This design comes from an exercise in tuning for small area on the open sky130 flow, not from production work.
RTL that was checked went through simulation tests only; none was proved equivalent to the original.
Not every run is shown, and edits may drop behaviour that the tests do not exercise.
For runs 2 and 3, only the layout was checked, not whether the RTL still works.
No activity file was given, so power comes from the tool's default toggle rates.

==> flow/design.v <==
`timescale 1ns / 1ps
module mmu_l2tlb_plru_4way (
    input            clk,
    input            rstn,
    input      [3:0] i_update_way_4,
    output reg [3:0] o_replace_way_4
);
    reg [2:0] state;
    always @(posedge clk or negedge rstn) begin
        if (!rstn) begin
            state <= 3'b000;
        end else begin
            case (i_update_way_4)
                4'b1000: begin
                    state[2] <= 1'b1;
                    state[0] <= 1'b1;
                end
                4'b0100: begin
                    state[2] <= 1'b1;
                    state[0] <= 1'b0;
                end
                4'b0010: begin
                    state[2] <= 1'b0;
                    state[1] <= 1'b1;
                end
                4'b0001: begin
                    state[2] <= 1'b0;
                    state[1] <= 1'b0;
                end
                default: begin
                    state <= state;
                end
            endcase
        end
    end
    always @(*) begin
        case (state)
            3'b000:  o_replace_way_4 = 4'b0001;
            3'b001:  o_replace_way_4 = 4'b0010;
            3'b010:  o_replace_way_4 = 4'b0100;
            3'b011:  o_replace_way_4 = 4'b1000;
            3'b100:  o_replace_way_4 = 4'b0100;
            3'b101:  o_replace_way_4 = 4'b1000;
            3'b110:  o_replace_way_4 = 4'b0001;
            3'b111:  o_replace_way_4 = 4'b0010;
        endcase
    end
endmodule
`timescale 1ns / 1ps
module mmu_l2tlb_replace (
    input            rstn,
    input            clk,
    input      [1:0] i_update_en_2,
    input      [7:0] i_update_position_8,
    input      [3:0] i_update_way_4,
    input      [3:0] i_l21_valid_4,
    input      [3:0] i_l22_valid_4,
    input      [1:0] i_replace_en_2,
    input      [5:0] i_l21_replace_position_6,
    input      [7:0] i_l22_replace_position_8,
    output reg [3:0] o_replace_way_4
);
    wire [3:0] w_replace_way_64 [ 63:0];
    wire [3:0] w_replace_way_256[255:0];
    mmu_l2tlb_plru_4way plru_64_inst0 (
        .clk            (clk),
        .rstn           (rstn),
        .i_update_way_4 ((i_update_en_2 == 2'b10 && i_update_position_8 == 8'd0) ? i_update_way_4 : 4'b0),
        .o_replace_way_4(w_replace_way_64[0])
    );
    mmu_l2tlb_plru_4way plru_64_inst1 (
        .clk            (clk),
        .rstn           (rstn),
        .i_update_way_4 ((i_update_en_2 == 2'b10 && i_update_position_8 == 8'd1) ? i_update_way_4 : 4'b0),
        .o_replace_way_4(w_replace_way_64[1])
    );
    mmu_l2tlb_plru_4way plru_64_inst2 (
        .clk            (clk),
        .rstn           (rstn),
        .i_update_way_4 ((i_update_en_2 == 2'b10 && i_update_position_8 == 8'd2) ? i_update_way_4 : 4'b0),
        .o_replace_way_4(w_replace_way_64[2])
    );
    mmu_l2tlb_plru_4way plru_64_inst3 (
        .clk            (clk),
        .rstn           (rstn),
        .i_update_way_4 ((i_update_en_2 == 2'b10 && i_update_position_8 == 8'd3) ? i_update_way_4 : 4'b0),
        .o_replace_way_4(w_replace_way_64[3])
    );
    mmu_l2tlb_plru_4way plru_64_inst4 (
        .clk            (clk),
        .rstn           (rstn),
        .i_update_way_4 ((i_update_en_2 == 2'b10 && i_update_position_8 == 8'd4) ? i_update_way_4 : 4'b0),
        .o_replace_way_4(w_replace_way_64[4])
    );
    mmu_l2tlb_plru_4way plru_64_inst5 (
        .clk            (clk),
        .rstn           (rstn),
        .i_update_way_4 ((i_update_en_2 == 2'b10 && i_update_position_8 == 8'd5) ? i_update_way_4 : 4'b0),
        .o_replace_way_4(w_replace_way_64[5])
    );
    mmu_l2tlb_plru_4way plru_64_inst6 (
        .clk            (clk),
        .rstn           (rstn),
        .i_update_way_4 ((i_update_en_2 == 2'b10 && i_update_position_8 == 8'd6) ? i_update_way_4 : 4'b0),
        .o_replace_way_4(w_replace_way_64[6])
    );
    mmu_l2tlb_plru_4way plru_64_inst7 (
        .clk            (clk),
        .rstn           (rstn),
        .i_update_way_4 ((i_update_en_2 == 2'b10 && i_update_position_8 == 8'd7) ? i_update_way_4 : 4'b0),
        .o_replace_way_4(w_replace_way_64[7])
    );
    mmu_l2tlb_plru_4way plru_64_inst8 (
        .clk            (clk),
        .rstn           (rstn),
        .i_update_way_4 ((i_update_en_2 == 2'b10 && i_update_position_8 == 8'd8) ? i_update_way_4 : 4'b0),
        .o_replace_way_4(w_replace_way_64[8])
    );
    mmu_l2tlb_plru_4way plru_64_inst9 (
        .clk            (clk),
        .rstn           (rstn),
        .i_update_way_4 ((i_update_en_2 == 2'b10 && i_update_position_8 == 8'd9) ? i_update_way_4 : 4'b0),
        .o_replace_way_4(w_replace_way_64[9])
    );
    mmu_l2tlb_plru_4way plru_64_inst10 (
        .clk            (clk),
        .rstn           (rstn),
        .i_update_way_4 ((i_update_en_2 == 2'b10 && i_update_position_8 == 8'd10) ? i_update_way_4 : 4'b0),
        .o_replace_way_4(w_replace_way_64[10])
    );
    mmu_l2tlb_plru_4way plru_64_inst11 (
        .clk            (clk),
        .rstn           (rstn),
        .i_update_way_4 ((i_update_en_2 == 2'b10 && i_update_position_8 == 8'd11) ? i_update_way_4 : 4'b0),
        .o_replace_way_4(w_replace_way_64[11])
    );
    mmu_l2tlb_plru_4way plru_64_inst12 (
        .clk            (clk),
        .rstn           (rstn),
        .i_update_way_4 ((i_update_en_2 == 2'b10 && i_update_position_8 == 8'd12) ? i_update_way_4 : 4'b0),
        .o_replace_way_4(w_replace_way_64[12])
    );
    mmu_l2tlb_plru_4way plru_64_inst13 (
        .clk            (clk),
        .rstn           (rstn),
        .i_update_way_4 ((i_update_en_2 == 2'b10 && i_update_position_8 == 8'd13) ? i_update_way_4 : 4'b0),
        .o_replace_way_4(w_replace_way_64[13])
    );
    mmu_l2tlb_plru_4way plru_64_inst14 (
        .clk            (clk),
        .rstn           (rstn),
        .i_update_way_4 ((i_update_en_2 == 2'b10 && i_update_position_8 == 8'd14) ? i_update_way_4 : 4'b0),
        .o_replace_way_4(w_replace_way_64[14])
    );
    mmu_l2tlb_plru_4way plru_64_inst15 (
        .clk            (clk),
        .rstn           (rstn),
        .i_update_way_4 ((i_update_en_2 == 2'b10 && i_update_position_8 == 8'd15) ? i_update_way_4 : 4'b0),
        .o_replace_way_4(w_replace_way_64[15])
    );
    mmu_l2tlb_plru_4way plru_64_inst16 (
        .clk            (clk),
        .rstn           (rstn),
        .i_update_way_4 ((i_update_en_2 == 2'b10 && i_update_position_8 == 8'd16) ? i_update_way_4 : 4'b0),
        .o_replace_way_4(w_replace_way_64[16])
    );
    mmu_l2tlb_plru_4way plru_64_inst17 (
        .clk            (clk),
        .rstn           (rstn),
        .i_update_way_4 ((i_update_en_2 == 2'b10 && i_update_position_8 == 8'd17) ? i_update_way_4 : 4'b0),
        .o_replace_way_4(w_replace_way_64[17])
    );
    mmu_l2tlb_plru_4way plru_64_inst18 (
        .clk            (clk),
        .rstn           (rstn),
        .i_update_way_4 ((i_update_en_2 == 2'b10 && i_update_position_8 == 8'd18) ? i_update_way_4 : 4'b0),
        .o_replace_way_4(w_replace_way_64[18])
    );
    mmu_l2tlb_plru_4way plru_64_inst19 (
        .clk            (clk),
        .rstn           (rstn),
        .i_update_way_4 ((i_update_en_2 == 2'b10 && i_update_position_8 == 8'd19) ? i_update_way_4 : 4'b0),
        .o_replace_way_4(w_replace_way_64[19])
    );
    mmu_l2tlb_plru_4way plru_64_inst20 (
        .clk            (clk),
        .rstn           (rstn),
        .i_update_way_4 ((i_update_en_2 == 2'b10 && i_update_position_8 == 8'd20) ? i_update_way_4 : 4'b0),
        .o_replace_way_4(w_replace_way_64[20])
    );
    mmu_l2tlb_plru_4way plru_64_inst21 (
        .clk            (clk),
        .rstn           (rstn),
        .i_update_way_4 ((i_update_en_2 == 2'b10 && i_update_position_8 == 8'd21) ? i_update_way_4 : 4'b0),
        .o_replace_way_4(w_replace_way_64[21])
    );
    mmu_l2tlb_plru_4way plru_64_inst22 (
        .clk            (clk),
        .rstn           (rstn),
        .i_update_way_4 ((i_update_en_2 == 2'b10 && i_update_position_8 == 8'd22) ? i_update_way_4 : 4'b0),
        .o_replace_way_4(w_replace_way_64[22])
    );
    mmu_l2tlb_plru_4way plru_64_inst23 (
        .clk            (clk),
        .rstn           (rstn),
        .i_update_way_4 ((i_update_en_2 == 2'b10 && i_update_position_8 == 8'd23) ? i_update_way_4 : 4'b0),
        .o_replace_way_4(w_replace_way_64[23])
    );
    mmu_l2tlb_plru_4way plru_64_inst24 (
        .clk            (clk),
        .rstn           (rstn),
        .i_update_way_4 ((i_update_en_2 == 2'b10 && i_update_position_8 == 8'd24) ? i_update_way_4 : 4'b0),
        .o_replace_way_4(w_replace_way_64[24])
    );
    mmu_l2tlb_plru_4way plru_64_inst25 (
        .clk            (clk),
        .rstn           (rstn),
        .i_update_way_4 ((i_update_en_2 == 2'b10 && i_update_position_8 == 8'd25) ? i_update_way_4 : 4'b0),
        .o_replace_way_4(w_replace_way_64[25])
    );
    mmu_l2tlb_plru_4way plru_64_inst26 (
        .clk            (clk),
        .rstn           (rstn),
        .i_update_way_4 ((i_update_en_2 == 2'b10 && i_update_position_8 == 8'd26) ? i_update_way_4 : 4'b0),
        .o_replace_way_4(w_replace_way_64[26])
    );
    mmu_l2tlb_plru_4way plru_64_inst27 (
        .clk            (clk),
        .rstn           (rstn),
        .i_update_way_4 ((i_update_en_2 == 2'b10 && i_update_position_8 == 8'd27) ? i_update_way_4 : 4'b0),
        .o_replace_way_4(w_replace_way_64[27])
    );
    mmu_l2tlb_plru_4way plru_64_inst28 (
        .clk            (clk),
        .rstn           (rstn),
        .i_update_way_4 ((i_update_en_2 == 2'b10 && i_update_position_8 == 8'd28) ? i_update_way_4 : 4'b0),
        .o_replace_way_4(w_replace_way_64[28])
    );
    mmu_l2tlb_plru_4way plru_64_inst29 (
        .clk            (clk),
        .rstn           (rstn),
        .i_update_way_4 ((i_update_en_2 == 2'b10 && i_update_position_8 == 8'd29) ? i_update_way_4 : 4'b0),
        .o_replace_way_4(w_replace_way_64[29])
    );
    mmu_l2tlb_plru_4way plru_64_inst30 (
        .clk            (clk),
        .rstn           (rstn),
        .i_update_way_4 ((i_update_en_2 == 2'b10 && i_update_position_8 == 8'd30) ? i_update_way_4 : 4'b0),
        .o_replace_way_4(w_replace_way_64[30])
    );
    mmu_l2tlb_plru_4way plru_64_inst31 (
        .clk            (clk),
        .rstn           (rstn),
        .i_update_way_4 ((i_update_en_2 == 2'b10 && i_update_position_8 == 8'd31) ? i_update_way_4 : 4'b0),
        .o_replace_way_4(w_replace_way_64[31])
    );
    mmu_l2tlb_plru_4way plru_64_inst32 (
        .clk            (clk),
        .rstn           (rstn),
        .i_update_way_4 ((i_update_en_2 == 2'b10 && i_update_position_8 == 8'd32) ? i_update_way_4 : 4'b0),
        .o_replace_way_4(w_replace_way_64[32])
    );
    mmu_l2tlb_plru_4way plru_64_inst33 (
        .clk            (clk),
        .rstn           (rstn),
        .i_update_way_4 ((i_update_en_2 == 2'b10 && i_update_position_8 == 8'd33) ? i_update_way_4 : 4'b0),
        .o_replace_way_4(w_replace_way_64[33])
    );
    mmu_l2tlb_plru_4way plru_64_inst34 (
        .clk            (clk),
        .rstn           (rstn),
        .i_update_way_4 ((i_update_en_2 == 2'b10 && i_update_position_8 == 8'd34) ? i_update_way_4 : 4'b0),
        .o_replace_way_4(w_replace_way_64[34])
    );
    mmu_l2tlb_plru_4way plru_64_inst35 (
        .clk            (clk),
        .rstn           (rstn),
        .i_update_way_4 ((i_update_en_2 == 2'b10 && i_update_position_8 == 8'd35) ? i_update_way_4 : 4'b0),
        .o_replace_way_4(w_replace_way_64[35])
    );
    mmu_l2tlb_plru_4way plru_64_inst36 (
        .clk            (clk),
        .rstn           (rstn),
        .i_update_way_4 ((i_update_en_2 == 2'b10 && i_update_position_8 == 8'd36) ? i_update_way_4 : 4'b0),
        .o_replace_way_4(w_replace_way_64[36])
    );
    mmu_l2tlb_plru_4way plru_64_inst37 (
        .clk            (clk),
        .rstn           (rstn),
        .i_update_way_4 ((i_update_en_2 == 2'b10 && i_update_position_8 == 8'd37) ? i_update_way_4 : 4'b0),
        .o_replace_way_4(w_replace_way_64[37])
    );
    mmu_l2tlb_plru_4way plru_64_inst38 (
        .clk            (clk),
        .rstn           (rstn),
        .i_update_way_4 ((i_update_en_2 == 2'b10 && i_update_position_8 == 8'd38) ? i_update_way_4 : 4'b0),
        .o_replace_way_4(w_replace_way_64[38])
    );
    mmu_l2tlb_plru_4way plru_64_inst39 (
        .clk            (clk),
        .rstn           (rstn),
        .i_update_way_4 ((i_update_en_2 == 2'b10 && i_update_position_8 == 8'd39) ? i_update_way_4 : 4'b0),
        .o_replace_way_4(w_replace_way_64[39])
    );
    mmu_l2tlb_plru_4way plru_64_inst40 (
        .clk            (clk),
        .rstn           (rstn),
        .i_update_way_4 ((i_update_en_2 == 2'b10 && i_update_position_8 == 8'd40) ? i_update_way_4 : 4'b0),
        .o_replace_way_4(w_replace_way_64[40])
    );
    mmu_l2tlb_plru_4way plru_64_inst41 (
        .clk            (clk),
        .rstn           (rstn),
        .i_update_way_4 ((i_update_en_2 == 2'b10 && i_update_position_8 == 8'd41) ? i_update_way_4 : 4'b0),
        .o_replace_way_4(w_replace_way_64[41])
    );
    mmu_l2tlb_plru_4way plru_64_inst42 (
        .clk            (clk),
        .rstn           (rstn),
        .i_update_way_4 ((i_update_en_2 == 2'b10 && i_update_position_8 == 8'd42) ? i_update_way_4 : 4'b0),
        .o_replace_way_4(w_replace_way_64[42])
    );
    mmu_l2tlb_plru_4way plru_64_inst43 (
        .clk            (clk),
        .rstn           (rstn),
        .i_update_way_4 ((i_update_en_2 == 2'b10 && i_update_position_8 == 8'd43) ? i_update_way_4 : 4'b0),
        .o_replace_way_4(w_replace_way_64[43])
    );
    mmu_l2tlb_plru_4way plru_64_inst44 (
        .clk            (clk),
        .rstn           (rstn),
        .i_update_way_4 ((i_update_en_2 == 2'b10 && i_update_position_8 == 8'd44) ? i_update_way_4 : 4'b0),
        .o_replace_way_4(w_replace_way_64[44])
    );
    mmu_l2tlb_plru_4way plru_64_inst45 (
        .clk            (clk),
        .rstn           (rstn),
        .i_update_way_4 ((i_update_en_2 == 2'b10 && i_update_position_8 == 8'd45) ? i_update_way_4 : 4'b0),
        .o_replace_way_4(w_replace_way_64[45])
    );
    mmu_l2tlb_plru_4way plru_64_inst46 (
        .clk            (clk),
        .rstn           (rstn),
        .i_update_way_4 ((i_update_en_2 == 2'b10 && i_update_position_8 == 8'd46) ? i_update_way_4 : 4'b0),
        .o_replace_way_4(w_replace_way_64[46])
    );
    mmu_l2tlb_plru_4way plru_64_inst47 (
        .clk            (clk),
        .rstn           (rstn),
        .i_update_way_4 ((i_update_en_2 == 2'b10 && i_update_position_8 == 8'd47) ? i_update_way_4 : 4'b0),
        .o_replace_way_4(w_replace_way_64[47])
    );
    mmu_l2tlb_plru_4way plru_64_inst48 (
        .clk            (clk),
        .rstn           (rstn),
        .i_update_way_4 ((i_update_en_2 == 2'b10 && i_update_position_8 == 8'd48) ? i_update_way_4 : 4'b0),
        .o_replace_way_4(w_replace_way_64[48])
    );
    mmu_l2tlb_plru_4way plru_64_inst49 (
        .clk            (clk),
        .rstn           (rstn),
        .i_update_way_4 ((i_update_en_2 == 2'b10 && i_update_position_8 == 8'd49) ? i_update_way_4 : 4'b0),
        .o_replace_way_4(w_replace_way_64[49])
    );
    mmu_l2tlb_plru_4way plru_64_inst50 (
        .clk            (clk),
        .rstn           (rstn),
        .i_update_way_4 ((i_update_en_2 == 2'b10 && i_update_position_8 == 8'd50) ? i_update_way_4 : 4'b0),
        .o_replace_way_4(w_replace_way_64[50])
    );
    mmu_l2tlb_plru_4way plru_64_inst51 (
        .clk            (clk),
        .rstn           (rstn),
        .i_update_way_4 ((i_update_en_2 == 2'b10 && i_update_position_8 == 8'd51) ? i_update_way_4 : 4'b0),
        .o_replace_way_4(w_replace_way_64[51])
    );
    mmu_l2tlb_plru_4way plru_64_inst52 (
        .clk            (clk),
        .rstn           (rstn),
        .i_update_way_4 ((i_update_en_2 == 2'b10 && i_update_position_8 == 8'd52) ? i_update_way_4 : 4'b0),
        .o_replace_way_4(w_replace_way_64[52])
    );
    mmu_l2tlb_plru_4way plru_64_inst53 (
        .clk            (clk),
        .rstn           (rstn),
        .i_update_way_4 ((i_update_en_2 == 2'b10 && i_update_position_8 == 8'd53) ? i_update_way_4 : 4'b0),
        .o_replace_way_4(w_replace_way_64[53])
    );
    mmu_l2tlb_plru_4way plru_64_inst54 (
        .clk            (clk),
        .rstn           (rstn),
        .i_update_way_4 ((i_update_en_2 == 2'b10 && i_update_position_8 == 8'd54) ? i_update_way_4 : 4'b0),
        .o_replace_way_4(w_replace_way_64[54])
    );
    mmu_l2tlb_plru_4way plru_64_inst55 (
        .clk            (clk),
        .rstn           (rstn),
        .i_update_way_4 ((i_update_en_2 == 2'b10 && i_update_position_8 == 8'd55) ? i_update_way_4 : 4'b0),
        .o_replace_way_4(w_replace_way_64[55])
    );
    mmu_l2tlb_plru_4way plru_64_inst56 (
        .clk            (clk),
        .rstn           (rstn),
        .i_update_way_4 ((i_update_en_2 == 2'b10 && i_update_position_8 == 8'd56) ? i_update_way_4 : 4'b0),
        .o_replace_way_4(w_replace_way_64[56])
    );
    mmu_l2tlb_plru_4way plru_64_inst57 (
        .clk            (clk),
        .rstn           (rstn),
        .i_update_way_4 ((i_update_en_2 == 2'b10 && i_update_position_8 == 8'd57) ? i_update_way_4 : 4'b0),
        .o_replace_way_4(w_replace_way_64[57])
    );
    mmu_l2tlb_plru_4way plru_64_inst58 (
        .clk            (clk),
        .rstn           (rstn),
        .i_update_way_4 ((i_update_en_2 == 2'b10 && i_update_position_8 == 8'd58) ? i_update_way_4 : 4'b0),
        .o_replace_way_4(w_replace_way_64[58])
    );
    mmu_l2tlb_plru_4way plru_64_inst59 (
        .clk            (clk),
        .rstn           (rstn),
        .i_update_way_4 ((i_update_en_2 == 2'b10 && i_update_position_8 == 8'd59) ? i_update_way_4 : 4'b0),
        .o_replace_way_4(w_replace_way_64[59])
    );
    mmu_l2tlb_plru_4way plru_64_inst60 (
        .clk            (clk),
        .rstn           (rstn),
        .i_update_way_4 ((i_update_en_2 == 2'b10 && i_update_position_8 == 8'd60) ? i_update_way_4 : 4'b0),
        .o_replace_way_4(w_replace_way_64[60])
    );
    mmu_l2tlb_plru_4way plru_64_inst61 (
        .clk            (clk),
        .rstn           (rstn),
        .i_update_way_4 ((i_update_en_2 == 2'b10 && i_update_position_8 == 8'd61) ? i_update_way_4 : 4'b0),
        .o_replace_way_4(w_replace_way_64[61])
    );
    mmu_l2tlb_plru_4way plru_64_inst62 (
        .clk            (clk),
        .rstn           (rstn),
        .i_update_way_4 ((i_update_en_2 == 2'b10 && i_update_position_8 == 8'd62) ? i_update_way_4 : 4'b0),
        .o_replace_way_4(w_replace_way_64[62])
    );
    mmu_l2tlb_plru_4way plru_64_inst63 (
        .clk            (clk),
        .rstn           (rstn),
        .i_update_way_4 ((i_update_en_2 == 2'b10 && i_update_position_8 == 8'd63) ? i_update_way_4 : 4'b0),
        .o_replace_way_4(w_replace_way_64[63])
    );
    mmu_l2tlb_plru_4way plru_256_inst0 (
        .clk            (clk),
        .rstn           (rstn),
        .i_update_way_4 ((i_update_en_2 == 2'b01 && i_update_position_8 == 8'd0) ? i_update_way_4 : 4'b0),
        .o_replace_way_4(w_replace_way_256[0])
    );
    mmu_l2tlb_plru_4way plru_256_inst1 (
        .clk            (clk),
        .rstn           (rstn),
        .i_update_way_4 ((i_update_en_2 == 2'b01 && i_update_position_8 == 8'd1) ? i_update_way_4 : 4'b0),
        .o_replace_way_4(w_replace_way_256[1])
    );
    mmu_l2tlb_plru_4way plru_256_inst2 (
        .clk            (clk),
        .rstn           (rstn),
        .i_update_way_4 ((i_update_en_2 == 2'b01 && i_update_position_8 == 8'd2) ? i_update_way_4 : 4'b0),
        .o_replace_way_4(w_replace_way_256[2])
    );
    mmu_l2tlb_plru_4way plru_256_inst3 (
        .clk            (clk),
        .rstn           (rstn),
        .i_update_way_4 ((i_update_en_2 == 2'b01 && i_update_position_8 == 8'd3) ? i_update_way_4 : 4'b0),
        .o_replace_way_4(w_replace_way_256[3])
    );
    mmu_l2tlb_plru_4way plru_256_inst4 (
        .clk            (clk),
        .rstn           (rstn),
        .i_update_way_4 ((i_update_en_2 == 2'b01 && i_update_position_8 == 8'd4) ? i_update_way_4 : 4'b0),
        .o_replace_way_4(w_replace_way_256[4])
    );
    mmu_l2tlb_plru_4way plru_256_inst5 (
        .clk            (clk),
        .rstn           (rstn),
        .i_update_way_4 ((i_update_en_2 == 2'b01 && i_update_position_8 == 8'd5) ? i_update_way_4 : 4'b0),
        .o_replace_way_4(w_replace_way_256[5])
    );
    mmu_l2tlb_plru_4way plru_256_inst6 (
        .clk            (clk),
        .rstn           (rstn),
        .i_update_way_4 ((i_update_en_2 == 2'b01 && i_update_position_8 == 8'd6) ? i_update_way_4 : 4'b0),
        .o_replace_way_4(w_replace_way_256[6])
    );
    mmu_l2tlb_plru_4way plru_256_inst7 (
        .clk            (clk),
        .rstn           (rstn),
        .i_update_way_4 ((i_update_en_2 == 2'b01 && i_update_position_8 == 8'd7) ? i_update_way_4 : 4'b0),
        .o_replace_way_4(w_replace_way_256[7])
    );
    mmu_l2tlb_plru_4way plru_256_inst8 (
        .clk            (clk),
        .rstn           (rstn),
        .i_update_way_4 ((i_update_en_2 == 2'b01 && i_update_position_8 == 8'd8) ? i_update_way_4 : 4'b0),
        .o_replace_way_4(w_replace_way_256[8])
    );
    mmu_l2tlb_plru_4way plru_256_inst9 (
        .clk            (clk),
        .rstn           (rstn),
        .i_update_way_4 ((i_update_en_2 == 2'b01 && i_update_position_8 == 8'd9) ? i_update_way_4 : 4'b0),
        .o_replace_way_4(w_replace_way_256[9])
    );
    mmu_l2tlb_plru_4way plru_256_inst10 (
        .clk            (clk),
        .rstn           (rstn),
        .i_update_way_4 ((i_update_en_2 == 2'b01 && i_update_position_8 == 8'd10) ? i_update_way_4 : 4'b0),
        .o_replace_way_4(w_replace_way_256[10])
    );
    mmu_l2tlb_plru_4way plru_256_inst11 (
        .clk            (clk),
        .rstn           (rstn),
        .i_update_way_4 ((i_update_en_2 == 2'b01 && i_update_position_8 == 8'd11) ? i_update_way_4 : 4'b0),
        .o_replace_way_4(w_replace_way_256[11])
    );
    mmu_l2tlb_plru_4way plru_256_inst12 (
        .clk            (clk),
        .rstn           (rstn),
        .i_update_way_4 ((i_update_en_2 == 2'b01 && i_update_position_8 == 8'd12) ? i_update_way_4 : 4'b0),
        .o_replace_way_4(w_replace_way_256[12])
    );
    mmu_l2tlb_plru_4way plru_256_inst13 (
        .clk            (clk),
        .rstn           (rstn),
        .i_update_way_4 ((i_update_en_2 == 2'b01 && i_update_position_8 == 8'd13) ? i_update_way_4 : 4'b0),
        .o_replace_way_4(w_replace_way_256[13])
    );
    mmu_l2tlb_plru_4way plru_256_inst14 (
        .clk            (clk),
        .rstn           (rstn),
        .i_update_way_4 ((i_update_en_2 == 2'b01 && i_update_position_8 == 8'd14) ? i_update_way_4 : 4'b0),
        .o_replace_way_4(w_replace_way_256[14])
    );
    mmu_l2tlb_plru_4way plru_256_inst15 (
        .clk            (clk),
        .rstn           (rstn),
        .i_update_way_4 ((i_update_en_2 == 2'b01 && i_update_position_8 == 8'd15) ? i_update_way_4 : 4'b0),
        .o_replace_way_4(w_replace_way_256[15])
    );
    mmu_l2tlb_plru_4way plru_256_inst16 (
        .clk            (clk),
        .rstn           (rstn),
        .i_update_way_4 ((i_update_en_2 == 2'b01 && i_update_position_8 == 8'd16) ? i_update_way_4 : 4'b0),
        .o_replace_way_4(w_replace_way_256[16])
    );
    mmu_l2tlb_plru_4way plru_256_inst17 (
        .clk            (clk),
        .rstn           (rstn),
        .i_update_way_4 ((i_update_en_2 == 2'b01 && i_update_position_8 == 8'd17) ? i_update_way_4 : 4'b0),
        .o_replace_way_4(w_replace_way_256[17])
    );
    mmu_l2tlb_plru_4way plru_256_inst18 (
        .clk            (clk),
        .rstn           (rstn),
        .i_update_way_4 ((i_update_en_2 == 2'b01 && i_update_position_8 == 8'd18) ? i_update_way_4 : 4'b0),
        .o_replace_way_4(w_replace_way_256[18])
    );
    mmu_l2tlb_plru_4way plru_256_inst19 (
        .clk            (clk),
        .rstn           (rstn),
        .i_update_way_4 ((i_update_en_2 == 2'b01 && i_update_position_8 == 8'd19) ? i_update_way_4 : 4'b0),
        .o_replace_way_4(w_replace_way_256[19])
    );
    mmu_l2tlb_plru_4way plru_256_inst20 (
        .clk            (clk),
        .rstn           (rstn),
        .i_update_way_4 ((i_update_en_2 == 2'b01 && i_update_position_8 == 8'd20) ? i_update_way_4 : 4'b0),
        .o_replace_way_4(w_replace_way_256[20])
    );
    mmu_l2tlb_plru_4way plru_256_inst21 (
        .clk            (clk),
        .rstn           (rstn),
        .i_update_way_4 ((i_update_en_2 == 2'b01 && i_update_position_8 == 8'd21) ? i_update_way_4 : 4'b0),
        .o_replace_way_4(w_replace_way_256[21])
    );
    mmu_l2tlb_plru_4way plru_256_inst22 (
        .clk            (clk),
        .rstn           (rstn),
        .i_update_way_4 ((i_update_en_2 == 2'b01 && i_update_position_8 == 8'd22) ? i_update_way_4 : 4'b0),
        .o_replace_way_4(w_replace_way_256[22])
    );
    mmu_l2tlb_plru_4way plru_256_inst23 (
        .clk            (clk),
        .rstn           (rstn),
        .i_update_way_4 ((i_update_en_2 == 2'b01 && i_update_position_8 == 8'd23) ? i_update_way_4 : 4'b0),
        .o_replace_way_4(w_replace_way_256[23])
    );
    mmu_l2tlb_plru_4way plru_256_inst24 (
        .clk            (clk),
        .rstn           (rstn),
        .i_update_way_4 ((i_update_en_2 == 2'b01 && i_update_position_8 == 8'd24) ? i_update_way_4 : 4'b0),
        .o_replace_way_4(w_replace_way_256[24])
    );
    mmu_l2tlb_plru_4way plru_256_inst25 (
        .clk            (clk),
        .rstn           (rstn),
        .i_update_way_4 ((i_update_en_2 == 2'b01 && i_update_position_8 == 8'd25) ? i_update_way_4 : 4'b0),
        .o_replace_way_4(w_replace_way_256[25])
    );
    mmu_l2tlb_plru_4way plru_256_inst26 (
        .clk            (clk),
        .rstn           (rstn),
        .i_update_way_4 ((i_update_en_2 == 2'b01 && i_update_position_8 == 8'd26) ? i_update_way_4 : 4'b0),
        .o_replace_way_4(w_replace_way_256[26])
    );
    mmu_l2tlb_plru_4way plru_256_inst27 (
        .clk            (clk),
        .rstn           (rstn),
        .i_update_way_4 ((i_update_en_2 == 2'b01 && i_update_position_8 == 8'd27) ? i_update_way_4 : 4'b0),
        .o_replace_way_4(w_replace_way_256[27])
    );
    mmu_l2tlb_plru_4way plru_256_inst28 (
        .clk            (clk),
        .rstn           (rstn),
        .i_update_way_4 ((i_update_en_2 == 2'b01 && i_update_position_8 == 8'd28) ? i_update_way_4 : 4'b0),
        .o_replace_way_4(w_replace_way_256[28])
    );
    mmu_l2tlb_plru_4way plru_256_inst29 (
        .clk            (clk),
        .rstn           (rstn),
        .i_update_way_4 ((i_update_en_2 == 2'b01 && i_update_position_8 == 8'd29) ? i_update_way_4 : 4'b0),
        .o_replace_way_4(w_replace_way_256[29])
    );
    mmu_l2tlb_plru_4way plru_256_inst30 (
        .clk            (clk),
        .rstn           (rstn),
        .i_update_way_4 ((i_update_en_2 == 2'b01 && i_update_position_8 == 8'd30) ? i_update_way_4 : 4'b0),
        .o_replace_way_4(w_replace_way_256[30])
    );
    mmu_l2tlb_plru_4way plru_256_inst31 (
        .clk            (clk),
        .rstn           (rstn),
        .i_update_way_4 ((i_update_en_2 == 2'b01 && i_update_position_8 == 8'd31) ? i_update_way_4 : 4'b0),
        .o_replace_way_4(w_replace_way_256[31])
    );
    mmu_l2tlb_plru_4way plru_256_inst32 (
        .clk            (clk),
        .rstn           (rstn),
        .i_update_way_4 ((i_update_en_2 == 2'b01 && i_update_position_8 == 8'd32) ? i_update_way_4 : 4'b0),
        .o_replace_way_4(w_replace_way_256[32])
    );
    mmu_l2tlb_plru_4way plru_256_inst33 (
        .clk            (clk),
        .rstn           (rstn),
        .i_update_way_4 ((i_update_en_2 == 2'b01 && i_update_position_8 == 8'd33) ? i_update_way_4 : 4'b0),
        .o_replace_way_4(w_replace_way_256[33])
    );
    mmu_l2tlb_plru_4way plru_256_inst34 (
        .clk            (clk),
        .rstn           (rstn),
        .i_update_way_4 ((i_update_en_2 == 2'b01 && i_update_position_8 == 8'd34) ? i_update_way_4 : 4'b0),
        .o_replace_way_4(w_replace_way_256[34])
    );
    mmu_l2tlb_plru_4way plru_256_inst35 (
        .clk            (clk),
        .rstn           (rstn),
        .i_update_way_4 ((i_update_en_2 == 2'b01 && i_update_position_8 == 8'd35) ? i_update_way_4 : 4'b0),
        .o_replace_way_4(w_replace_way_256[35])
    );
    mmu_l2tlb_plru_4way plru_256_inst36 (
        .clk            (clk),
        .rstn           (rstn),
        .i_update_way_4 ((i_update_en_2 == 2'b01 && i_update_position_8 == 8'd36) ? i_update_way_4 : 4'b0),
        .o_replace_way_4(w_replace_way_256[36])
    );
    mmu_l2tlb_plru_4way plru_256_inst37 (
        .clk            (clk),
        .rstn           (rstn),
        .i_update_way_4 ((i_update_en_2 == 2'b01 && i_update_position_8 == 8'd37) ? i_update_way_4 : 4'b0),
        .o_replace_way_4(w_replace_way_256[37])
    );
    mmu_l2tlb_plru_4way plru_256_inst38 (
        .clk            (clk),
        .rstn           (rstn),
        .i_update_way_4 ((i_update_en_2 == 2'b01 && i_update_position_8 == 8'd38) ? i_update_way_4 : 4'b0),
        .o_replace_way_4(w_replace_way_256[38])
    );
    mmu_l2tlb_plru_4way plru_256_inst39 (
        .clk            (clk),
        .rstn           (rstn),
        .i_update_way_4 ((i_update_en_2 == 2'b01 && i_update_position_8 == 8'd39) ? i_update_way_4 : 4'b0),
        .o_replace_way_4(w_replace_way_256[39])
    );
    mmu_l2tlb_plru_4way plru_256_inst40 (
        .clk            (clk),
        .rstn           (rstn),
        .i_update_way_4 ((i_update_en_2 == 2'b01 && i_update_position_8 == 8'd40) ? i_update_way_4 : 4'b0),
        .o_replace_way_4(w_replace_way_256[40])
    );
    mmu_l2tlb_plru_4way plru_256_inst41 (
        .clk            (clk),
        .rstn           (rstn),
        .i_update_way_4 ((i_update_en_2 == 2'b01 && i_update_position_8 == 8'd41) ? i_update_way_4 : 4'b0),
        .o_replace_way_4(w_replace_way_256[41])
    );
    mmu_l2tlb_plru_4way plru_256_inst42 (
        .clk            (clk),
        .rstn           (rstn),
        .i_update_way_4 ((i_update_en_2 == 2'b01 && i_update_position_8 == 8'd42) ? i_update_way_4 : 4'b0),
        .o_replace_way_4(w_replace_way_256[42])
    );
    mmu_l2tlb_plru_4way plru_256_inst43 (
        .clk            (clk),
        .rstn           (rstn),
        .i_update_way_4 ((i_update_en_2 == 2'b01 && i_update_position_8 == 8'd43) ? i_update_way_4 : 4'b0),
        .o_replace_way_4(w_replace_way_256[43])
    );
    mmu_l2tlb_plru_4way plru_256_inst44 (
        .clk            (clk),
        .rstn           (rstn),
        .i_update_way_4 ((i_update_en_2 == 2'b01 && i_update_position_8 == 8'd44) ? i_update_way_4 : 4'b0),
        .o_replace_way_4(w_replace_way_256[44])
    );
    mmu_l2tlb_plru_4way plru_256_inst45 (
        .clk            (clk),
        .rstn           (rstn),
        .i_update_way_4 ((i_update_en_2 == 2'b01 && i_update_position_8 == 8'd45) ? i_update_way_4 : 4'b0),
        .o_replace_way_4(w_replace_way_256[45])
    );
    mmu_l2tlb_plru_4way plru_256_inst46 (
        .clk            (clk),
        .rstn           (rstn),
        .i_update_way_4 ((i_update_en_2 == 2'b01 && i_update_position_8 == 8'd46) ? i_update_way_4 : 4'b0),
        .o_replace_way_4(w_replace_way_256[46])
    );
    mmu_l2tlb_plru_4way plru_256_inst47 (
        .clk            (clk),
        .rstn           (rstn),
        .i_update_way_4 ((i_update_en_2 == 2'b01 && i_update_position_8 == 8'd47) ? i_update_way_4 : 4'b0),
        .o_replace_way_4(w_replace_way_256[47])
    );
    mmu_l2tlb_plru_4way plru_256_inst48 (
        .clk            (clk),
        .rstn           (rstn),
        .i_update_way_4 ((i_update_en_2 == 2'b01 && i_update_position_8 == 8'd48) ? i_update_way_4 : 4'b0),
        .o_replace_way_4(w_replace_way_256[48])
    );
    mmu_l2tlb_plru_4way plru_256_inst49 (
        .clk            (clk),
        .rstn           (rstn),
        .i_update_way_4 ((i_update_en_2 == 2'b01 && i_update_position_8 == 8'd49) ? i_update_way_4 : 4'b0),
        .o_replace_way_4(w_replace_way_256[49])
    );
    mmu_l2tlb_plru_4way plru_256_inst50 (
        .clk            (clk),
        .rstn           (rstn),
        .i_update_way_4 ((i_update_en_2 == 2'b01 && i_update_position_8 == 8'd50) ? i_update_way_4 : 4'b0),
        .o_replace_way_4(w_replace_way_256[50])
    );
    mmu_l2tlb_plru_4way plru_256_inst51 (
        .clk            (clk),
        .rstn           (rstn),
        .i_update_way_4 ((i_update_en_2 == 2'b01 && i_update_position_8 == 8'd51) ? i_update_way_4 : 4'b0),
        .o_replace_way_4(w_replace_way_256[51])
    );
    mmu_l2tlb_plru_4way plru_256_inst52 (
        .clk            (clk),
        .rstn           (rstn),
        .i_update_way_4 ((i_update_en_2 == 2'b01 && i_update_position_8 == 8'd52) ? i_update_way_4 : 4'b0),
        .o_replace_way_4(w_replace_way_256[52])
    );
    mmu_l2tlb_plru_4way plru_256_inst53 (
        .clk            (clk),
        .rstn           (rstn),
        .i_update_way_4 ((i_update_en_2 == 2'b01 && i_update_position_8 == 8'd53) ? i_update_way_4 : 4'b0),
        .o_replace_way_4(w_replace_way_256[53])
    );
    mmu_l2tlb_plru_4way plru_256_inst54 (
        .clk            (clk),
        .rstn           (rstn),
        .i_update_way_4 ((i_update_en_2 == 2'b01 && i_update_position_8 == 8'd54) ? i_update_way_4 : 4'b0),
        .o_replace_way_4(w_replace_way_256[54])
    );
    mmu_l2tlb_plru_4way plru_256_inst55 (
        .clk            (clk),
        .rstn           (rstn),
        .i_update_way_4 ((i_update_en_2 == 2'b01 && i_update_position_8 == 8'd55) ? i_update_way_4 : 4'b0),
        .o_replace_way_4(w_replace_way_256[55])
    );
    mmu_l2tlb_plru_4way plru_256_inst56 (
        .clk            (clk),
        .rstn           (rstn),
        .i_update_way_4 ((i_update_en_2 == 2'b01 && i_update_position_8 == 8'd56) ? i_update_way_4 : 4'b0),
        .o_replace_way_4(w_replace_way_256[56])
    );
    mmu_l2tlb_plru_4way plru_256_inst57 (
        .clk            (clk),
        .rstn           (rstn),
        .i_update_way_4 ((i_update_en_2 == 2'b01 && i_update_position_8 == 8'd57) ? i_update_way_4 : 4'b0),
        .o_replace_way_4(w_replace_way_256[57])
    );
    mmu_l2tlb_plru_4way plru_256_inst58 (
        .clk            (clk),
        .rstn           (rstn),
        .i_update_way_4 ((i_update_en_2 == 2'b01 && i_update_position_8 == 8'd58) ? i_update_way_4 : 4'b0),
        .o_replace_way_4(w_replace_way_256[58])
    );
    mmu_l2tlb_plru_4way plru_256_inst59 (
        .clk            (clk),
        .rstn           (rstn),
        .i_update_way_4 ((i_update_en_2 == 2'b01 && i_update_position_8 == 8'd59) ? i_update_way_4 : 4'b0),
        .o_replace_way_4(w_replace_way_256[59])
    );
    mmu_l2tlb_plru_4way plru_256_inst60 (
        .clk            (clk),
        .rstn           (rstn),
        .i_update_way_4 ((i_update_en_2 == 2'b01 && i_update_position_8 == 8'd60) ? i_update_way_4 : 4'b0),
        .o_replace_way_4(w_replace_way_256[60])
    );
    mmu_l2tlb_plru_4way plru_256_inst61 (
        .clk            (clk),
        .rstn           (rstn),
        .i_update_way_4 ((i_update_en_2 == 2'b01 && i_update_position_8 == 8'd61) ? i_update_way_4 : 4'b0),
        .o_replace_way_4(w_replace_way_256[61])
    );
    mmu_l2tlb_plru_4way plru_256_inst62 (
        .clk            (clk),
        .rstn           (rstn),
        .i_update_way_4 ((i_update_en_2 == 2'b01 && i_update_position_8 == 8'd62) ? i_update_way_4 : 4'b0),
        .o_replace_way_4(w_replace_way_256[62])
    );
    mmu_l2tlb_plru_4way plru_256_inst63 (
        .clk            (clk),
        .rstn           (rstn),
        .i_update_way_4 ((i_update_en_2 == 2'b01 && i_update_position_8 == 8'd63) ? i_update_way_4 : 4'b0),
        .o_replace_way_4(w_replace_way_256[63])
    );
    mmu_l2tlb_plru_4way plru_256_inst64 (
        .clk            (clk),
        .rstn           (rstn),
        .i_update_way_4 ((i_update_en_2 == 2'b01 && i_update_position_8 == 8'd64) ? i_update_way_4 : 4'b0),
        .o_replace_way_4(w_replace_way_256[64])
    );
    mmu_l2tlb_plru_4way plru_256_inst65 (
        .clk            (clk),
        .rstn           (rstn),
        .i_update_way_4 ((i_update_en_2 == 2'b01 && i_update_position_8 == 8'd65) ? i_update_way_4 : 4'b0),
        .o_replace_way_4(w_replace_way_256[65])
    );
    mmu_l2tlb_plru_4way plru_256_inst66 (
        .clk            (clk),
        .rstn           (rstn),
        .i_update_way_4 ((i_update_en_2 == 2'b01 && i_update_position_8 == 8'd66) ? i_update_way_4 : 4'b0),
        .o_replace_way_4(w_replace_way_256[66])
    );
    mmu_l2tlb_plru_4way plru_256_inst67 (
        .clk            (clk),
        .rstn           (rstn),
        .i_update_way_4 ((i_update_en_2 == 2'b01 && i_update_position_8 == 8'd67) ? i_update_way_4 : 4'b0),
        .o_replace_way_4(w_replace_way_256[67])
    );
    mmu_l2tlb_plru_4way plru_256_inst68 (
        .clk            (clk),
        .rstn           (rstn),
        .i_update_way_4 ((i_update_en_2 == 2'b01 && i_update_position_8 == 8'd68) ? i_update_way_4 : 4'b0),
        .o_replace_way_4(w_replace_way_256[68])
    );
    mmu_l2tlb_plru_4way plru_256_inst69 (
        .clk            (clk),
        .rstn           (rstn),
        .i_update_way_4 ((i_update_en_2 == 2'b01 && i_update_position_8 == 8'd69) ? i_update_way_4 : 4'b0),
        .o_replace_way_4(w_replace_way_256[69])
    );
    mmu_l2tlb_plru_4way plru_256_inst70 (
        .clk            (clk),
        .rstn           (rstn),
        .i_update_way_4 ((i_update_en_2 == 2'b01 && i_update_position_8 == 8'd70) ? i_update_way_4 : 4'b0),
        .o_replace_way_4(w_replace_way_256[70])
    );
    mmu_l2tlb_plru_4way plru_256_inst71 (
        .clk            (clk),
        .rstn           (rstn),
        .i_update_way_4 ((i_update_en_2 == 2'b01 && i_update_position_8 == 8'd71) ? i_update_way_4 : 4'b0),
        .o_replace_way_4(w_replace_way_256[71])
    );
    mmu_l2tlb_plru_4way plru_256_inst72 (
        .clk            (clk),
        .rstn           (rstn),
        .i_update_way_4 ((i_update_en_2 == 2'b01 && i_update_position_8 == 8'd72) ? i_update_way_4 : 4'b0),
        .o_replace_way_4(w_replace_way_256[72])
    );
    mmu_l2tlb_plru_4way plru_256_inst73 (
        .clk            (clk),
        .rstn           (rstn),
        .i_update_way_4 ((i_update_en_2 == 2'b01 && i_update_position_8 == 8'd73) ? i_update_way_4 : 4'b0),
        .o_replace_way_4(w_replace_way_256[73])
    );
    mmu_l2tlb_plru_4way plru_256_inst74 (
        .clk            (clk),
        .rstn           (rstn),
        .i_update_way_4 ((i_update_en_2 == 2'b01 && i_update_position_8 == 8'd74) ? i_update_way_4 : 4'b0),
        .o_replace_way_4(w_replace_way_256[74])
    );
    mmu_l2tlb_plru_4way plru_256_inst75 (
        .clk            (clk),
        .rstn           (rstn),
        .i_update_way_4 ((i_update_en_2 == 2'b01 && i_update_position_8 == 8'd75) ? i_update_way_4 : 4'b0),
        .o_replace_way_4(w_replace_way_256[75])
    );
    mmu_l2tlb_plru_4way plru_256_inst76 (
        .clk            (clk),
        .rstn           (rstn),
        .i_update_way_4 ((i_update_en_2 == 2'b01 && i_update_position_8 == 8'd76) ? i_update_way_4 : 4'b0),
        .o_replace_way_4(w_replace_way_256[76])
    );
    mmu_l2tlb_plru_4way plru_256_inst77 (
        .clk            (clk),
        .rstn           (rstn),
        .i_update_way_4 ((i_update_en_2 == 2'b01 && i_update_position_8 == 8'd77) ? i_update_way_4 : 4'b0),
        .o_replace_way_4(w_replace_way_256[77])
    );
    mmu_l2tlb_plru_4way plru_256_inst78 (
        .clk            (clk),
        .rstn           (rstn),
        .i_update_way_4 ((i_update_en_2 == 2'b01 && i_update_position_8 == 8'd78) ? i_update_way_4 : 4'b0),
        .o_replace_way_4(w_replace_way_256[78])
    );
    mmu_l2tlb_plru_4way plru_256_inst79 (
        .clk            (clk),
        .rstn           (rstn),
        .i_update_way_4 ((i_update_en_2 == 2'b01 && i_update_position_8 == 8'd79) ? i_update_way_4 : 4'b0),
        .o_replace_way_4(w_replace_way_256[79])
    );
    mmu_l2tlb_plru_4way plru_256_inst80 (
        .clk            (clk),
        .rstn           (rstn),
        .i_update_way_4 ((i_update_en_2 == 2'b01 && i_update_position_8 == 8'd80) ? i_update_way_4 : 4'b0),
        .o_replace_way_4(w_replace_way_256[80])
    );
    mmu_l2tlb_plru_4way plru_256_inst81 (
        .clk            (clk),
        .rstn           (rstn),
        .i_update_way_4 ((i_update_en_2 == 2'b01 && i_update_position_8 == 8'd81) ? i_update_way_4 : 4'b0),
        .o_replace_way_4(w_replace_way_256[81])
    );
    mmu_l2tlb_plru_4way plru_256_inst82 (
        .clk            (clk),
        .rstn           (rstn),
        .i_update_way_4 ((i_update_en_2 == 2'b01 && i_update_position_8 == 8'd82) ? i_update_way_4 : 4'b0),
        .o_replace_way_4(w_replace_way_256[82])
    );
    mmu_l2tlb_plru_4way plru_256_inst83 (
        .clk            (clk),
        .rstn           (rstn),
        .i_update_way_4 ((i_update_en_2 == 2'b01 && i_update_position_8 == 8'd83) ? i_update_way_4 : 4'b0),
        .o_replace_way_4(w_replace_way_256[83])
    );
    mmu_l2tlb_plru_4way plru_256_inst84 (
        .clk            (clk),
        .rstn           (rstn),
        .i_update_way_4 ((i_update_en_2 == 2'b01 && i_update_position_8 == 8'd84) ? i_update_way_4 : 4'b0),
        .o_replace_way_4(w_replace_way_256[84])
    );
    mmu_l2tlb_plru_4way plru_256_inst85 (
        .clk            (clk),
        .rstn           (rstn),
        .i_update_way_4 ((i_update_en_2 == 2'b01 && i_update_position_8 == 8'd85) ? i_update_way_4 : 4'b0),
        .o_replace_way_4(w_replace_way_256[85])
    );
    mmu_l2tlb_plru_4way plru_256_inst86 (
        .clk            (clk),
        .rstn           (rstn),
        .i_update_way_4 ((i_update_en_2 == 2'b01 && i_update_position_8 == 8'd86) ? i_update_way_4 : 4'b0),
        .o_replace_way_4(w_replace_way_256[86])
    );
    mmu_l2tlb_plru_4way plru_256_inst87 (
        .clk            (clk),
        .rstn           (rstn),
        .i_update_way_4 ((i_update_en_2 == 2'b01 && i_update_position_8 == 8'd87) ? i_update_way_4 : 4'b0),
        .o_replace_way_4(w_replace_way_256[87])
    );
    mmu_l2tlb_plru_4way plru_256_inst88 (
        .clk            (clk),
        .rstn           (rstn),
        .i_update_way_4 ((i_update_en_2 == 2'b01 && i_update_position_8 == 8'd88) ? i_update_way_4 : 4'b0),
        .o_replace_way_4(w_replace_way_256[88])
    );
    mmu_l2tlb_plru_4way plru_256_inst89 (
        .clk            (clk),
        .rstn           (rstn),
        .i_update_way_4 ((i_update_en_2 == 2'b01 && i_update_position_8 == 8'd89) ? i_update_way_4 : 4'b0),
        .o_replace_way_4(w_replace_way_256[89])
    );
    mmu_l2tlb_plru_4way plru_256_inst90 (
        .clk            (clk),
        .rstn           (rstn),
        .i_update_way_4 ((i_update_en_2 == 2'b01 && i_update_position_8 == 8'd90) ? i_update_way_4 : 4'b0),
        .o_replace_way_4(w_replace_way_256[90])
    );
    mmu_l2tlb_plru_4way plru_256_inst91 (
        .clk            (clk),
        .rstn           (rstn),
        .i_update_way_4 ((i_update_en_2 == 2'b01 && i_update_position_8 == 8'd91) ? i_update_way_4 : 4'b0),
        .o_replace_way_4(w_replace_way_256[91])
    );
    mmu_l2tlb_plru_4way plru_256_inst92 (
        .clk            (clk),
        .rstn           (rstn),
        .i_update_way_4 ((i_update_en_2 == 2'b01 && i_update_position_8 == 8'd92) ? i_update_way_4 : 4'b0),
        .o_replace_way_4(w_replace_way_256[92])
    );
    mmu_l2tlb_plru_4way plru_256_inst93 (
        .clk            (clk),
        .rstn           (rstn),
        .i_update_way_4 ((i_update_en_2 == 2'b01 && i_update_position_8 == 8'd93) ? i_update_way_4 : 4'b0),
        .o_replace_way_4(w_replace_way_256[93])
    );
    mmu_l2tlb_plru_4way plru_256_inst94 (
        .clk            (clk),
        .rstn           (rstn),
        .i_update_way_4 ((i_update_en_2 == 2'b01 && i_update_position_8 == 8'd94) ? i_update_way_4 : 4'b0),
        .o_replace_way_4(w_replace_way_256[94])
    );
    mmu_l2tlb_plru_4way plru_256_inst95 (
        .clk            (clk),
        .rstn           (rstn),
        .i_update_way_4 ((i_update_en_2 == 2'b01 && i_update_position_8 == 8'd95) ? i_update_way_4 : 4'b0),
        .o_replace_way_4(w_replace_way_256[95])
    );
    mmu_l2tlb_plru_4way plru_256_inst96 (
        .clk            (clk),
        .rstn           (rstn),
        .i_update_way_4 ((i_update_en_2 == 2'b01 && i_update_position_8 == 8'd96) ? i_update_way_4 : 4'b0),
        .o_replace_way_4(w_replace_way_256[96])
    );
    mmu_l2tlb_plru_4way plru_256_inst97 (
        .clk            (clk),
        .rstn           (rstn),
        .i_update_way_4 ((i_update_en_2 == 2'b01 && i_update_position_8 == 8'd97) ? i_update_way_4 : 4'b0),
        .o_replace_way_4(w_replace_way_256[97])
    );
    mmu_l2tlb_plru_4way plru_256_inst98 (
        .clk            (clk),
        .rstn           (rstn),
        .i_update_way_4 ((i_update_en_2 == 2'b01 && i_update_position_8 == 8'd98) ? i_update_way_4 : 4'b0),
        .o_replace_way_4(w_replace_way_256[98])
    );
    mmu_l2tlb_plru_4way plru_256_inst99 (
        .clk            (clk),
        .rstn           (rstn),
        .i_update_way_4 ((i_update_en_2 == 2'b01 && i_update_position_8 == 8'd99) ? i_update_way_4 : 4'b0),
        .o_replace_way_4(w_replace_way_256[99])
    );
    mmu_l2tlb_plru_4way plru_256_inst100 (
        .clk            (clk),
        .rstn           (rstn),
        .i_update_way_4 ((i_update_en_2 == 2'b01 && i_update_position_8 == 8'd100) ? i_update_way_4 : 4'b0),
        .o_replace_way_4(w_replace_way_256[100])
    );
    mmu_l2tlb_plru_4way plru_256_inst101 (
        .clk            (clk),
        .rstn           (rstn),
        .i_update_way_4 ((i_update_en_2 == 2'b01 && i_update_position_8 == 8'd101) ? i_update_way_4 : 4'b0),
        .o_replace_way_4(w_replace_way_256[101])
    );
    mmu_l2tlb_plru_4way plru_256_inst102 (
        .clk            (clk),
        .rstn           (rstn),
        .i_update_way_4 ((i_update_en_2 == 2'b01 && i_update_position_8 == 8'd102) ? i_update_way_4 : 4'b0),
        .o_replace_way_4(w_replace_way_256[102])
    );
    mmu_l2tlb_plru_4way plru_256_inst103 (
        .clk            (clk),
        .rstn           (rstn),
        .i_update_way_4 ((i_update_en_2 == 2'b01 && i_update_position_8 == 8'd103) ? i_update_way_4 : 4'b0),
        .o_replace_way_4(w_replace_way_256[103])
    );
    mmu_l2tlb_plru_4way plru_256_inst104 (
        .clk            (clk),
        .rstn           (rstn),
        .i_update_way_4 ((i_update_en_2 == 2'b01 && i_update_position_8 == 8'd104) ? i_update_way_4 : 4'b0),
        .o_replace_way_4(w_replace_way_256[104])
    );
    mmu_l2tlb_plru_4way plru_256_inst105 (
        .clk            (clk),
        .rstn           (rstn),
        .i_update_way_4 ((i_update_en_2 == 2'b01 && i_update_position_8 == 8'd105) ? i_update_way_4 : 4'b0),
        .o_replace_way_4(w_replace_way_256[105])
    );
    mmu_l2tlb_plru_4way plru_256_inst106 (
        .clk            (clk),
        .rstn           (rstn),
        .i_update_way_4 ((i_update_en_2 == 2'b01 && i_update_position_8 == 8'd106) ? i_update_way_4 : 4'b0),
        .o_replace_way_4(w_replace_way_256[106])
    );
    mmu_l2tlb_plru_4way plru_256_inst107 (
        .clk            (clk),
        .rstn           (rstn),
        .i_update_way_4 ((i_update_en_2 == 2'b01 && i_update_position_8 == 8'd107) ? i_update_way_4 : 4'b0),
        .o_replace_way_4(w_replace_way_256[107])
    );
    mmu_l2tlb_plru_4way plru_256_inst108 (
        .clk            (clk),
        .rstn           (rstn),
        .i_update_way_4 ((i_update_en_2 == 2'b01 && i_update_position_8 == 8'd108) ? i_update_way_4 : 4'b0),
        .o_replace_way_4(w_replace_way_256[108])
    );
    mmu_l2tlb_plru_4way plru_256_inst109 (
        .clk            (clk),
        .rstn           (rstn),
        .i_update_way_4 ((i_update_en_2 == 2'b01 && i_update_position_8 == 8'd109) ? i_update_way_4 : 4'b0),
        .o_replace_way_4(w_replace_way_256[109])
    );
    mmu_l2tlb_plru_4way plru_256_inst110 (
        .clk            (clk),
        .rstn           (rstn),
        .i_update_way_4 ((i_update_en_2 == 2'b01 && i_update_position_8 == 8'd110) ? i_update_way_4 : 4'b0),
        .o_replace_way_4(w_replace_way_256[110])
    );
    mmu_l2tlb_plru_4way plru_256_inst111 (
        .clk            (clk),
        .rstn           (rstn),
        .i_update_way_4 ((i_update_en_2 == 2'b01 && i_update_position_8 == 8'd111) ? i_update_way_4 : 4'b0),
        .o_replace_way_4(w_replace_way_256[111])
    );
    mmu_l2tlb_plru_4way plru_256_inst112 (
        .clk            (clk),
        .rstn           (rstn),
        .i_update_way_4 ((i_update_en_2 == 2'b01 && i_update_position_8 == 8'd112) ? i_update_way_4 : 4'b0),
        .o_replace_way_4(w_replace_way_256[112])
    );
    mmu_l2tlb_plru_4way plru_256_inst113 (
        .clk            (clk),
        .rstn           (rstn),
        .i_update_way_4 ((i_update_en_2 == 2'b01 && i_update_position_8 == 8'd113) ? i_update_way_4 : 4'b0),
        .o_replace_way_4(w_replace_way_256[113])
    );
    mmu_l2tlb_plru_4way plru_256_inst114 (
        .clk            (clk),
        .rstn           (rstn),
        .i_update_way_4 ((i_update_en_2 == 2'b01 && i_update_position_8 == 8'd114) ? i_update_way_4 : 4'b0),
        .o_replace_way_4(w_replace_way_256[114])
    );
    mmu_l2tlb_plru_4way plru_256_inst115 (
        .clk            (clk),
        .rstn           (rstn),
        .i_update_way_4 ((i_update_en_2 == 2'b01 && i_update_position_8 == 8'd115) ? i_update_way_4 : 4'b0),
        .o_replace_way_4(w_replace_way_256[115])
    );
    mmu_l2tlb_plru_4way plru_256_inst116 (
        .clk            (clk),
        .rstn           (rstn),
        .i_update_way_4 ((i_update_en_2 == 2'b01 && i_update_position_8 == 8'd116) ? i_update_way_4 : 4'b0),
        .o_replace_way_4(w_replace_way_256[116])
    );
    mmu_l2tlb_plru_4way plru_256_inst117 (
        .clk            (clk),
        .rstn           (rstn),
        .i_update_way_4 ((i_update_en_2 == 2'b01 && i_update_position_8 == 8'd117) ? i_update_way_4 : 4'b0),
        .o_replace_way_4(w_replace_way_256[117])
    );
    mmu_l2tlb_plru_4way plru_256_inst118 (
        .clk            (clk),
        .rstn           (rstn),
        .i_update_way_4 ((i_update_en_2 == 2'b01 && i_update_position_8 == 8'd118) ? i_update_way_4 : 4'b0),
        .o_replace_way_4(w_replace_way_256[118])
    );
    mmu_l2tlb_plru_4way plru_256_inst119 (
        .clk            (clk),
        .rstn           (rstn),
        .i_update_way_4 ((i_update_en_2 == 2'b01 && i_update_position_8 == 8'd119) ? i_update_way_4 : 4'b0),
        .o_replace_way_4(w_replace_way_256[119])
    );
    mmu_l2tlb_plru_4way plru_256_inst120 (
        .clk            (clk),
        .rstn           (rstn),
        .i_update_way_4 ((i_update_en_2 == 2'b01 && i_update_position_8 == 8'd120) ? i_update_way_4 : 4'b0),
        .o_replace_way_4(w_replace_way_256[120])
    );
    mmu_l2tlb_plru_4way plru_256_inst121 (
        .clk            (clk),
        .rstn           (rstn),
        .i_update_way_4 ((i_update_en_2 == 2'b01 && i_update_position_8 == 8'd121) ? i_update_way_4 : 4'b0),
        .o_replace_way_4(w_replace_way_256[121])
    );
    mmu_l2tlb_plru_4way plru_256_inst122 (
        .clk            (clk),
        .rstn           (rstn),
        .i_update_way_4 ((i_update_en_2 == 2'b01 && i_update_position_8 == 8'd122) ? i_update_way_4 : 4'b0),
        .o_replace_way_4(w_replace_way_256[122])
    );
    mmu_l2tlb_plru_4way plru_256_inst123 (
        .clk            (clk),
        .rstn           (rstn),
        .i_update_way_4 ((i_update_en_2 == 2'b01 && i_update_position_8 == 8'd123) ? i_update_way_4 : 4'b0),
        .o_replace_way_4(w_replace_way_256[123])
    );
    mmu_l2tlb_plru_4way plru_256_inst124 (
        .clk            (clk),
        .rstn           (rstn),
        .i_update_way_4 ((i_update_en_2 == 2'b01 && i_update_position_8 == 8'd124) ? i_update_way_4 : 4'b0),
        .o_replace_way_4(w_replace_way_256[124])
    );
    mmu_l2tlb_plru_4way plru_256_inst125 (
        .clk            (clk),
        .rstn           (rstn),
        .i_update_way_4 ((i_update_en_2 == 2'b01 && i_update_position_8 == 8'd125) ? i_update_way_4 : 4'b0),
        .o_replace_way_4(w_replace_way_256[125])
    );
    mmu_l2tlb_plru_4way plru_256_inst126 (
        .clk            (clk),
        .rstn           (rstn),
        .i_update_way_4 ((i_update_en_2 == 2'b01 && i_update_position_8 == 8'd126) ? i_update_way_4 : 4'b0),
        .o_replace_way_4(w_replace_way_256[126])
    );
    mmu_l2tlb_plru_4way plru_256_inst127 (
        .clk            (clk),
        .rstn           (rstn),
        .i_update_way_4 ((i_update_en_2 == 2'b01 && i_update_position_8 == 8'd127) ? i_update_way_4 : 4'b0),
        .o_replace_way_4(w_replace_way_256[127])
    );
    mmu_l2tlb_plru_4way plru_256_inst128 (
        .clk            (clk),
        .rstn           (rstn),
        .i_update_way_4 ((i_update_en_2 == 2'b01 && i_update_position_8 == 8'd128) ? i_update_way_4 : 4'b0),
        .o_replace_way_4(w_replace_way_256[128])
    );
    mmu_l2tlb_plru_4way plru_256_inst129 (
        .clk            (clk),
        .rstn           (rstn),
        .i_update_way_4 ((i_update_en_2 == 2'b01 && i_update_position_8 == 8'd129) ? i_update_way_4 : 4'b0),
        .o_replace_way_4(w_replace_way_256[129])
    );
    mmu_l2tlb_plru_4way plru_256_inst130 (
        .clk            (clk),
        .rstn           (rstn),
        .i_update_way_4 ((i_update_en_2 == 2'b01 && i_update_position_8 == 8'd130) ? i_update_way_4 : 4'b0),
        .o_replace_way_4(w_replace_way_256[130])
    );
    mmu_l2tlb_plru_4way plru_256_inst131 (
        .clk            (clk),
        .rstn           (rstn),
        .i_update_way_4 ((i_update_en_2 == 2'b01 && i_update_position_8 == 8'd131) ? i_update_way_4 : 4'b0),
        .o_replace_way_4(w_replace_way_256[131])
    );
    mmu_l2tlb_plru_4way plru_256_inst132 (
        .clk            (clk),
        .rstn           (rstn),
        .i_update_way_4 ((i_update_en_2 == 2'b01 && i_update_position_8 == 8'd132) ? i_update_way_4 : 4'b0),
        .o_replace_way_4(w_replace_way_256[132])
    );
    mmu_l2tlb_plru_4way plru_256_inst133 (
        .clk            (clk),
        .rstn           (rstn),
        .i_update_way_4 ((i_update_en_2 == 2'b01 && i_update_position_8 == 8'd133) ? i_update_way_4 : 4'b0),
        .o_replace_way_4(w_replace_way_256[133])
    );
    mmu_l2tlb_plru_4way plru_256_inst134 (
        .clk            (clk),
        .rstn           (rstn),
        .i_update_way_4 ((i_update_en_2 == 2'b01 && i_update_position_8 == 8'd134) ? i_update_way_4 : 4'b0),
        .o_replace_way_4(w_replace_way_256[134])
    );
    mmu_l2tlb_plru_4way plru_256_inst135 (
        .clk            (clk),
        .rstn           (rstn),
        .i_update_way_4 ((i_update_en_2 == 2'b01 && i_update_position_8 == 8'd135) ? i_update_way_4 : 4'b0),
        .o_replace_way_4(w_replace_way_256[135])
    );
    mmu_l2tlb_plru_4way plru_256_inst136 (
        .clk            (clk),
        .rstn           (rstn),
        .i_update_way_4 ((i_update_en_2 == 2'b01 && i_update_position_8 == 8'd136) ? i_update_way_4 : 4'b0),
        .o_replace_way_4(w_replace_way_256[136])
    );
    mmu_l2tlb_plru_4way plru_256_inst137 (
        .clk            (clk),
        .rstn           (rstn),
        .i_update_way_4 ((i_update_en_2 == 2'b01 && i_update_position_8 == 8'd137) ? i_update_way_4 : 4'b0),
        .o_replace_way_4(w_replace_way_256[137])
    );
    mmu_l2tlb_plru_4way plru_256_inst138 (
        .clk            (clk),
        .rstn           (rstn),
        .i_update_way_4 ((i_update_en_2 == 2'b01 && i_update_position_8 == 8'd138) ? i_update_way_4 : 4'b0),
        .o_replace_way_4(w_replace_way_256[138])
    );
    mmu_l2tlb_plru_4way plru_256_inst139 (
        .clk            (clk),
        .rstn           (rstn),
        .i_update_way_4 ((i_update_en_2 == 2'b01 && i_update_position_8 == 8'd139) ? i_update_way_4 : 4'b0),
        .o_replace_way_4(w_replace_way_256[139])
    );
    mmu_l2tlb_plru_4way plru_256_inst140 (
        .clk            (clk),
        .rstn           (rstn),
        .i_update_way_4 ((i_update_en_2 == 2'b01 && i_update_position_8 == 8'd140) ? i_update_way_4 : 4'b0),
        .o_replace_way_4(w_replace_way_256[140])
    );
    mmu_l2tlb_plru_4way plru_256_inst141 (
        .clk            (clk),
        .rstn           (rstn),
        .i_update_way_4 ((i_update_en_2 == 2'b01 && i_update_position_8 == 8'd141) ? i_update_way_4 : 4'b0),
        .o_replace_way_4(w_replace_way_256[141])
    );
    mmu_l2tlb_plru_4way plru_256_inst142 (
        .clk            (clk),
        .rstn           (rstn),
        .i_update_way_4 ((i_update_en_2 == 2'b01 && i_update_position_8 == 8'd142) ? i_update_way_4 : 4'b0),
        .o_replace_way_4(w_replace_way_256[142])
    );
    mmu_l2tlb_plru_4way plru_256_inst143 (
        .clk            (clk),
        .rstn           (rstn),
        .i_update_way_4 ((i_update_en_2 == 2'b01 && i_update_position_8 == 8'd143) ? i_update_way_4 : 4'b0),
        .o_replace_way_4(w_replace_way_256[143])
    );
    mmu_l2tlb_plru_4way plru_256_inst144 (
        .clk            (clk),
        .rstn           (rstn),
        .i_update_way_4 ((i_update_en_2 == 2'b01 && i_update_position_8 == 8'd144) ? i_update_way_4 : 4'b0),
        .o_replace_way_4(w_replace_way_256[144])
    );
    mmu_l2tlb_plru_4way plru_256_inst145 (
        .clk            (clk),
        .rstn           (rstn),
        .i_update_way_4 ((i_update_en_2 == 2'b01 && i_update_position_8 == 8'd145) ? i_update_way_4 : 4'b0),
        .o_replace_way_4(w_replace_way_256[145])
    );
    mmu_l2tlb_plru_4way plru_256_inst146 (
        .clk            (clk),
        .rstn           (rstn),
        .i_update_way_4 ((i_update_en_2 == 2'b01 && i_update_position_8 == 8'd146) ? i_update_way_4 : 4'b0),
        .o_replace_way_4(w_replace_way_256[146])
    );
    mmu_l2tlb_plru_4way plru_256_inst147 (
        .clk            (clk),
        .rstn           (rstn),
        .i_update_way_4 ((i_update_en_2 == 2'b01 && i_update_position_8 == 8'd147) ? i_update_way_4 : 4'b0),
        .o_replace_way_4(w_replace_way_256[147])
    );
    mmu_l2tlb_plru_4way plru_256_inst148 (
        .clk            (clk),
        .rstn           (rstn),
        .i_update_way_4 ((i_update_en_2 == 2'b01 && i_update_position_8 == 8'd148) ? i_update_way_4 : 4'b0),
        .o_replace_way_4(w_replace_way_256[148])
    );
    mmu_l2tlb_plru_4way plru_256_inst149 (
        .clk            (clk),
        .rstn           (rstn),
        .i_update_way_4 ((i_update_en_2 == 2'b01 && i_update_position_8 == 8'd149) ? i_update_way_4 : 4'b0),
        .o_replace_way_4(w_replace_way_256[149])
    );
    mmu_l2tlb_plru_4way plru_256_inst150 (
        .clk            (clk),
        .rstn           (rstn),
        .i_update_way_4 ((i_update_en_2 == 2'b01 && i_update_position_8 == 8'd150) ? i_update_way_4 : 4'b0),
        .o_replace_way_4(w_replace_way_256[150])
    );
    mmu_l2tlb_plru_4way plru_256_inst151 (
        .clk            (clk),
        .rstn           (rstn),
        .i_update_way_4 ((i_update_en_2 == 2'b01 && i_update_position_8 == 8'd151) ? i_update_way_4 : 4'b0),
        .o_replace_way_4(w_replace_way_256[151])
    );
    mmu_l2tlb_plru_4way plru_256_inst152 (
        .clk            (clk),
        .rstn           (rstn),
        .i_update_way_4 ((i_update_en_2 == 2'b01 && i_update_position_8 == 8'd152) ? i_update_way_4 : 4'b0),
        .o_replace_way_4(w_replace_way_256[152])
    );
    mmu_l2tlb_plru_4way plru_256_inst153 (
        .clk            (clk),
        .rstn           (rstn),
        .i_update_way_4 ((i_update_en_2 == 2'b01 && i_update_position_8 == 8'd153) ? i_update_way_4 : 4'b0),
        .o_replace_way_4(w_replace_way_256[153])
    );
    mmu_l2tlb_plru_4way plru_256_inst154 (
        .clk            (clk),
        .rstn           (rstn),
        .i_update_way_4 ((i_update_en_2 == 2'b01 && i_update_position_8 == 8'd154) ? i_update_way_4 : 4'b0),
        .o_replace_way_4(w_replace_way_256[154])
    );
    mmu_l2tlb_plru_4way plru_256_inst155 (
        .clk            (clk),
        .rstn           (rstn),
        .i_update_way_4 ((i_update_en_2 == 2'b01 && i_update_position_8 == 8'd155) ? i_update_way_4 : 4'b0),
        .o_replace_way_4(w_replace_way_256[155])
    );
    mmu_l2tlb_plru_4way plru_256_inst156 (
        .clk            (clk),
        .rstn           (rstn),
        .i_update_way_4 ((i_update_en_2 == 2'b01 && i_update_position_8 == 8'd156) ? i_update_way_4 : 4'b0),
        .o_replace_way_4(w_replace_way_256[156])
    );
    mmu_l2tlb_plru_4way plru_256_inst157 (
        .clk            (clk),
        .rstn           (rstn),
        .i_update_way_4 ((i_update_en_2 == 2'b01 && i_update_position_8 == 8'd157) ? i_update_way_4 : 4'b0),
        .o_replace_way_4(w_replace_way_256[157])
    );
    mmu_l2tlb_plru_4way plru_256_inst158 (
        .clk            (clk),
        .rstn           (rstn),
        .i_update_way_4 ((i_update_en_2 == 2'b01 && i_update_position_8 == 8'd158) ? i_update_way_4 : 4'b0),
        .o_replace_way_4(w_replace_way_256[158])
    );
    mmu_l2tlb_plru_4way plru_256_inst159 (
        .clk            (clk),
        .rstn           (rstn),
        .i_update_way_4 ((i_update_en_2 == 2'b01 && i_update_position_8 == 8'd159) ? i_update_way_4 : 4'b0),
        .o_replace_way_4(w_replace_way_256[159])
    );
    mmu_l2tlb_plru_4way plru_256_inst160 (
        .clk            (clk),
        .rstn           (rstn),
        .i_update_way_4 ((i_update_en_2 == 2'b01 && i_update_position_8 == 8'd160) ? i_update_way_4 : 4'b0),
        .o_replace_way_4(w_replace_way_256[160])
    );
    mmu_l2tlb_plru_4way plru_256_inst161 (
        .clk            (clk),
        .rstn           (rstn),
        .i_update_way_4 ((i_update_en_2 == 2'b01 && i_update_position_8 == 8'd161) ? i_update_way_4 : 4'b0),
        .o_replace_way_4(w_replace_way_256[161])
    );
    mmu_l2tlb_plru_4way plru_256_inst162 (
        .clk            (clk),
        .rstn           (rstn),
        .i_update_way_4 ((i_update_en_2 == 2'b01 && i_update_position_8 == 8'd162) ? i_update_way_4 : 4'b0),
        .o_replace_way_4(w_replace_way_256[162])
    );
    mmu_l2tlb_plru_4way plru_256_inst163 (
        .clk            (clk),
        .rstn           (rstn),
        .i_update_way_4 ((i_update_en_2 == 2'b01 && i_update_position_8 == 8'd163) ? i_update_way_4 : 4'b0),
        .o_replace_way_4(w_replace_way_256[163])
    );
    mmu_l2tlb_plru_4way plru_256_inst164 (
        .clk            (clk),
        .rstn           (rstn),
        .i_update_way_4 ((i_update_en_2 == 2'b01 && i_update_position_8 == 8'd164) ? i_update_way_4 : 4'b0),
        .o_replace_way_4(w_replace_way_256[164])
    );
    mmu_l2tlb_plru_4way plru_256_inst165 (
        .clk            (clk),
        .rstn           (rstn),
        .i_update_way_4 ((i_update_en_2 == 2'b01 && i_update_position_8 == 8'd165) ? i_update_way_4 : 4'b0),
        .o_replace_way_4(w_replace_way_256[165])
    );
    mmu_l2tlb_plru_4way plru_256_inst166 (
        .clk            (clk),
        .rstn           (rstn),
        .i_update_way_4 ((i_update_en_2 == 2'b01 && i_update_position_8 == 8'd166) ? i_update_way_4 : 4'b0),
        .o_replace_way_4(w_replace_way_256[166])
    );
    mmu_l2tlb_plru_4way plru_256_inst167 (
        .clk            (clk),
        .rstn           (rstn),
        .i_update_way_4 ((i_update_en_2 == 2'b01 && i_update_position_8 == 8'd167) ? i_update_way_4 : 4'b0),
        .o_replace_way_4(w_replace_way_256[167])
    );
    mmu_l2tlb_plru_4way plru_256_inst168 (
        .clk            (clk),
        .rstn           (rstn),
        .i_update_way_4 ((i_update_en_2 == 2'b01 && i_update_position_8 == 8'd168) ? i_update_way_4 : 4'b0),
        .o_replace_way_4(w_replace_way_256[168])
    );
    mmu_l2tlb_plru_4way plru_256_inst169 (
        .clk            (clk),
        .rstn           (rstn),
        .i_update_way_4 ((i_update_en_2 == 2'b01 && i_update_position_8 == 8'd169) ? i_update_way_4 : 4'b0),
        .o_replace_way_4(w_replace_way_256[169])
    );
    mmu_l2tlb_plru_4way plru_256_inst170 (
        .clk            (clk),
        .rstn           (rstn),
        .i_update_way_4 ((i_update_en_2 == 2'b01 && i_update_position_8 == 8'd170) ? i_update_way_4 : 4'b0),
        .o_replace_way_4(w_replace_way_256[170])
    );
    mmu_l2tlb_plru_4way plru_256_inst171 (
        .clk            (clk),
        .rstn           (rstn),
        .i_update_way_4 ((i_update_en_2 == 2'b01 && i_update_position_8 == 8'd171) ? i_update_way_4 : 4'b0),
        .o_replace_way_4(w_replace_way_256[171])
    );
    mmu_l2tlb_plru_4way plru_256_inst172 (
        .clk            (clk),
        .rstn           (rstn),
        .i_update_way_4 ((i_update_en_2 == 2'b01 && i_update_position_8 == 8'd172) ? i_update_way_4 : 4'b0),
        .o_replace_way_4(w_replace_way_256[172])
    );
    mmu_l2tlb_plru_4way plru_256_inst173 (
        .clk            (clk),
        .rstn           (rstn),
        .i_update_way_4 ((i_update_en_2 == 2'b01 && i_update_position_8 == 8'd173) ? i_update_way_4 : 4'b0),
        .o_replace_way_4(w_replace_way_256[173])
    );
    mmu_l2tlb_plru_4way plru_256_inst174 (
        .clk            (clk),
        .rstn           (rstn),
        .i_update_way_4 ((i_update_en_2 == 2'b01 && i_update_position_8 == 8'd174) ? i_update_way_4 : 4'b0),
        .o_replace_way_4(w_replace_way_256[174])
    );
    mmu_l2tlb_plru_4way plru_256_inst175 (
        .clk            (clk),
        .rstn           (rstn),
        .i_update_way_4 ((i_update_en_2 == 2'b01 && i_update_position_8 == 8'd175) ? i_update_way_4 : 4'b0),
        .o_replace_way_4(w_replace_way_256[175])
    );
    mmu_l2tlb_plru_4way plru_256_inst176 (
        .clk            (clk),
        .rstn           (rstn),
        .i_update_way_4 ((i_update_en_2 == 2'b01 && i_update_position_8 == 8'd176) ? i_update_way_4 : 4'b0),
        .o_replace_way_4(w_replace_way_256[176])
    );
    mmu_l2tlb_plru_4way plru_256_inst177 (
        .clk            (clk),
        .rstn           (rstn),
        .i_update_way_4 ((i_update_en_2 == 2'b01 && i_update_position_8 == 8'd177) ? i_update_way_4 : 4'b0),
        .o_replace_way_4(w_replace_way_256[177])
    );
    mmu_l2tlb_plru_4way plru_256_inst178 (
        .clk            (clk),
        .rstn           (rstn),
        .i_update_way_4 ((i_update_en_2 == 2'b01 && i_update_position_8 == 8'd178) ? i_update_way_4 : 4'b0),
        .o_replace_way_4(w_replace_way_256[178])
    );
    mmu_l2tlb_plru_4way plru_256_inst179 (
        .clk            (clk),
        .rstn           (rstn),
        .i_update_way_4 ((i_update_en_2 == 2'b01 && i_update_position_8 == 8'd179) ? i_update_way_4 : 4'b0),
        .o_replace_way_4(w_replace_way_256[179])
    );
    mmu_l2tlb_plru_4way plru_256_inst180 (
        .clk            (clk),
        .rstn           (rstn),
        .i_update_way_4 ((i_update_en_2 == 2'b01 && i_update_position_8 == 8'd180) ? i_update_way_4 : 4'b0),
        .o_replace_way_4(w_replace_way_256[180])
    );
    mmu_l2tlb_plru_4way plru_256_inst181 (
        .clk            (clk),
        .rstn           (rstn),
        .i_update_way_4 ((i_update_en_2 == 2'b01 && i_update_position_8 == 8'd181) ? i_update_way_4 : 4'b0),
        .o_replace_way_4(w_replace_way_256[181])
    );
    mmu_l2tlb_plru_4way plru_256_inst182 (
        .clk            (clk),
        .rstn           (rstn),
        .i_update_way_4 ((i_update_en_2 == 2'b01 && i_update_position_8 == 8'd182) ? i_update_way_4 : 4'b0),
        .o_replace_way_4(w_replace_way_256[182])
    );
    mmu_l2tlb_plru_4way plru_256_inst183 (
        .clk            (clk),
        .rstn           (rstn),
        .i_update_way_4 ((i_update_en_2 == 2'b01 && i_update_position_8 == 8'd183) ? i_update_way_4 : 4'b0),
        .o_replace_way_4(w_replace_way_256[183])
    );
    mmu_l2tlb_plru_4way plru_256_inst184 (
        .clk            (clk),
        .rstn           (rstn),
        .i_update_way_4 ((i_update_en_2 == 2'b01 && i_update_position_8 == 8'd184) ? i_update_way_4 : 4'b0),
        .o_replace_way_4(w_replace_way_256[184])
    );
    mmu_l2tlb_plru_4way plru_256_inst185 (
        .clk            (clk),
        .rstn           (rstn),
        .i_update_way_4 ((i_update_en_2 == 2'b01 && i_update_position_8 == 8'd185) ? i_update_way_4 : 4'b0),
        .o_replace_way_4(w_replace_way_256[185])
    );
    mmu_l2tlb_plru_4way plru_256_inst186 (
        .clk            (clk),
        .rstn           (rstn),
        .i_update_way_4 ((i_update_en_2 == 2'b01 && i_update_position_8 == 8'd186) ? i_update_way_4 : 4'b0),
        .o_replace_way_4(w_replace_way_256[186])
    );
    mmu_l2tlb_plru_4way plru_256_inst187 (
        .clk            (clk),
        .rstn           (rstn),
        .i_update_way_4 ((i_update_en_2 == 2'b01 && i_update_position_8 == 8'd187) ? i_update_way_4 : 4'b0),
        .o_replace_way_4(w_replace_way_256[187])
    );
    mmu_l2tlb_plru_4way plru_256_inst188 (
        .clk            (clk),
        .rstn           (rstn),
        .i_update_way_4 ((i_update_en_2 == 2'b01 && i_update_position_8 == 8'd188) ? i_update_way_4 : 4'b0),
        .o_replace_way_4(w_replace_way_256[188])
    );
    mmu_l2tlb_plru_4way plru_256_inst189 (
        .clk            (clk),
        .rstn           (rstn),
        .i_update_way_4 ((i_update_en_2 == 2'b01 && i_update_position_8 == 8'd189) ? i_update_way_4 : 4'b0),
        .o_replace_way_4(w_replace_way_256[189])
    );
    mmu_l2tlb_plru_4way plru_256_inst190 (
        .clk            (clk),
        .rstn           (rstn),
        .i_update_way_4 ((i_update_en_2 == 2'b01 && i_update_position_8 == 8'd190) ? i_update_way_4 : 4'b0),
        .o_replace_way_4(w_replace_way_256[190])
    );
    mmu_l2tlb_plru_4way plru_256_inst191 (
        .clk            (clk),
        .rstn           (rstn),
        .i_update_way_4 ((i_update_en_2 == 2'b01 && i_update_position_8 == 8'd191) ? i_update_way_4 : 4'b0),
        .o_replace_way_4(w_replace_way_256[191])
    );
    mmu_l2tlb_plru_4way plru_256_inst192 (
        .clk            (clk),
        .rstn           (rstn),
        .i_update_way_4 ((i_update_en_2 == 2'b01 && i_update_position_8 == 8'd192) ? i_update_way_4 : 4'b0),
        .o_replace_way_4(w_replace_way_256[192])
    );
    mmu_l2tlb_plru_4way plru_256_inst193 (
        .clk            (clk),
        .rstn           (rstn),
        .i_update_way_4 ((i_update_en_2 == 2'b01 && i_update_position_8 == 8'd193) ? i_update_way_4 : 4'b0),
        .o_replace_way_4(w_replace_way_256[193])
    );
    mmu_l2tlb_plru_4way plru_256_inst194 (
        .clk            (clk),
        .rstn           (rstn),
        .i_update_way_4 ((i_update_en_2 == 2'b01 && i_update_position_8 == 8'd194) ? i_update_way_4 : 4'b0),
        .o_replace_way_4(w_replace_way_256[194])
    );
    mmu_l2tlb_plru_4way plru_256_inst195 (
        .clk            (clk),
        .rstn           (rstn),
        .i_update_way_4 ((i_update_en_2 == 2'b01 && i_update_position_8 == 8'd195) ? i_update_way_4 : 4'b0),
        .o_replace_way_4(w_replace_way_256[195])
    );
    mmu_l2tlb_plru_4way plru_256_inst196 (
        .clk            (clk),
        .rstn           (rstn),
        .i_update_way_4 ((i_update_en_2 == 2'b01 && i_update_position_8 == 8'd196) ? i_update_way_4 : 4'b0),
        .o_replace_way_4(w_replace_way_256[196])
    );
    mmu_l2tlb_plru_4way plru_256_inst197 (
        .clk            (clk),
        .rstn           (rstn),
        .i_update_way_4 ((i_update_en_2 == 2'b01 && i_update_position_8 == 8'd197) ? i_update_way_4 : 4'b0),
        .o_replace_way_4(w_replace_way_256[197])
    );
    mmu_l2tlb_plru_4way plru_256_inst198 (
        .clk            (clk),
        .rstn           (rstn),
        .i_update_way_4 ((i_update_en_2 == 2'b01 && i_update_position_8 == 8'd198) ? i_update_way_4 : 4'b0),
        .o_replace_way_4(w_replace_way_256[198])
    );
    mmu_l2tlb_plru_4way plru_256_inst199 (
        .clk            (clk),
        .rstn           (rstn),
        .i_update_way_4 ((i_update_en_2 == 2'b01 && i_update_position_8 == 8'd199) ? i_update_way_4 : 4'b0),
        .o_replace_way_4(w_replace_way_256[199])
    );
    mmu_l2tlb_plru_4way plru_256_inst200 (
        .clk            (clk),
        .rstn           (rstn),
        .i_update_way_4 ((i_update_en_2 == 2'b01 && i_update_position_8 == 8'd200) ? i_update_way_4 : 4'b0),
        .o_replace_way_4(w_replace_way_256[200])
    );
    mmu_l2tlb_plru_4way plru_256_inst201 (
        .clk            (clk),
        .rstn           (rstn),
        .i_update_way_4 ((i_update_en_2 == 2'b01 && i_update_position_8 == 8'd201) ? i_update_way_4 : 4'b0),
        .o_replace_way_4(w_replace_way_256[201])
    );
    mmu_l2tlb_plru_4way plru_256_inst202 (
        .clk            (clk),
        .rstn           (rstn),
        .i_update_way_4 ((i_update_en_2 == 2'b01 && i_update_position_8 == 8'd202) ? i_update_way_4 : 4'b0),
        .o_replace_way_4(w_replace_way_256[202])
    );
    mmu_l2tlb_plru_4way plru_256_inst203 (
        .clk            (clk),
        .rstn           (rstn),
        .i_update_way_4 ((i_update_en_2 == 2'b01 && i_update_position_8 == 8'd203) ? i_update_way_4 : 4'b0),
        .o_replace_way_4(w_replace_way_256[203])
    );
    mmu_l2tlb_plru_4way plru_256_inst204 (
        .clk            (clk),
        .rstn           (rstn),
        .i_update_way_4 ((i_update_en_2 == 2'b01 && i_update_position_8 == 8'd204) ? i_update_way_4 : 4'b0),
        .o_replace_way_4(w_replace_way_256[204])
    );
    mmu_l2tlb_plru_4way plru_256_inst205 (
        .clk            (clk),
        .rstn           (rstn),
        .i_update_way_4 ((i_update_en_2 == 2'b01 && i_update_position_8 == 8'd205) ? i_update_way_4 : 4'b0),
        .o_replace_way_4(w_replace_way_256[205])
    );
    mmu_l2tlb_plru_4way plru_256_inst206 (
        .clk            (clk),
        .rstn           (rstn),
        .i_update_way_4 ((i_update_en_2 == 2'b01 && i_update_position_8 == 8'd206) ? i_update_way_4 : 4'b0),
        .o_replace_way_4(w_replace_way_256[206])
    );
    mmu_l2tlb_plru_4way plru_256_inst207 (
        .clk            (clk),
        .rstn           (rstn),
        .i_update_way_4 ((i_update_en_2 == 2'b01 && i_update_position_8 == 8'd207) ? i_update_way_4 : 4'b0),
        .o_replace_way_4(w_replace_way_256[207])
    );
    mmu_l2tlb_plru_4way plru_256_inst208 (
        .clk            (clk),
        .rstn           (rstn),
        .i_update_way_4 ((i_update_en_2 == 2'b01 && i_update_position_8 == 8'd208) ? i_update_way_4 : 4'b0),
        .o_replace_way_4(w_replace_way_256[208])
    );
    mmu_l2tlb_plru_4way plru_256_inst209 (
        .clk            (clk),
        .rstn           (rstn),
        .i_update_way_4 ((i_update_en_2 == 2'b01 && i_update_position_8 == 8'd209) ? i_update_way_4 : 4'b0),
        .o_replace_way_4(w_replace_way_256[209])
    );
    mmu_l2tlb_plru_4way plru_256_inst210 (
        .clk            (clk),
        .rstn           (rstn),
        .i_update_way_4 ((i_update_en_2 == 2'b01 && i_update_position_8 == 8'd210) ? i_update_way_4 : 4'b0),
        .o_replace_way_4(w_replace_way_256[210])
    );
    mmu_l2tlb_plru_4way plru_256_inst211 (
        .clk            (clk),
        .rstn           (rstn),
        .i_update_way_4 ((i_update_en_2 == 2'b01 && i_update_position_8 == 8'd211) ? i_update_way_4 : 4'b0),
        .o_replace_way_4(w_replace_way_256[211])
    );
    mmu_l2tlb_plru_4way plru_256_inst212 (
        .clk            (clk),
        .rstn           (rstn),
        .i_update_way_4 ((i_update_en_2 == 2'b01 && i_update_position_8 == 8'd212) ? i_update_way_4 : 4'b0),
        .o_replace_way_4(w_replace_way_256[212])
    );
    mmu_l2tlb_plru_4way plru_256_inst213 (
        .clk            (clk),
        .rstn           (rstn),
        .i_update_way_4 ((i_update_en_2 == 2'b01 && i_update_position_8 == 8'd213) ? i_update_way_4 : 4'b0),
        .o_replace_way_4(w_replace_way_256[213])
    );
    mmu_l2tlb_plru_4way plru_256_inst214 (
        .clk            (clk),
        .rstn           (rstn),
        .i_update_way_4 ((i_update_en_2 == 2'b01 && i_update_position_8 == 8'd214) ? i_update_way_4 : 4'b0),
        .o_replace_way_4(w_replace_way_256[214])
    );
    mmu_l2tlb_plru_4way plru_256_inst215 (
        .clk            (clk),
        .rstn           (rstn),
        .i_update_way_4 ((i_update_en_2 == 2'b01 && i_update_position_8 == 8'd215) ? i_update_way_4 : 4'b0),
        .o_replace_way_4(w_replace_way_256[215])
    );
    mmu_l2tlb_plru_4way plru_256_inst216 (
        .clk            (clk),
        .rstn           (rstn),
        .i_update_way_4 ((i_update_en_2 == 2'b01 && i_update_position_8 == 8'd216) ? i_update_way_4 : 4'b0),
        .o_replace_way_4(w_replace_way_256[216])
    );
    mmu_l2tlb_plru_4way plru_256_inst217 (
        .clk            (clk),
        .rstn           (rstn),
        .i_update_way_4 ((i_update_en_2 == 2'b01 && i_update_position_8 == 8'd217) ? i_update_way_4 : 4'b0),
        .o_replace_way_4(w_replace_way_256[217])
    );
    mmu_l2tlb_plru_4way plru_256_inst218 (
        .clk            (clk),
        .rstn           (rstn),
        .i_update_way_4 ((i_update_en_2 == 2'b01 && i_update_position_8 == 8'd218) ? i_update_way_4 : 4'b0),
        .o_replace_way_4(w_replace_way_256[218])
    );
    mmu_l2tlb_plru_4way plru_256_inst219 (
        .clk            (clk),
        .rstn           (rstn),
        .i_update_way_4 ((i_update_en_2 == 2'b01 && i_update_position_8 == 8'd219) ? i_update_way_4 : 4'b0),
        .o_replace_way_4(w_replace_way_256[219])
    );
    mmu_l2tlb_plru_4way plru_256_inst220 (
        .clk            (clk),
        .rstn           (rstn),
        .i_update_way_4 ((i_update_en_2 == 2'b01 && i_update_position_8 == 8'd220) ? i_update_way_4 : 4'b0),
        .o_replace_way_4(w_replace_way_256[220])
    );
    mmu_l2tlb_plru_4way plru_256_inst221 (
        .clk            (clk),
        .rstn           (rstn),
        .i_update_way_4 ((i_update_en_2 == 2'b01 && i_update_position_8 == 8'd221) ? i_update_way_4 : 4'b0),
        .o_replace_way_4(w_replace_way_256[221])
    );
    mmu_l2tlb_plru_4way plru_256_inst222 (
        .clk            (clk),
        .rstn           (rstn),
        .i_update_way_4 ((i_update_en_2 == 2'b01 && i_update_position_8 == 8'd222) ? i_update_way_4 : 4'b0),
        .o_replace_way_4(w_replace_way_256[222])
    );
    mmu_l2tlb_plru_4way plru_256_inst223 (
        .clk            (clk),
        .rstn           (rstn),
        .i_update_way_4 ((i_update_en_2 == 2'b01 && i_update_position_8 == 8'd223) ? i_update_way_4 : 4'b0),
        .o_replace_way_4(w_replace_way_256[223])
    );
    mmu_l2tlb_plru_4way plru_256_inst224 (
        .clk            (clk),
        .rstn           (rstn),
        .i_update_way_4 ((i_update_en_2 == 2'b01 && i_update_position_8 == 8'd224) ? i_update_way_4 : 4'b0),
        .o_replace_way_4(w_replace_way_256[224])
    );
    mmu_l2tlb_plru_4way plru_256_inst225 (
        .clk            (clk),
        .rstn           (rstn),
        .i_update_way_4 ((i_update_en_2 == 2'b01 && i_update_position_8 == 8'd225) ? i_update_way_4 : 4'b0),
        .o_replace_way_4(w_replace_way_256[225])
    );
    mmu_l2tlb_plru_4way plru_256_inst226 (
        .clk            (clk),
        .rstn           (rstn),
        .i_update_way_4 ((i_update_en_2 == 2'b01 && i_update_position_8 == 8'd226) ? i_update_way_4 : 4'b0),
        .o_replace_way_4(w_replace_way_256[226])
    );
    mmu_l2tlb_plru_4way plru_256_inst227 (
        .clk            (clk),
        .rstn           (rstn),
        .i_update_way_4 ((i_update_en_2 == 2'b01 && i_update_position_8 == 8'd227) ? i_update_way_4 : 4'b0),
        .o_replace_way_4(w_replace_way_256[227])
    );
    mmu_l2tlb_plru_4way plru_256_inst228 (
        .clk            (clk),
        .rstn           (rstn),
        .i_update_way_4 ((i_update_en_2 == 2'b01 && i_update_position_8 == 8'd228) ? i_update_way_4 : 4'b0),
        .o_replace_way_4(w_replace_way_256[228])
    );
    mmu_l2tlb_plru_4way plru_256_inst229 (
        .clk            (clk),
        .rstn           (rstn),
        .i_update_way_4 ((i_update_en_2 == 2'b01 && i_update_position_8 == 8'd229) ? i_update_way_4 : 4'b0),
        .o_replace_way_4(w_replace_way_256[229])
    );
    mmu_l2tlb_plru_4way plru_256_inst230 (
        .clk            (clk),
        .rstn           (rstn),
        .i_update_way_4 ((i_update_en_2 == 2'b01 && i_update_position_8 == 8'd230) ? i_update_way_4 : 4'b0),
        .o_replace_way_4(w_replace_way_256[230])
    );
    mmu_l2tlb_plru_4way plru_256_inst231 (
        .clk            (clk),
        .rstn           (rstn),
        .i_update_way_4 ((i_update_en_2 == 2'b01 && i_update_position_8 == 8'd231) ? i_update_way_4 : 4'b0),
        .o_replace_way_4(w_replace_way_256[231])
    );
    mmu_l2tlb_plru_4way plru_256_inst232 (
        .clk            (clk),
        .rstn           (rstn),
        .i_update_way_4 ((i_update_en_2 == 2'b01 && i_update_position_8 == 8'd232) ? i_update_way_4 : 4'b0),
        .o_replace_way_4(w_replace_way_256[232])
    );
    mmu_l2tlb_plru_4way plru_256_inst233 (
        .clk            (clk),
        .rstn           (rstn),
        .i_update_way_4 ((i_update_en_2 == 2'b01 && i_update_position_8 == 8'd233) ? i_update_way_4 : 4'b0),
        .o_replace_way_4(w_replace_way_256[233])
    );
    mmu_l2tlb_plru_4way plru_256_inst234 (
        .clk            (clk),
        .rstn           (rstn),
        .i_update_way_4 ((i_update_en_2 == 2'b01 && i_update_position_8 == 8'd234) ? i_update_way_4 : 4'b0),
        .o_replace_way_4(w_replace_way_256[234])
    );
    mmu_l2tlb_plru_4way plru_256_inst235 (
        .clk            (clk),
        .rstn           (rstn),
        .i_update_way_4 ((i_update_en_2 == 2'b01 && i_update_position_8 == 8'd235) ? i_update_way_4 : 4'b0),
        .o_replace_way_4(w_replace_way_256[235])
    );
    mmu_l2tlb_plru_4way plru_256_inst236 (
        .clk            (clk),
        .rstn           (rstn),
        .i_update_way_4 ((i_update_en_2 == 2'b01 && i_update_position_8 == 8'd236) ? i_update_way_4 : 4'b0),
        .o_replace_way_4(w_replace_way_256[236])
    );
    mmu_l2tlb_plru_4way plru_256_inst237 (
        .clk            (clk),
        .rstn           (rstn),
        .i_update_way_4 ((i_update_en_2 == 2'b01 && i_update_position_8 == 8'd237) ? i_update_way_4 : 4'b0),
        .o_replace_way_4(w_replace_way_256[237])
    );
    mmu_l2tlb_plru_4way plru_256_inst238 (
        .clk            (clk),
        .rstn           (rstn),
        .i_update_way_4 ((i_update_en_2 == 2'b01 && i_update_position_8 == 8'd238) ? i_update_way_4 : 4'b0),
        .o_replace_way_4(w_replace_way_256[238])
    );
    mmu_l2tlb_plru_4way plru_256_inst239 (
        .clk            (clk),
        .rstn           (rstn),
        .i_update_way_4 ((i_update_en_2 == 2'b01 && i_update_position_8 == 8'd239) ? i_update_way_4 : 4'b0),
        .o_replace_way_4(w_replace_way_256[239])
    );
    mmu_l2tlb_plru_4way plru_256_inst240 (
        .clk            (clk),
        .rstn           (rstn),
        .i_update_way_4 ((i_update_en_2 == 2'b01 && i_update_position_8 == 8'd240) ? i_update_way_4 : 4'b0),
        .o_replace_way_4(w_replace_way_256[240])
    );
    mmu_l2tlb_plru_4way plru_256_inst241 (
        .clk            (clk),
        .rstn           (rstn),
        .i_update_way_4 ((i_update_en_2 == 2'b01 && i_update_position_8 == 8'd241) ? i_update_way_4 : 4'b0),
        .o_replace_way_4(w_replace_way_256[241])
    );
    mmu_l2tlb_plru_4way plru_256_inst242 (
        .clk            (clk),
        .rstn           (rstn),
        .i_update_way_4 ((i_update_en_2 == 2'b01 && i_update_position_8 == 8'd242) ? i_update_way_4 : 4'b0),
        .o_replace_way_4(w_replace_way_256[242])
    );
    mmu_l2tlb_plru_4way plru_256_inst243 (
        .clk            (clk),
        .rstn           (rstn),
        .i_update_way_4 ((i_update_en_2 == 2'b01 && i_update_position_8 == 8'd243) ? i_update_way_4 : 4'b0),
        .o_replace_way_4(w_replace_way_256[243])
    );
    mmu_l2tlb_plru_4way plru_256_inst244 (
        .clk            (clk),
        .rstn           (rstn),
        .i_update_way_4 ((i_update_en_2 == 2'b01 && i_update_position_8 == 8'd244) ? i_update_way_4 : 4'b0),
        .o_replace_way_4(w_replace_way_256[244])
    );
    mmu_l2tlb_plru_4way plru_256_inst245 (
        .clk            (clk),
        .rstn           (rstn),
        .i_update_way_4 ((i_update_en_2 == 2'b01 && i_update_position_8 == 8'd245) ? i_update_way_4 : 4'b0),
        .o_replace_way_4(w_replace_way_256[245])
    );
    mmu_l2tlb_plru_4way plru_256_inst246 (
        .clk            (clk),
        .rstn           (rstn),
        .i_update_way_4 ((i_update_en_2 == 2'b01 && i_update_position_8 == 8'd246) ? i_update_way_4 : 4'b0),
        .o_replace_way_4(w_replace_way_256[246])
    );
    mmu_l2tlb_plru_4way plru_256_inst247 (
        .clk            (clk),
        .rstn           (rstn),
        .i_update_way_4 ((i_update_en_2 == 2'b01 && i_update_position_8 == 8'd247) ? i_update_way_4 : 4'b0),
        .o_replace_way_4(w_replace_way_256[247])
    );
    mmu_l2tlb_plru_4way plru_256_inst248 (
        .clk            (clk),
        .rstn           (rstn),
        .i_update_way_4 ((i_update_en_2 == 2'b01 && i_update_position_8 == 8'd248) ? i_update_way_4 : 4'b0),
        .o_replace_way_4(w_replace_way_256[248])
    );
    mmu_l2tlb_plru_4way plru_256_inst249 (
        .clk            (clk),
        .rstn           (rstn),
        .i_update_way_4 ((i_update_en_2 == 2'b01 && i_update_position_8 == 8'd249) ? i_update_way_4 : 4'b0),
        .o_replace_way_4(w_replace_way_256[249])
    );
    mmu_l2tlb_plru_4way plru_256_inst250 (
        .clk            (clk),
        .rstn           (rstn),
        .i_update_way_4 ((i_update_en_2 == 2'b01 && i_update_position_8 == 8'd250) ? i_update_way_4 : 4'b0),
        .o_replace_way_4(w_replace_way_256[250])
    );
    mmu_l2tlb_plru_4way plru_256_inst251 (
        .clk            (clk),
        .rstn           (rstn),
        .i_update_way_4 ((i_update_en_2 == 2'b01 && i_update_position_8 == 8'd251) ? i_update_way_4 : 4'b0),
        .o_replace_way_4(w_replace_way_256[251])
    );
    mmu_l2tlb_plru_4way plru_256_inst252 (
        .clk            (clk),
        .rstn           (rstn),
        .i_update_way_4 ((i_update_en_2 == 2'b01 && i_update_position_8 == 8'd252) ? i_update_way_4 : 4'b0),
        .o_replace_way_4(w_replace_way_256[252])
    );
    mmu_l2tlb_plru_4way plru_256_inst253 (
        .clk            (clk),
        .rstn           (rstn),
        .i_update_way_4 ((i_update_en_2 == 2'b01 && i_update_position_8 == 8'd253) ? i_update_way_4 : 4'b0),
        .o_replace_way_4(w_replace_way_256[253])
    );
    mmu_l2tlb_plru_4way plru_256_inst254 (
        .clk            (clk),
        .rstn           (rstn),
        .i_update_way_4 ((i_update_en_2 == 2'b01 && i_update_position_8 == 8'd254) ? i_update_way_4 : 4'b0),
        .o_replace_way_4(w_replace_way_256[254])
    );
    mmu_l2tlb_plru_4way plru_256_inst255 (
        .clk            (clk),
        .rstn           (rstn),
        .i_update_way_4 ((i_update_en_2 == 2'b01 && i_update_position_8 == 8'd255) ? i_update_way_4 : 4'b0),
        .o_replace_way_4(w_replace_way_256[255])
    );
    always @(*) begin
        o_replace_way_4 = 4'b0000;
        if (i_replace_en_2[1]) begin
            if (i_l21_valid_4[0] == 1'b0) begin
                o_replace_way_4 = 4'b0001;
            end else if (i_l21_valid_4[1] == 1'b0) begin
                o_replace_way_4 = 4'b0010;
            end else if (i_l21_valid_4[2] == 1'b0) begin
                o_replace_way_4 = 4'b0100;
            end else if (i_l21_valid_4[3] == 1'b0) begin
                o_replace_way_4 = 4'b1000;
            end else begin
                o_replace_way_4 = w_replace_way_64[i_l21_replace_position_6];
            end
        end else if (i_replace_en_2[0]) begin
            if (i_l22_valid_4[0] == 1'b0) begin
                o_replace_way_4 = 4'b0001;
            end else if (i_l22_valid_4[1] == 1'b0) begin
                o_replace_way_4 = 4'b0010;
            end else if (i_l22_valid_4[2] == 1'b0) begin
                o_replace_way_4 = 4'b0100;
            end else if (i_l22_valid_4[3] == 1'b0) begin
                o_replace_way_4 = 4'b1000;
            end else begin
                o_replace_way_4 = w_replace_way_256[i_l22_replace_position_8];
            end
        end else begin
            o_replace_way_4 = 4'b0000;   
        end
    end
endmodule
==> flow/run.sh <==
#!/bin/bash
# synth_recipe.tcl (not shown) runs the flow's synth.tcl, then flattens the netlist and writes it again
# the make line also repeats each setting of config.mk as NAME=value (left out here)
make -C /OpenROAD-flow-scripts/flow DESIGN_CONFIG=/design/flow/config.mk WORK_HOME=/design/flow/orfs CLKGATE_MAP_FILE= SYNTH_SCRIPT=/design/flow/synth_recipe.tcl finish
==> flow/config.mk <==
export PLATFORM = sky130hd
export DESIGN_NAME = mmu_l2tlb_replace
export DESIGN_NICKNAME = mmu_l2tlb_replace
export VERILOG_FILES = /design/flow/design.v
export SDC_FILE = /design/flow/constraint.sdc
export NUM_CORES = 4
export LEC_CHECK = 0
export CAP_MARGIN = 20
export CORE_MARGIN = 2
export CORE_UTILIZATION = 25
export SLEW_MARGIN = 20
==> flow/constraint.sdc <==
create_clock -name core_clock -period 14.0 [get_ports {clk}]
set_input_delay 2.8000 -clock core_clock [delete_from_list [all_inputs] [get_ports {clk}]]
set_output_delay 2.8000 -clock core_clock [all_outputs]
set_load 0.01 [all_outputs]
run_1/final_worst_path.png
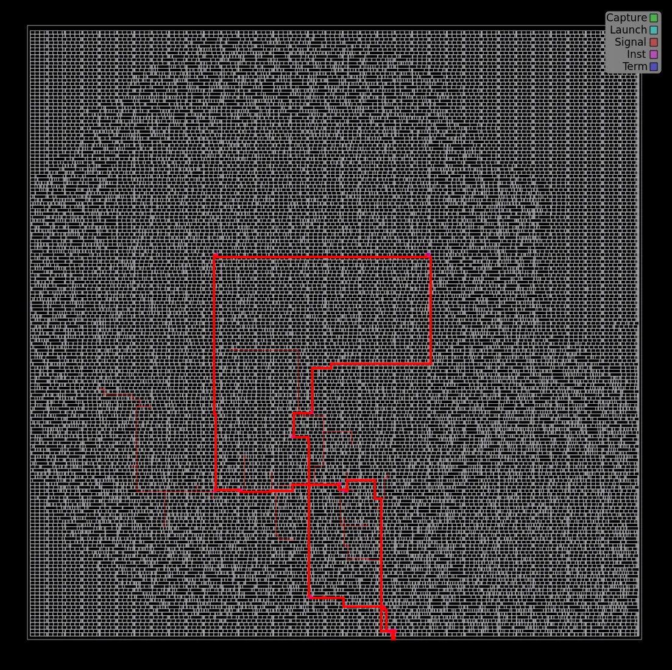
Final min period: 11.82 ns
Final WS setup: 2.178 ns
Layout Cells excl Fill: 10130

run_1/port_nets.png
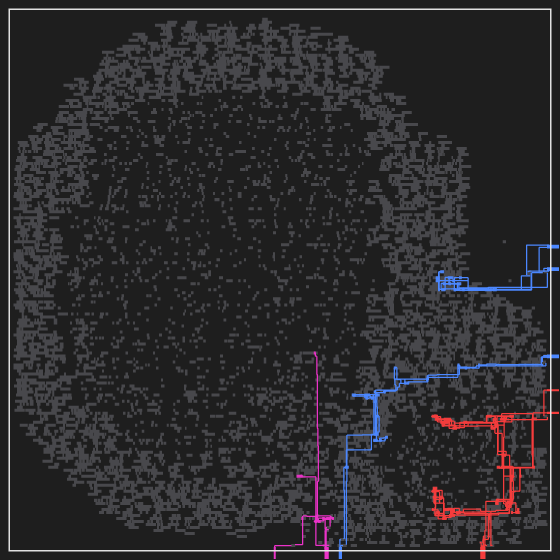
i_l21_replace_position_6: drawn in red, direction input, end cells 45, buffers 10, wire 1990 µm. i_l22_valid_4: drawn in magenta, direction input, end cells 11, buffers 4, wire 432 µm. i_update_position_8: drawn in blue, direction input, end cells 43, buffers 9, wire 1630 µm.
Port Buffers: 43
I/O pin count: 44

==> reports/summary.txt, run 1 <==
Number of setup buffers added after CTS: 0
Clock power share: 0.477
Worst Path Class, Setup: input port to output pin
Post-DP HPWL: 318900 µm
DRC viols: 0
Delay-heaviest family, CP: simple AND/OR/NAND/NOR gates
Die Wd: 488.4 µm
Fin. Hold Viols: 0
P&R area growth vs syn: 15.20%
DRC marker count from the first detailed-route iteration: 10380
Worst hold start: plru_256_inst158.state[1]
Tot Pwr: 6.512 mW
Gpl congestion: 1.109
Combinational power share: 0.091
Clock Tree Buf Depth: 3
Max-cap violations: 0
VDD IR max: 95.94 µV
Worst endpoint required time: 11.20 ns
Worst-Skew Late Latency: 0.83 ns
Final Skew: 0 ns
Hold crit path type: flop to flop
Crit path max fanout: 17
Post-synth EDFFs: 0
Worst path max stage delay: 1.06 ns
CTS Buf Count: 111
FILL cells: 24760
Final period util: 0.8444
Synthesis-stage register bit count: 960
Worst r2r src: plru_256_inst255.state[0]
Rel. slew slack: 0.1250
First-pass DRT Iterations: 8
Routed vias/inst: 6.553
Synth cell types: 79
Cts-stage hold buffer count: 0
RSZ-0062 raised after global routing: no
Sw power: 1.834 mW
Commonest cells after routing, fill and taps aside: o21ai_0 (1523), dfrtp_1 (960), a31oi_1 (516)
FF-to-FF setup slack: 12.43 ns
Register share of total power: 0.432
Cell Chain, Critical Path: clkdlybuf4s50_1, and4b_1, buf_4, nand4_1, o21ai_0, nor3_1, and4_1, nand3_1, nor4_1, buf_4, o2111ai_1, clkdlybuf4s50_1
Die area: 238500 µm²
PwrDens: 96.37 nW/µm²
Fmax: 0.08459 GHz
Synth async-reset ratio: 1.000
Core ar.: 233000 µm²
CP Launch Type: input port
Vias in the first global route: 60830
CTS sink count: 960
Reg2reg end: plru_256_inst255.state[0]
Buf/Inv on CP: 4
Starting density of the core: 0.2518
Internal power: 4.678 mW
Mapped Cells: 7120
Die Height: 488.4 µm
Share of layout cells above drive strength 1: 0.09602
Antenna violations before repair: 56
Cell Area, Synth: 58660 µm²
Post-CTS resize count: 0
Switching part of the total power: 0.2816
Leak pwr: 23.80 nW
Pin count of the biggest net entering global routing: 161
Outcome: finished clean
Crit path capture type: output pin
TNS Setup: 0 ns
Num rows: 177
Min-Delay Endpoint: plru_256_inst158.state[1]
Nets: 6914
CTS tree: done
Fin. max-slew vios: 0
Worst Max-Slew Pin Slew: 1.303 ns
Crit. Startpoint: i_l22_replace_position_8[7]
Most common cell after layout, fill and taps aside: o21ai_0
Clock slew at reported path FFs: 0.06 ns
Hold path cells: 2
Main synth FF type: dfrtp_1
run_1/metal_stack.png
Bar = 100 µm. Only two layers are drawn.
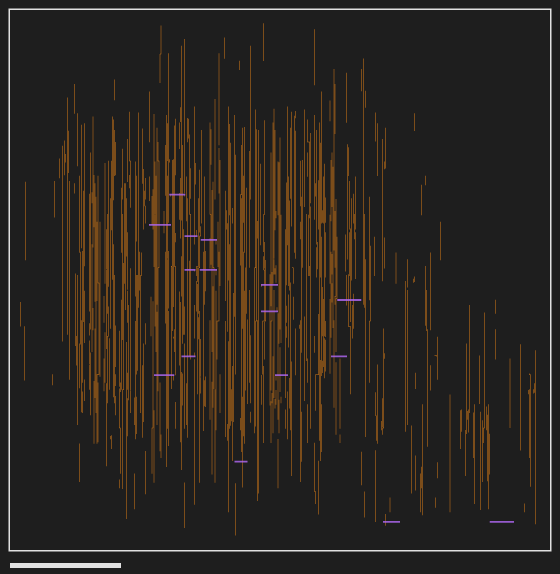
met4: drawn in orange, wire length 33.4 mm. met5: drawn in purple, wire length 219 µm.
final wirelength: 440300 µm
global-route usage over all layers: 0.3590
Avg WL per Cell: 43.48 µm

run_1/met4.png
Supply wires on this layer in gray.
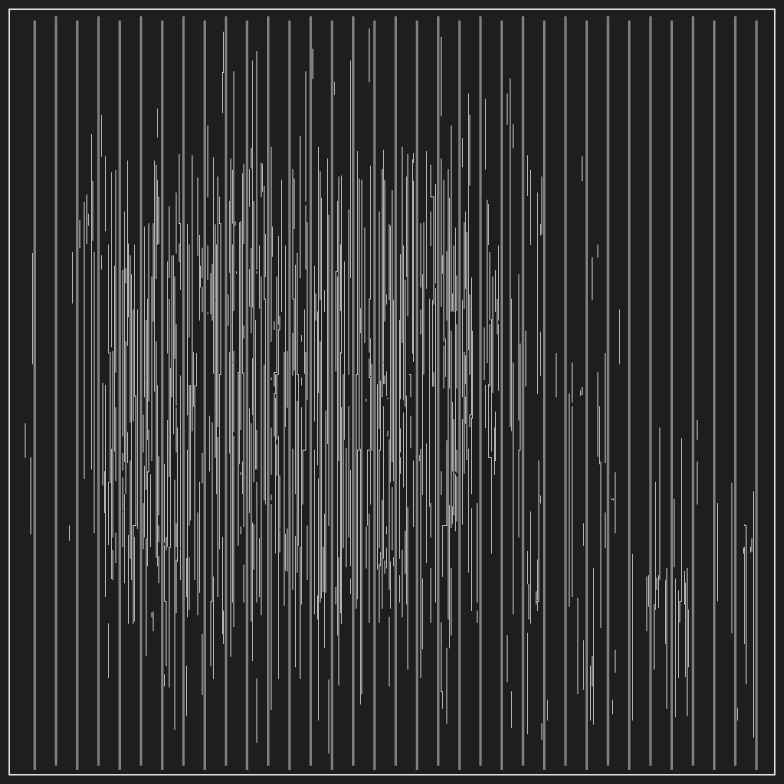
358 nets have wire on it. The layer carries 33.4 mm of wire. The longest straight run is 328 µm. The wires run mostly vertical.
DR vias: 66350

## run 1: stage by stage
step	hold slack (ns)	area (µm²)	std cells	util	setup slack, ns
6_report	0.5272	67570	10130	0.2900	2.178
2_1_floorplan	0.4911	58660	7120	-	6.054
3_3_place_gp	0.5059	63410	9887	0.2722	2.339
4_1_cts	0.5266	67450	10100	0.2895	2.459
3_5_place_dp	0.5148	63600	9892	0.2730	2.481
5_1_grt	0.5492	67520	10100	0.2898	2.383
## run 1: kinds of logic (layout without fill, tap and decap cells)
group | count (synthesis) | after routing | share of synthesized area
DFF | 960 | 960 | 0.4096
muxes | 3 | 3 | 0.0005120
other | 0 | 27 | 0
adders and majority gates | 1 | 1 | 0.0001707
and+or+nand+nor | 2420 | 2420 | 0.2272
xor gates and xnor gates | 452 | 452 | 0.06749
buffers and inverters | 782 | 629 | 0.05365
AOI/OAI and AO/OA | 2502 | 2502 | 0.2414
## run 1: worst max-delay path by stage
stage                                     to  slack (ns)  cells after the start
after floorplan           o_replace_way_4[3]        6.05                     11
after global placement    o_replace_way_4[2]        2.34                     11
after detailed placement  o_replace_way_4[1]        2.48                     12
after CTS                 o_replace_way_4[1]        2.46                     12
after global routing      o_replace_way_4[1]        2.38                     13
final                     o_replace_way_4[1]        2.18                     12
## run 1: tightest hold or removal path: stages, from the launching register on
cell and delay [ns]:
dfrtp_1 0.35, o21ai_0 0.08, o21ai_0 0.06
## run 1: power by group through the flow
stage / sequential [mW] / clock, mW / combinational, mW
finish: 2.81 / 3.11 / 0.591
global route: 2.81 / 3.26 / 0.602
CTS: 2.81 / 3.15 / 0.574
detailed placement: 2.86 / 0 / 0.572
global placement: 2.86 / 0 / 0.571
floorplan: 2.86 / 0 / 0.245
## run 1: routing by layer
metal / up-vias / global-route usage / part of all wire
li1: 26700 / - / -
met1: 34040 / 0.4578 / 0.40
met2: 4515 / 0.5409 / 0.44
met3: 1059 / 0.08521 / 0.088
met4: 32 / 0.2333 / 0.076
met5: - / 0 / 0.00050
## run 1: area by class of cell
type,count,area (µm²),share of cell area
inverter,72,270.3,0.003999
clock buffer,155,3184,0.04712
multi-input combinational,5378,32550,0.4816
timing repair buffer,351,2902,0.04294
clock inverter,51,663.1,0.009814
antenna,27,67.56,0.0009999
tap,3132,3919,0.05799
sequential,960,24020,0.3555
## run 1: Yosys cell counts, drive strengths merged, types with 6 or more instances
library cell	n	area share
o2111ai	43	0.0064
xor2	211	0.032
nor4b	51	0.0080
inv	72	0.0046
a221oi	43	0.0064
a31oi	516	0.055
nor4	444	0.047
or4	42	0.0054
nand2b	20	0.0021
nor3	192	0.016
and4	17	0.0025
o211ai	7	0.00090
xnor2	241	0.036
o22ai	25	0.0027
o32ai	9	0.0013
nand3	203	0.017
a21oi	174	0.015
buf	179	0.015
nor2b	73	0.0078
nor2	273	0.017
o41ai	11	0.0016
nand4	471	0.050
and3	9	0.00096
or3	11	0.0012
o221ai	6	0.00090
a2bb2oi	7	0.0010
a211oi	6	0.00077
and4b	12	0.0022
or4b	13	0.0022
dfrtp	960	0.41
clkbuf	531	0.034
nand4b	32	0.0050
a2111oi	43	0.0064
nor4bb	16	0.0027
nand4bb	17	0.0033
nand3b	6	0.00077
o21ai	1525	0.13
or2	7	0.00075
a32oi	15	0.0022
a22oi	20	0.0026
nand2	502	0.032
==> run 2: a larger rewrite; changed files in full <==
==> flow/design.v <==
`timescale 1ns / 1ps
module mmu_l2tlb_plru_4way (
    input            clk,
    input            r,
    input            rv,
    input            c_hi,
    input            c1,
    input            c3,
    input            cv_lo,
    input            cv_hi,
    output reg [2:0] state
);
    wire k_lo = ~(rv & cv_lo);   
    wire k_hi = ~(rv & cv_hi);   
    always @(posedge clk) begin
        state[2] <= (state[2] & k_lo) | (r & c_hi);
        state[1] <= (state[1] & k_lo) | (r & c1);
        state[0] <= (state[0] & k_hi) | (r & c3);
    end
endmodule
module mmu_l2tlb_plru_rd16 (
    input  [47:0] states,   
    input  [15:0] sel,
    output [ 2:0] state
);
    wire [15:0] b2, b1, b0;
    genvar c;
    generate
        for (c = 0; c < 16; c = c + 1) begin : g_c
            assign b2[c] = states[3*c+2];
            assign b1[c] = states[3*c+1];
            assign b0[c] = states[3*c];
        end
    endgenerate
    assign state = {|(b2 & sel), |(b1 & sel), |(b0 & sel)};
endmodule
`timescale 1ns / 1ps
module mmu_l2tlb_replace (
    input            rstn,
    input            clk,
    input      [1:0] i_update_en_2,
    input      [7:0] i_update_position_8,
    input      [3:0] i_update_way_4,
    input      [3:0] i_l21_valid_4,
    input      [3:0] i_l22_valid_4,
    input      [1:0] i_replace_en_2,
    input      [5:0] i_l21_replace_position_6,
    input      [7:0] i_l22_replace_position_8,
    output reg [3:0] o_replace_way_4
);
    localparam NR = 20;
    localparam NC = 16;
    reg valid;
    always @(posedge clk or negedge rstn) begin
        if (!rstn) valid <= 1'b0;
        else valid <= 1'b1;
    end
    wire upd22 = (i_update_en_2 == 2'b01);
    wire upd21 = (i_update_en_2 == 2'b10) && (i_update_position_8[7:6] == 2'b00);
    wire w3 = (i_update_way_4 == 4'b1000);
    wire w2 = (i_update_way_4 == 4'b0100);
    wire w1 = (i_update_way_4 == 4'b0010);
    wire w0 = (i_update_way_4 == 4'b0001);
    wire [NR-1:0] r_sel;
    wire [NR-1:0] rv_sel;
    wire [NC-1:0] c_hi, c1, c3, cv_lo, cv_hi;
    genvar gr, gc;
    generate
        for (gr = 0; gr < NR; gr = gr + 1) begin : g_row
            if (gr < 16) begin : g_l22
                assign r_sel[gr] = upd22 && (i_update_position_8[7:4] == gr);
            end else begin : g_l21
                assign r_sel[gr] = upd21 && (i_update_position_8[5:4] == gr - 16);
            end
            assign rv_sel[gr] = r_sel[gr] | ~valid;
        end
        for (gc = 0; gc < NC; gc = gc + 1) begin : g_col
            wire cm = (i_update_position_8[3:0] == gc);
            assign c_hi[gc]  = cm & (w3 | w2);
            assign c1[gc]    = cm & w1;
            assign c3[gc]    = cm & w3;
            assign cv_lo[gc] = (cm & (w1 | w0)) | ~valid;
            assign cv_hi[gc] = (cm & (w3 | w2)) | ~valid;
        end
    endgenerate
    wire [2:0] st[0:NR*NC-1];
    generate
        for (gr = 0; gr < NR; gr = gr + 1) begin : g_r
            for (gc = 0; gc < NC; gc = gc + 1) begin : g_c
                mmu_l2tlb_plru_4way plru (
                    .clk  (clk),
                    .r    (r_sel[gr]),
                    .rv   (rv_sel[gr]),
                    .c_hi (c_hi[gc]),
                    .c1   (c1[gc]),
                    .c3   (c3[gc]),
                    .cv_lo(cv_lo[gc]),
                    .cv_hi(cv_hi[gc]),
                    .state(st[gr*NC+gc])
                );
            end
        end
    endgenerate
    wire       rd21 = i_replace_en_2[1];
    wire [3:0] rd_col = rd21 ? i_l21_replace_position_6[3:0] : i_l22_replace_position_8[3:0];
    wire [3:0] vbits = rd21 ? i_l21_valid_4 : i_l22_valid_4;
    wire [NR-1:0] rd_row;
    wire [NC-1:0] rd_colsel;
    wire [NR-1:0] row_s2, row_s1, row_s0;
    generate
        for (gr = 0; gr < NR; gr = gr + 1) begin : g_rdrow
            if (gr < 16) begin : g_l22
                assign rd_row[gr] = valid & ~rd21 & (i_l22_replace_position_8[7:4] == gr);
            end else begin : g_l21
                assign rd_row[gr] = valid & rd21 & (i_l21_replace_position_6[5:4] == gr - 16);
            end
            wire [3*NC-1:0] row_states;
            for (gc = 0; gc < NC; gc = gc + 1) begin : g_rdcol
                assign row_states[3*gc+2:3*gc] = st[gr*NC+gc];
            end
            mmu_l2tlb_plru_rd16 rd (
                .states(row_states),
                .sel   (rd_colsel),
                .state ({row_s2[gr], row_s1[gr], row_s0[gr]})
            );
        end
        for (gc = 0; gc < NC; gc = gc + 1) begin : g_rdcolsel
            assign rd_colsel[gc] = (rd_col == gc);
        end
    endgenerate
    wire [2:0] s = {|(row_s2 & rd_row), |(row_s1 & rd_row), |(row_s0 & rd_row)};
    wire [1:0] idx = {s[1] ^ s[2], s[0]};
    always @(*) begin
        if (i_replace_en_2 == 2'b00) begin
            o_replace_way_4 = 4'b0000;
        end else if (!vbits[0]) begin
            o_replace_way_4 = 4'b0001;
        end else if (!vbits[1]) begin
            o_replace_way_4 = 4'b0010;
        end else if (!vbits[2]) begin
            o_replace_way_4 = 4'b0100;
        end else if (!vbits[3]) begin
            o_replace_way_4 = 4'b1000;
        end else begin
            o_replace_way_4 = 4'b0001 << idx;
        end
    end
endmodule
==> flow/config.mk <==
export PLATFORM = sky130hd
export DESIGN_NAME = mmu_l2tlb_replace
export DESIGN_NICKNAME = mmu_l2tlb_replace
export VERILOG_FILES = /design/flow/design.v
export SDC_FILE = /design/flow/constraint.sdc
export NUM_CORES = 4
export LEC_CHECK = 0
export ABC_AREA = 0
export CAP_MARGIN = 20
export CORE_MARGIN = 2
export CORE_UTILIZATION = 70
export SLEW_MARGIN = 20
export SYNTH_HIERARCHICAL = 1
export SYNTH_MINIMUM_KEEP_SIZE = 0
run_2/met4.png
Supply wires on this layer in gray.
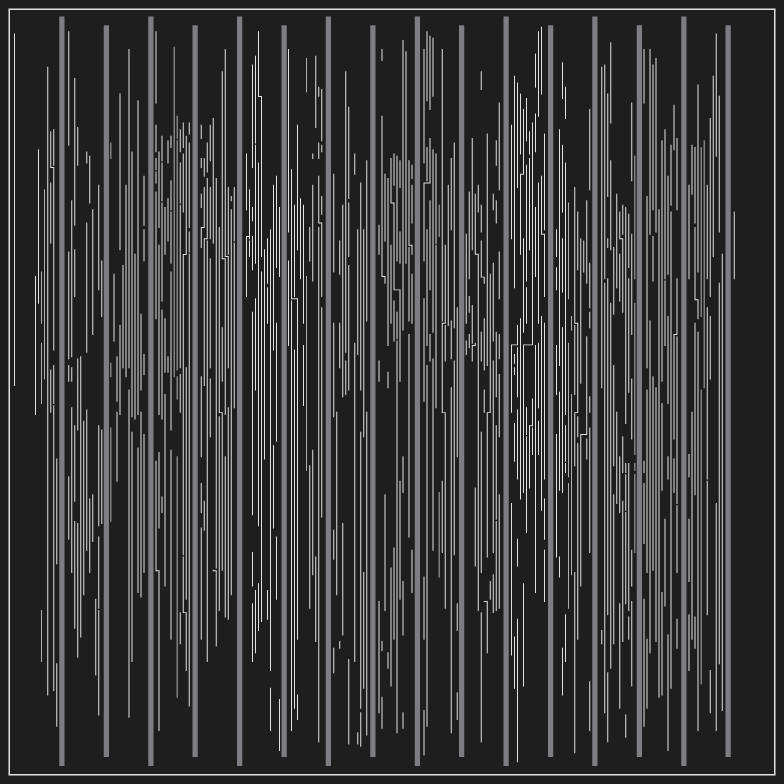
The wires run mostly vertical. 337 nets have wire on it. The longest straight run is 192 µm. The layer holds 12% of the routed length.
DR vias: 36840
final wirelength: 153800 µm

run_2/final_all.png
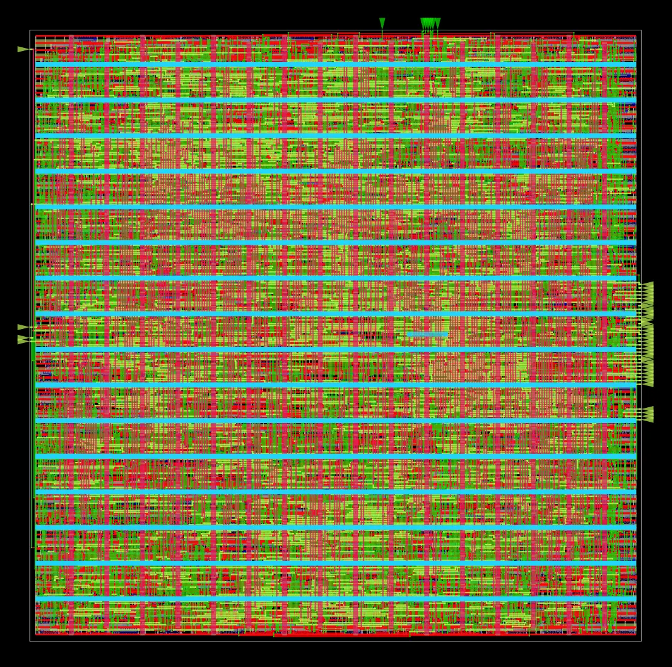
Die Height: 233.4 µm
die area: 54480 µm²
num rows: 84
Core Util, Final: 0.8200

run_2/final_worst_path.png
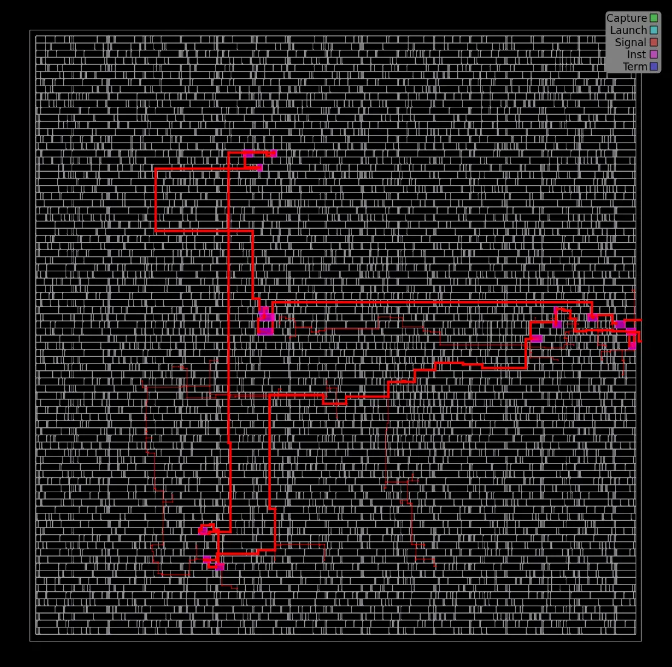
Final WS setup: 2.217 ns
TNS Setup: 0 ns
Final min period: 11.78 ns
Layout Cells excl Fill: 4471

==> reports/summary.txt, run 2 <==
Crit path max fanout: 33 (+16)
Worst-Skew Late Latency: 0.68 ns (-0.15 ns)
Multi-input gate area: 17930 µm² (-45%)
Pin count of the biggest net entering global routing: 61 (-62%)
Post-DP HPWL: 91590 µm (-71%)
Share of layout cells above drive strength 1: 0.1143 (+0.01823)
DRC marker count from the first detailed-route iteration: 6681 (-36%)
Clock Tree Buf Depth: 3 (unchanged)
Worst endpoint required time: 11.20 ns (about the same)
Tot Pwr: 5.727 mW (-12%)
Cell Chain, Critical Path: clkdlybuf4s50_1, buf_4, nor2_1, a32oi_1, nor2_4, buf_4, a22o_1, a221oi_1, nand4_1, mux2i_1, o21ai_0, or4b_1, o2111ai_2, xor2_2, a32o_1, clkdlybuf4s50_1
P&R area growth vs syn: 16.51%
Slowest-stage cell, CP: a221oi_1
Most frequent cell after synthesis: a22o_1
Synth async-reset ratio: 0.001041 (-0.9990)
Clock power share: 0.466 (-0.011)
Gpl congestion: 1.046 (-5.7%)
DRC viols: 0 (unchanged)
CTS sink count: 961 (+0.10%)
GRT Residual Overflow: 0
Routed vias/inst: 8.239 (+26%)
Max H-tree Level: 3
First-pass GRT wire length: 224600 µm
Die Wd: 233.4 µm (-52%)
Port Buffers: 43 (unchanged)
Rel. slew slack: 0.1059 (-0.01918)
Leak pwr: 16.63 nW (-30%)
Worst Max-Slew Pin Slew: 1.341 ns (+0.03814 ns)
Commonest cells after routing, fill and taps aside: a22o_1 (1202), dfxtp_1 (960), nand2_1 (663)
Most common cell after layout, fill and taps aside: a22o_1
Sequential fraction of the synthesis area: 0.5224
Combinational power share: 0.055 (-0.036)
Share of the synthesized area in the top cell type: 0.5217 (+0.1121)
RSZ-0062 raised after global routing: no
Final Skew: 0.01717 ns (+0.01717 ns)
CTS Buf Count: 93 (-16%)
Worst Path Class, Setup: input port to output pin
Final setup violation count: 0
Synthesis-stage register bit count: 961 (+0.10%)
CTS tree: done
Main synth FF type: dfxtp_1
Max-cap violations: 0 (unchanged)
FILL cells: 3104 (-87%)
Synth Net Count: 3483
Vias in the first global route: 35250 (-42%)
Worst path max stage delay: 0.97 ns (-0.09 ns)
Synth cell types: 60 (-24%)
I/O pin count: 44 (unchanged)
PwrDens: 133.4 nW/µm² (+38%)
Post-synth EDFFs: 0 (unchanged)
Top reg by flops: g_r.g_c.plru.state
Clock slew at reported path FFs: 0.06 ns (about the same)
First-pass DRT Iterations: 16 (+8)
Antenna violations before repair: 2 (-96%)
Internal power: 4.361 mW (-6.8%)
Post-CTS resize count: 0 (unchanged)
Starting density of the core: 0.7038 (+0.4521)
Delay-heaviest family, CP: compound AO/OA/AOI/OAI gates
Avg WL per Cell: 34.39 µm (-21%)
Fin. Hold Viols: 0 (unchanged)
Mapped Cells: 3443 (-52%)
Syn avg cell area: 10.70 µm²
Fin. max-slew vios: 0 (unchanged)
Switching part of the total power: 0.2385 (-0.04304)
Max reg flops: 960
Reg area: 19240 µm² (-20%)
Sw power: 1.366 mW (-26%)
Core ar.: 52340 µm² (-78%)
Final period util: 0.8417 (-0.002750)
CP Launch Type: input port
Synth area leaders: dfxtp_1 (52%), a22o_1 (29%), nand2_1 (6.8%)
Cell taking the most area after synthesis: dfxtp_1
VDD IR max: 131.0 µV (+37%)
Post-route ant nets: 0
Cell Area, Synth: 36840 µm² (-37%)
Buf/Inv on CP: 4 (unchanged)
Crit path capture type: output pin
Fmax: 0.08487 GHz (+0.33%)
CTS root buf: clkbuf_16
Crit path DAT: 8.98 ns
Largest registers: g_r.g_c.plru.state: 960 flops, valid: 1 flops
Register share of total power: 0.478 (+0.046)
Cts-stage hold buffer count: 0 (unchanged)
Hold crit path type: flop to flop
Global-route usage over all layers: 0.5549 (+0.1959)
YS warnings: 8
Number of setup buffers added after CTS: 0 (unchanged)
Outcome: finished clean
Nets: 3744 (-46%)
Commonest cells in the netlist: a22o_1 (1202), dfxtp_1 (960), nand2_1 (663)
## run 2: cell count changes after synthesis, sizes merged, moves of 198 or more
| cell | change |
|---|---|
| nand4 | -407 |
| dfxtp | +960 |
| xor2 | -210 |
| clkbuf | -514 |
| nor4 | -443 |
| a22o | +1198 |
| o21ai | -1472 |
| xnor2 | -239 |
| a31oi | -510 |
| a221oi | +198 |
| dfrtp | -959 |
## run 2: logic make-up after synthesis
| family | share of synthesized area |
|---|---|
| AO/OA/AOI/OAI | 0.3656 |
| flip-flops | 0.5224 |
| buffers and inverters | 0.004585 |
| AND/OR/NAND/NOR | 0.1001 |
| XOR/XNOR | 0.0009172 |
| multiplexers | 0.006351 |
| other | 0.0001018 |
## run 2: worst paths after layout
path | start | endpoint | slack (ns) | cells after the start
max | i_replace_en_2[1] | o_replace_way_4[2] | 2.22 | 16
min | g_r[1].g_c[14].plru.state[2] | g_r[1].g_c[14].plru.state[2] | 0.48 | 1
max reg2reg | valid | g_r[8].g_c[15].plru.state[2] | 11.28 | 5
min reg2reg | g_r[1].g_c[14].plru.state[2] | g_r[1].g_c[14].plru.state[2] | 0.48 | 1
max in group asynchronous | rstn | valid | 11.63 | 1
min in group asynchronous | rstn | valid | 2.26 | 1
## run 2: per-layer routing
| layer | share of wire | track usage | vias to the layer above | wire, µm |
|---|---|---|---|---|
| li1 | - | - | 14500 | - |
| met1 | 0.32 | 0.6445 | 17410 | 49900 |
| met2 | 0.40 | 0.7684 | 3798 | 61520 |
| met3 | 0.16 | 0.2352 | 1128 | 24400 |
| met4 | 0.12 | 0.5123 | 2 | 17930 |
| met5 | 0.000085 | 0.001838 | - | 13 |
## run 2: area by class of cell
| class | count | share of cell area |
|---|---|---|
| inverters | 8 | 0.0006996 |
| multi-input cells | 2447 | 0.4177 |
| clock inverters | 36 | 0.01111 |
| clock buffers | 136 | 0.06460 |
| well taps | 688 | 0.02006 |
| flip-flops and latches | 961 | 0.4484 |
| diodes | 2 | 0.0001166 |
| repair buffers | 193 | 0.03737 |
## run 2: Yosys stat by module, one instance, submodules excluded
module               area [µm²]  times used
mmu_l2tlb_plru_4way       93.84         320
mmu_l2tlb_plru_rd16       241.5          20
mmu_l2tlb_replace          1981           1
## run 2: through the flow
| stage | util | hold WS [ns] | cell area [µm²] | worst slack [ns] | std cells |
|---|---|---|---|---|---|
| floorplan | - | 0.4398 | 36840 | 3.090 | 3443 |
| global placement | 0.7537 | 0.4521 | 39450 | 2.896 | 4283 |
| detailed placement | 0.7544 | 0.4531 | 39480 | 2.861 | 4284 |
| CTS | 0.8164 | 0.4731 | 42730 | 2.836 | 4456 |
| global route | 0.8199 | 0.4833 | 42910 | 2.243 | 4469 |
| finish | 0.8200 | 0.4753 | 42920 | 2.217 | 4471 |
## run 2: worst register-to-register path: stages (launching register included)
cell     delay [ns]
dfrtp_2        0.85
buf_4          0.64
o21ai_2        0.44
buf_4          0.38
nand2_1        0.19
a22o_1         0.15
## run 2: power by group through the flow
| stage | sequential (mW) | combinational [mW] | clock, mW |
|---|---|---|---|
| floorplan | 2.80 | 0.154 | 0 |
| global placement | 2.80 | 0.276 | 0 |
| detailed placement | 2.80 | 0.289 | 0 |
| CTS | 2.74 | 0.292 | 2.64 |
| global route | 2.74 | 0.322 | 2.75 |
| finish | 2.74 | 0.318 | 2.67 |
==> run 3: changes to the inputs <==
--- a/flow/config.mk
+++ b/flow/config.mk
@@ -8,7 +8,7 @@
 export ABC_AREA = 0
 export CAP_MARGIN = 20
 export CORE_MARGIN = 2
-export CORE_UTILIZATION = 70
+export CORE_UTILIZATION = 55
 export SLEW_MARGIN = 20
 export SYNTH_HIERARCHICAL = 1
 export SYNTH_MINIMUM_KEEP_SIZE = 0
run_3/final_worst_path.png
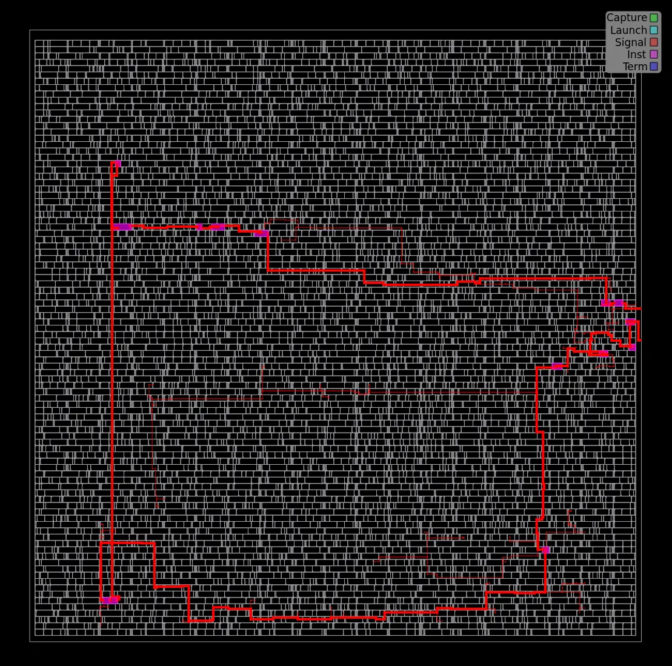
Core Util, Final: 0.6528
Final WS setup: 2.337 ns
Final min period: 11.66 ns
Layout Cells excl Fill: 4632

run_3/met4.png
Supply wires on this layer in gray.
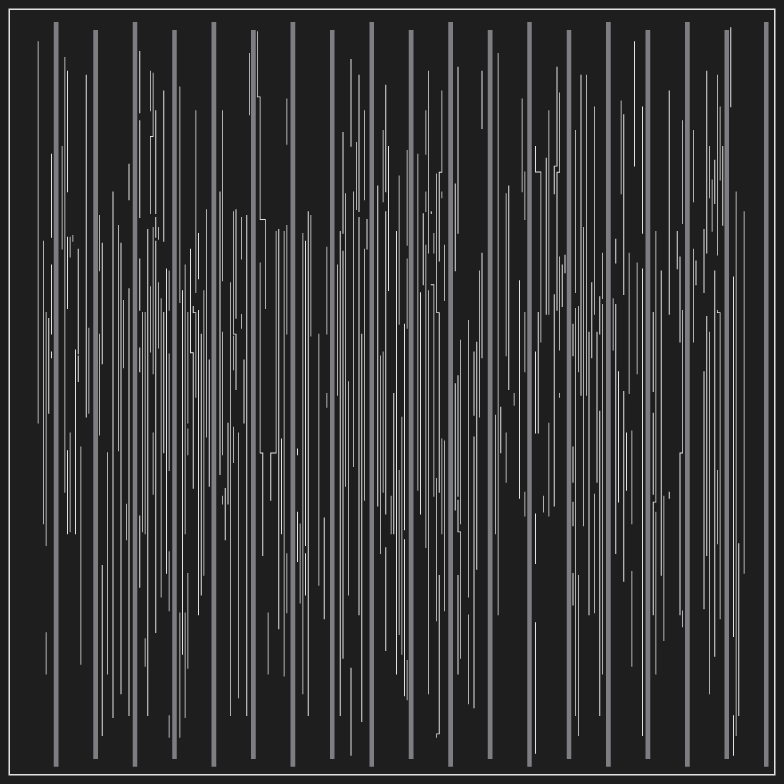
The layer holds 9.8% of the routed length. The layer carries 15500 µm of wire.
final wirelength: 159400 µm
DR vias: 35160

run_3/final_all.png
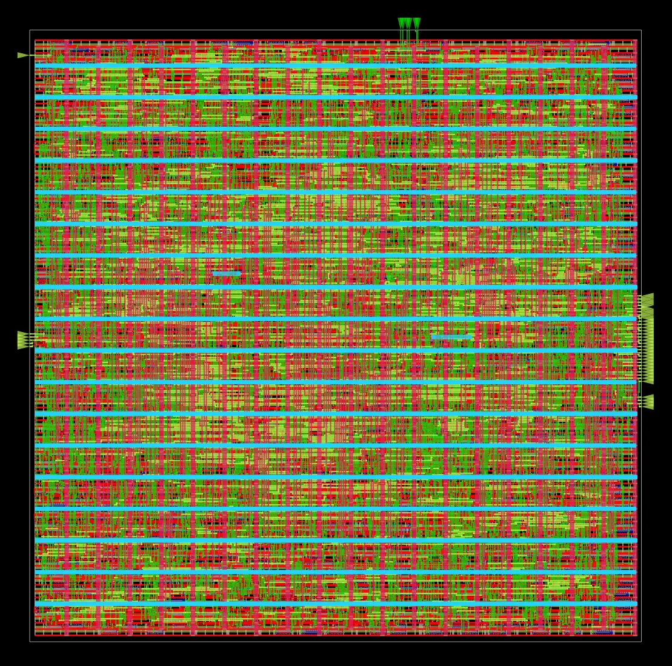
die area: 69070 µm²
Final Cell Area: 43080 µm²
num rows: 94
Die Wd: 262.8 µm

==> reports/summary.txt, run 3 <==
Outcome: finished clean
Crit. Startpoint: i_replace_en_2[1]
Global-route usage over all layers: 0.4446 (-0.1103)
Synth cell types: 60 (unchanged)
Port Buffers: 43 (unchanged)
Core ar.: 65980 µm² (+26%)
Worst path max stage delay: 0.89 ns (-0.08 ns)
Clock Tree Buf Depth: 3 (unchanged)
DRC marker count from the first detailed-route iteration: 5215 (-22%)
YS warnings: 8 (unchanged)
Synth area leaders: dfxtp_1 (52%), a22o_1 (29%), nand2_1 (6.8%)
CTS root buf: clkbuf_16
Max H-tree Level: 3 (unchanged)
Starting density of the core: 0.5583 (-0.1455)
Worst-Skew Late Latency: 0.68 ns (about the same)
First-pass GRT wire length: 228600 µm (+1.8%)
Vias in the first global route: 33230 (-5.7%)
Synthesis-stage register bit count: 961 (unchanged)
Final Skew: 0.02381 ns (+0.006638 ns)
Crit path capture type: output pin
Main synth FF type: dfxtp_1
RSZ-0062 raised after global routing: no
Cell taking the most area after synthesis: dfxtp_1
Most common cell after layout, fill and taps aside: a22o_1
Fin. Hold Viols: 0 (unchanged)
Post-CTS resize count: 0 (unchanged)
PwrDens: 132.1 nW/µm² (-1.0%)
Avg WL per Cell: 34.42 µm (about the same)
CP Launch Type: input port
Pin count of the biggest net entering global routing: 61 (unchanged)
Rel. slew slack: 0.1318 (+0.02593)
DRC viols: 0 (unchanged)
CTS tree: done
Largest registers: g_r.g_c.plru.state: 960 flops, valid: 1 flops
First-pass DRT Iterations: 6 (-10)
Clock slew at reported path FFs: 0.06 ns (about the same)
FILL cells: 5210 (+68%)
Crit path capture: o_replace_way_4[2]
Post-route ant nets: 0 (unchanged)
Fin. max-slew vios: 0 (unchanged)
Cell Chain, Critical Path: clkdlybuf4s50_1, buf_4, nor2_1, a31oi_1, nor2_4, buf_4, a22o_1, a221oi_1, nand4_1, mux4_2, nand4_1, o2111ai_2, xor2_2, a32o_1, clkdlybuf4s50_1
Final period util: 0.8331 (-0.008589)
Leak pwr: 16.55 nW (-0.52%)
Routed vias/inst: 7.590 (-7.9%)
CTS sink count: 961 (unchanged)
Cts-stage hold buffer count: 0 (unchanged)
CTS Buf Count: 98 (+5.4%)
VDD IR max: 98.09 µV (-25%)
Reg2reg end: g_r[15].g_c[6].plru.state[1]
Mapped Cells: 3443 (unchanged)
Most frequent cell after synthesis: a22o_1
Fmax: 0.08574 GHz (+1.0%)
Crit path DAT: 8.86 ns (-0.12 ns)
Cell Area, Synth: 36840 µm² (unchanged)
Crit path max fanout: 40 (+21%)
Worst endpoint required time: 11.20 ns (about the same)
Post-synth EDFFs: 0 (unchanged)
Commonest cells in the netlist: a22o_1 (1202), dfxtp_1 (960), nand2_1 (663)
Syn avg cell area: 10.70 µm² (unchanged)
Max-cap violations: 0 (unchanged)
Hold crit path type: flop to flop
Gpl congestion: 0.9882 (-5.5%)
Max reg flops: 960 (unchanged)
Final setup violation count: 0 (unchanged)
Top reg by flops: g_r.g_c.plru.state
Reg2Reg Depth: 6 (+1)
TNS Setup: 0 ns (unchanged)
Synth Net Count: 3483 (unchanged)
WHS: 0.4716 ns (-0.003745 ns)
Slowest-stage cell, CP: a221oi_1
P&R area growth vs syn: 16.93%
Share of the synthesized area in the top cell type: 0.5217 (unchanged)
Commonest cells after routing, fill and taps aside: a22o_1 (1202), dfxtp_1 (960), nand2_1 (663)
FF-to-FF setup slack: 11.34 ns (+0.06 ns)
Worst Max-Slew Pin Slew: 1.302 ns (-0.03889 ns)
Antenna violations before repair: 2 (unchanged)
Sequential fraction of the synthesis area: 0.5224 (unchanged)
Nets: 3733 (-0.29%)
Worst r2r src: valid
Synth async-reset ratio: 0.001041 (unchanged)
Share of layout cells above drive strength 1: 0.1147 (+0.0004246)
Number of setup buffers added after CTS: 0 (unchanged)
Worst Path Class, Setup: input port to output pin
Post-DP HPWL: 97410 µm (+6.4%)
I/O pin count: 44 (unchanged)
GRT Residual Overflow: 0 (unchanged)
run 3: cell counts after synthesis:
No cell type changed its count.
run 3: power by group:
group | internal (mW) | switching (mW)
clock network | 1.50 | 1.13
logic | 0.0648 | 0.256
registers | 2.74 | 0.000969
run 3: cell type report:
cell class	instances	area [µm²]	area share
inverters	8	30.03	0.0006971
multi-input cells	2447	18000	0.4179
clock inverters	33	320.3	0.007436
flip-flops and latches	961	19240	0.4468
diodes	1	2.502	0.00005809
clock buffers	141	2875	0.06675
repair buffers	177	1519	0.03526
well taps	864	1081	0.02510
run 3: worst min path at each step:
stage | depth (start not counted) | to | slack, ns | startpoint
final | 1 | g_r[18].g_c[10].plru.state[2] | 0.47 | g_r[18].g_c[10].plru.state[2]
after global routing | 1 | g_r[1].g_c[8].plru.state[2] | 0.48 | g_r[1].g_c[8].plru.state[2]
after CTS | 1 | g_r[1].g_c[8].plru.state[2] | 0.47 | g_r[1].g_c[8].plru.state[2]
after detailed placement | 1 | g_r[6].g_c[14].plru.state[2] | 0.45 | g_r[6].g_c[14].plru.state[2]
after global placement | 1 | g_r[1].g_c[7].plru.state[2] | 0.45 | g_r[1].g_c[7].plru.state[2]
after floorplan | 1 | g_r[0].g_c[1].plru.state[2] | 0.44 | g_r[0].g_c[1].plru.state[2]
run 3: Yosys stat by module (local to each module, per instance):
module,cells,cell area [µm²],times used,flops+latches
mmu_l2tlb_replace,343,1981,1,1
mmu_l2tlb_plru_rd16,27,241.5,20,0
mmu_l2tlb_plru_4way,8,93.84,320,3
run 3: worst max-delay path, delay by kind of cell:
family                 cells  cell delay, ns
XOR/XNOR                   1            0.52
multiplexers               1            0.55
buffers and inverters      4            1.77
AO/OA/AOI/OAI              5            2.33
AND/OR/NAND/NOR            4            0.83
run 3: stage by stage:
step	setup slack, ns	instances	util	total power, mW	area, µm²
floorplan	3.090	3443	-	2.951	36840
global placement	2.553	4449	0.6021	3.091	39730
detailed placement	2.567	4452	0.6028	3.100	39770
CTS	2.545	4626	0.6512	5.665	42970
global route	2.347	4631	0.6528	5.796	43070
finish	2.337	4632	0.6528	5.690	43080
run 3: cells by family (layout without fill, tap and decap cells):
logic type	after synthesis	in the layout	share of synthesized area
buf+inv	35	359	0.004585
compound gates	1533	1533	0.3656
simple gates	892	892	0.1001
mux	18	18	0.006351
xor+xnor	3	3	0.0009172
other cells	1	2	0.0001018
flops	961	961	0.5224
run 3: layer usage:
metal / vias to the layer above / part of all wire / wire, µm / global-route usage
li1: 14500 / - / - / -
met1: 17210 / 0.36 / 58160 / 0.5545
met2: 2813 / 0.42 / 66170 / 0.6476
met3: 638 / 0.12 / 19530 / 0.1101
met4: 4 / 0.098 / 15550 / 0.3745
met5: - / 0.00016 / 25 / 0
==> run 4: changes to the inputs <==
--- a/flow/design.v
+++ b/flow/design.v
@@ -18,21 +18,34 @@
         state[0] <= (state[0] & k_hi) | (r & c3);
     end
 endmodule
-module mmu_l2tlb_plru_rd16 (
+module mmu_l2tlb_plru_rd3 (
+    input  [8:0] states,   
+    input  [2:0] sel,
+    output [2:0] state_n
+);
+    assign state_n = ~((states[8:6] & {3{sel[2]}}) |
+                       (states[5:3] & {3{sel[1]}}) |
+                       (states[2:0] & {3{sel[0]}}));
+endmodule
+module mmu_l2tlb_plru_rdrow (
     input  [47:0] states,   
     input  [15:0] sel,
+    input         row_sel,
     output [ 2:0] state
 );
-    wire [15:0] b2, b1, b0;
-    genvar c;
+    wire [2:0] g_n[0:4];
+    genvar g;
     generate
-        for (c = 0; c < 16; c = c + 1) begin : g_c
-            assign b2[c] = states[3*c+2];
-            assign b1[c] = states[3*c+1];
-            assign b0[c] = states[3*c];
+        for (g = 0; g < 5; g = g + 1) begin : g_grp
+            mmu_l2tlb_plru_rd3 rd (
+                .states (states[9*g+8:9*g]),
+                .sel    (sel[3*g+2:3*g]),
+                .state_n(g_n[g])
+            );
         end
     endgenerate
-    assign state = {|(b2 & sel), |(b1 & sel), |(b0 & sel)};
+    assign state = {3{row_sel}} & (~g_n[0] | ~g_n[1] | ~g_n[2] | ~g_n[3] | ~g_n[4] |
+                                   (states[47:45] & {3{sel[15]}}));
 endmodule
 `timescale 1ns / 1ps
 module mmu_l2tlb_replace (
@@ -106,7 +119,7 @@
     wire [3:0] vbits = rd21 ? i_l21_valid_4 : i_l22_valid_4;
     wire [NR-1:0] rd_row;
     wire [NC-1:0] rd_colsel;
-    wire [NR-1:0] row_s2, row_s1, row_s0;
+    wire [2:0] row_st[0:NR-1];
     generate
         for (gr = 0; gr < NR; gr = gr + 1) begin : g_rdrow
             if (gr < 16) begin : g_l22
@@ -118,17 +131,23 @@
             for (gc = 0; gc < NC; gc = gc + 1) begin : g_rdcol
                 assign row_states[3*gc+2:3*gc] = st[gr*NC+gc];
             end
-            mmu_l2tlb_plru_rd16 rd (
-                .states(row_states),
-                .sel   (rd_colsel),
-                .state ({row_s2[gr], row_s1[gr], row_s0[gr]})
+            mmu_l2tlb_plru_rdrow rd (
+                .states (row_states),
+                .sel    (rd_colsel),
+                .row_sel(rd_row[gr]),
+                .state  (row_st[gr])
             );
         end
         for (gc = 0; gc < NC; gc = gc + 1) begin : g_rdcolsel
             assign rd_colsel[gc] = (rd_col == gc);
         end
     endgenerate
-    wire [2:0] s = {|(row_s2 & rd_row), |(row_s1 & rd_row), |(row_s0 & rd_row)};
+    reg [2:0] s;
+    integer i;
+    always @(*) begin
+        s = 3'b000;
+        for (i = 0; i < NR; i = i + 1) s = s | row_st[i];
+    end
     wire [1:0] idx = {s[1] ^ s[2], s[0]};
     always @(*) begin
         if (i_replace_en_2 == 2'b00) begin
--- a/flow/config.mk
+++ b/flow/config.mk
@@ -9,6 +9,8 @@
 export CAP_MARGIN = 20
 export CORE_MARGIN = 2
 export CORE_UTILIZATION = 55
+export CTS_BUF_LIST = sky130_fd_sc_hd__clkbuf_4 sky130_fd_sc_hd__clkbuf_8
+export GPL_TIMING_DRIVEN = 0
 export SLEW_MARGIN = 20
 export SYNTH_HIERARCHICAL = 1
 export SYNTH_MINIMUM_KEEP_SIZE = 0
run_4/final_worst_path.png
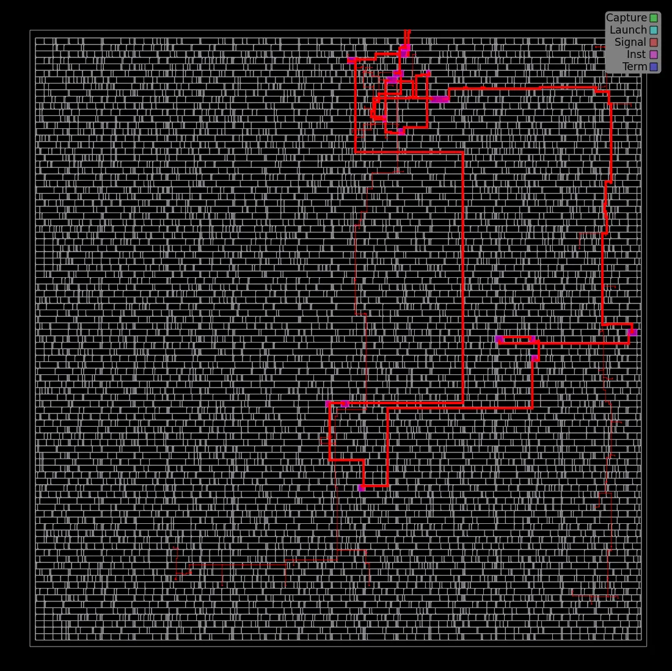
Final min period: 12.35 ns
Layout Cells excl Fill: 4691
Final WS setup: 1.648 ns

run_4/gate_families.png
Bar = 100 µm.
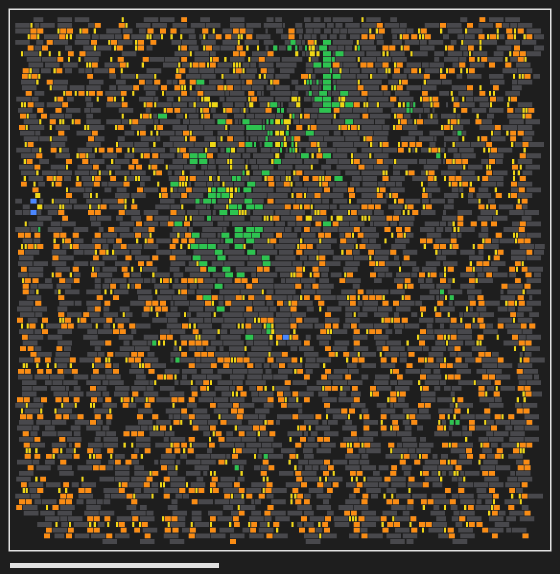
AND-OR and OR-AND gates: drawn in orange, cells 965, most used a22o_1, where widely spread. NAND gates: drawn in yellow, cells 755, most used nand2_1, where widely spread. XOR/XNOR gates: drawn in blue, cells 3, most used xnor2_1. NOR gates: drawn in green, cells 141, most used nor2_4.
multi-input combinational area share: 0.3872
most common cell after layout, fill and taps aside: a22o_1

run_4/port_nets.png
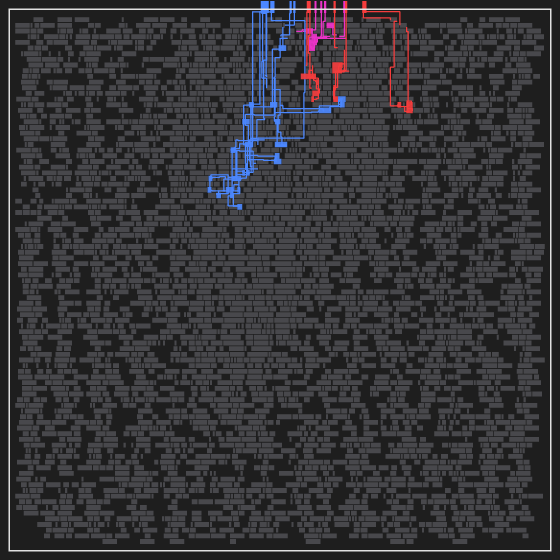
Port Buffers: 42

==> reports/summary.txt, run 4 <==
Tot Pwr: 5.669 mW (-0.37%)
CTS Buf Count: 154 (+57%)
I/O pin count: 44 (unchanged)
Placed Area: 41760 µm² (+5.0%)
Final Skew: 0.02311 ns (-0.0006984 ns)
Syn avg cell area: 10.64 µm² (-0.58%)
FF-to-FF setup slack: 11.24 ns (-0.10 ns)
Gpl congestion: 0.9008 (-8.8%)
Hold crit path type: flop to flop
Worst-Skew Late Latency: 0.84 ns (+0.16 ns)
Final wirelength: 151500 µm (-5.0%)
Final setup violation count: 0 (unchanged)
Starting density of the core: 0.5556 (-0.002691)
Synth Area in Compound Gates: 0.3395 (-0.02611)
Worst Max-Slew Pin Slew: 1.250 ns (-0.05207 ns)
Commonest cells in the netlist: a22o_1 (962), dfxtp_1 (960), nand2_1 (722)
FILL cells: 4499 (-14%)
First-pass DRT Iterations: 13 (+7)
Post-route ant nets: 0 (unchanged)
Clock Tree Buf Depth: 3 (unchanged)
Min-Delay Endpoint: g_r[13].g_c[1].plru.state[2]
CTS root buf: clkbuf_8
Fmax: 0.08096 GHz (-5.6%)
Max reg flops: 960 (unchanged)
YS warnings: 9 (+1)
Fin. Hold Viols: 0 (unchanged)
Reg2reg end: g_r[1].g_c[0].plru.state[2]
Worst hold start: g_r[13].g_c[1].plru.state[2]
Die area: 67060 µm² (-2.9%)
P&R area growth vs syn: 26.00%
Largest registers: g_r.g_c.plru.state: 960 flops, valid: 1 flops
Avg WL per Cell: 32.30 µm (-6.2%)
Post-synthesis mux area share: 0.0005599 (-0.005791)
Crit path max fanout: 24 (-40%)
Largest family of logic cells by synthesized area: compound AO/OA/AOI/OAI gates
Antenna violations before repair: 7 (+5)
Final period util: 0.8823 (+0.04923)
Nets: 3757 (+0.64%)
Share of the synthesized area in the top cell type: 0.5375 (+0.01583)
CTS sink count: 961 (unchanged)
Leak pwr: 16.39 nW (-0.97%)
Crit path capture type: output pin
GRT Residual Overflow: 0 (unchanged)
Crit path DAT: 9.55 ns (+0.69 ns)
Core Util, Final: 0.7001 (+0.04729)
Worst Path Class, Setup: input port to output pin
Number of setup buffers added after CTS: 0 (unchanged)
Most frequent cell after synthesis: a22o_1
Vias in the first global route: 34340 (+3.3%)
Hold path cells: 1 (unchanged)
DR vias: 35140 (-0.048%)
DRC viols: 0 (unchanged)
Post-synth EDFFs: 0 (unchanged)
Post-DP HPWL: 100600 µm (+3.3%)
CP Launch Type: input port
Num rows: 93 (-1.1%)
Worst r2r src: valid
DRC marker count from the first detailed-route iteration: 6922 (+33%)
Clock slew at reported path FFs: 0.05 ns (about the same)
Cts-stage hold buffer count: 0 (unchanged)
Synth cell types: 42 (-30%)
VDD IR max: 88.25 µV (-10%)
Reg2Reg Depth: 6 (unchanged)
Routed vias/inst: 7.491 (-1.3%)
CTS tree: done
Post-CTS resize count: 0 (unchanged)
Die Wd: 259.0 µm (-1.5%)
Cell taking the most area after synthesis: dfxtp_1
Rel. slew slack: 0.1588 (+0.02703)
Reg area: 19240 µm² (about the same)
Cell Area, Synth: 35750 µm² (-2.9%)
Commonest cells after routing, fill and taps aside: a22o_1 (962), dfxtp_1 (960), nand2_1 (722)
Pin count of the biggest net entering global routing: 35 (-43%)
PwrDens: 125.8 nW/µm² (-4.7%)
Fin. max-slew vios: 0 (unchanged)
Max H-tree Level: 4 (+1)
Synth area leaders: dfxtp_1 (54%), a22o_1 (24%), a222oi_1 (8.4%)
Share of layout cells above drive strength 1: 0.1514 (+0.03672)
Mapped Cells: 3361 (-2.4%)
Synthesis-stage register bit count: 961 (unchanged)
Top reg by flops: g_r.g_c.plru.state
Synth Net Count: 3401 (-2.4%)
Adder-Cell Fraction of Synth Area: 0 (unchanged)
Outcome: finished clean
Post-synthesis xor/xnor area fraction: 0.0007349 (-0.0001821)
Simple-gate share of the synthesized area: 0.1159 (+0.01584)
Final Cell Area: 45050 µm² (+4.6%)
Core ar.: 64350 µm² (-2.5%)
RSZ-0062 raised after global routing: no
==> run 4: changes by cell type in the layout (fill, tap and decap cells not counted), sizes merged, moves of 9 or more <==
cell / change
nor4: +14
a222oi: +300
a31oi: +56
nand2: +59
and4: +60
a22o: -240
clkbuf: +108
inv: +14
buf: +27
nand4: -63
nor2: +10
mux2i: -9
a221oi: -241
==> run 4: logic make-up (layout without fill, tap and decap cells) <==
logic type	after synthesis	after routing
AND/OR/NAND/NOR	967	967
XOR/XNOR	3	3
flip-flops	961	961
buffers and inverters	43	513
AO/OA/AOI/OAI	1384	1384
multiplexers	2	2
other	1	6
==> run 4: worst max path at each step <==
stage | start | to | cells after the start
5_1_grt | i_replace_en_2[1] | o_replace_way_4[3] | 17
2_1_floorplan | i_replace_en_2[1] | o_replace_way_4[2] | 13
3_3_place_gp | i_replace_en_2[1] | o_replace_way_4[3] | 15
6_report | i_replace_en_2[1] | o_replace_way_4[3] | 16
3_5_place_dp | i_replace_en_2[1] | o_replace_way_4[3] | 16
4_1_cts | i_replace_en_2[1] | o_replace_way_4[3] | 16
==> run 4: report_power, final <==
part           internal, mW  total, mW  switching, mW
logic                 0.104      0.368          0.264
registers              2.74       2.74        0.00100
clock network          1.41       2.56           1.16
total                  4.25       5.67           1.42
==> run 4: routing by layer <==
layer | up-vias | GRT usage | part of all wire | wire, µm
met5 | - | 0 | 0.00011 | 17
li1 | 14540 | - | - | -
met3 | 732 | 0.1677 | 0.14 | 21220
met4 | 2 | 0.3020 | 0.071 | 10720
met1 | 16990 | 0.5401 | 0.36 | 54790
met2 | 2883 | 0.6503 | 0.43 | 64790
==> run 4: critical path, cell delays in order <==
cell and delay, ns:
clkdlybuf4s50_1 0.58, buf_6 0.18, clkbuf_1 0.38, nor2_1 0.14, a31oi_1 0.75, nor2_4 0.37, buf_12 0.28, a222oi_1 0.57
and4_1 0.29, a31oi_1 0.10, nor4_1 0.88, and3_1 0.33, nand3_1 0.11, xor2_1 0.94, a22o_1 0.27, clkdlybuf4s50_1 0.55
==> run 4: area by class of cell <==
class                   instances  share of cell area
clock inverters                36            0.005860
flip-flops and latches        961              0.4271
plain buffers                  18            0.002111
well taps                     855             0.02375
inverters                      25            0.002083
repair buffers                200             0.08482
multi-input cells            2357              0.3872
diodes                          5           0.0002777
clock buffers                 234             0.06676
==> run 4: per-module statistics from Yosys (local to each module, per instance) <==
module,area [µm²],flip-flops and latches,cells inside,copies in the design
mmu_l2tlb_plru_4way,93.84,3,8,320
mmu_l2tlb_plru_rd3,30.03,0,3,100
mmu_l2tlb_plru_rdrow,60.06,0,10,20
mmu_l2tlb_replace,1521,1,301,1
==> run 4: per-stage QoR <==
step / hold WS, ns / std cells / setup WS, ns / TNS [ns]
after global placement: 0.4510 / 4258 / -0.7021 / -2.629
after global routing: 0.4785 / 4690 / 1.572 / 0
after detailed placement: 0.4521 / 4416 / 2.244 / 0
after CTS: 0.4723 / 4686 / 2.217 / 0
final: 0.4688 / 4691 / 1.648 / 0
after floorplan: 0.4390 / 3361 / 4.471 / 0
==> run 5: changes to the inputs <==
--- a/flow/config.mk
+++ b/flow/config.mk
@@ -9,8 +9,6 @@
 export CAP_MARGIN = 20
 export CORE_MARGIN = 2
 export CORE_UTILIZATION = 55
-export CTS_BUF_LIST = sky130_fd_sc_hd__clkbuf_4 sky130_fd_sc_hd__clkbuf_8
-export GPL_TIMING_DRIVEN = 0
 export SLEW_MARGIN = 20
 export SYNTH_HIERARCHICAL = 1
 export SYNTH_MINIMUM_KEEP_SIZE = 0
run_5/gate_families.png
Bar = 100 µm.
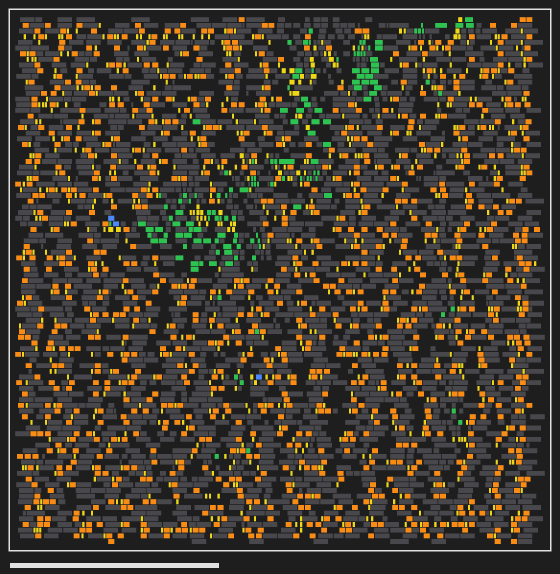
NAND gates: drawn in yellow, cells 755, most used nand2_1, where widely spread. XOR/XNOR gates: drawn in blue, cells 3, most used xnor2_1. NOR gates: drawn in green, cells 141, most used nor2_4. AND-OR and OR-AND gates: drawn in orange, cells 965, most used a22o_1, where widely spread.
Layout Cells excl Fill: 4539
multi-input combinational area share: 0.4039

run_5/final_worst_path.png
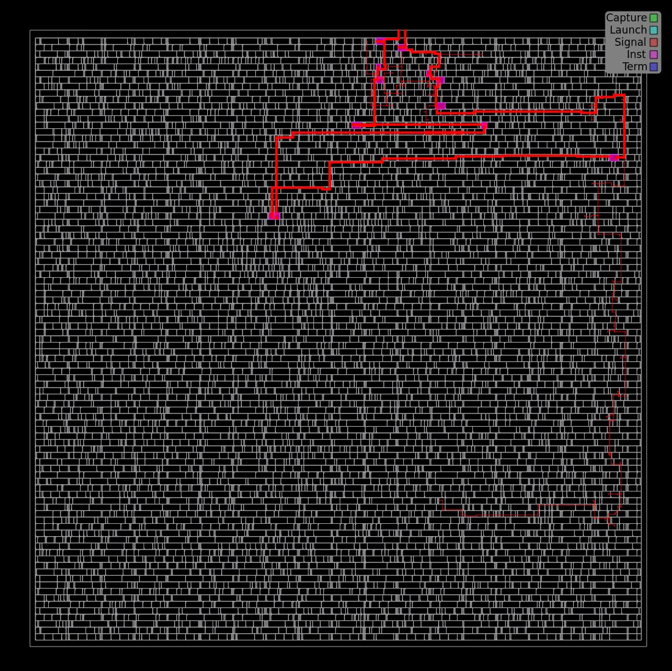
Core Util, Final: 0.6555
Final WS setup: 1.879 ns

run_5/met4.png
Supply wires on this layer in gray.
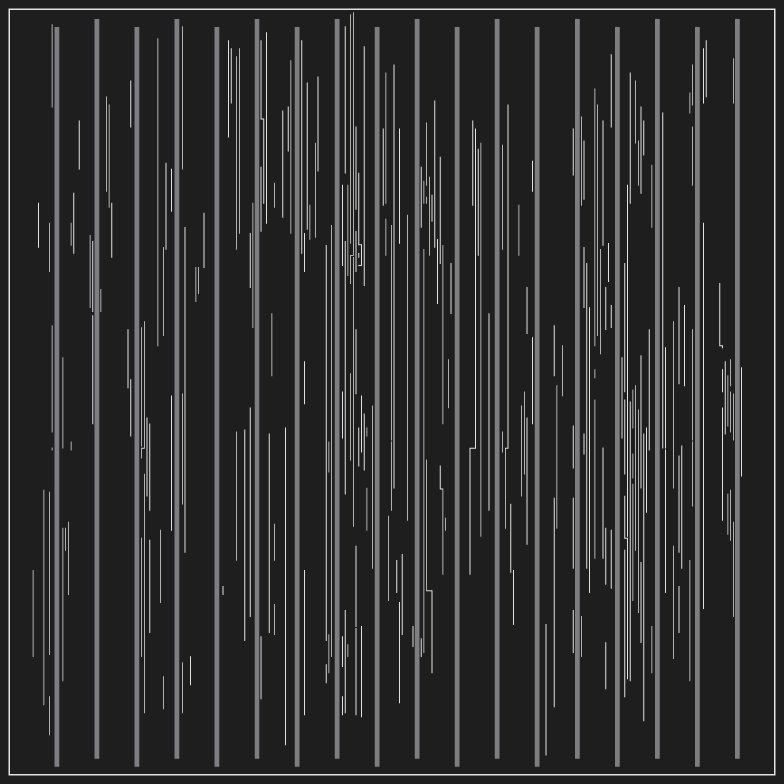
144 nets have wire on it. The longest straight run is 146 µm.
final wirelength: 150700 µm
DR vias: 34680

==> reports/summary.txt, run 5 <==
M2 GR Usage: 0.6361 (-0.01411)
Leak pwr: 15.28 nW (-6.7%)
Main synth FF type: dfxtp_1
Synth Net Count: 3401 (unchanged)
GRT Residual Overflow: 0 (unchanged)
FF-to-FF setup slack: 11.50 ns (+0.26 ns)
Die Wd: 259.0 µm (unchanged)
Pin count of the biggest net entering global routing: 61 (+74%)
Most frequent CP cell: clkdlybuf4s50_1
Die area: 67060 µm² (unchanged)
WHS: 0.4708 ns (+0.001978 ns)
Reg2reg end: g_r[5].g_c[4].plru.state[2]
Clock Tree Buf Depth: 3 (unchanged)
Post-synth EDFFs: 0 (unchanged)
VDD IR max: 100.9 µV (+14%)
Hold crit path type: flop to flop
YS warnings: 9 (unchanged)
Commonest cells in the netlist: a22o_1 (962), dfxtp_1 (960), nand2_1 (722)
Cell Chain, Critical Path: clkdlybuf4s50_1, nor2_1, a32oi_1, nor2_4, a222oi_1, a31oi_1, nor4_1, and3_1, nand3_2, or4_1, o21ai_1, clkdlybuf4s50_1
CTS sink count: 961 (unchanged)
Synthesis-stage register bit count: 961 (unchanged)
Largest registers: g_r.g_c.plru.state: 960 flops, valid: 1 flops
Fin. Hold Viols: 0 (unchanged)
FILL cells: 5057 (+12%)
Num rows: 93 (unchanged)
Worst path max stage delay: 1.20 ns (+0.26 ns)
Crit path DAT: 9.32 ns (-0.23 ns)
Reg2Reg Depth: 5 (-1)
Crit path max fanout: 31 (+29%)
Grt met1 use: 0.5787 (+0.03862)
Worst Max-Slew Pin Slew: 1.299 ns (+0.04875 ns)
Avg WL per Cell: 33.20 µm (+2.8%)
First-pass DRT Iterations: 9 (-4)
DRC viols: 0 (unchanged)
I/O pin count: 44 (unchanged)
Share of layout cells above drive strength 1: 0.1060 (-0.04542)
Clock slew at reported path FFs: 0.06 ns (about the same)
DRC marker count from the first detailed-route iteration: 6852 (-1.0%)
Most common cell after layout, fill and taps aside: a22o_1
Commonest cells after routing, fill and taps aside: a22o_1 (962), dfxtp_1 (960), nand2_1 (722)
Starting density of the core: 0.5556 (unchanged)
Synth cell types: 42 (unchanged)
Routed vias/inst: 7.640 (+2.0%)
Fmax: 0.08250 GHz (+1.9%)
Crit path capture type: output pin
Final min period: 12.12 ns (-0.2310 ns)
Nets: 3643 (-3.0%)
Rel. slew slack: 0.1340 (-0.02482)
PwrDens: 135.7 nW/µm² (+7.9%)
P&R area growth vs syn: 17.97%
CTS root buf: clkbuf_16
Most frequent cell after synthesis: a22o_1
Vias in the first global route: 33260 (-3.1%)
Cell Area, Synth: 35750 µm² (unchanged)
Worst r2r src: valid
Antenna violations before repair: 8 (+1)
CTS tree: done
Worst hold start: g_r[13].g_c[7].plru.state[2]
Busiest grt layer: met2
Met3 GRT Util: 0.1275 (-0.04023)
Top reg by flops: g_r.g_c.plru.state
Final setup violation count: 0 (unchanged)
Post-DP HPWL: 91510 µm (-9.1%)
Reg area: 19240 µm² (about the same)
CP Launch Type: input port
Port Buffers: 43 (+2.4%)
Gpl congestion: 0.9667 (+7.3%)
Cts-stage hold buffer count: 0 (unchanged)
Worst-Skew Late Latency: 0.66 ns (-0.18 ns)
Tot Pwr: 5.725 mW (+0.99%)
TNS Setup: 0 ns (unchanged)
Final Skew: 0.01948 ns (-0.003632 ns)
Worst Path Class, Setup: input port to output pin
Max reg flops: 960 (unchanged)
Post-route ant nets: 0 (unchanged)
Min-Delay Endpoint: g_r[13].g_c[7].plru.state[2]
Post-CTS resize count: 0 (unchanged)
Core ar.: 64350 µm² (unchanged)
RSZ-0062 raised after global routing: no
Cell taking the most area after synthesis: dfxtp_1
Outcome: finished clean
Final period util: 0.8658 (-0.01650)
CTS Buf Count: 97 (-37%)
Max-cap violations: 0
Number of setup buffers added after CTS: 0 (unchanged)
Max H-tree Level: 3 (-1)
Syn avg cell area: 10.64 µm² (unchanged)
Crit. Startpoint: i_replace_en_2[1]
run 5: where the power goes:
group | switching (mW) | internal (mW) | total, mW
clock network | 1.13 | 1.56 | 2.68
registers | 0.00132 | 2.74 | 2.74
logic | 0.243 | 0.0619 | 0.305
run 5: cell families after synthesis:
logic type / synth area share
simple gates: 0.1159
xor+xnor: 0.0007350
mux: 0.0005599
other cells: 0.0001049
buf+inv: 0.004969
compound gates: 0.3395
flops: 0.5382
run 5: worst max path at each step:
stage / endpoint / slack [ns]
2_1_floorplan: o_replace_way_4[2] / 4.47
6_report: o_replace_way_4[0] / 1.88
5_1_grt: o_replace_way_4[3] / 1.83
4_1_cts: o_replace_way_4[3] / 2.16
3_5_place_dp: o_replace_way_4[3] / 2.15
3_3_place_gp: o_replace_way_4[3] / 2.31
run 5: cell type report:
| class | count | share of cell area |
|---|---|---|
| diodes | 4 | 0.0002373 |
| clock buffers | 144 | 0.06755 |
| clock inverters | 32 | 0.01003 |
| inverters | 25 | 0.002225 |
| multi-input cells | 2357 | 0.4039 |
| flip-flops and latches | 961 | 0.4563 |
| well taps | 855 | 0.02536 |
| repair buffers | 161 | 0.03447 |
run 5: worst max-delay path, delay by kind of cell:
family,cells,cell delay (ns)
buffers and inverters,2,1.71
AO/OA/AOI/OAI,4,2.27
AND/OR/NAND/NOR,6,2.51
run 5: per-module statistics from Yosys, one instance, submodules excluded:
module / times used / cells inside / flip-flops and latches
mmu_l2tlb_plru_4way: 320 / 8 / 3
mmu_l2tlb_replace: 1 / 301 / 1
mmu_l2tlb_plru_rd3: 100 / 3 / 0
mmu_l2tlb_plru_rdrow: 20 / 10 / 0
run 5: metal layers:
metal	vias to the layer above	share of wire
li1	14290	-
met1	16990	0.38
met4	6	0.059
met3	565	0.14
met2	2820	0.42
met5	-	0.00051
run 5: through the flow:
step           setup WS, ns  cell area (µm²)
2_1_floorplan         4.471            35750
3_3_place_gp          2.314            38760
3_5_place_dp          2.149            38840
4_1_cts               2.158            42110
5_1_grt               1.834            42180
6_report              1.879            42180
==> run 6: changes to the inputs <==
--- a/flow/config.mk
+++ b/flow/config.mk
@@ -6,9 +6,9 @@
 export NUM_CORES = 4
 export LEC_CHECK = 0
 export ABC_AREA = 0
-export CAP_MARGIN = 20
+export CAP_MARGIN = 0
 export CORE_MARGIN = 2
 export CORE_UTILIZATION = 55
-export SLEW_MARGIN = 20
+export SLEW_MARGIN = 0
 export SYNTH_HIERARCHICAL = 1
 export SYNTH_MINIMUM_KEEP_SIZE = 0
run_6/gate_families.png
Bar = 100 µm.
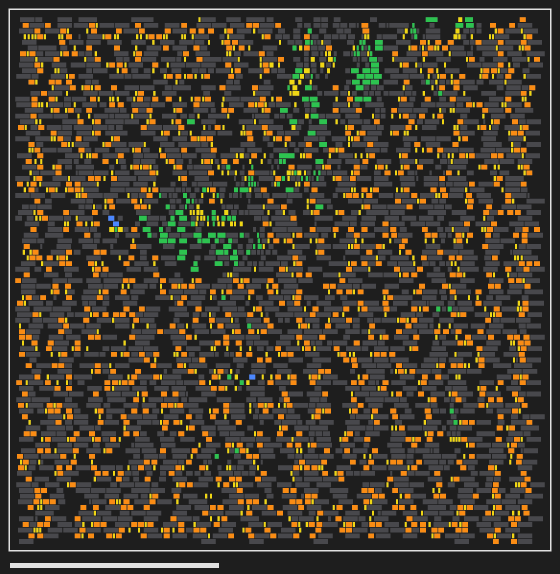
Layout Cells excl Fill: 4528
multi-input combinational area share: 0.4062

run_6/met4.png
Supply wires on this layer in gray.
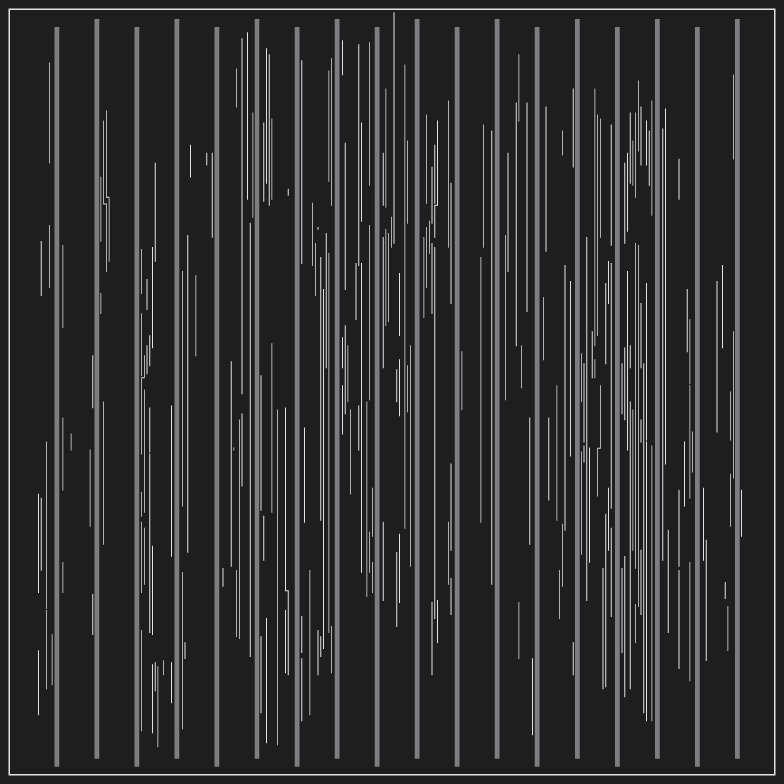
The layer carries 8980 µm of wire. The longest straight run is 157 µm. The wires run mostly vertical. The layer holds 6.0% of the routed length. 145 nets have wire on it.
DR vias: 34580
final wirelength: 150500 µm

run_6/metal_stack.png
Bar = 100 µm. Only two layers are drawn.
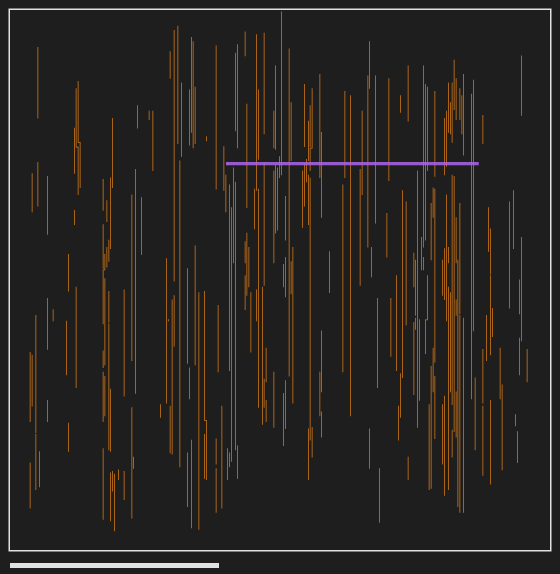
met5: drawn in purple, wire length 120 µm. met4: drawn in orange, wire length 8980 µm.
global-route usage over all layers: 0.4350
Avg WL per Cell: 33.24 µm

==> reports/summary.txt, run 6 <==
Final period util: 0.8624 (-0.003371)
Crit path max fanout: 33 (+6.5%)
VDD IR max: 129.6 µV (+28%)
Largest registers: g_r.g_c.plru.state: 960 flops, valid: 1 flops
DRC viols: 0 (unchanged)
Final setup violation count: 0 (unchanged)
Crit path DAT: 9.27 ns (-0.05 ns)
Post-CTS resize count: 0 (unchanged)
Syn avg cell area: 10.64 µm² (unchanged)
Core Util, Final: 0.6517 (-0.003734)
Max H-tree Level: 3 (unchanged)
Main synth FF type: dfxtp_1
Number of setup buffers added after CTS: 0 (unchanged)
Final Skew: 0.02888 ns (+0.009396 ns)
CTS tree: done
Port Buffers: 43 (unchanged)
FF-to-FF setup slack: 11.51 ns (about the same)
CTS sink count: 961 (unchanged)
Hold crit path type: flop to flop
YS warnings: 9 (unchanged)
Synthesis-stage register bit count: 961 (unchanged)
Outcome: finished clean
CTS Buf Count: 96 (-1.0%)
Cts-stage hold buffer count: 0 (unchanged)
Worst Path Class, Setup: input port to output pin
Post-synth EDFFs: 0 (unchanged)
Synth Net Count: 3401 (unchanged)
Routed vias/inst: 7.636 (about the same)
GRT Residual Overflow: 0 (unchanged)
Most common cell after layout, fill and taps aside: a22o_1
Antenna violations before repair: 7 (-1)
Share of layout cells above drive strength 1: 0.1039 (-0.002079)
Cell taking the most area after synthesis: dfxtp_1
Clock power share: 0.461 (-0.008)
Pin count of the biggest net entering global routing: 61 (unchanged)
Rel. slew slack: 0.07503 (-0.05898)
Clock slew at reported path FFs: 0.06 ns (about the same)
Num rows: 93 (unchanged)
Post-route ant nets: 0 (unchanged)
Crit path capture type: output pin
Worst-Skew Late Latency: 0.68 ns (+0.02 ns)
Register share of total power: 0.485 (+0.007)
Clock Tree Buf Depth: 3 (unchanged)
Fin. Hold Viols: 0 (unchanged)
Commonest cells in the netlist: a22o_1 (962), dfxtp_1 (960), nand2_1 (722)
Worst Max-Slew Pin Slew: 1.384 ns (+0.08519 ns)
Core ar.: 64350 µm² (unchanged)
PwrDens: 134.7 nW/µm² (-0.79%)
Max reg flops: 960 (unchanged)
Final min period: 12.07 ns (-0.04720 ns)
DRC marker count from the first detailed-route iteration: 7139 (+4.2%)
Most frequent cell after synthesis: a22o_1
Cell Area, Synth: 35750 µm² (unchanged)
CP Launch Type: input port
P&R area growth vs syn: 17.29%
TNS Setup: 0 ns (unchanged)
Fmax: 0.08282 GHz (+0.39%)
Synth cell types: 42 (unchanged)
Switching part of the total power: 0.2406 (+0.001326)
Die Wd: 259.0 µm (unchanged)
Post-DP HPWL: 90900 µm (-0.67%)
CTS root buf: clkbuf_16
RSZ-0062 raised after global routing: no
Starting density of the core: 0.5556 (unchanged)
First-pass DRT Iterations: 14 (+5)
Gpl congestion: 0.9667 (unchanged)
I/O pin count: 44 (unchanged)
Sw power: 1.359 mW (-0.81%)
Max-cap violations: 0 (unchanged)
## run 6: cell counts after synthesis
No cell type changed its count.
## run 6: worst paths after layout
kind,from,end
max in group asynchronous,rstn,valid
worst max register to register,valid,g_r[5].g_c[7].plru.state[1]
worst max-delay path,i_replace_en_2[1],o_replace_way_4[3]
worst min register to register,g_r[0].g_c[5].plru.state[0],g_r[0].g_c[5].plru.state[0]
min in group asynchronous,rstn,valid
worst min-delay path,g_r[0].g_c[5].plru.state[0],g_r[0].g_c[5].plru.state[0]
## run 6: through the flow
step           total power, mW  cells  worst slack [ns]  instance area (µm²)  hold WS [ns]
6_report                 5.648   4528             1.926                41940        0.4718
5_1_grt                  5.766   4525             1.722                41930        0.4821
4_1_cts                  5.634   4522             2.141                41920        0.4721
3_5_place_dp             3.087   4352             2.151                38760        0.4543
3_3_place_gp             3.078   4352             2.314                38760        0.4512
2_1_floorplan            2.942   3361             4.471                35750        0.4390
## run 6: cell families after synthesis
logic type	Yosys count	synth area share
compound gates	1384	0.3395
xor+xnor	3	0.0007350
buf+inv	43	0.004969
flops	961	0.5382
mux	2	0.0005599
other cells	1	0.0001049
simple gates	967	0.1159
## run 6: per-module statistics from Yosys (local to each module, per instance)
| module | flops+latches | cell area (µm²) | copies in the design |
|---|---|---|---|
| mmu_l2tlb_replace | 1 | 1521 | 1 |
| mmu_l2tlb_plru_4way | 3 | 93.84 | 320 |
| mmu_l2tlb_plru_rdrow | 0 | 60.06 | 20 |
| mmu_l2tlb_plru_rd3 | 0 | 30.03 | 100 |
## run 6: worst max-delay path, stage by stage
cell,delay [ns]
clkdlybuf4s50_1,1.12
nor3_1,0.14
a21oi_1,0.71
nor2_4,0.05
buf_4,0.32
buf_4,0.35
a222oi_1,0.51
and4_1,0.26
a31oi_1,0.10
nor4_1,0.96
and3_1,0.30
nand3_1,0.09
xor2_1,0.70
a22o_1,0.27
clkdlybuf4s50_1,0.54
## run 6: cell type report
class                      instances  area [µm²]
tap                              855        1070
inverter                          25       93.84
multi-input combinational       2357       17030
antenna                            6       15.01
timing repair buffer             154        1314
clock inverter                    25       286.5
clock buffer                     145        2880
sequential                       961       19240
fill                            5097       22410
## run 6: power groups by stage
| stage | clock network (mW) | logic (mW) | registers [mW] |
|---|---|---|---|
| floorplan | 0 | 0.145 | 2.80 |
| global placement | 0 | 0.281 | 2.80 |
| detailed placement | 0 | 0.289 | 2.80 |
| CTS | 2.61 | 0.290 | 2.74 |
| global route | 2.72 | 0.313 | 2.74 |
| finish | 2.61 | 0.305 | 2.74 |
## run 6: per-layer routing
layer  track usage  routed length (µm)  share of wire  vias to the layer above
met5             0                 119        0.00079                        -
met2        0.6281               63130           0.42                     2820
li1              -                   -              -                    14270
met4        0.2514                8978          0.060                        2
met3        0.1346               20870           0.14                      548
met1        0.5746               57420           0.38                    16940
==> run 7: changes to the inputs <==
==> flow/flow/run.sh (new file) <==
#!/bin/bash
set -euo pipefail
export CTS_ARGS="-sink_clustering_enable -repair_clock_nets -dont_use_dummy_load"
bash standard.sh finish > standard_flow.log 2>&1
==> flow/standard.sh (new file) <==
#!/bin/bash
# synth_recipe.tcl (not shown) runs the flow's synth.tcl, then flattens the netlist and writes it again
# the make line also repeats each setting of config.mk as NAME=value (left out here)
make -C /OpenROAD-flow-scripts/flow DESIGN_CONFIG=/design/flow/config.mk WORK_HOME=/design/flow/orfs CLKGATE_MAP_FILE= SYNTH_SCRIPT=/design/flow/synth_recipe.tcl "${@:-finish}"
--- a/flow/config.mk
+++ b/flow/config.mk
@@ -6,9 +6,9 @@
 export NUM_CORES = 4
 export LEC_CHECK = 0
 export ABC_AREA = 0
-export CAP_MARGIN = 0
+export CAP_MARGIN = 20
 export CORE_MARGIN = 2
 export CORE_UTILIZATION = 55
-export SLEW_MARGIN = 0
+export SLEW_MARGIN = 20
 export SYNTH_HIERARCHICAL = 1
 export SYNTH_MINIMUM_KEEP_SIZE = 0
removed: flow/run.sh
run_7/final_worst_path.png
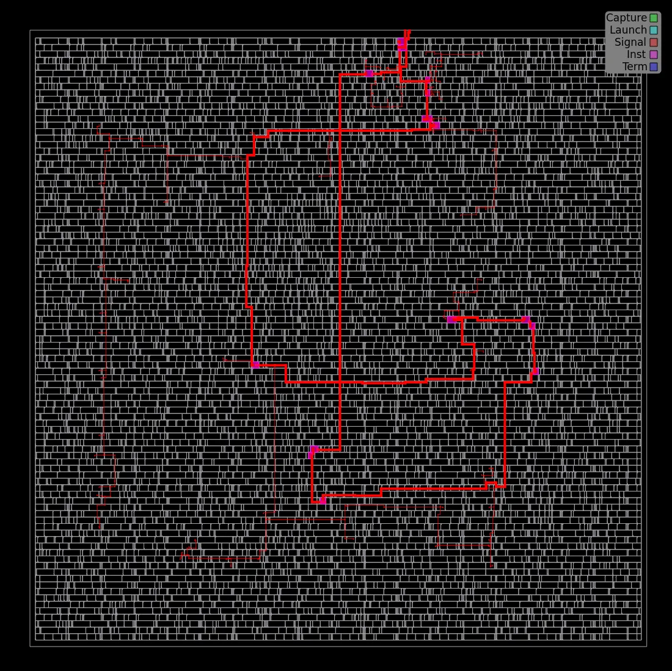
Core Util, Final: 0.6425
Final min period: 12.09 ns

run_7/met4.png
Supply wires on this layer in gray.
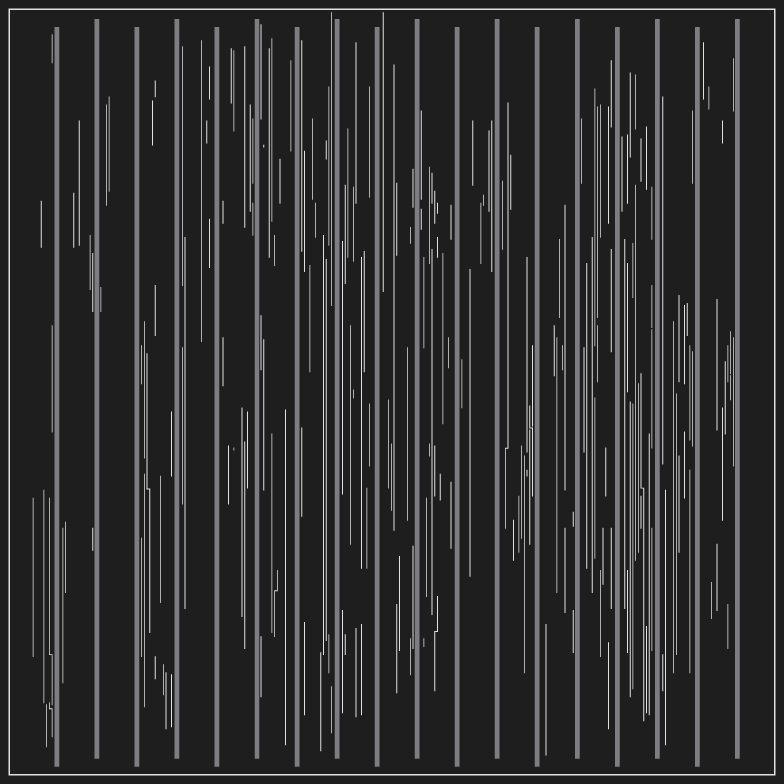
The wires run mostly vertical. The layer holds 5.7% of the routed length.
DR vias: 34440
final wirelength: 150400 µm

run_7/port_nets.png
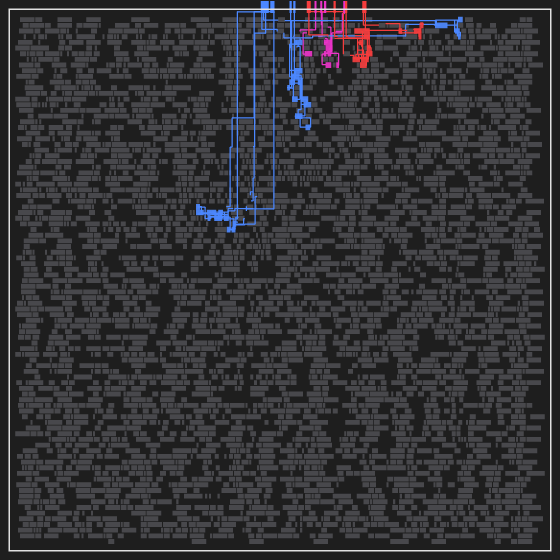
i_l21_replace_position_6: drawn in red, direction input, end cells 17, buffers 6, wire 293 µm. i_l22_valid_4: drawn in magenta, direction input, end cells 7, buffers 4, wire 124 µm. i_update_position_8: drawn in blue, direction input, end cells 29, buffers 8, wire 1080 µm.
Port Buffers: 43

==> reports/summary.txt, run 7 <==
Outcome: finished clean
CTS sink count: 961 (unchanged)
Rel. slew slack: 0.1414 (+0.06635)
FILL cells: 5123 (+0.51%)
Clock Tree Buf Depth: 3 (unchanged)
First-pass GRT wire length: 218500 µm
Fmax: 0.08274 GHz (-0.10%)
Register share of total power: 0.520 (+0.035)
Worst-Skew Late Latency: 0.65 ns (-0.03 ns)
YS warnings: 9 (unchanged)
Crit path DAT: 9.29 ns (+0.02 ns)
Nets: 3644
Main synth FF type: dfxtp_1
Synthesis-stage register bit count: 961 (unchanged)
Post-synth EDFFs: 0 (unchanged)
Share of layout cells above drive strength 1: 0.09411 (-0.009785)
RSZ-0062 raised after global routing: no
Cell taking the most area after synthesis: dfxtp_1
Num rows: 93 (unchanged)
Hold crit path type: flop to flop
Worst Path Class, Setup: input port to output pin
Crit path max fanout: 33 (unchanged)
Switching part of the total power: 0.2391 (-0.001452)
Global-route usage over all layers: 0.4351 (about the same)
WHS: 0.4703 ns (-0.001564 ns)
Worst Max-Slew Pin Slew: 1.283 ns (-0.1011 ns)
Routed vias/inst: 7.718 (+1.1%)
Max-cap violations: 0 (unchanged)
Post-route ant nets: 0 (unchanged)
Largest registers: g_r.g_c.plru.state: 960 flops, valid: 1 flops
Fin. Hold Viols: 0 (unchanged)
VDD IR max: 90.59 µV (-30%)
Die Wd: 259.0 µm (unchanged)
Clock power share: 0.422 (-0.039)
Crit path capture type: output pin
Post-DP HPWL: 91510 µm (+0.67%)
Mapped Cells: 3361
Combinational power share: 0.058
Avg WL per Cell: 33.71 µm (+1.4%)
Commonest cells in the netlist: a22o_1 (962), dfxtp_1 (960), nand2_1 (722)
CTS tree: done
Synth cell types: 42 (unchanged)
Most common cell after layout, fill and taps aside: a22o_1
Synth Net Count: 3401 (unchanged)
Number of setup buffers added after CTS: 0 (unchanged)
CP Launch Type: input port
Tot Pwr: 5.267 mW (-6.7%)
TNS Setup: 0 ns (unchanged)
Share of the synthesized area in the top cell type: 0.5375
Final setup violation count: 0 (unchanged)
Max reg flops: 960 (unchanged)
Synth async-reset ratio: 0.001041
I/O pin count: 44 (unchanged)
Pin count of the biggest net entering global routing: 61 (unchanged)
Syn avg cell area: 10.64 µm² (unchanged)
CTS root buf: clkbuf_16
DRC viols: 0 (unchanged)
Most frequent cell after synthesis: a22o_1
Cts-stage hold buffer count: 0 (unchanged)
Final period util: 0.8633 (+0.0008764)
Max H-tree Level: 3 (unchanged)
Post-CTS resize count: 0 (unchanged)
Final Skew: 0.05552 ns (+0.02665 ns)
GRT Residual Overflow: 0 (unchanged)
Sw power: 1.260 mW (-7.3%)
Sequential fraction of the synthesis area: 0.5382
Gpl congestion: 0.9667 (unchanged)
Clock slew at reported path FFs: 0.05 ns (about the same)
Cell Area, Synth: 35750 µm² (unchanged)
Core ar.: 64350 µm² (unchanged)
CTS Buf Count: 97 (+1.0%)
Starting density of the core: 0.5556 (unchanged)
DRC marker count from the first detailed-route iteration: 7119 (-0.28%)
Antenna violations before repair: 7 (unchanged)
Die Height: 259.0 µm
FF-to-FF setup slack: 11.50 ns (about the same)
First-pass DRT Iterations: 14 (unchanged)
PwrDens: 127.4 nW/µm² (-5.4%)
P&R area growth vs syn: 15.63%
==> run 7: metal layers <==
layer | up-vias | share of wire | global-route usage
met5 | - | 0.00019 | 0.004274
met2 | 2823 | 0.42 | 0.6366
li1 | 14230 | - | -
met3 | 514 | 0.14 | 0.1293
met4 | 4 | 0.057 | 0.2402
met1 | 16860 | 0.38 | 0.5756
==> run 7: power by group through the flow <==
stage                     clock [mW]  combinational [mW]  sequential, mW
final                           2.22               0.305            2.74
after global routing            2.33               0.315            2.74
after CTS                       2.22               0.290            2.74
after detailed placement           0               0.289            2.80
after global placement             0               0.281            2.80
after floorplan                    0               0.145            2.80
==> run 7: final timing paths <==
| path | startpoint | endpoint | cells past startpoint |
|---|---|---|---|
| max | i_replace_en_2[1] | o_replace_way_4[3] | 15 |
| min in group asynchronous | rstn | valid | 1 |
| max in group asynchronous | rstn | valid | 1 |
| max reg2reg | valid | g_r[18].g_c[6].plru.state[1] | 5 |
| min | g_r[0].g_c[5].plru.state[0] | g_r[0].g_c[5].plru.state[0] | 1 |
| min reg2reg | g_r[0].g_c[5].plru.state[0] | g_r[0].g_c[5].plru.state[0] | 1 |
==> run 7: cell type report <==
class | count | area, µm² | share of cell area
Sequential cell | 961 | 19240 | 0.4655
Multi-Input combinational cell | 2357 | 17030 | 0.4120
Clock buffer | 97 | 2427 | 0.05871
Timing Repair Buffer | 162 | 1461 | 0.03535
Tap cell | 855 | 1070 | 0.02588
Inverter | 25 | 93.84 | 0.002270
Antenna cell | 5 | 12.51 | 0.0003026
==> run 7: worst max-delay path, cell delays in order <==
cell,delay (ns)
clkdlybuf4s50_1,1.12
nor3_1,0.14
a21oi_1,0.73
nor2_4,0.05
buf_4,0.31
buf_4,0.35
a222oi_1,0.50
and4_1,0.26
a31oi_1,0.10
nor4_1,0.97
and3_1,0.30
nand3_1,0.09
xor2_1,0.72
a22o_1,0.26
clkdlybuf4s50_1,0.54
==> run 7: per-stage QoR <==
step | instances | instance area (µm²) | setup slack (ns) | util
2_1_floorplan | 3361 | 35750 | 4.471 | -
3_3_place_gp | 4352 | 38760 | 2.314 | 0.6023
3_5_place_dp | 4356 | 38840 | 2.149 | 0.6035
4_1_cts | 4453 | 41260 | 2.158 | 0.6413
5_1_grt | 4460 | 41340 | 1.835 | 0.6424
6_report | 4462 | 41340 | 1.914 | 0.6425
==> run 7: kinds of logic (layout without fill, tap and decap cells) <==
group / after synthesis / count (layout) / synth area share
xor+xnor: 3 / 3 / 0.0007350
flops: 961 / 961 / 0.5382
other cells: 1 / 6 / 0.0001049
buf+inv: 43 / 284 / 0.004969
mux: 2 / 2 / 0.0005599
simple gates: 967 / 967 / 0.1159
compound gates: 1384 / 1384 / 0.3395
==> run 7: Yosys stat by module, one instance, submodules excluded <==
module / cells inside / cell area [µm²]
mmu_l2tlb_plru_4way: 8 / 93.84
mmu_l2tlb_plru_rdrow: 10 / 60.06
mmu_l2tlb_plru_rd3: 3 / 30.03
mmu_l2tlb_replace: 301 / 1521
==> run 8: changes to the inputs <==
==> flow/flow/run.sh (replaced) <==
#!/bin/bash
set -euo pipefail
export CTS_ARGS="-sink_clustering_enable -repair_clock_nets -dont_use_dummy_load -sink_clustering_size 24 -sink_clustering_max_diameter 100"
bash standard.sh finish > standard_flow.log 2>&1
run_8/port_nets.png
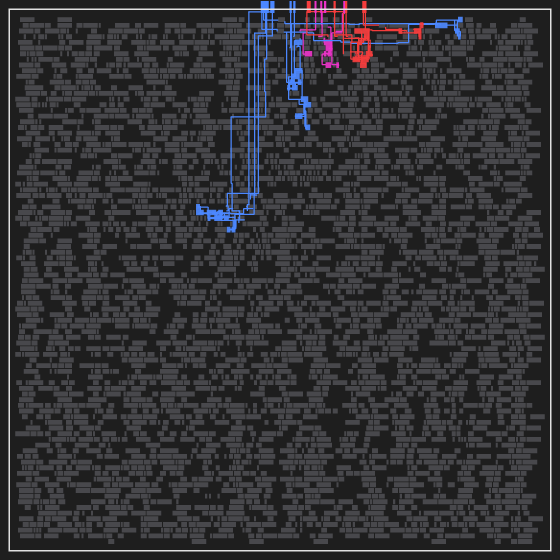
i_l22_valid_4: drawn in magenta, direction input, end cells 7, buffers 4, wire 122 µm. i_update_position_8: drawn in blue, direction input, end cells 29, buffers 8, wire 1070 µm. i_l21_replace_position_6: drawn in red, direction input, end cells 17, buffers 6, wire 304 µm.

run_8/final_worst_path.png
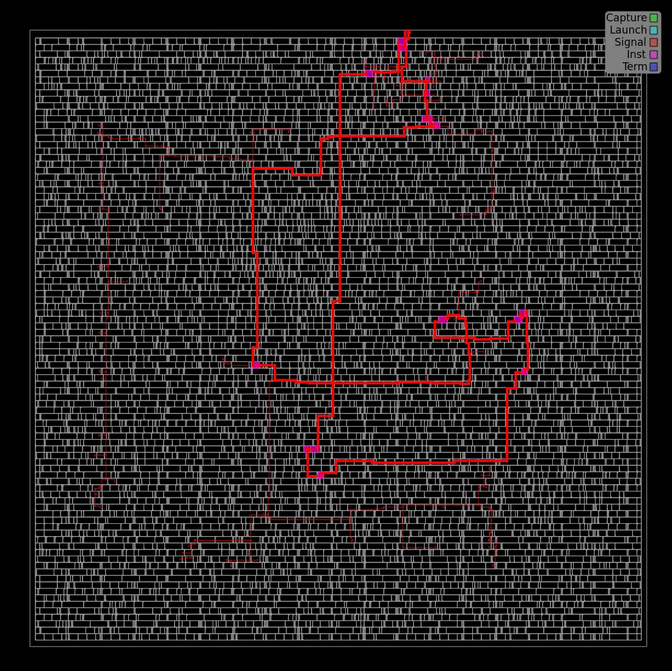
Layout Cells excl Fill: 4414
Final min period: 12.01 ns
Final WS setup: 1.988 ns
Core Util, Final: 0.6228

run_8/gate_families.png
Bar = 100 µm.
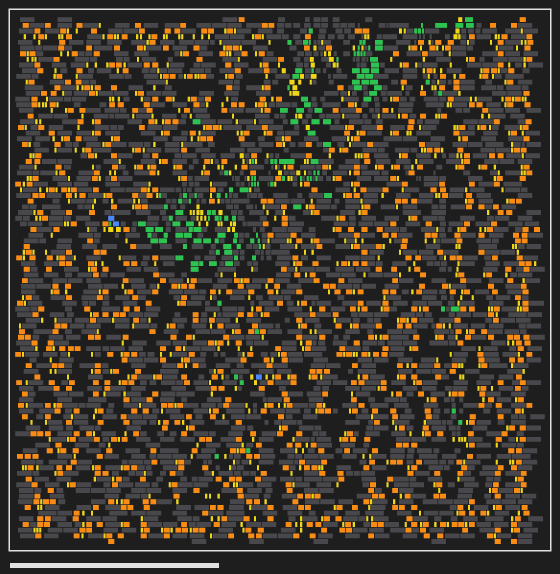
NAND gates: drawn in yellow, cells 755, most used nand2_1, where widely spread. AND-OR and OR-AND gates: drawn in orange, cells 965, most used a22o_1, where widely spread. XOR/XNOR gates: drawn in blue, cells 3, most used xnor2_1. NOR gates: drawn in green, cells 141, most used nor2_4.
multi-input combinational area share: 0.4252

==> reports/summary.txt, run 8 <==
Outcome: finished clean
Combinational power share: 0.068 (+0.010)
Register share of total power: 0.608 (+0.088)
Commonest cells after routing, fill and taps aside: a22o_1 (962), dfxtp_1 (960), nand2_1 (722)
Antenna violations before repair: 12 (+5)
RSZ-0062 raised after global routing: no
Die Wd: 259.0 µm (unchanged)
FILL cells: 5235 (+2.2%)
Most common cell after layout, fill and taps aside: a22o_1
Cts-stage hold buffer count: 0 (unchanged)
DRC viols: 0 (unchanged)
Tot Pwr: 4.498 mW (-15%)
Worst Max-Slew Pin Slew: 1.312 ns (+0.02870 ns)
Synth cell types: 42 (unchanged)
CTS root buf: clkbuf_16
Avg WL per Cell: 33.66 µm (-0.15%)
Largest registers: g_r.g_c.plru.state: 960 flops, valid: 1 flops
Num rows: 93 (unchanged)
Worst endpoint required time: 11.20 ns
Final setup violation count: 0 (unchanged)
Synthesis-stage register bit count: 961 (unchanged)
Worst-Skew Late Latency: 0.65 ns (about the same)
Worst path max stage delay: 1.11 ns (about the same)
Nets: 3593 (-1.4%)
Switching part of the total power: 0.2476 (+0.008498)
Max H-tree Level: 2 (-1)
Routed vias/inst: 7.749 (+0.40%)
Port Buffers: 43 (unchanged)
CP Launch Type: input port
Hold crit path type: flop to flop
Final period util: 0.8580 (-0.005294)
I/O pin count: 44 (unchanged)
Worst Path Class, Setup: input port to output pin
Setup slack after placement: 2.149 ns (unchanged)
Vias in the first global route: 32590
Syn avg cell area: 10.64 µm² (unchanged)
Gpl congestion: 0.9667 (unchanged)
Number of setup buffers added after CTS: 0 (unchanged)
Post-synth EDFFs: 0 (unchanged)
Sequential fraction of the synthesis area: 0.5382 (unchanged)
Synth area leaders: dfxtp_1 (54%), a22o_1 (24%), a222oi_1 (8.4%)
P&R area growth vs syn: 12.09%
Sw power: 1.114 mW (-12%)
Fin. Hold Viols: 0 (unchanged)
Global-route usage over all layers: 0.4305 (-0.004671)
Post-DP HPWL: 91510 µm (unchanged)
Crit path DAT: 9.21 ns (-0.08 ns)
Synth async-reset ratio: 0.001041 (unchanged)
Die Height: 259.0 µm (unchanged)
CTS sink count: 961 (unchanged)
CTS tree: done
Synth Net Count: 3401 (unchanged)
Multi-input gate area: 17040 µm² (about the same)
Core ar.: 64350 µm² (unchanged)
Cell Chain, Critical Path: clkdlybuf4s50_1, nor3_1, a21oi_1, nor2_4, buf_4, buf_4, a222oi_1, and4_1, a31oi_1, nor4_1, and3_1, nand3_1, xor2_1, a22o_1, clkdlybuf4s50_1
Crit path max fanout: 33 (unchanged)
YS warnings: 9 (unchanged)
WHS: 0.4791 ns (+0.008840 ns)
Final wirelength: 148600 µm (-1.2%)
Crit path capture type: output pin
Final Skew: 0.04044 ns (-0.01508 ns)
Rel. slew slack: 0.1222 (-0.01921)
Cell Area, Synth: 35750 µm² (unchanged)
Post-CTS resize count: 0 (unchanged)
Max-cap violations: 0 (unchanged)
Cell taking the most area after synthesis: dfxtp_1
Mapped Cells: 3361 (unchanged)
DRC marker count from the first detailed-route iteration: 6866 (-3.6%)
Post-route ant nets: 0 (unchanged)
Pin count of the biggest net entering global routing: 61 (unchanged)
Clock Tree Buf Depth: 3 (unchanged)
Starting density of the core: 0.5556 (unchanged)
Share of layout cells above drive strength 1: 0.08139 (-0.01273)
Share of the synthesized area in the top cell type: 0.5375 (unchanged)
PwrDens: 112.2 nW/µm² (-12%)
Most frequent cell after synthesis: a22o_1
Internal power: 3.384 mW
Slowest-stage cell, CP: clkdlybuf4s50_1
VDD IR max: 112.2 µV (+24%)
Leak pwr: 14.24 nW
Fmax: 0.08325 GHz (+0.62%)
Top reg by flops: g_r.g_c.plru.state
TNS Setup: 0 ns (unchanged)
GRT Residual Overflow: 0 (unchanged)
Die area: 67060 µm²
Max reg flops: 960 (unchanged)
CTS Buf Count: 46 (-53%)
Clock power share: 0.324 (-0.098)
First-pass DRT Iterations: 12 (-2)
DR vias: 34200 (-0.68%)
Clock slew at reported path FFs: 0.07 ns (+0.02 ns)
Fin. max-slew vios: 0
Main synth FF type: dfxtp_1
Commonest cells in the netlist: a22o_1 (962), dfxtp_1 (960), nand2_1 (722)
Reg area: 19240 µm² (unchanged)
First-pass GRT wire length: 216400 µm (-0.94%)
## run 8: cell families (layout without fill, tap and decap cells)
logic type	Yosys count	count (layout)	synth area share
AOI/OAI and AO/OA	1384	1384	0.3395
xor gates and xnor gates	3	3	0.0007350
buffers and inverters	43	233	0.004969
DFF	961	961	0.5382
muxes	2	2	0.0005599
other	1	9	0.0001049
and+or+nand+nor	967	967	0.1159
## run 8: power by group through the flow
stage	Sequential (mW)	Clock, mW	Combinational (mW)
floorplan	2.80	0	0.145
global placement	2.80	0	0.281
detailed placement	2.80	0	0.289
CTS	2.73	1.46	0.289
global route	2.74	1.55	0.315
finish	2.73	1.46	0.305
## run 8: path summary, 6_finish.rpt
kind,slack (ns),cells past startpoint,end,start
setup / recovery,1.99,15,o_replace_way_4[3],i_replace_en_2[1]
hold / removal,0.48,1,g_r[7].g_c[6].plru.state[0],g_r[7].g_c[6].plru.state[0]
setup reg to reg,11.50,5,g_r[17].g_c[6].plru.state[1],valid
hold reg to reg,0.48,1,g_r[7].g_c[6].plru.state[0],g_r[7].g_c[6].plru.state[0]
max in group asynchronous,11.56,1,valid,rstn
min in group asynchronous,2.32,1,valid,rstn
## run 8: worst max-delay path: cells and delay by family
| kind | cells | cell delay (ns) |
|---|---|---|
| buf+inv | 4 | 2.31 |
| compound gates | 4 | 1.65 |
| simple gates | 6 | 1.68 |
| xor+xnor | 1 | 0.71 |
## run 8: modules after synthesis (local to each module, per instance)
module / times used / cells
mmu_l2tlb_plru_rd3: 100 / 3
mmu_l2tlb_replace: 1 / 301
mmu_l2tlb_plru_rdrow: 20 / 10
mmu_l2tlb_plru_4way: 320 / 8
## run 8: per-layer routing
metal | routed length, µm | track usage
met5 | 45 | 0.004274
met1 | 56850 | 0.5730
met3 | 20370 | 0.1208
met4 | 8101 | 0.2294
met2 | 63210 | 0.6347
## run 8: final cells by class
type                       instances  share of cell area
antenna                            8           0.0004995
sequential                       961              0.4802
clock buffer                      46             0.02872
tap                              855             0.02669
inverter                          25            0.002341
multi-input combinational       2357              0.4252
timing repair buffer             162             0.03640
## run 8: metrics by stage
step,area [µm²],std cells,utilization
6_report,40080,4414,0.6228
3_3_place_gp,38760,4352,0.6023
4_1_cts,39990,4402,0.6214
5_1_grt,40070,4410,0.6227
2_1_floorplan,35750,3361,-
3_5_place_dp,38840,4356,0.6035
==> run 9: changes to the inputs <==
==> flow/flow/run.sh (replaced) <==
#!/bin/bash
set -euo pipefail
export CTS_ARGS="-sink_clustering_enable -repair_clock_nets -dont_use_dummy_load -sink_clustering_size 28 -sink_clustering_max_diameter 100"
bash standard.sh finish > standard_flow.log 2>&1
--- a/flow/config.mk
+++ b/flow/config.mk
@@ -6,9 +6,9 @@
 export NUM_CORES = 4
 export LEC_CHECK = 0
 export ABC_AREA = 0
-export CAP_MARGIN = 20
+export CAP_MARGIN = 0
 export CORE_MARGIN = 2
 export CORE_UTILIZATION = 55
-export SLEW_MARGIN = 20
+export SLEW_MARGIN = 0
 export SYNTH_HIERARCHICAL = 1
 export SYNTH_MINIMUM_KEEP_SIZE = 0
run_9/port_nets.png
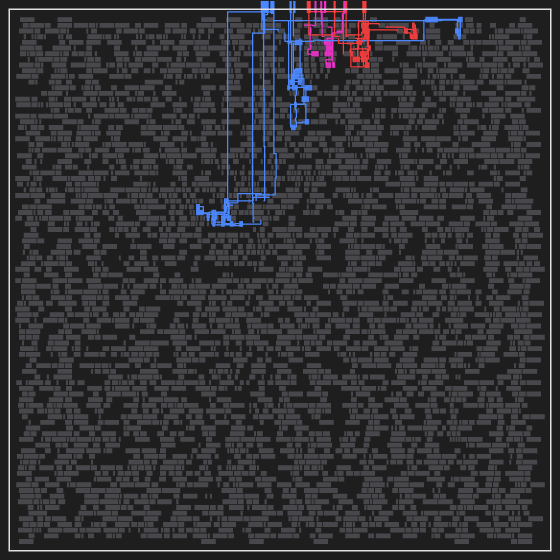
i_l21_replace_position_6: drawn in red, direction input, end cells 17, buffers 6, wire 306 µm. i_update_position_8: drawn in blue, direction input, end cells 29, buffers 8, wire 1100 µm. i_l22_valid_4: drawn in magenta, direction input, end cells 7, buffers 4, wire 121 µm.

run_9/final_worst_path.png
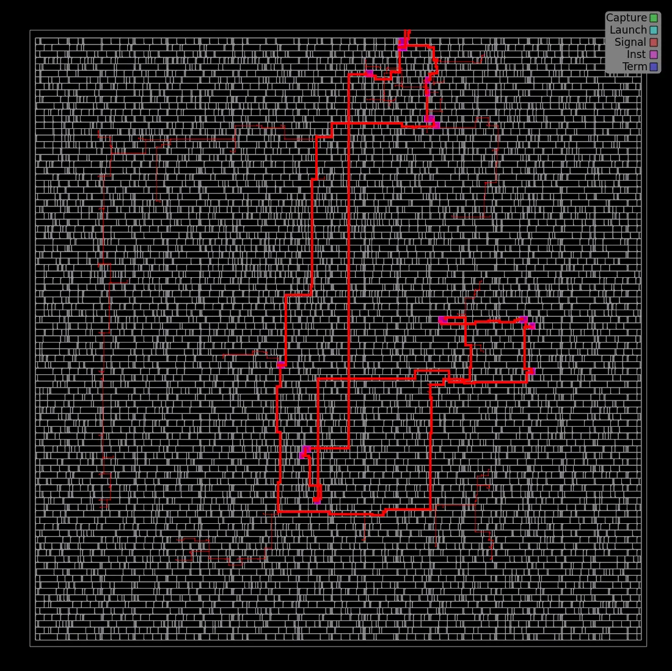
Core Util, Final: 0.6181
Final WS setup: 1.708 ns
Final min period: 12.29 ns

run_9/metal_stack.png
Bar = 100 µm. Only two layers are drawn.
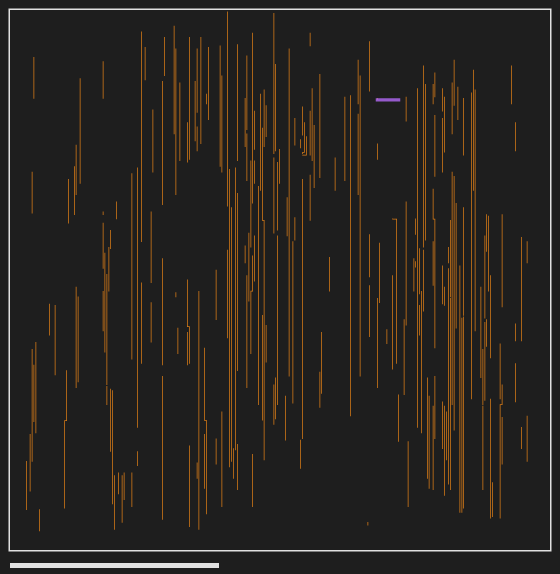
met4: drawn in orange, wire length 8870 µm. met5: drawn in purple, wire length 10.1 µm.
final wirelength: 148600 µm
global-route usage over all layers: 0.4285

==> reports/summary.txt, run 9 <==
Crit. Startpoint: i_replace_en_2[1]
CP Launch Type: input port
TNS Setup: 0 ns (unchanged)
Avg WL per Cell: 33.78 µm (+0.34%)
Post-synthesis mux area share: 0.0005599 (unchanged)
Syn avg cell area: 10.64 µm² (unchanged)
Leak pwr: 14.11 nW (-0.95%)
Gpl congestion: 0.9667 (unchanged)
Commonest cells after routing, fill and taps aside: a22o_1 (962), dfxtp_1 (960), nand2_1 (722)
Starting density of the core: 0.5556 (unchanged)
Share of the synthesized area in the top cell type: 0.5375 (unchanged)
Cell taking the most area after synthesis: dfxtp_1
Worst endpoint required time: 11.20 ns (about the same)
Fin. max-slew vios: 0 (unchanged)
Fmax: 0.08136 GHz (-2.3%)
CTS Buf Count: 40 (-13%)
Max-cap violations: 0 (unchanged)
Final Skew: 0.03328 ns (-0.007160 ns)
Outcome: finished clean
FF-to-FF setup slack: 11.50 ns (about the same)
Placed Area: 38760 µm² (-0.21%)
PwrDens: 111.1 nW/µm² (-1.0%)
Worst-Skew Late Latency: 0.64 ns (about the same)
FILL cells: 5303 (+1.3%)
Nets: 3579 (-0.39%)
CTS root buf: clkbuf_16
Switching part of the total power: 0.2500 (+0.002342)
Post-route ant nets: 0 (unchanged)
Largest family of logic cells by synthesized area: compound AO/OA/AOI/OAI gates
CTS sink count: 961 (unchanged)
Adder-Cell Fraction of Synth Area: 0 (unchanged)
YS warnings: 9 (unchanged)
Rel. slew slack: 0.06950 (-0.05268)
Top reg by flops: g_r.g_c.plru.state
DR vias: 34190 (-0.041%)
Synth async-reset ratio: 0.001041 (unchanged)
Synthesis-stage register bit count: 961 (unchanged)
Crit path max fanout: 33 (unchanged)
Internal power: 3.313 mW (-2.1%)
WHS: 0.4733 ns (-0.005790 ns)
I/O pin count: 44 (unchanged)
Post-synth EDFFs: 0 (unchanged)
P&R area growth vs syn: 11.24%
Cts-stage hold buffer count: 0 (unchanged)
Reg2Reg Depth: 5 (unchanged)
GRT Residual Overflow: 0 (unchanged)
Synth Net Count: 3401 (unchanged)
Worst Path Class, Setup: input port to output pin
Max H-tree Level: 2 (unchanged)
Synth area leaders: dfxtp_1 (54%), a22o_1 (24%), a222oi_1 (8.4%)
Post-synthesis xor/xnor area fraction: 0.0007349 (unchanged)
Setup slack after placement: 2.151 ns (+0.002590 ns)
Crit path capture type: output pin
RSZ-0062 raised after global routing: no
Most frequent cell after synthesis: a22o_1
Die Height: 259.0 µm (unchanged)
Antenna violations before repair: 9 (-3)
Port Buffers: 43 (unchanged)
Post-DP HPWL: 90900 µm (-0.67%)
Grt met1 use: 0.5775 (+0.004525)
Fin. Hold Viols: 0 (unchanged)
Final period util: 0.8780 (+0.01996)
Share of layout cells above drive strength 1: 0.07747 (-0.003919)
Pin count of the biggest net entering global routing: 61 (unchanged)
Crit path DAT: 9.49 ns (+0.28 ns)
First-pass GRT wire length: 215600 µm (-0.40%)
Sequential fraction of the synthesis area: 0.5382 (unchanged)
Clock power share: 0.312 (-0.012)
Combinational power share: 0.069 (about the same)
Sw power: 1.104 mW (-0.86%)
Final Cell Area: 39770 µm² (-0.76%)
Main synth FF type: dfxtp_1
Synth cell types: 42 (unchanged)
Mapped Cells: 3361 (unchanged)
Multi-input gate area: 17030 µm² (about the same)
Synth Area in Compound Gates: 0.3395 (unchanged)
VDD IR max: 97.64 µV (-13%)
Crit path capture: o_replace_way_4[3]
Number of setup buffers added after CTS: 0 (unchanged)
Max reg flops: 960 (unchanged)
Clock Tree Buf Depth: 3 (unchanged)
Vias in the first global route: 32380 (-0.66%)
DRC viols: 0 (unchanged)
Clock slew at reported path FFs: 0.05 ns (-0.02 ns)
CTS tree: done
Core ar.: 64350 µm² (unchanged)
Post-CTS resize count: 0 (unchanged)
Die Wd: 259.0 µm (unchanged)
Routed vias/inst: 7.774 (+0.32%)
Met3 GRT Util: 0.1164 (-0.004394)
-- run 9: cells by family (layout without fill, tap and decap cells) --
family	count (synthesis)	after routing
AOI/OAI and AO/OA	1384	1384
xor gates and xnor gates	3	3
buffers and inverters	43	219
DFF	961	961
muxes	2	2
other	1	7
and+or+nand+nor	967	967
-- run 9: layer usage --
layer,part of all wire,vias to the layer above
li1,-,14080
met3,0.14,505
met2,0.42,2778
met4,0.060,2
met5,0.000067,-
met1,0.38,16820
-- run 9: metrics by stage --
step / std cells / power, mW
4_1_cts: 4392 / 4.395
3_5_place_dp: 4352 / 3.087
3_3_place_gp: 4352 / 3.078
6_report: 4398 / 4.418
2_1_floorplan: 3361 / 2.942
5_1_grt: 4396 / 4.519
-- run 9: cell type report --
| cell class | instances | area share |
|---|---|---|
| Inverter | 25 | 0.002359 |
| Antenna cell | 6 | 0.0003775 |
| Clock buffer | 40 | 0.02517 |
| Tap cell | 855 | 0.02690 |
| Sequential cell | 961 | 0.4839 |
| Timing Repair Buffer | 154 | 0.03303 |
| Multi-Input combinational cell | 2357 | 0.4283 |
-- run 9: power groups by stage --
| stage | clock (mW) | sequential, mW | combinational, mW |
|---|---|---|---|
| 2_1_floorplan | 0 | 2.80 | 0.145 |
| 3_3_place_gp | 0 | 2.80 | 0.281 |
| 3_5_place_dp | 0 | 2.80 | 0.289 |
| 4_1_cts | 1.37 | 2.74 | 0.289 |
| 5_1_grt | 1.47 | 2.74 | 0.313 |
| 6_report | 1.38 | 2.74 | 0.304 |
-- run 9: per-module statistics from Yosys (local to each module, per instance) --
module / flops+latches / cells / copies in the design
mmu_l2tlb_replace: 1 / 301 / 1
mmu_l2tlb_plru_rdrow: 0 / 10 / 20
mmu_l2tlb_plru_rd3: 0 / 3 / 100
mmu_l2tlb_plru_4way: 3 / 8 / 320
-- run 9: critical path, cell delays in order --
cell	delay (ns)
clkdlybuf4s50_1	1.10
nor3_1	0.14
a21oi_1	0.70
nor2_4	0.05
buf_4	0.32
buf_4	0.34
a222oi_1	0.53
and4_1	0.27
a31oi_1	0.11
nor4_1	1.13
and3_1	0.31
nand3_1	0.09
xor2_1	0.72
a22o_1	0.27
clkdlybuf4s50_1	0.54
-- run 9: worst min-delay path by stage --
stage	end	slack, ns	depth (start not counted)
after floorplan	g_r[0].g_c[10].plru.state[2]	0.44	1
after global placement	g_r[5].g_c[11].plru.state[2]	0.45	1
after detailed placement	g_r[9].g_c[8].plru.state[0]	0.45	1
after CTS	g_r[13].g_c[3].plru.state[2]	0.47	1
after global routing	g_r[13].g_c[3].plru.state[2]	0.49	1
final	g_r[13].g_c[3].plru.state[2]	0.47	1
## Run 10: files that changed since run 9, shown whole
==> flow/design.v <==
`timescale 1ns / 1ps
module mmu_l2tlb_plru_4way (
    input            clk,
    input            r,
    input            rv,
    input            c_hi,
    input            c1,
    input            c3,
    input            cv_lo,
    input            cv_hi,
    output reg [2:0] state
);
    wire k_lo = ~(rv & cv_lo);   
    wire k_hi = ~(rv & cv_hi);   
    always @(posedge clk) begin
        state[2] <= (state[2] & k_lo) | (r & c_hi);
        state[1] <= (state[1] & k_lo) | (r & c1);
        state[0] <= (state[0] & k_hi) | (r & c3);
    end
endmodule
module mmu_l2tlb_plru_rd3 (
    input  [8:0] states,   
    input  [2:0] sel,
    output [2:0] state_n
);
    assign state_n = ~((states[8:6] & {3{sel[2]}}) |
                       (states[5:3] & {3{sel[1]}}) |
                       (states[2:0] & {3{sel[0]}}));
endmodule
module mmu_l2tlb_plru_rdrow (
    input  [47:0] states,   
    input  [15:0] sel,
    input         row_sel,
    output [ 2:0] state
);
    wire [2:0] g_n[0:4];
    genvar g;
    generate
        for (g = 0; g < 5; g = g + 1) begin : g_grp
            mmu_l2tlb_plru_rd3 rd (
                .states (states[9*g+8:9*g]),
                .sel    (sel[3*g+2:3*g]),
                .state_n(g_n[g])
            );
        end
    endgenerate
    assign state = {3{row_sel}} & (~g_n[0] | ~g_n[1] | ~g_n[2] | ~g_n[3] | ~g_n[4] |
                                   (states[47:45] & {3{sel[15]}}));
endmodule
module mmu_l2tlb_plru_rowdrv (
    input  a_n,     
    input  b_n,     
    input  valid,
    output r,
    output rv
);
    assign r  = ~(a_n | b_n);
    assign rv = ~((a_n | b_n) & valid);
endmodule
module mmu_l2tlb_plru_coldrv (
    input  cm_n,    
    input  hi_n,    
    input  lo_n,    
    input  w1_n,    
    input  w3_n,    
    input  valid,
    output c_hi,
    output c1,
    output c3,
    output cv_lo,
    output cv_hi
);
    assign c_hi  = ~(cm_n | hi_n);
    assign c1    = ~(cm_n | w1_n);
    assign c3    = ~(cm_n | w3_n);
    assign cv_lo = ~((cm_n | lo_n) & valid);
    assign cv_hi = ~((cm_n | hi_n) & valid);
endmodule
module mmu_l2tlb_plru_and2n (
    input  a_n,
    input  b_n,
    output y
);
    assign y = ~(a_n | b_n);
endmodule
`timescale 1ns / 1ps
module mmu_l2tlb_replace (
    input            rstn,
    input            clk,
    input      [1:0] i_update_en_2,
    input      [7:0] i_update_position_8,
    input      [3:0] i_update_way_4,
    input      [3:0] i_l21_valid_4,
    input      [3:0] i_l22_valid_4,
    input      [1:0] i_replace_en_2,
    input      [5:0] i_l21_replace_position_6,
    input      [7:0] i_l22_replace_position_8,
    output reg [3:0] o_replace_way_4
);
    localparam NR = 20;
    localparam NC = 16;
    reg valid;
    always @(posedge clk or negedge rstn) begin
        if (!rstn) valid <= 1'b0;
        else valid <= 1'b1;
    end
    wire [7:0] up = i_update_position_8;
    wire upd22 = (i_update_en_2 == 2'b01);
    wire upd21 = (i_update_en_2 == 2'b10) && (i_update_position_8[7:6] == 2'b00);
    wire w3 = (i_update_way_4 == 4'b1000);
    wire w2 = (i_update_way_4 == 4'b0100);
    wire w1 = (i_update_way_4 == 4'b0010);
    wire w0 = (i_update_way_4 == 4'b0001);
    wire [NR-1:0] r_sel[0:1];
    wire [NR-1:0] rv_sel[0:1];
    wire [NC-1:0] c_hi[0:1], c1[0:1], c3[0:1], cv_lo[0:1], cv_hi[0:1];
    wire [4:0] ra_n;
    wire [3:0] rb_n;
    assign ra_n[0] = ~(upd22 && up[7:6] == 2'd0);
    assign ra_n[1] = ~(upd22 && up[7:6] == 2'd1);
    assign ra_n[2] = ~(upd22 && up[7:6] == 2'd2);
    assign ra_n[3] = ~(upd22 && up[7:6] == 2'd3);
    assign ra_n[4] = ~upd21;
    assign rb_n[0] = ~(up[5:4] == 2'd0);
    assign rb_n[1] = ~(up[5:4] == 2'd1);
    assign rb_n[2] = ~(up[5:4] == 2'd2);
    assign rb_n[3] = ~(up[5:4] == 2'd3);
    wire hi_n = ~(w3 | w2);
    wire lo_n = ~(w1 | w0);
    wire w1_n = ~w1;
    wire w3_n = ~w3;
    genvar gr, gc, gh;
    generate
        for (gr = 0; gr < NR; gr = gr + 1) begin : g_row
            for (gh = 0; gh < 2; gh = gh + 1) begin : g_half
                mmu_l2tlb_plru_rowdrv drv (
                    .a_n  (ra_n[gr/4]),
                    .b_n  (rb_n[gr%4]),
                    .valid(valid),
                    .r    (r_sel[gh][gr]),
                    .rv   (rv_sel[gh][gr])
                );
            end
        end
        for (gc = 0; gc < NC; gc = gc + 1) begin : g_col
            wire cm_n = ~(up[3:0] == gc);
            for (gh = 0; gh < 2; gh = gh + 1) begin : g_half
                mmu_l2tlb_plru_coldrv drv (
                    .cm_n (cm_n),
                    .hi_n (hi_n),
                    .lo_n (lo_n),
                    .w1_n (w1_n),
                    .w3_n (w3_n),
                    .valid(valid),
                    .c_hi (c_hi[gh][gc]),
                    .c1   (c1[gh][gc]),
                    .c3   (c3[gh][gc]),
                    .cv_lo(cv_lo[gh][gc]),
                    .cv_hi(cv_hi[gh][gc])
                );
            end
        end
    endgenerate
    wire [2:0] st[0:NR*NC-1];
    generate
        for (gr = 0; gr < NR; gr = gr + 1) begin : g_r
            for (gc = 0; gc < NC; gc = gc + 1) begin : g_c
                mmu_l2tlb_plru_4way plru (
                    .clk  (clk),
                    .r    (r_sel[gc/8][gr]),
                    .rv   (rv_sel[gc/8][gr]),
                    .c_hi (c_hi[gr/10][gc]),
                    .c1   (c1[gr/10][gc]),
                    .c3   (c3[gr/10][gc]),
                    .cv_lo(cv_lo[gr/10][gc]),
                    .cv_hi(cv_hi[gr/10][gc]),
                    .state(st[gr*NC+gc])
                );
            end
        end
    endgenerate
    wire       rd21 = i_replace_en_2[1];
    wire [3:0] rd_col = rd21 ? i_l21_replace_position_6[3:0] : i_l22_replace_position_8[3:0];
    wire [3:0] vbits = rd21 ? i_l21_valid_4 : i_l22_valid_4;
    wire [NR-1:0] rd_row;
    wire [NC-1:0] rd_colsel[0:1];
    wire [2:0] row_st[0:NR-1];
    generate
        for (gr = 0; gr < NR; gr = gr + 1) begin : g_rdrow
            if (gr < 16) begin : g_l22
                assign rd_row[gr] = valid & ~rd21 & (i_l22_replace_position_8[7:4] == gr);
            end else begin : g_l21
                assign rd_row[gr] = valid & rd21 & (i_l21_replace_position_6[5:4] == gr - 16);
            end
            wire [3*NC-1:0] row_states;
            for (gc = 0; gc < NC; gc = gc + 1) begin : g_rdcol
                assign row_states[3*gc+2:3*gc] = st[gr*NC+gc];
            end
            mmu_l2tlb_plru_rdrow rd (
                .states (row_states),
                .sel    (rd_colsel[gr/10]),
                .row_sel(rd_row[gr]),
                .state  (row_st[gr])
            );
        end
        for (gc = 0; gc < NC; gc = gc + 1) begin : g_rdcolsel
            wire lo_n = ~(rd_col[1:0] == gc % 4);
            wire hi_n = ~(rd_col[3:2] == gc / 4);
            for (gh = 0; gh < 2; gh = gh + 1) begin : g_half
                mmu_l2tlb_plru_and2n drv (
                    .a_n(lo_n),
                    .b_n(hi_n),
                    .y  (rd_colsel[gh][gc])
                );
            end
        end
    endgenerate
    reg [2:0] s;
    integer i;
    always @(*) begin
        s = 3'b000;
        for (i = 0; i < NR; i = i + 1) s = s | row_st[i];
    end
    wire [1:0] idx = {s[1] ^ s[2], s[0]};
    always @(*) begin
        if (i_replace_en_2 == 2'b00) begin
            o_replace_way_4 = 4'b0000;
        end else if (!vbits[0]) begin
            o_replace_way_4 = 4'b0001;
        end else if (!vbits[1]) begin
            o_replace_way_4 = 4'b0010;
        end else if (!vbits[2]) begin
            o_replace_way_4 = 4'b0100;
        end else if (!vbits[3]) begin
            o_replace_way_4 = 4'b1000;
        end else begin
            o_replace_way_4 = 4'b0001 << idx;
        end
    end
endmodule
==> flow/flow/run.sh <==
#!/bin/bash
set -euo pipefail
export CTS_ARGS="-sink_clustering_enable -repair_clock_nets -dont_use_dummy_load -sink_clustering_size 28 -sink_clustering_max_diameter 100"
export BUFFER_PORTS_ARGS="-buffer_cell sky130_fd_sc_hd__buf_2"
bash standard.sh finish > standard_flow.log 2>&1
==> flow/config.mk <==
export PLATFORM = sky130hd
export DESIGN_NAME = mmu_l2tlb_replace
export DESIGN_NICKNAME = mmu_l2tlb_replace
export VERILOG_FILES = /design/flow/design.v
export SDC_FILE = /design/flow/constraint.sdc
export NUM_CORES = 4
export LEC_CHECK = 0
export ABC_AREA = 0
export CAP_MARGIN = 10
export CORE_MARGIN = 2
export CORE_UTILIZATION = 55
export SLEW_MARGIN = 10
export SYNTH_HIERARCHICAL = 1
export SYNTH_MINIMUM_KEEP_SIZE = 0
run_10/final_all.png
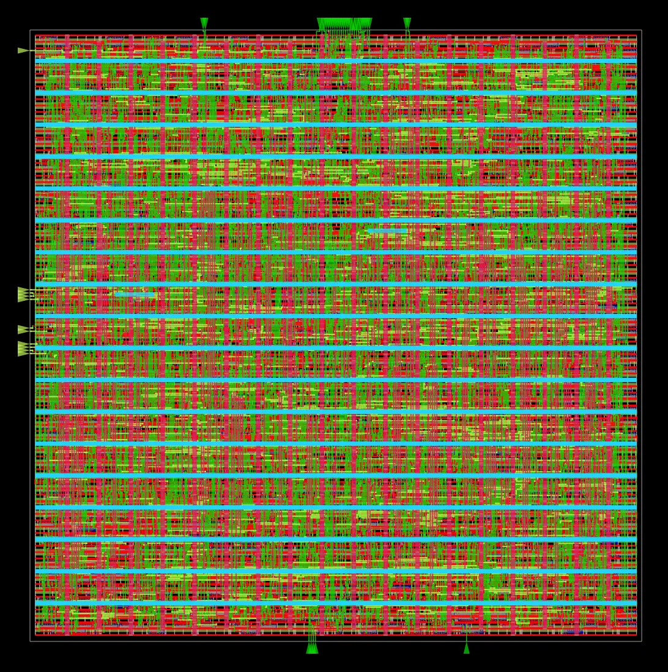
Die Height: 260.7 µm
Final Cell Area: 39420 µm²
die area: 67970 µm²
Core Util, Final: 0.6017
Layout Cells excl Fill: 4521

run_10/gate_families.png
Bar = 100 µm.
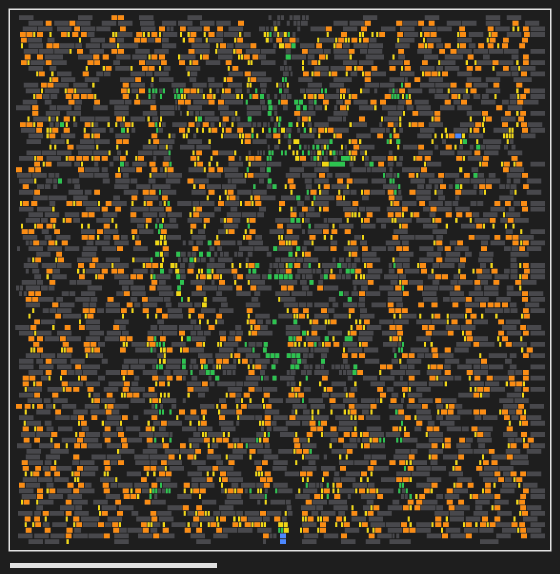
NOR gates: drawn in green, cells 226, most used nor2_1. NAND gates: drawn in yellow, cells 750, most used nand2_1, where widely spread. XOR/XNOR gates: drawn in blue, cells 3, most used xor2_1. AND-OR and OR-AND gates: drawn in orange, cells 965, most used a22o_1, where widely spread.
multi-input combinational area share: 0.4333

run_10/metal_stack.png
Bar = 100 µm. Only two layers are drawn.
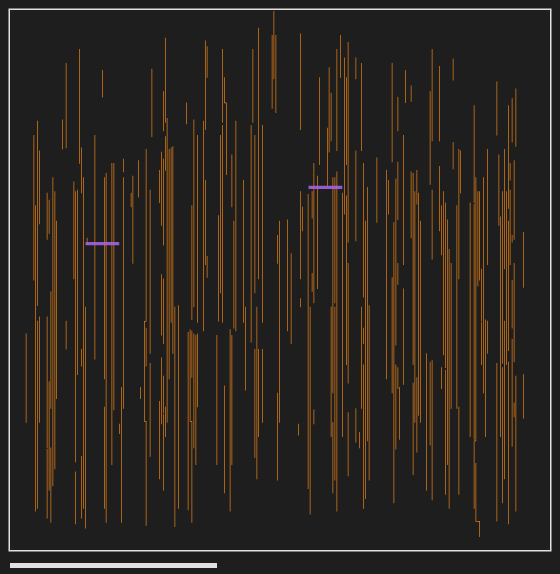
met4: drawn in orange, wire length 13700 µm. met5: drawn in purple, wire length 29.4 µm.
Avg WL per Cell: 31.36 µm
global-route usage over all layers: 0.4055
DR vias: 33850
final wirelength: 141800 µm

==> reports/summary.txt, run 10 <==
Delay-heaviest family, CP: simple AND/OR/NAND/NOR gates
Max reg flops: 960 (unchanged)
Cell taking the most area after synthesis: dfxtp_1
Nets: 3693 (+3.2%)
PwrDens: 111.4 nW/µm² (+0.34%)
Tot Pwr: 4.393 mW (-0.56%)
GRT Residual Overflow: 0 (unchanged)
Cts-stage hold buffer count: 0 (unchanged)
VDD IR max: 97.21 µV (-0.45%)
Placed Area: 38380 µm² (-0.97%)
Synth Net Count: 3521 (+3.5%)
TNS Setup: 0 ns (unchanged)
Switching part of the total power: 0.2471 (-0.002921)
Most frequent CP cell: buf_2
First-pass GRT wire length: 207300 µm (-3.8%)
FILL cells: 5504 (+3.8%)
Hold path cells: 1 (unchanged)
Worst hold start: g_r[12].g_c[2].plru.state[2]
Max H-tree Level: 2 (unchanged)
Post-CTS resize count: 0 (unchanged)
Commonest cells after routing, fill and taps aside: a22o_1 (962), dfxtp_1 (960), nand2_1 (722)
P&R area growth vs syn: 8.754%
Clock slew at reported path FFs: 0.10 ns (+0.05 ns)
RSZ-0062 raised after global routing: no
Die Wd: 260.7 µm (+0.67%)
Share of the synthesized area in the top cell type: 0.5302 (-0.007274)
Simple-gate share of the synthesized area: 0.1215
Crit path DAT: 8.14 ns (-1.35 ns)
Crit path capture type: output pin
Final period util: 0.7813 (-0.09669)
Reg2Reg Depth: 5 (unchanged)
Cell Chain, Critical Path: buf_2, nor2_1, a32oi_1, nor2_2, buf_4, a222oi_1, and4_1, a31oi_1, nor4_1, and3_1, nand3_1, xor2_1, o21ai_0, buf_2
CTS sink count: 961 (unchanged)
I/O pin count: 44 (unchanged)
Leak pwr: 14.03 nW (-0.53%)
CP Launch Type: input port
Post-synthesis mux area share: 0.0005523 (-0.000007577)
CTS root buf: clkbuf_16
Antenna violations before repair: 6 (-3)
Sequential fraction of the synthesis area: 0.5309 (-0.007283)
Synth area leaders: dfxtp_1 (53%), a22o_1 (23%), a222oi_1 (8.3%)
Fmax: 0.09142 GHz (+12%)
FF-to-FF setup slack: 11.07 ns (-0.43 ns)
Slowest-stage cell, CP: nor4_1
Largest family of logic cells by synthesized area: compound AO/OA/AOI/OAI gates
Synth async-reset ratio: 0.001041 (unchanged)
Vias in the first global route: 31970 (-1.3%)
Num rows: 94
Post-synthesis xor/xnor area fraction: 0.0007249 (-0.000009945)
Commonest cells in the netlist: a22o_1 (962), dfxtp_1 (960), nand2_1 (723)
Fin. Hold Viols: 0 (unchanged)
Post-route ant nets: 0 (unchanged)
Gpl congestion: 1.013 (+4.8%)
Worst Path Class, Setup: input port to output pin
Final min period: 10.94 ns (-1.354 ns)
Synth cell types: 40 (-4.8%)
Syn avg cell area: 10.41 µm² (-2.1%)
DRC marker count from the first detailed-route iteration: 6268
First-pass DRT Iterations: 14
Synthesis-stage register bit count: 961 (unchanged)
Post-synth EDFFs: 0 (unchanged)
Adder-Cell Fraction of Synth Area: 0 (unchanged)
Hold crit path type: flop to flop
Largest registers: g_r.g_c.plru.state: 960 flops, valid: 1 flops
Pin count of the biggest net entering global routing: 78 (+28%)
Internal power: 3.308 mW (-0.17%)
Register share of total power: 0.623
Share of layout cells above drive strength 1: 0.07012 (-0.007349)
Reg2reg end: g_r[7].g_c[12].plru.state[1]
Crit path max fanout: 31 (-6.1%)
Most common cell after layout, fill and taps aside: a22o_1
Cell Area, Synth: 36240 µm²
Starting density of the core: 0.5533 (-0.002372)
Max-cap violations: 1 (+1)
Worst endpoint required time: 11.20 ns (about the same)
Min-Delay Endpoint: g_r[12].g_c[2].plru.state[2]
Sw power: 1.085 mW (-1.7%)
Worst r2r src: valid
Post-DP HPWL: 92820 µm (+2.1%)
Clock power share: 0.314 (+0.002)
Mapped Cells: 3481 (+3.6%)
Fin. max-slew vios: 0 (unchanged)
Clock Tree Buf Depth: 3 (unchanged)
CTS tree: done
Port Buffers: 43 (unchanged)
YS warnings: 9 (unchanged)
Number of setup buffers added after CTS: 0 (unchanged)
Final setup violation count: 0
Core ar.: 65510 µm² (+1.8%)
Main synth FF type: dfxtp_1
Combinational power share: 0.063 (-0.006)
Top reg by flops: g_r.g_c.plru.state
Worst Max-Slew Pin Slew: 1.467 ns
CTS Buf Count: 40 (unchanged)
Buf/Inv on CP: 3 (-1)
Synth Area in Compound Gates: 0.3428 (+0.003277)
DRC viols: 0 (unchanged)
Routed vias/inst: 7.488 (-3.7%)
Most frequent cell after synthesis: a22o_1
Layout Check Fails: max-capacitance violations
Worst path max stage delay: 1.13 ns (about the same)
Worst-Skew Late Latency: 0.63 ns (about the same)
Final Skew: 0.03064 ns (-0.002643 ns)
Outcome: failed layout checks
Rel. slew slack: 0.01291 (-0.05659)
## run 10: power groups by stage
stage | combinational [mW] | sequential, mW | clock [mW]
floorplan | 0.147 | 2.80 | 0
global placement | 0.259 | 2.80 | 0
detailed placement | 0.267 | 2.80 | 0
CTS | 0.267 | 2.74 | 1.38
global route | 0.295 | 2.74 | 1.47
finish | 0.278 | 2.74 | 1.38
## run 10: layout make-up
cell class | instances | area (µm²) | area share
Antenna cell | 6 | 15.01 | 0.0003809
Clock buffer | 40 | 1001 | 0.02539
Inverter | 25 | 93.84 | 0.002381
Multi-Input combinational cell | 2492 | 17080 | 0.4333
Sequential cell | 961 | 19250 | 0.4883
Tap cell | 864 | 1081 | 0.02743
Timing Repair Buffer | 133 | 898.4 | 0.02279
## run 10: how the worst max path moves through the flow
| stage | slack (ns) | from | cells after the start | end |
|---|---|---|---|---|
| final | 3.06 | i_replace_en_2[1] | 14 | o_replace_way_4[1] |
| after detailed placement | 3.40 | i_replace_en_2[1] | 14 | o_replace_way_4[1] |
| after CTS | 3.37 | i_replace_en_2[1] | 14 | o_replace_way_4[1] |
| after global routing | 3.02 | i_replace_en_2[1] | 14 | o_replace_way_4[1] |
| after global placement | 3.38 | i_replace_en_2[1] | 14 | o_replace_way_4[1] |
| after floorplan | 5.34 | i_replace_en_2[1] | 13 | o_replace_way_4[0] |
## run 10: Yosys stat by module, one instance, submodules excluded
| module | flops+latches | cells | cell area (µm²) | copies in the design |
|---|---|---|---|---|
| mmu_l2tlb_plru_rd3 | 0 | 3 | 30.03 | 100 |
| mmu_l2tlb_plru_and2n | 0 | 1 | 3.754 | 32 |
| mmu_l2tlb_replace | 1 | 149 | 860.8 | 1 |
| mmu_l2tlb_plru_4way | 3 | 8 | 93.84 | 320 |
| mmu_l2tlb_plru_coldrv | 0 | 5 | 21.27 | 32 |
| mmu_l2tlb_plru_rdrow | 0 | 10 | 60.06 | 20 |
| mmu_l2tlb_plru_rowdrv | 0 | 2 | 8.758 | 40 |
## run 10: kinds of logic (layout without fill, tap and decap cells)
family	count (synthesis)	after routing
AOI/OAI and AO/OA	1441	1441
xor gates and xnor gates	3	3
buffers and inverters	28	198
DFF	961	961
muxes	2	2
other	1	7
and+or+nand+nor	1045	1045
## run 10: through the flow
step | utilization | setup slack [ns] | hold WS [ns] | instances
floorplan | - | 5.337 | 0.4390 | 3481
detailed placement | 0.5859 | 3.405 | 0.4522 | 4474
global route | 0.6016 | 3.021 | 0.4926 | 4518
CTS | 0.6012 | 3.369 | 0.4820 | 4514
global placement | 0.5859 | 3.376 | 0.4518 | 4474
finish | 0.6017 | 3.062 | 0.4811 | 4521
## run 10: worst reg2reg max path, stage by stage, from the launching register on
cell and delay, ns:
dfrtp_4 0.74, buf_4 0.85, o21ai_1 0.63, buf_4 0.37, nand2_1 0.12, a22o_1 0.16
## run 10: metal layers
| metal | vias up | wire [µm] | GRT usage |
|---|---|---|---|
| li1 | 14500 | - | - |
| met1 | 16710 | 51750 | 0.4901 |
| met2 | 2126 | 64950 | 0.6546 |
| met3 | 512 | 11310 | 0.04817 |
| met4 | 4 | 13740 | 0.3263 |
| met5 | - | 29 | 0 |
==> run 11: changes to the inputs <==
--- a/flow/config.mk
+++ b/flow/config.mk
@@ -6,7 +6,7 @@
 export NUM_CORES = 4
 export LEC_CHECK = 0
 export ABC_AREA = 0
-export CAP_MARGIN = 10
+export CAP_MARGIN = 20
 export CORE_MARGIN = 2
 export CORE_UTILIZATION = 55
 export SLEW_MARGIN = 10
run_11/gate_families.png
Bar = 100 µm.
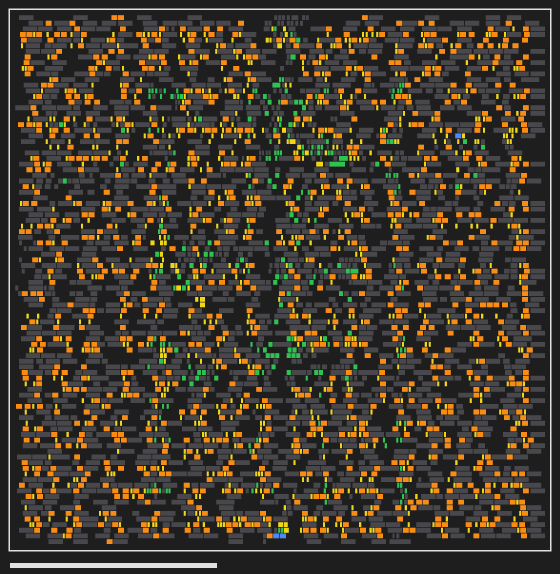
multi-input combinational area share: 0.4283
Layout Cells excl Fill: 4555

run_11/final_worst_path.png
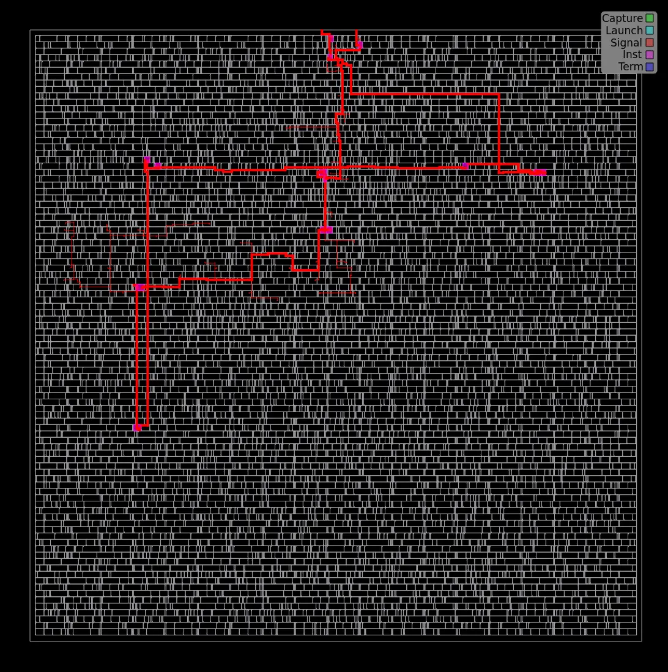
Final min period: 11.00 ns
Final WS setup: 2.998 ns
Core Util, Final: 0.6090

run_11/met4.png
Supply wires on this layer in gray.
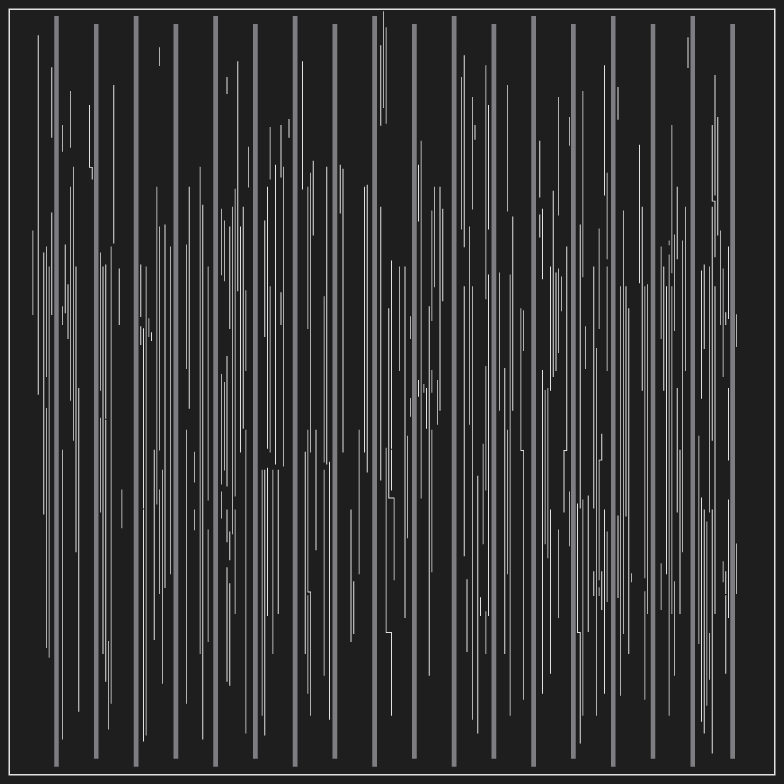
The layer carries 13400 µm of wire. The longest straight run is 182 µm. The layer holds 9.4% of the routed length. The wires run mostly vertical. 213 nets have wire on it.
DR vias: 33930
final wirelength: 142100 µm

==> reports/summary.txt, run 11 <==
Outcome: finished clean
Die area: 67970 µm² (unchanged)
PwrDens: 110.0 nW/µm² (-1.3%)
Antenna violations before repair: 8 (+2)
Crit path DAT: 8.20 ns (+0.06 ns)
Post-route ant nets: 0 (unchanged)
Fin. max-slew vios: 0 (unchanged)
Vias in the first global route: 32120 (+0.46%)
Final Cell Area: 39900 µm² (+1.2%)
CTS tree: done
CP Launch Type: input port
Commonest cells in the netlist: a22o_1 (962), dfxtp_1 (960), nand2_1 (723)
Routed vias/inst: 7.449 (-0.53%)
VDD IR max: 91.67 µV (-5.7%)
Final Skew: 0.02574 ns (-0.004901 ns)
Sequential fraction of the synthesis area: 0.5309 (unchanged)
FILL cells: 5492 (-0.22%)
Port Buffers: 43 (unchanged)
Synth Net Count: 3521 (unchanged)
Final period util: 0.7859 (+0.004560)
RSZ-0062 raised after global routing: no
Number of setup buffers added after CTS: 0 (unchanged)
DRC viols: 0 (unchanged)
Worst-Skew Late Latency: 0.62 ns (about the same)
Combinational power share: 0.064 (about the same)
Register share of total power: 0.624 (about the same)
Cell Area, Synth: 36240 µm² (unchanged)
Die Height: 260.7 µm (unchanged)
Max reg flops: 960 (unchanged)
P&R area growth vs syn: 10.08%
Tot Pwr: 4.387 mW (-0.13%)
Share of layout cells above drive strength 1: 0.07820 (+0.008079)
Cts-stage hold buffer count: 0 (unchanged)
Commonest cells after routing, fill and taps aside: a22o_1 (962), dfxtp_1 (960), nand2_1 (722)
Synth area leaders: dfxtp_1 (53%), a22o_1 (23%), a222oi_1 (8.3%)
Die Wd: 260.7 µm (unchanged)
First-pass DRT Iterations: 12 (-2)
Crit path capture type: output pin
Worst Path Class, Setup: input port to output pin
FF-to-FF setup slack: 11.15 ns (+0.08 ns)
Top reg by flops: g_r.g_c.plru.state
CTS Buf Count: 40 (unchanged)
Syn avg cell area: 10.41 µm² (unchanged)
Starting density of the core: 0.5533 (unchanged)
Final setup violation count: 0 (unchanged)
Fmax: 0.09089 GHz (-0.58%)
Reg area: 19250 µm² (unchanged)
Fin. Hold Viols: 0 (unchanged)
Worst Max-Slew Pin Slew: 1.289 ns (-0.1782 ns)
Avg WL per Cell: 31.19 µm (-0.55%)
Core ar.: 65510 µm² (unchanged)
Hold crit path type: flop to flop
Worst endpoint required time: 11.20 ns (about the same)
Sw power: 1.077 mW (-0.73%)
Share of the synthesized area in the top cell type: 0.5302 (unchanged)
CTS root buf: clkbuf_16
Nets: 3725 (+0.87%)
Internal power: 3.310 mW (about the same)
I/O pin count: 44 (unchanged)
Num rows: 94 (unchanged)
Clock Tree Buf Depth: 3 (unchanged)
Most common cell after layout, fill and taps aside: a22o_1
Max H-tree Level: 2 (unchanged)
Synthesis-stage register bit count: 961 (unchanged)
run 11: cell count changes in the layout (fill, tap and decap cells not counted), sizes merged:
cell,change
clkbuf,+1
diode,+2
buf,+31
run 11: modules after synthesis, one instance, submodules excluded:
| module | cells | times used |
|---|---|---|
| mmu_l2tlb_plru_and2n | 1 | 32 |
| mmu_l2tlb_plru_4way | 8 | 320 |
| mmu_l2tlb_replace | 149 | 1 |
| mmu_l2tlb_plru_coldrv | 5 | 32 |
| mmu_l2tlb_plru_rowdrv | 2 | 40 |
| mmu_l2tlb_plru_rdrow | 10 | 20 |
| mmu_l2tlb_plru_rd3 | 3 | 100 |
run 11: kinds of logic (layout without fill, tap and decap cells):
group / Yosys count / count (layout) / share of synthesized area
compound gates: 1441 / 1441 / 0.3428
xor+xnor: 3 / 3 / 0.0007251
buf+inv: 28 / 230 / 0.003383
other cells: 1 / 9 / 0.0001035
mux: 2 / 2 / 0.0005524
simple gates: 1045 / 1045 / 0.1215
flops: 961 / 961 / 0.5309
run 11: final timing paths:
path,depth (start not counted),end,start
max,14,o_replace_way_4[1],i_replace_en_2[1]
min,1,g_r[17].g_c[2].plru.state[1],g_r[17].g_c[2].plru.state[1]
max reg2reg,5,g_r[11].g_c[2].plru.state[1],valid
min reg2reg,1,g_r[17].g_c[2].plru.state[1],g_r[17].g_c[2].plru.state[1]
max in group asynchronous,1,valid,rstn
min in group asynchronous,1,valid,rstn
run 11: per-stage QoR:
step / setup WS, ns / std cells / hold WS [ns]
after detailed placement: 3.389 / 4483 / 0.4526
final: 2.998 / 4555 / 0.4816
after global routing: 3.092 / 4551 / 0.4933
after CTS: 3.369 / 4523 / 0.4751
after floorplan: 5.337 / 3481 / 0.4390
after global placement: 3.376 / 4474 / 0.4518
run 11: area by class of cell:
type / instances / share of cell area
sequential: 961 / 0.4824
antenna: 8 / 0.0005018
inverter: 25 / 0.002352
clock buffer: 40 / 0.02509
multi-input combinational: 2492 / 0.4283
tap: 864 / 0.02710
timing repair buffer: 165 / 0.03428
run 11: power groups by stage:
| stage | combinational (mW) | clock (mW) | sequential, mW |
|---|---|---|---|
| after floorplan | 0.147 | 0 | 2.80 |
| after CTS | 0.268 | 1.38 | 2.74 |
| final | 0.282 | 1.37 | 2.74 |
| after global routing | 0.300 | 1.46 | 2.74 |
| after detailed placement | 0.268 | 0 | 2.80 |
| after global placement | 0.259 | 0 | 2.80 |
run 11: per-layer routing:
layer,part of all wire,GRT usage,vias to the layer above
met5,0.000070,0,-
met4,0.094,0.3125,2
met3,0.082,0.05439,515
met2,0.46,0.6582,2186
met1,0.36,0.4900,16660
li1,-,-,14570
run 11: worst max-delay path: stages:
cell	delay [ns]
buf_2	0.40
nor2_1	0.10
a32oi_1	0.94
nor2_2	0.07
buf_4	0.28
a222oi_1	0.63
and4_1	0.43
a31oi_1	0.13
nor4_1	0.99
and3_1	0.34
nand3_1	0.10
xor2_1	0.59
o21ai_0	0.19
buf_2	0.17
==> run 12: changes to the inputs <==
==> flow/flow/run.sh (replaced) <==
#!/bin/bash
set -euo pipefail
export CTS_ARGS="-sink_clustering_enable -repair_clock_nets -dont_use_dummy_load -sink_clustering_size 28 -sink_clustering_max_diameter 100"
bash standard.sh finish > standard_flow.log 2>&1
--- a/flow/config.mk
+++ b/flow/config.mk
@@ -6,9 +6,10 @@
 export NUM_CORES = 4
 export LEC_CHECK = 0
 export ABC_AREA = 0
-export CAP_MARGIN = 20
+export CAP_MARGIN = 5
 export CORE_MARGIN = 2
 export CORE_UTILIZATION = 55
+export PLACE_DENSITY = 0.7
 export SLEW_MARGIN = 10
 export SYNTH_HIERARCHICAL = 1
 export SYNTH_MINIMUM_KEEP_SIZE = 0
run_12/metal_stack.png
Bar = 100 µm. Only two layers are drawn.
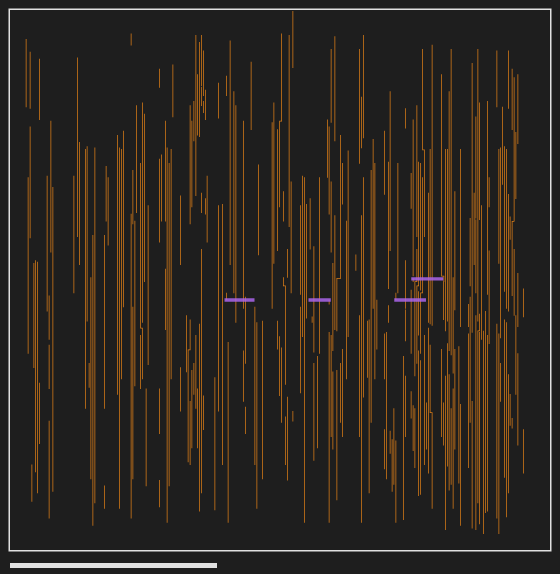
Avg WL per Cell: 32.65 µm
DR vias: 34100
global-route usage over all layers: 0.4212
final wirelength: 147600 µm

run_12/port_nets.png
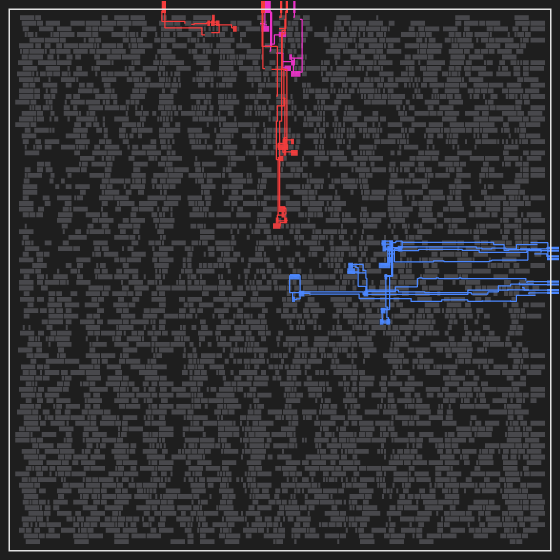
i_update_position_8: drawn in blue, direction input, end cells 21, buffers 8, wire 1060 µm. i_l21_replace_position_6: drawn in red, direction input, end cells 17, buffers 6, wire 496 µm. i_l22_valid_4: drawn in magenta, direction input, end cells 7, buffers 4, wire 127 µm.

run_12/gate_families.png
Bar = 100 µm.
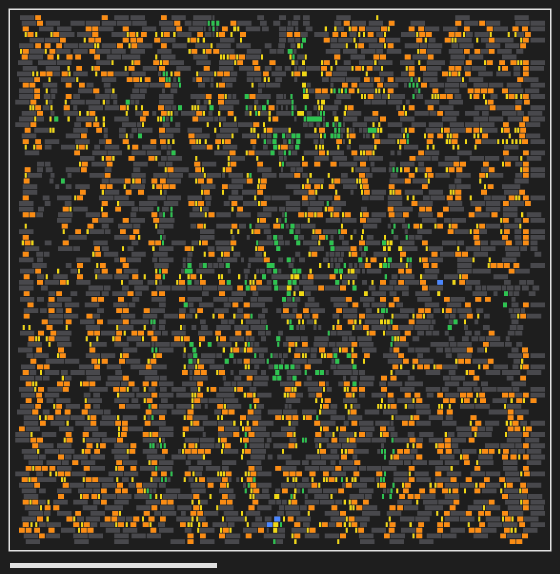
NAND gates: drawn in yellow, cells 750, most used nand2_1, where widely spread. AND-OR and OR-AND gates: drawn in orange, cells 965, most used a22o_1, where widely spread. XOR/XNOR gates: drawn in blue, cells 3, most used xor2_1. NOR gates: drawn in green, cells 226, most used nor2_1.
Layout Cells excl Fill: 4522
multi-input combinational area share: 0.4310

==> reports/summary.txt, run 12 <==
DRC viols: 0 (unchanged)
Nets: 3695 (-0.81%)
Worst Max-Slew Pin Slew: 1.392 ns (+0.1031 ns)
Crit path DAT: 9.14 ns (+0.94 ns)
Top reg by flops: g_r.g_c.plru.state
Vias in the first global route: 32150 (+0.11%)
Final setup violation count: 0 (unchanged)
CTS tree: done
FF-to-FF setup slack: 11.23 ns (+0.08 ns)
Worst endpoint required time: 11.20 ns (about the same)
Worst Path Class, Setup: input port to output pin
Cell Chain, Critical Path: clkdlybuf4s50_1, o32a_1, nor2_2, buf_4, a222oi_1, and4_1, a31oi_1, nor4_1, and3_1, nand3_1, xor2_1, a22o_1, clkdlybuf4s50_1
Post-DP HPWL: 98750 µm
Hold crit path type: flop to flop
Buf/Inv on CP: 3 (unchanged)
Worst r2r src: valid
Crit. Startpoint: i_replace_en_2[1]
Worst path max stage delay: 1.16 ns (+0.17 ns)
Die Height: 260.7 µm (unchanged)
Synth area leaders: dfxtp_1 (53%), a22o_1 (23%), a222oi_1 (8.3%)
Reg2Reg Depth: 5 (unchanged)
Core Util, Final: 0.6051 (-0.003935)
Final period util: 0.8529 (+0.06701)
Final Skew: 0.02209 ns (-0.003643 ns)
Fin. max-slew vios: 0 (unchanged)
PwrDens: 110.9 nW/µm² (+0.84%)
CTS sink count: 961
Core ar.: 65510 µm² (unchanged)
Stages on the worst setup path: 13 (-1)
GRT Residual Overflow: 0
Crit path capture: o_replace_way_4[3]
Syn avg cell area: 10.41 µm² (unchanged)
Die Wd: 260.7 µm (unchanged)
Starting density of the core: 0.5533 (unchanged)
Crit path capture type: output pin
Port Buffers: 43 (unchanged)
Final min period: 11.94 ns (+0.9382 ns)
Clock Tree Buf Depth: 3 (unchanged)
RSZ-0062 raised after global routing: no
Fmax: 0.08375 GHz (-7.9%)
Synthesis-stage register bit count: 961 (unchanged)
Share of the synthesized area in the top cell type: 0.5302 (unchanged)
Share of layout cells above drive strength 1: 0.05831 (-0.01989)
Commonest cells after routing, fill and taps aside: a22o_1 (962), dfxtp_1 (960), nand2_1 (722)
DRC marker count from the first detailed-route iteration: 5962
Tot Pwr: 4.396 mW (+0.19%)
Cell Area, Synth: 36240 µm² (unchanged)
Number of setup buffers added after CTS: 0 (unchanged)
CP Launch Type: input port
Worst-Skew Late Latency: 0.64 ns (+0.02 ns)
FILL cells: 5442 (-0.91%)
Max H-tree Level: 2 (unchanged)
Reg2reg end: g_r[5].g_c[11].plru.state[2]
Sequential fraction of the synthesis area: 0.5309 (unchanged)
P&R area growth vs syn: 9.366%
Synth Net Count: 3521 (unchanged)
VDD IR max: 125.7 µV (+37%)
Fin. Hold Viols: 0 (unchanged)
Most common cell after layout, fill and taps aside: a22o_1
CTS Buf Count: 40 (unchanged)
Antenna violations before repair: 9 (+1)
First-pass DRT Iterations: 14 (+2)
Routed vias/inst: 7.540 (+1.2%)
Post-route ant nets: 0 (unchanged)
Die area: 67970 µm² (unchanged)
I/O pin count: 44 (unchanged)
CTS root buf: clkbuf_16
Slowest-stage cell, CP: clkdlybuf4s50_1
Most frequent CP cell: clkdlybuf4s50_1
Max reg flops: 960 (unchanged)
Outcome: finished clean
==> run 12: cell counts after synthesis <==
Identical to the previous run, type by type.
==> run 12: routing by layer <==
| layer | part of all wire | track usage |
|---|---|---|
| met2 | 0.46 | 0.6899 |
| met5 | 0.00033 | 0 |
| met3 | 0.087 | 0.06420 |
| met4 | 0.10 | 0.3552 |
| met1 | 0.35 | 0.4854 |
==> run 12: stage by stage <==
stage          hold WS (ns)  instances  instance area (µm²)  setup slack (ns)
2_1_floorplan        0.4390       3481                36240             5.337
3_3_place_gp         0.4522       4477                38620             2.277
3_5_place_dp         0.4540       4477                38620             2.223
4_1_cts              0.4802       4517                39620             2.200
5_1_grt              0.4929       4517                39630             1.812
6_report             0.4800       4522                39640             2.060
==> run 12: cells by family (layout without fill, tap and decap cells) <==
family | Yosys count | count (layout) | share of synthesized area
compound gates | 1441 | 1441 | 0.3428
xor+xnor | 3 | 3 | 0.0007251
buf+inv | 28 | 200 | 0.003383
flops | 961 | 961 | 0.5309
mux | 2 | 2 | 0.0005524
other cells | 1 | 6 | 0.0001035
simple gates | 1045 | 1045 | 0.1215
==> run 12: worst min-delay path by stage <==
stage                                            start                           end  slack [ns]  depth (start not counted)
after floorplan           g_r[0].g_c[10].plru.state[2]  g_r[0].g_c[10].plru.state[2]        0.44                          1
after global placement    g_r[14].g_c[1].plru.state[2]  g_r[14].g_c[1].plru.state[2]        0.45                          1
after detailed placement   g_r[9].g_c[5].plru.state[2]   g_r[9].g_c[5].plru.state[2]        0.45                          1
after CTS                  g_r[0].g_c[7].plru.state[2]   g_r[0].g_c[7].plru.state[2]        0.48                          1
after global routing       g_r[8].g_c[6].plru.state[2]   g_r[8].g_c[6].plru.state[2]        0.49                          1
final                     g_r[5].g_c[15].plru.state[2]  g_r[5].g_c[15].plru.state[2]        0.48                          1
==> run 12: layout make-up <==
cell class / instances / area, µm² / area share
flip-flops and latches: 961 / 19250 / 0.4856
multi-input cells: 2492 / 17080 / 0.4310
repair buffers: 135 / 1121 / 0.02828
well taps: 864 / 1081 / 0.02727
clock buffers: 40 / 1001 / 0.02525
inverters: 25 / 93.84 / 0.002367
diodes: 5 / 12.51 / 0.0003156
==> run 12: modules after synthesis, one instance, submodules excluded <==
module / flops+latches / area, µm² / cells inside / copies in the design
mmu_l2tlb_plru_coldrv: 0 / 21.27 / 5 / 32
mmu_l2tlb_plru_rdrow: 0 / 60.06 / 10 / 20
mmu_l2tlb_plru_and2n: 0 / 3.754 / 1 / 32
mmu_l2tlb_replace: 1 / 860.8 / 149 / 1
mmu_l2tlb_plru_4way: 3 / 93.84 / 8 / 320
mmu_l2tlb_plru_rd3: 0 / 30.03 / 3 / 100
mmu_l2tlb_plru_rowdrv: 0 / 8.758 / 2 / 40
==> run 12: worst register-to-register path, cell delays in order, from the launching register on <==
cell and delay, ns:
dfrtp_4 0.85, buf_4 0.72, o21ai_1 0.57, buf_4 0.34, nand2_1 0.10, a22o_1 0.15
==> run 12: power breakdown <==
| group | total (mW) | internal [mW] | switching [mW] | leakage [nW] |
|---|---|---|---|---|
| Clock | 1.37 | 0.518 | 0.855 | 0.493 |
| Combinational | 0.286 | 0.0613 | 0.224 | 5.81 |
| Sequential | 2.74 | 2.73 | 0.00376 | 7.74 |
==> run 13: changes to the inputs <==
--- a/flow/config.mk
+++ b/flow/config.mk
@@ -9,7 +9,6 @@
 export CAP_MARGIN = 5
 export CORE_MARGIN = 2
 export CORE_UTILIZATION = 55
-export PLACE_DENSITY = 0.7
 export SLEW_MARGIN = 10
 export SYNTH_HIERARCHICAL = 1
 export SYNTH_MINIMUM_KEEP_SIZE = 0
run_13/metal_stack.png
Bar = 100 µm. Only two layers are drawn.
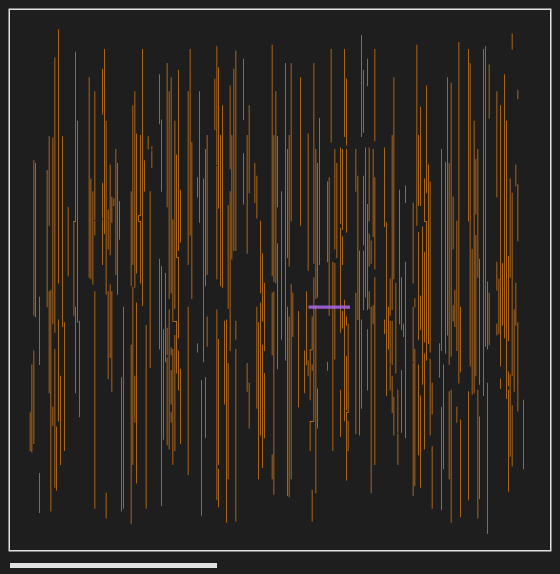
final wirelength: 149800 µm
global-route usage over all layers: 0.4300
DR vias: 34670
Avg WL per Cell: 33.15 µm

run_13/met4.png
Supply wires on this layer in gray.
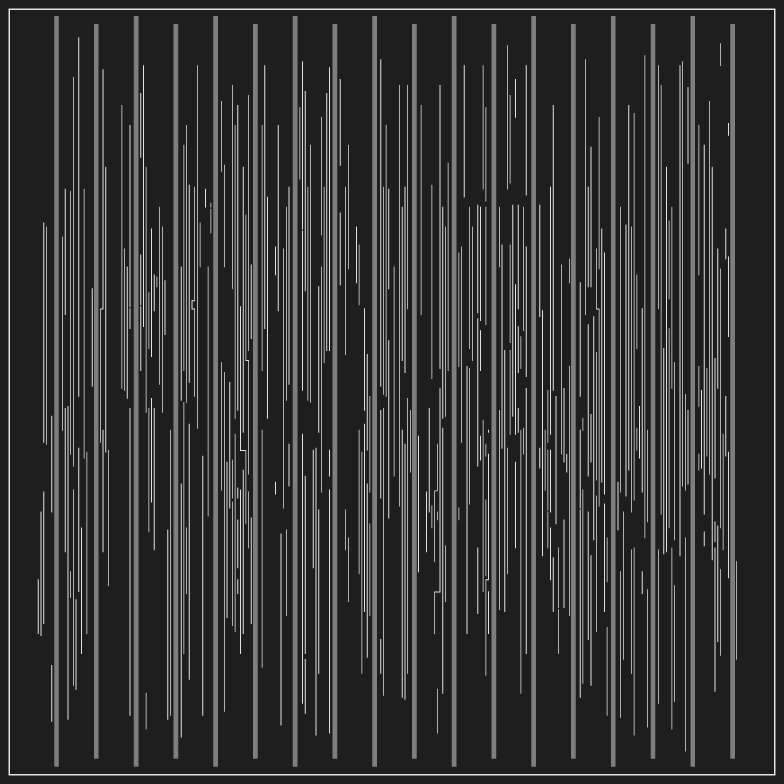
The layer carries 16600 µm of wire. The wires run mostly vertical.

run_13/final_worst_path.png
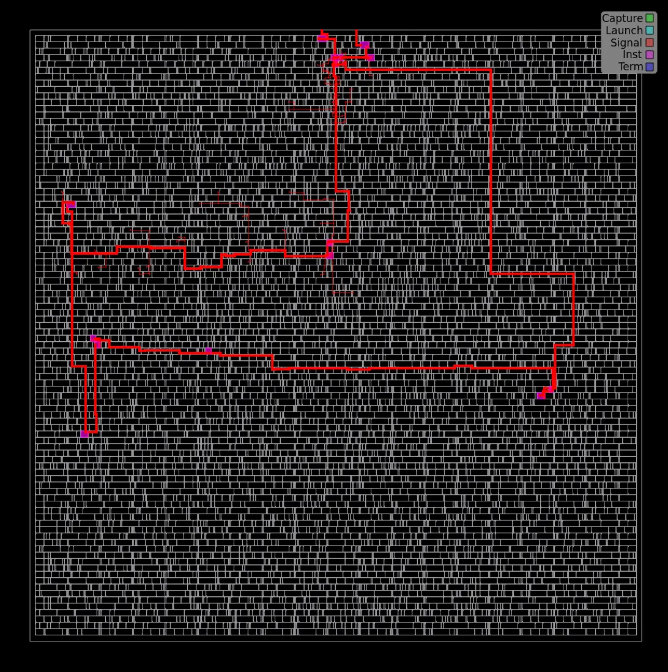
Core Util, Final: 0.6050
Final min period: 11.91 ns
Final WS setup: 2.090 ns
Layout Cells excl Fill: 4518

==> reports/summary.txt, run 13 <==
Outcome: finished clean
Hold crit path type: flop to flop
Setup slack after placement: 2.443 ns (+0.2206 ns)
Vias in the first global route: 32660 (+1.6%)
First-pass DRT Iterations: 12 (-2)
Antenna violations before repair: 2 (-7)
CP Launch Type: input port
CTS root buf: clkbuf_16
Max-cap violations: 0
Commonest cells in the netlist: a22o_1 (962), dfxtp_1 (960), nand2_1 (723)
Final Cell Area: 39630 µm² (about the same)
Fin. max-slew vios: 0 (unchanged)
Most common cell after layout, fill and taps aside: a22o_1
Max H-tree Level: 2 (unchanged)
Die Wd: 260.7 µm (unchanged)
TNS Setup: 0 ns
Post-route ant nets: 0 (unchanged)
Cell Chain, Critical Path: clkdlybuf4s50_1, buf_4, nor2_1, a32oi_1, nor2_2, buf_4, a222oi_1, and4_1, a31oi_1, nor4_1, and3_1, nand3_1, xor2_1, o21ai_0, clkdlybuf4s50_1
Crit path max fanout: 31
Worst-Skew Late Latency: 0.63 ns (about the same)
Worst r2r src: valid
FF-to-FF setup slack: 11.01 ns (-0.22 ns)
Crit path DAT: 9.11 ns (-0.03 ns)
YS warnings: 9
Worst Path Class, Setup: input port to output pin
Worst endpoint required time: 11.20 ns (about the same)
Delay-heaviest family, CP: compound AO/OA/AOI/OAI gates
Fin. Hold Viols: 0 (unchanged)
Cell taking the most area after synthesis: dfxtp_1
Synthesis-stage register bit count: 961 (unchanged)
Number of setup buffers added after CTS: 0 (unchanged)
Routed vias/inst: 7.674 (+1.8%)
Starting density of the core: 0.5533 (unchanged)
Slowest-stage cell, CP: a32oi_1
Reg2reg end: g_r[12].g_c[3].plru.state[2]
VDD IR max: 90.00 µV (-28%)
Die Height: 260.7 µm (unchanged)
Clock slew at reported path FFs: 0.10 ns
Core ar.: 65510 µm² (unchanged)
Top reg by flops: g_r.g_c.plru.state
Die area: 67970 µm² (unchanged)
Worst hold start: g_r[17].g_c[4].plru.state[2]
Num rows: 94
CTS sink count: 961 (unchanged)
I/O pin count: 44 (unchanged)
Most frequent cell after synthesis: a22o_1
DRC marker count from the first detailed-route iteration: 6457 (+8.3%)
Synth cell types: 40
Pin count of the biggest net entering global routing: 74
Crit path capture type: output pin
Final period util: 0.8507 (-0.002129)
Main synth FF type: dfxtp_1
Largest registers: g_r.g_c.plru.state: 960 flops, valid: 1 flops
WHS: 0.4822 ns (+0.002189 ns)
Hold path cells: 1 (unchanged)
Max reg flops: 960 (unchanged)
GRT Residual Overflow: 0 (unchanged)
Share of layout cells above drive strength 1: 0.05837 (+0.00006392)
Post-CTS resize count: 0
Buf/Inv on CP: 4 (+1)
Port Buffers: 43 (unchanged)
Gpl congestion: 1.058
Placed Area: 38590 µm² (about the same)
Reg2Reg Depth: 5 (unchanged)
Fmax: 0.08396 GHz (+0.25%)
Final Skew: 0.02157 ns (-0.0005268 ns)
CTS Buf Count: 40 (unchanged)
Placed cells: 4472 (-0.11%)
RSZ-0062 raised after global routing: no
Commonest cells after routing, fill and taps aside: a22o_1 (962), dfxtp_1 (960), nand2_1 (722)
Tot Pwr: 4.405 mW (+0.20%)
Sequential fraction of the synthesis area: 0.5309 (unchanged)
Synth area leaders: dfxtp_1 (53%), a22o_1 (23%), a222oi_1 (8.3%)
Final setup violation count: 0 (unchanged)
Share of the synthesized area in the top cell type: 0.5302 (unchanged)
First-pass GRT wire length: 218200 µm
Rel. slew slack: 0.07598
Worst path max stage delay: 0.96 ns (-0.20 ns)
Cts-stage hold buffer count: 0
Clock Tree Buf Depth: 3 (unchanged)
Synth async-reset ratio: 0.001041
Nets: 3691 (-0.11%)
Leak pwr: 14.02 nW
Mapped Cells: 3481
DRC viols: 0 (unchanged)
Worst Max-Slew Pin Slew: 1.381 ns (-0.01109 ns)
Post-synth EDFFs: 0
Cell Area, Synth: 36240 µm² (unchanged)
Min-Delay Endpoint: g_r[17].g_c[4].plru.state[2]
CTS tree: done
PwrDens: 111.1 nW/µm² (+0.22%)
Synth Net Count: 3521 (unchanged)
Syn avg cell area: 10.41 µm² (unchanged)
Post-DP HPWL: 100500 µm (+1.7%)
P&R area growth vs syn: 9.348% (about the same)
-- run 13: cell counts after synthesis --
Identical to the previous run, type by type.
-- run 13: final cells by class --
class                      instances  area [µm²]
clock buffer                      40        1001
tap                              864        1081
multi-input combinational       2492       17110
fill                            5474       25880
sequential                       961       19250
antenna                            5       12.51
timing repair buffer             131        1089
inverter                          25       93.84
-- run 13: worst max-delay path by stage --
stage,from,slack [ns],depth (start not counted),endpoint
floorplan,i_replace_en_2[1],5.34,13,o_replace_way_4[0]
global placement,i_replace_en_2[1],2.35,15,o_replace_way_4[2]
detailed placement,i_replace_en_2[1],2.44,15,o_replace_way_4[3]
CTS,i_replace_en_2[1],2.40,15,o_replace_way_4[1]
global route,i_replace_en_2[1],2.07,15,o_replace_way_4[1]
finish,i_replace_en_2[1],2.09,15,o_replace_way_4[1]
-- run 13: cells by family after synthesis --
| family | Yosys count | share of synthesized area |
|---|---|---|
| compound gates | 1441 | 0.3428 |
| xor+xnor | 3 | 0.0007251 |
| buf+inv | 28 | 0.003383 |
| flops | 961 | 0.5309 |
| mux | 2 | 0.0005524 |
| other cells | 1 | 0.0001035 |
| simple gates | 1045 | 0.1215 |
-- run 13: power breakdown --
part | total (mW) | switching, mW | leakage (nW) | internal, mW
Clock | 1.38 | 0.861 | 0.493 | 0.518
Sequential | 2.74 | 0.00309 | 7.74 | 2.73
Combinational | 0.288 | 0.227 | 5.78 | 0.0614
Total | 4.40 | 1.09 | 14.0 | 3.31
-- run 13: modules after synthesis, one instance, submodules excluded --
module / copies in the design / cells inside
mmu_l2tlb_plru_4way: 320 / 8
mmu_l2tlb_plru_and2n: 32 / 1
mmu_l2tlb_plru_coldrv: 32 / 5
mmu_l2tlb_plru_rd3: 100 / 3
mmu_l2tlb_plru_rdrow: 20 / 10
mmu_l2tlb_plru_rowdrv: 40 / 2
mmu_l2tlb_replace: 1 / 149
-- run 13: worst register-to-register path, cell delays in order, from the launching register on --
cell and delay [ns]:
dfrtp_4 0.75, buf_4 0.84, o21ai_1 0.69, buf_4 0.37
nand2_1 0.10, a22o_1 0.17
-- run 13: layer usage --
metal  track usage  part of all wire  wire length, µm
met1        0.5002              0.35            52100
met2        0.6967              0.46            68250
met3       0.06022             0.085            12780
met4        0.3757              0.11            16610
met5             0           0.00012               18

==> layout pictures side by side <==
Gate families picked out.
panel A
Bar = 100 µm.
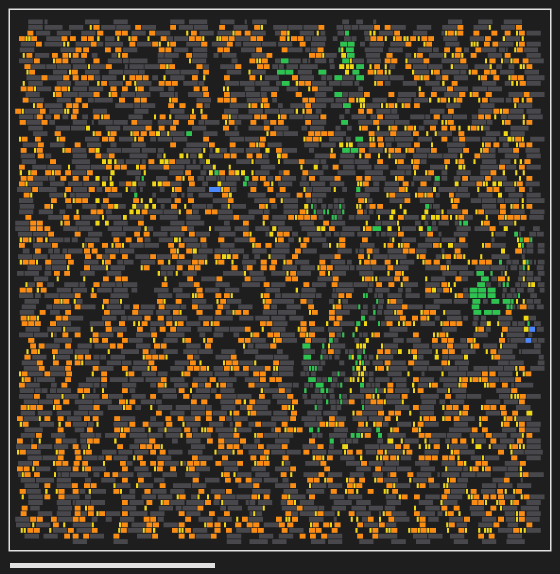
panel B
Bar = 100 µm.
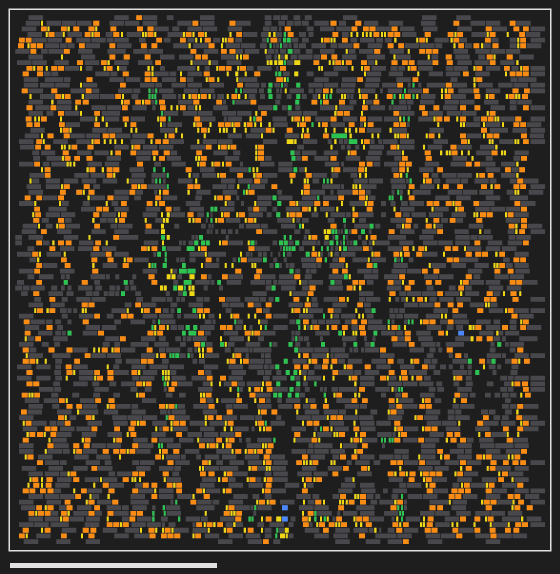
panel C
Bar = 50 µm.
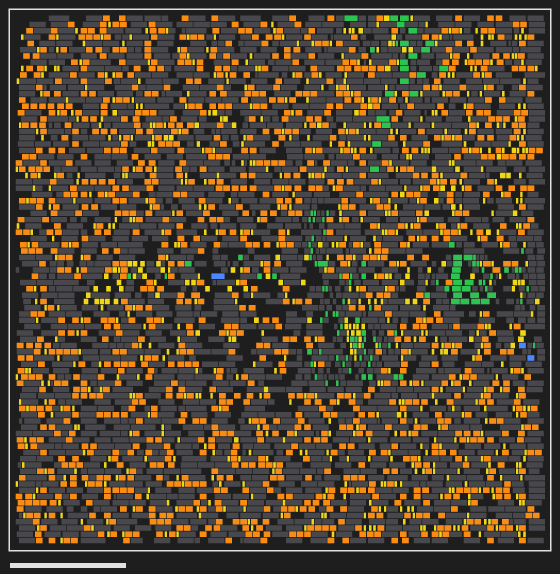
Of these, smallest die: panel C
panel B: run 13
panel C: run 2
panel A: run 3

separate check: timing with driven ports:
The flow's constraints put no driver on any port. The routed layouts listed below were extracted and timed again, unchanged, in two steps. Step 1 (the two cells are an assumption about what drives the block):
set clk [get_ports {clk}]
set_driving_cell -lib_cell sky130_fd_sc_hd__clkbuf_16 $clk
set_driving_cell -lib_cell sky130_fd_sc_hd__buf_2 [delete_from_list [all_inputs] $clk]
Step 2 adds t to the input delays and takes it off the output delays; t is the mean of the earliest and latest rising clock arrival at the registers after step 1. Input paths then give back, and output paths get back, about the clock's delay inside the block. a / b / c = no drivers / after step 1 / after step 2; a / b = the first two.
| run | t (ns) | setup WS [ns] | worst setup path after step 2 |
|---|---|---|---|
| run 1 | 0.922 | 2.178 / 2.152 / 2.152 | input to output |
| run 2 | 0.742 | 2.217 / 2.190 / 2.190 | input to output |
| run 3 | 0.745 | 2.337 / 2.308 / 2.308 | input to output |
| run 4 | 0.886 | 1.648 / 1.621 / 1.621 | input to output |
| run 5 | 0.722 | 1.879 / 1.852 / 1.852 | input to output |
| run 6 | 0.734 | 1.926 / 1.899 / 1.899 | input to output |
| run 7 | 0.694 | 1.914 / 1.887 / 1.887 | input to output |
| run 8 | 0.690 | 1.988 / 1.960 / 1.960 | input to output |
| run 9 | 0.674 | 1.708 / 1.681 / 1.681 | input to output |
| run 10 | 0.684 | 3.062 / 3.038 / 3.038 | input to output |
| run 11 | 0.681 | 2.998 / 2.974 / 2.974 | input to output |
| run 12 | 0.695 | 2.060 / 2.019 / 2.019 | input to output |
| run 13 | 0.699 | 2.090 / 2.063 / 2.063 | input to output |
For run 12, which loses most, drivers alone change the setup slack by -0.041 ns; drivers and shift together by -0.041 ns.
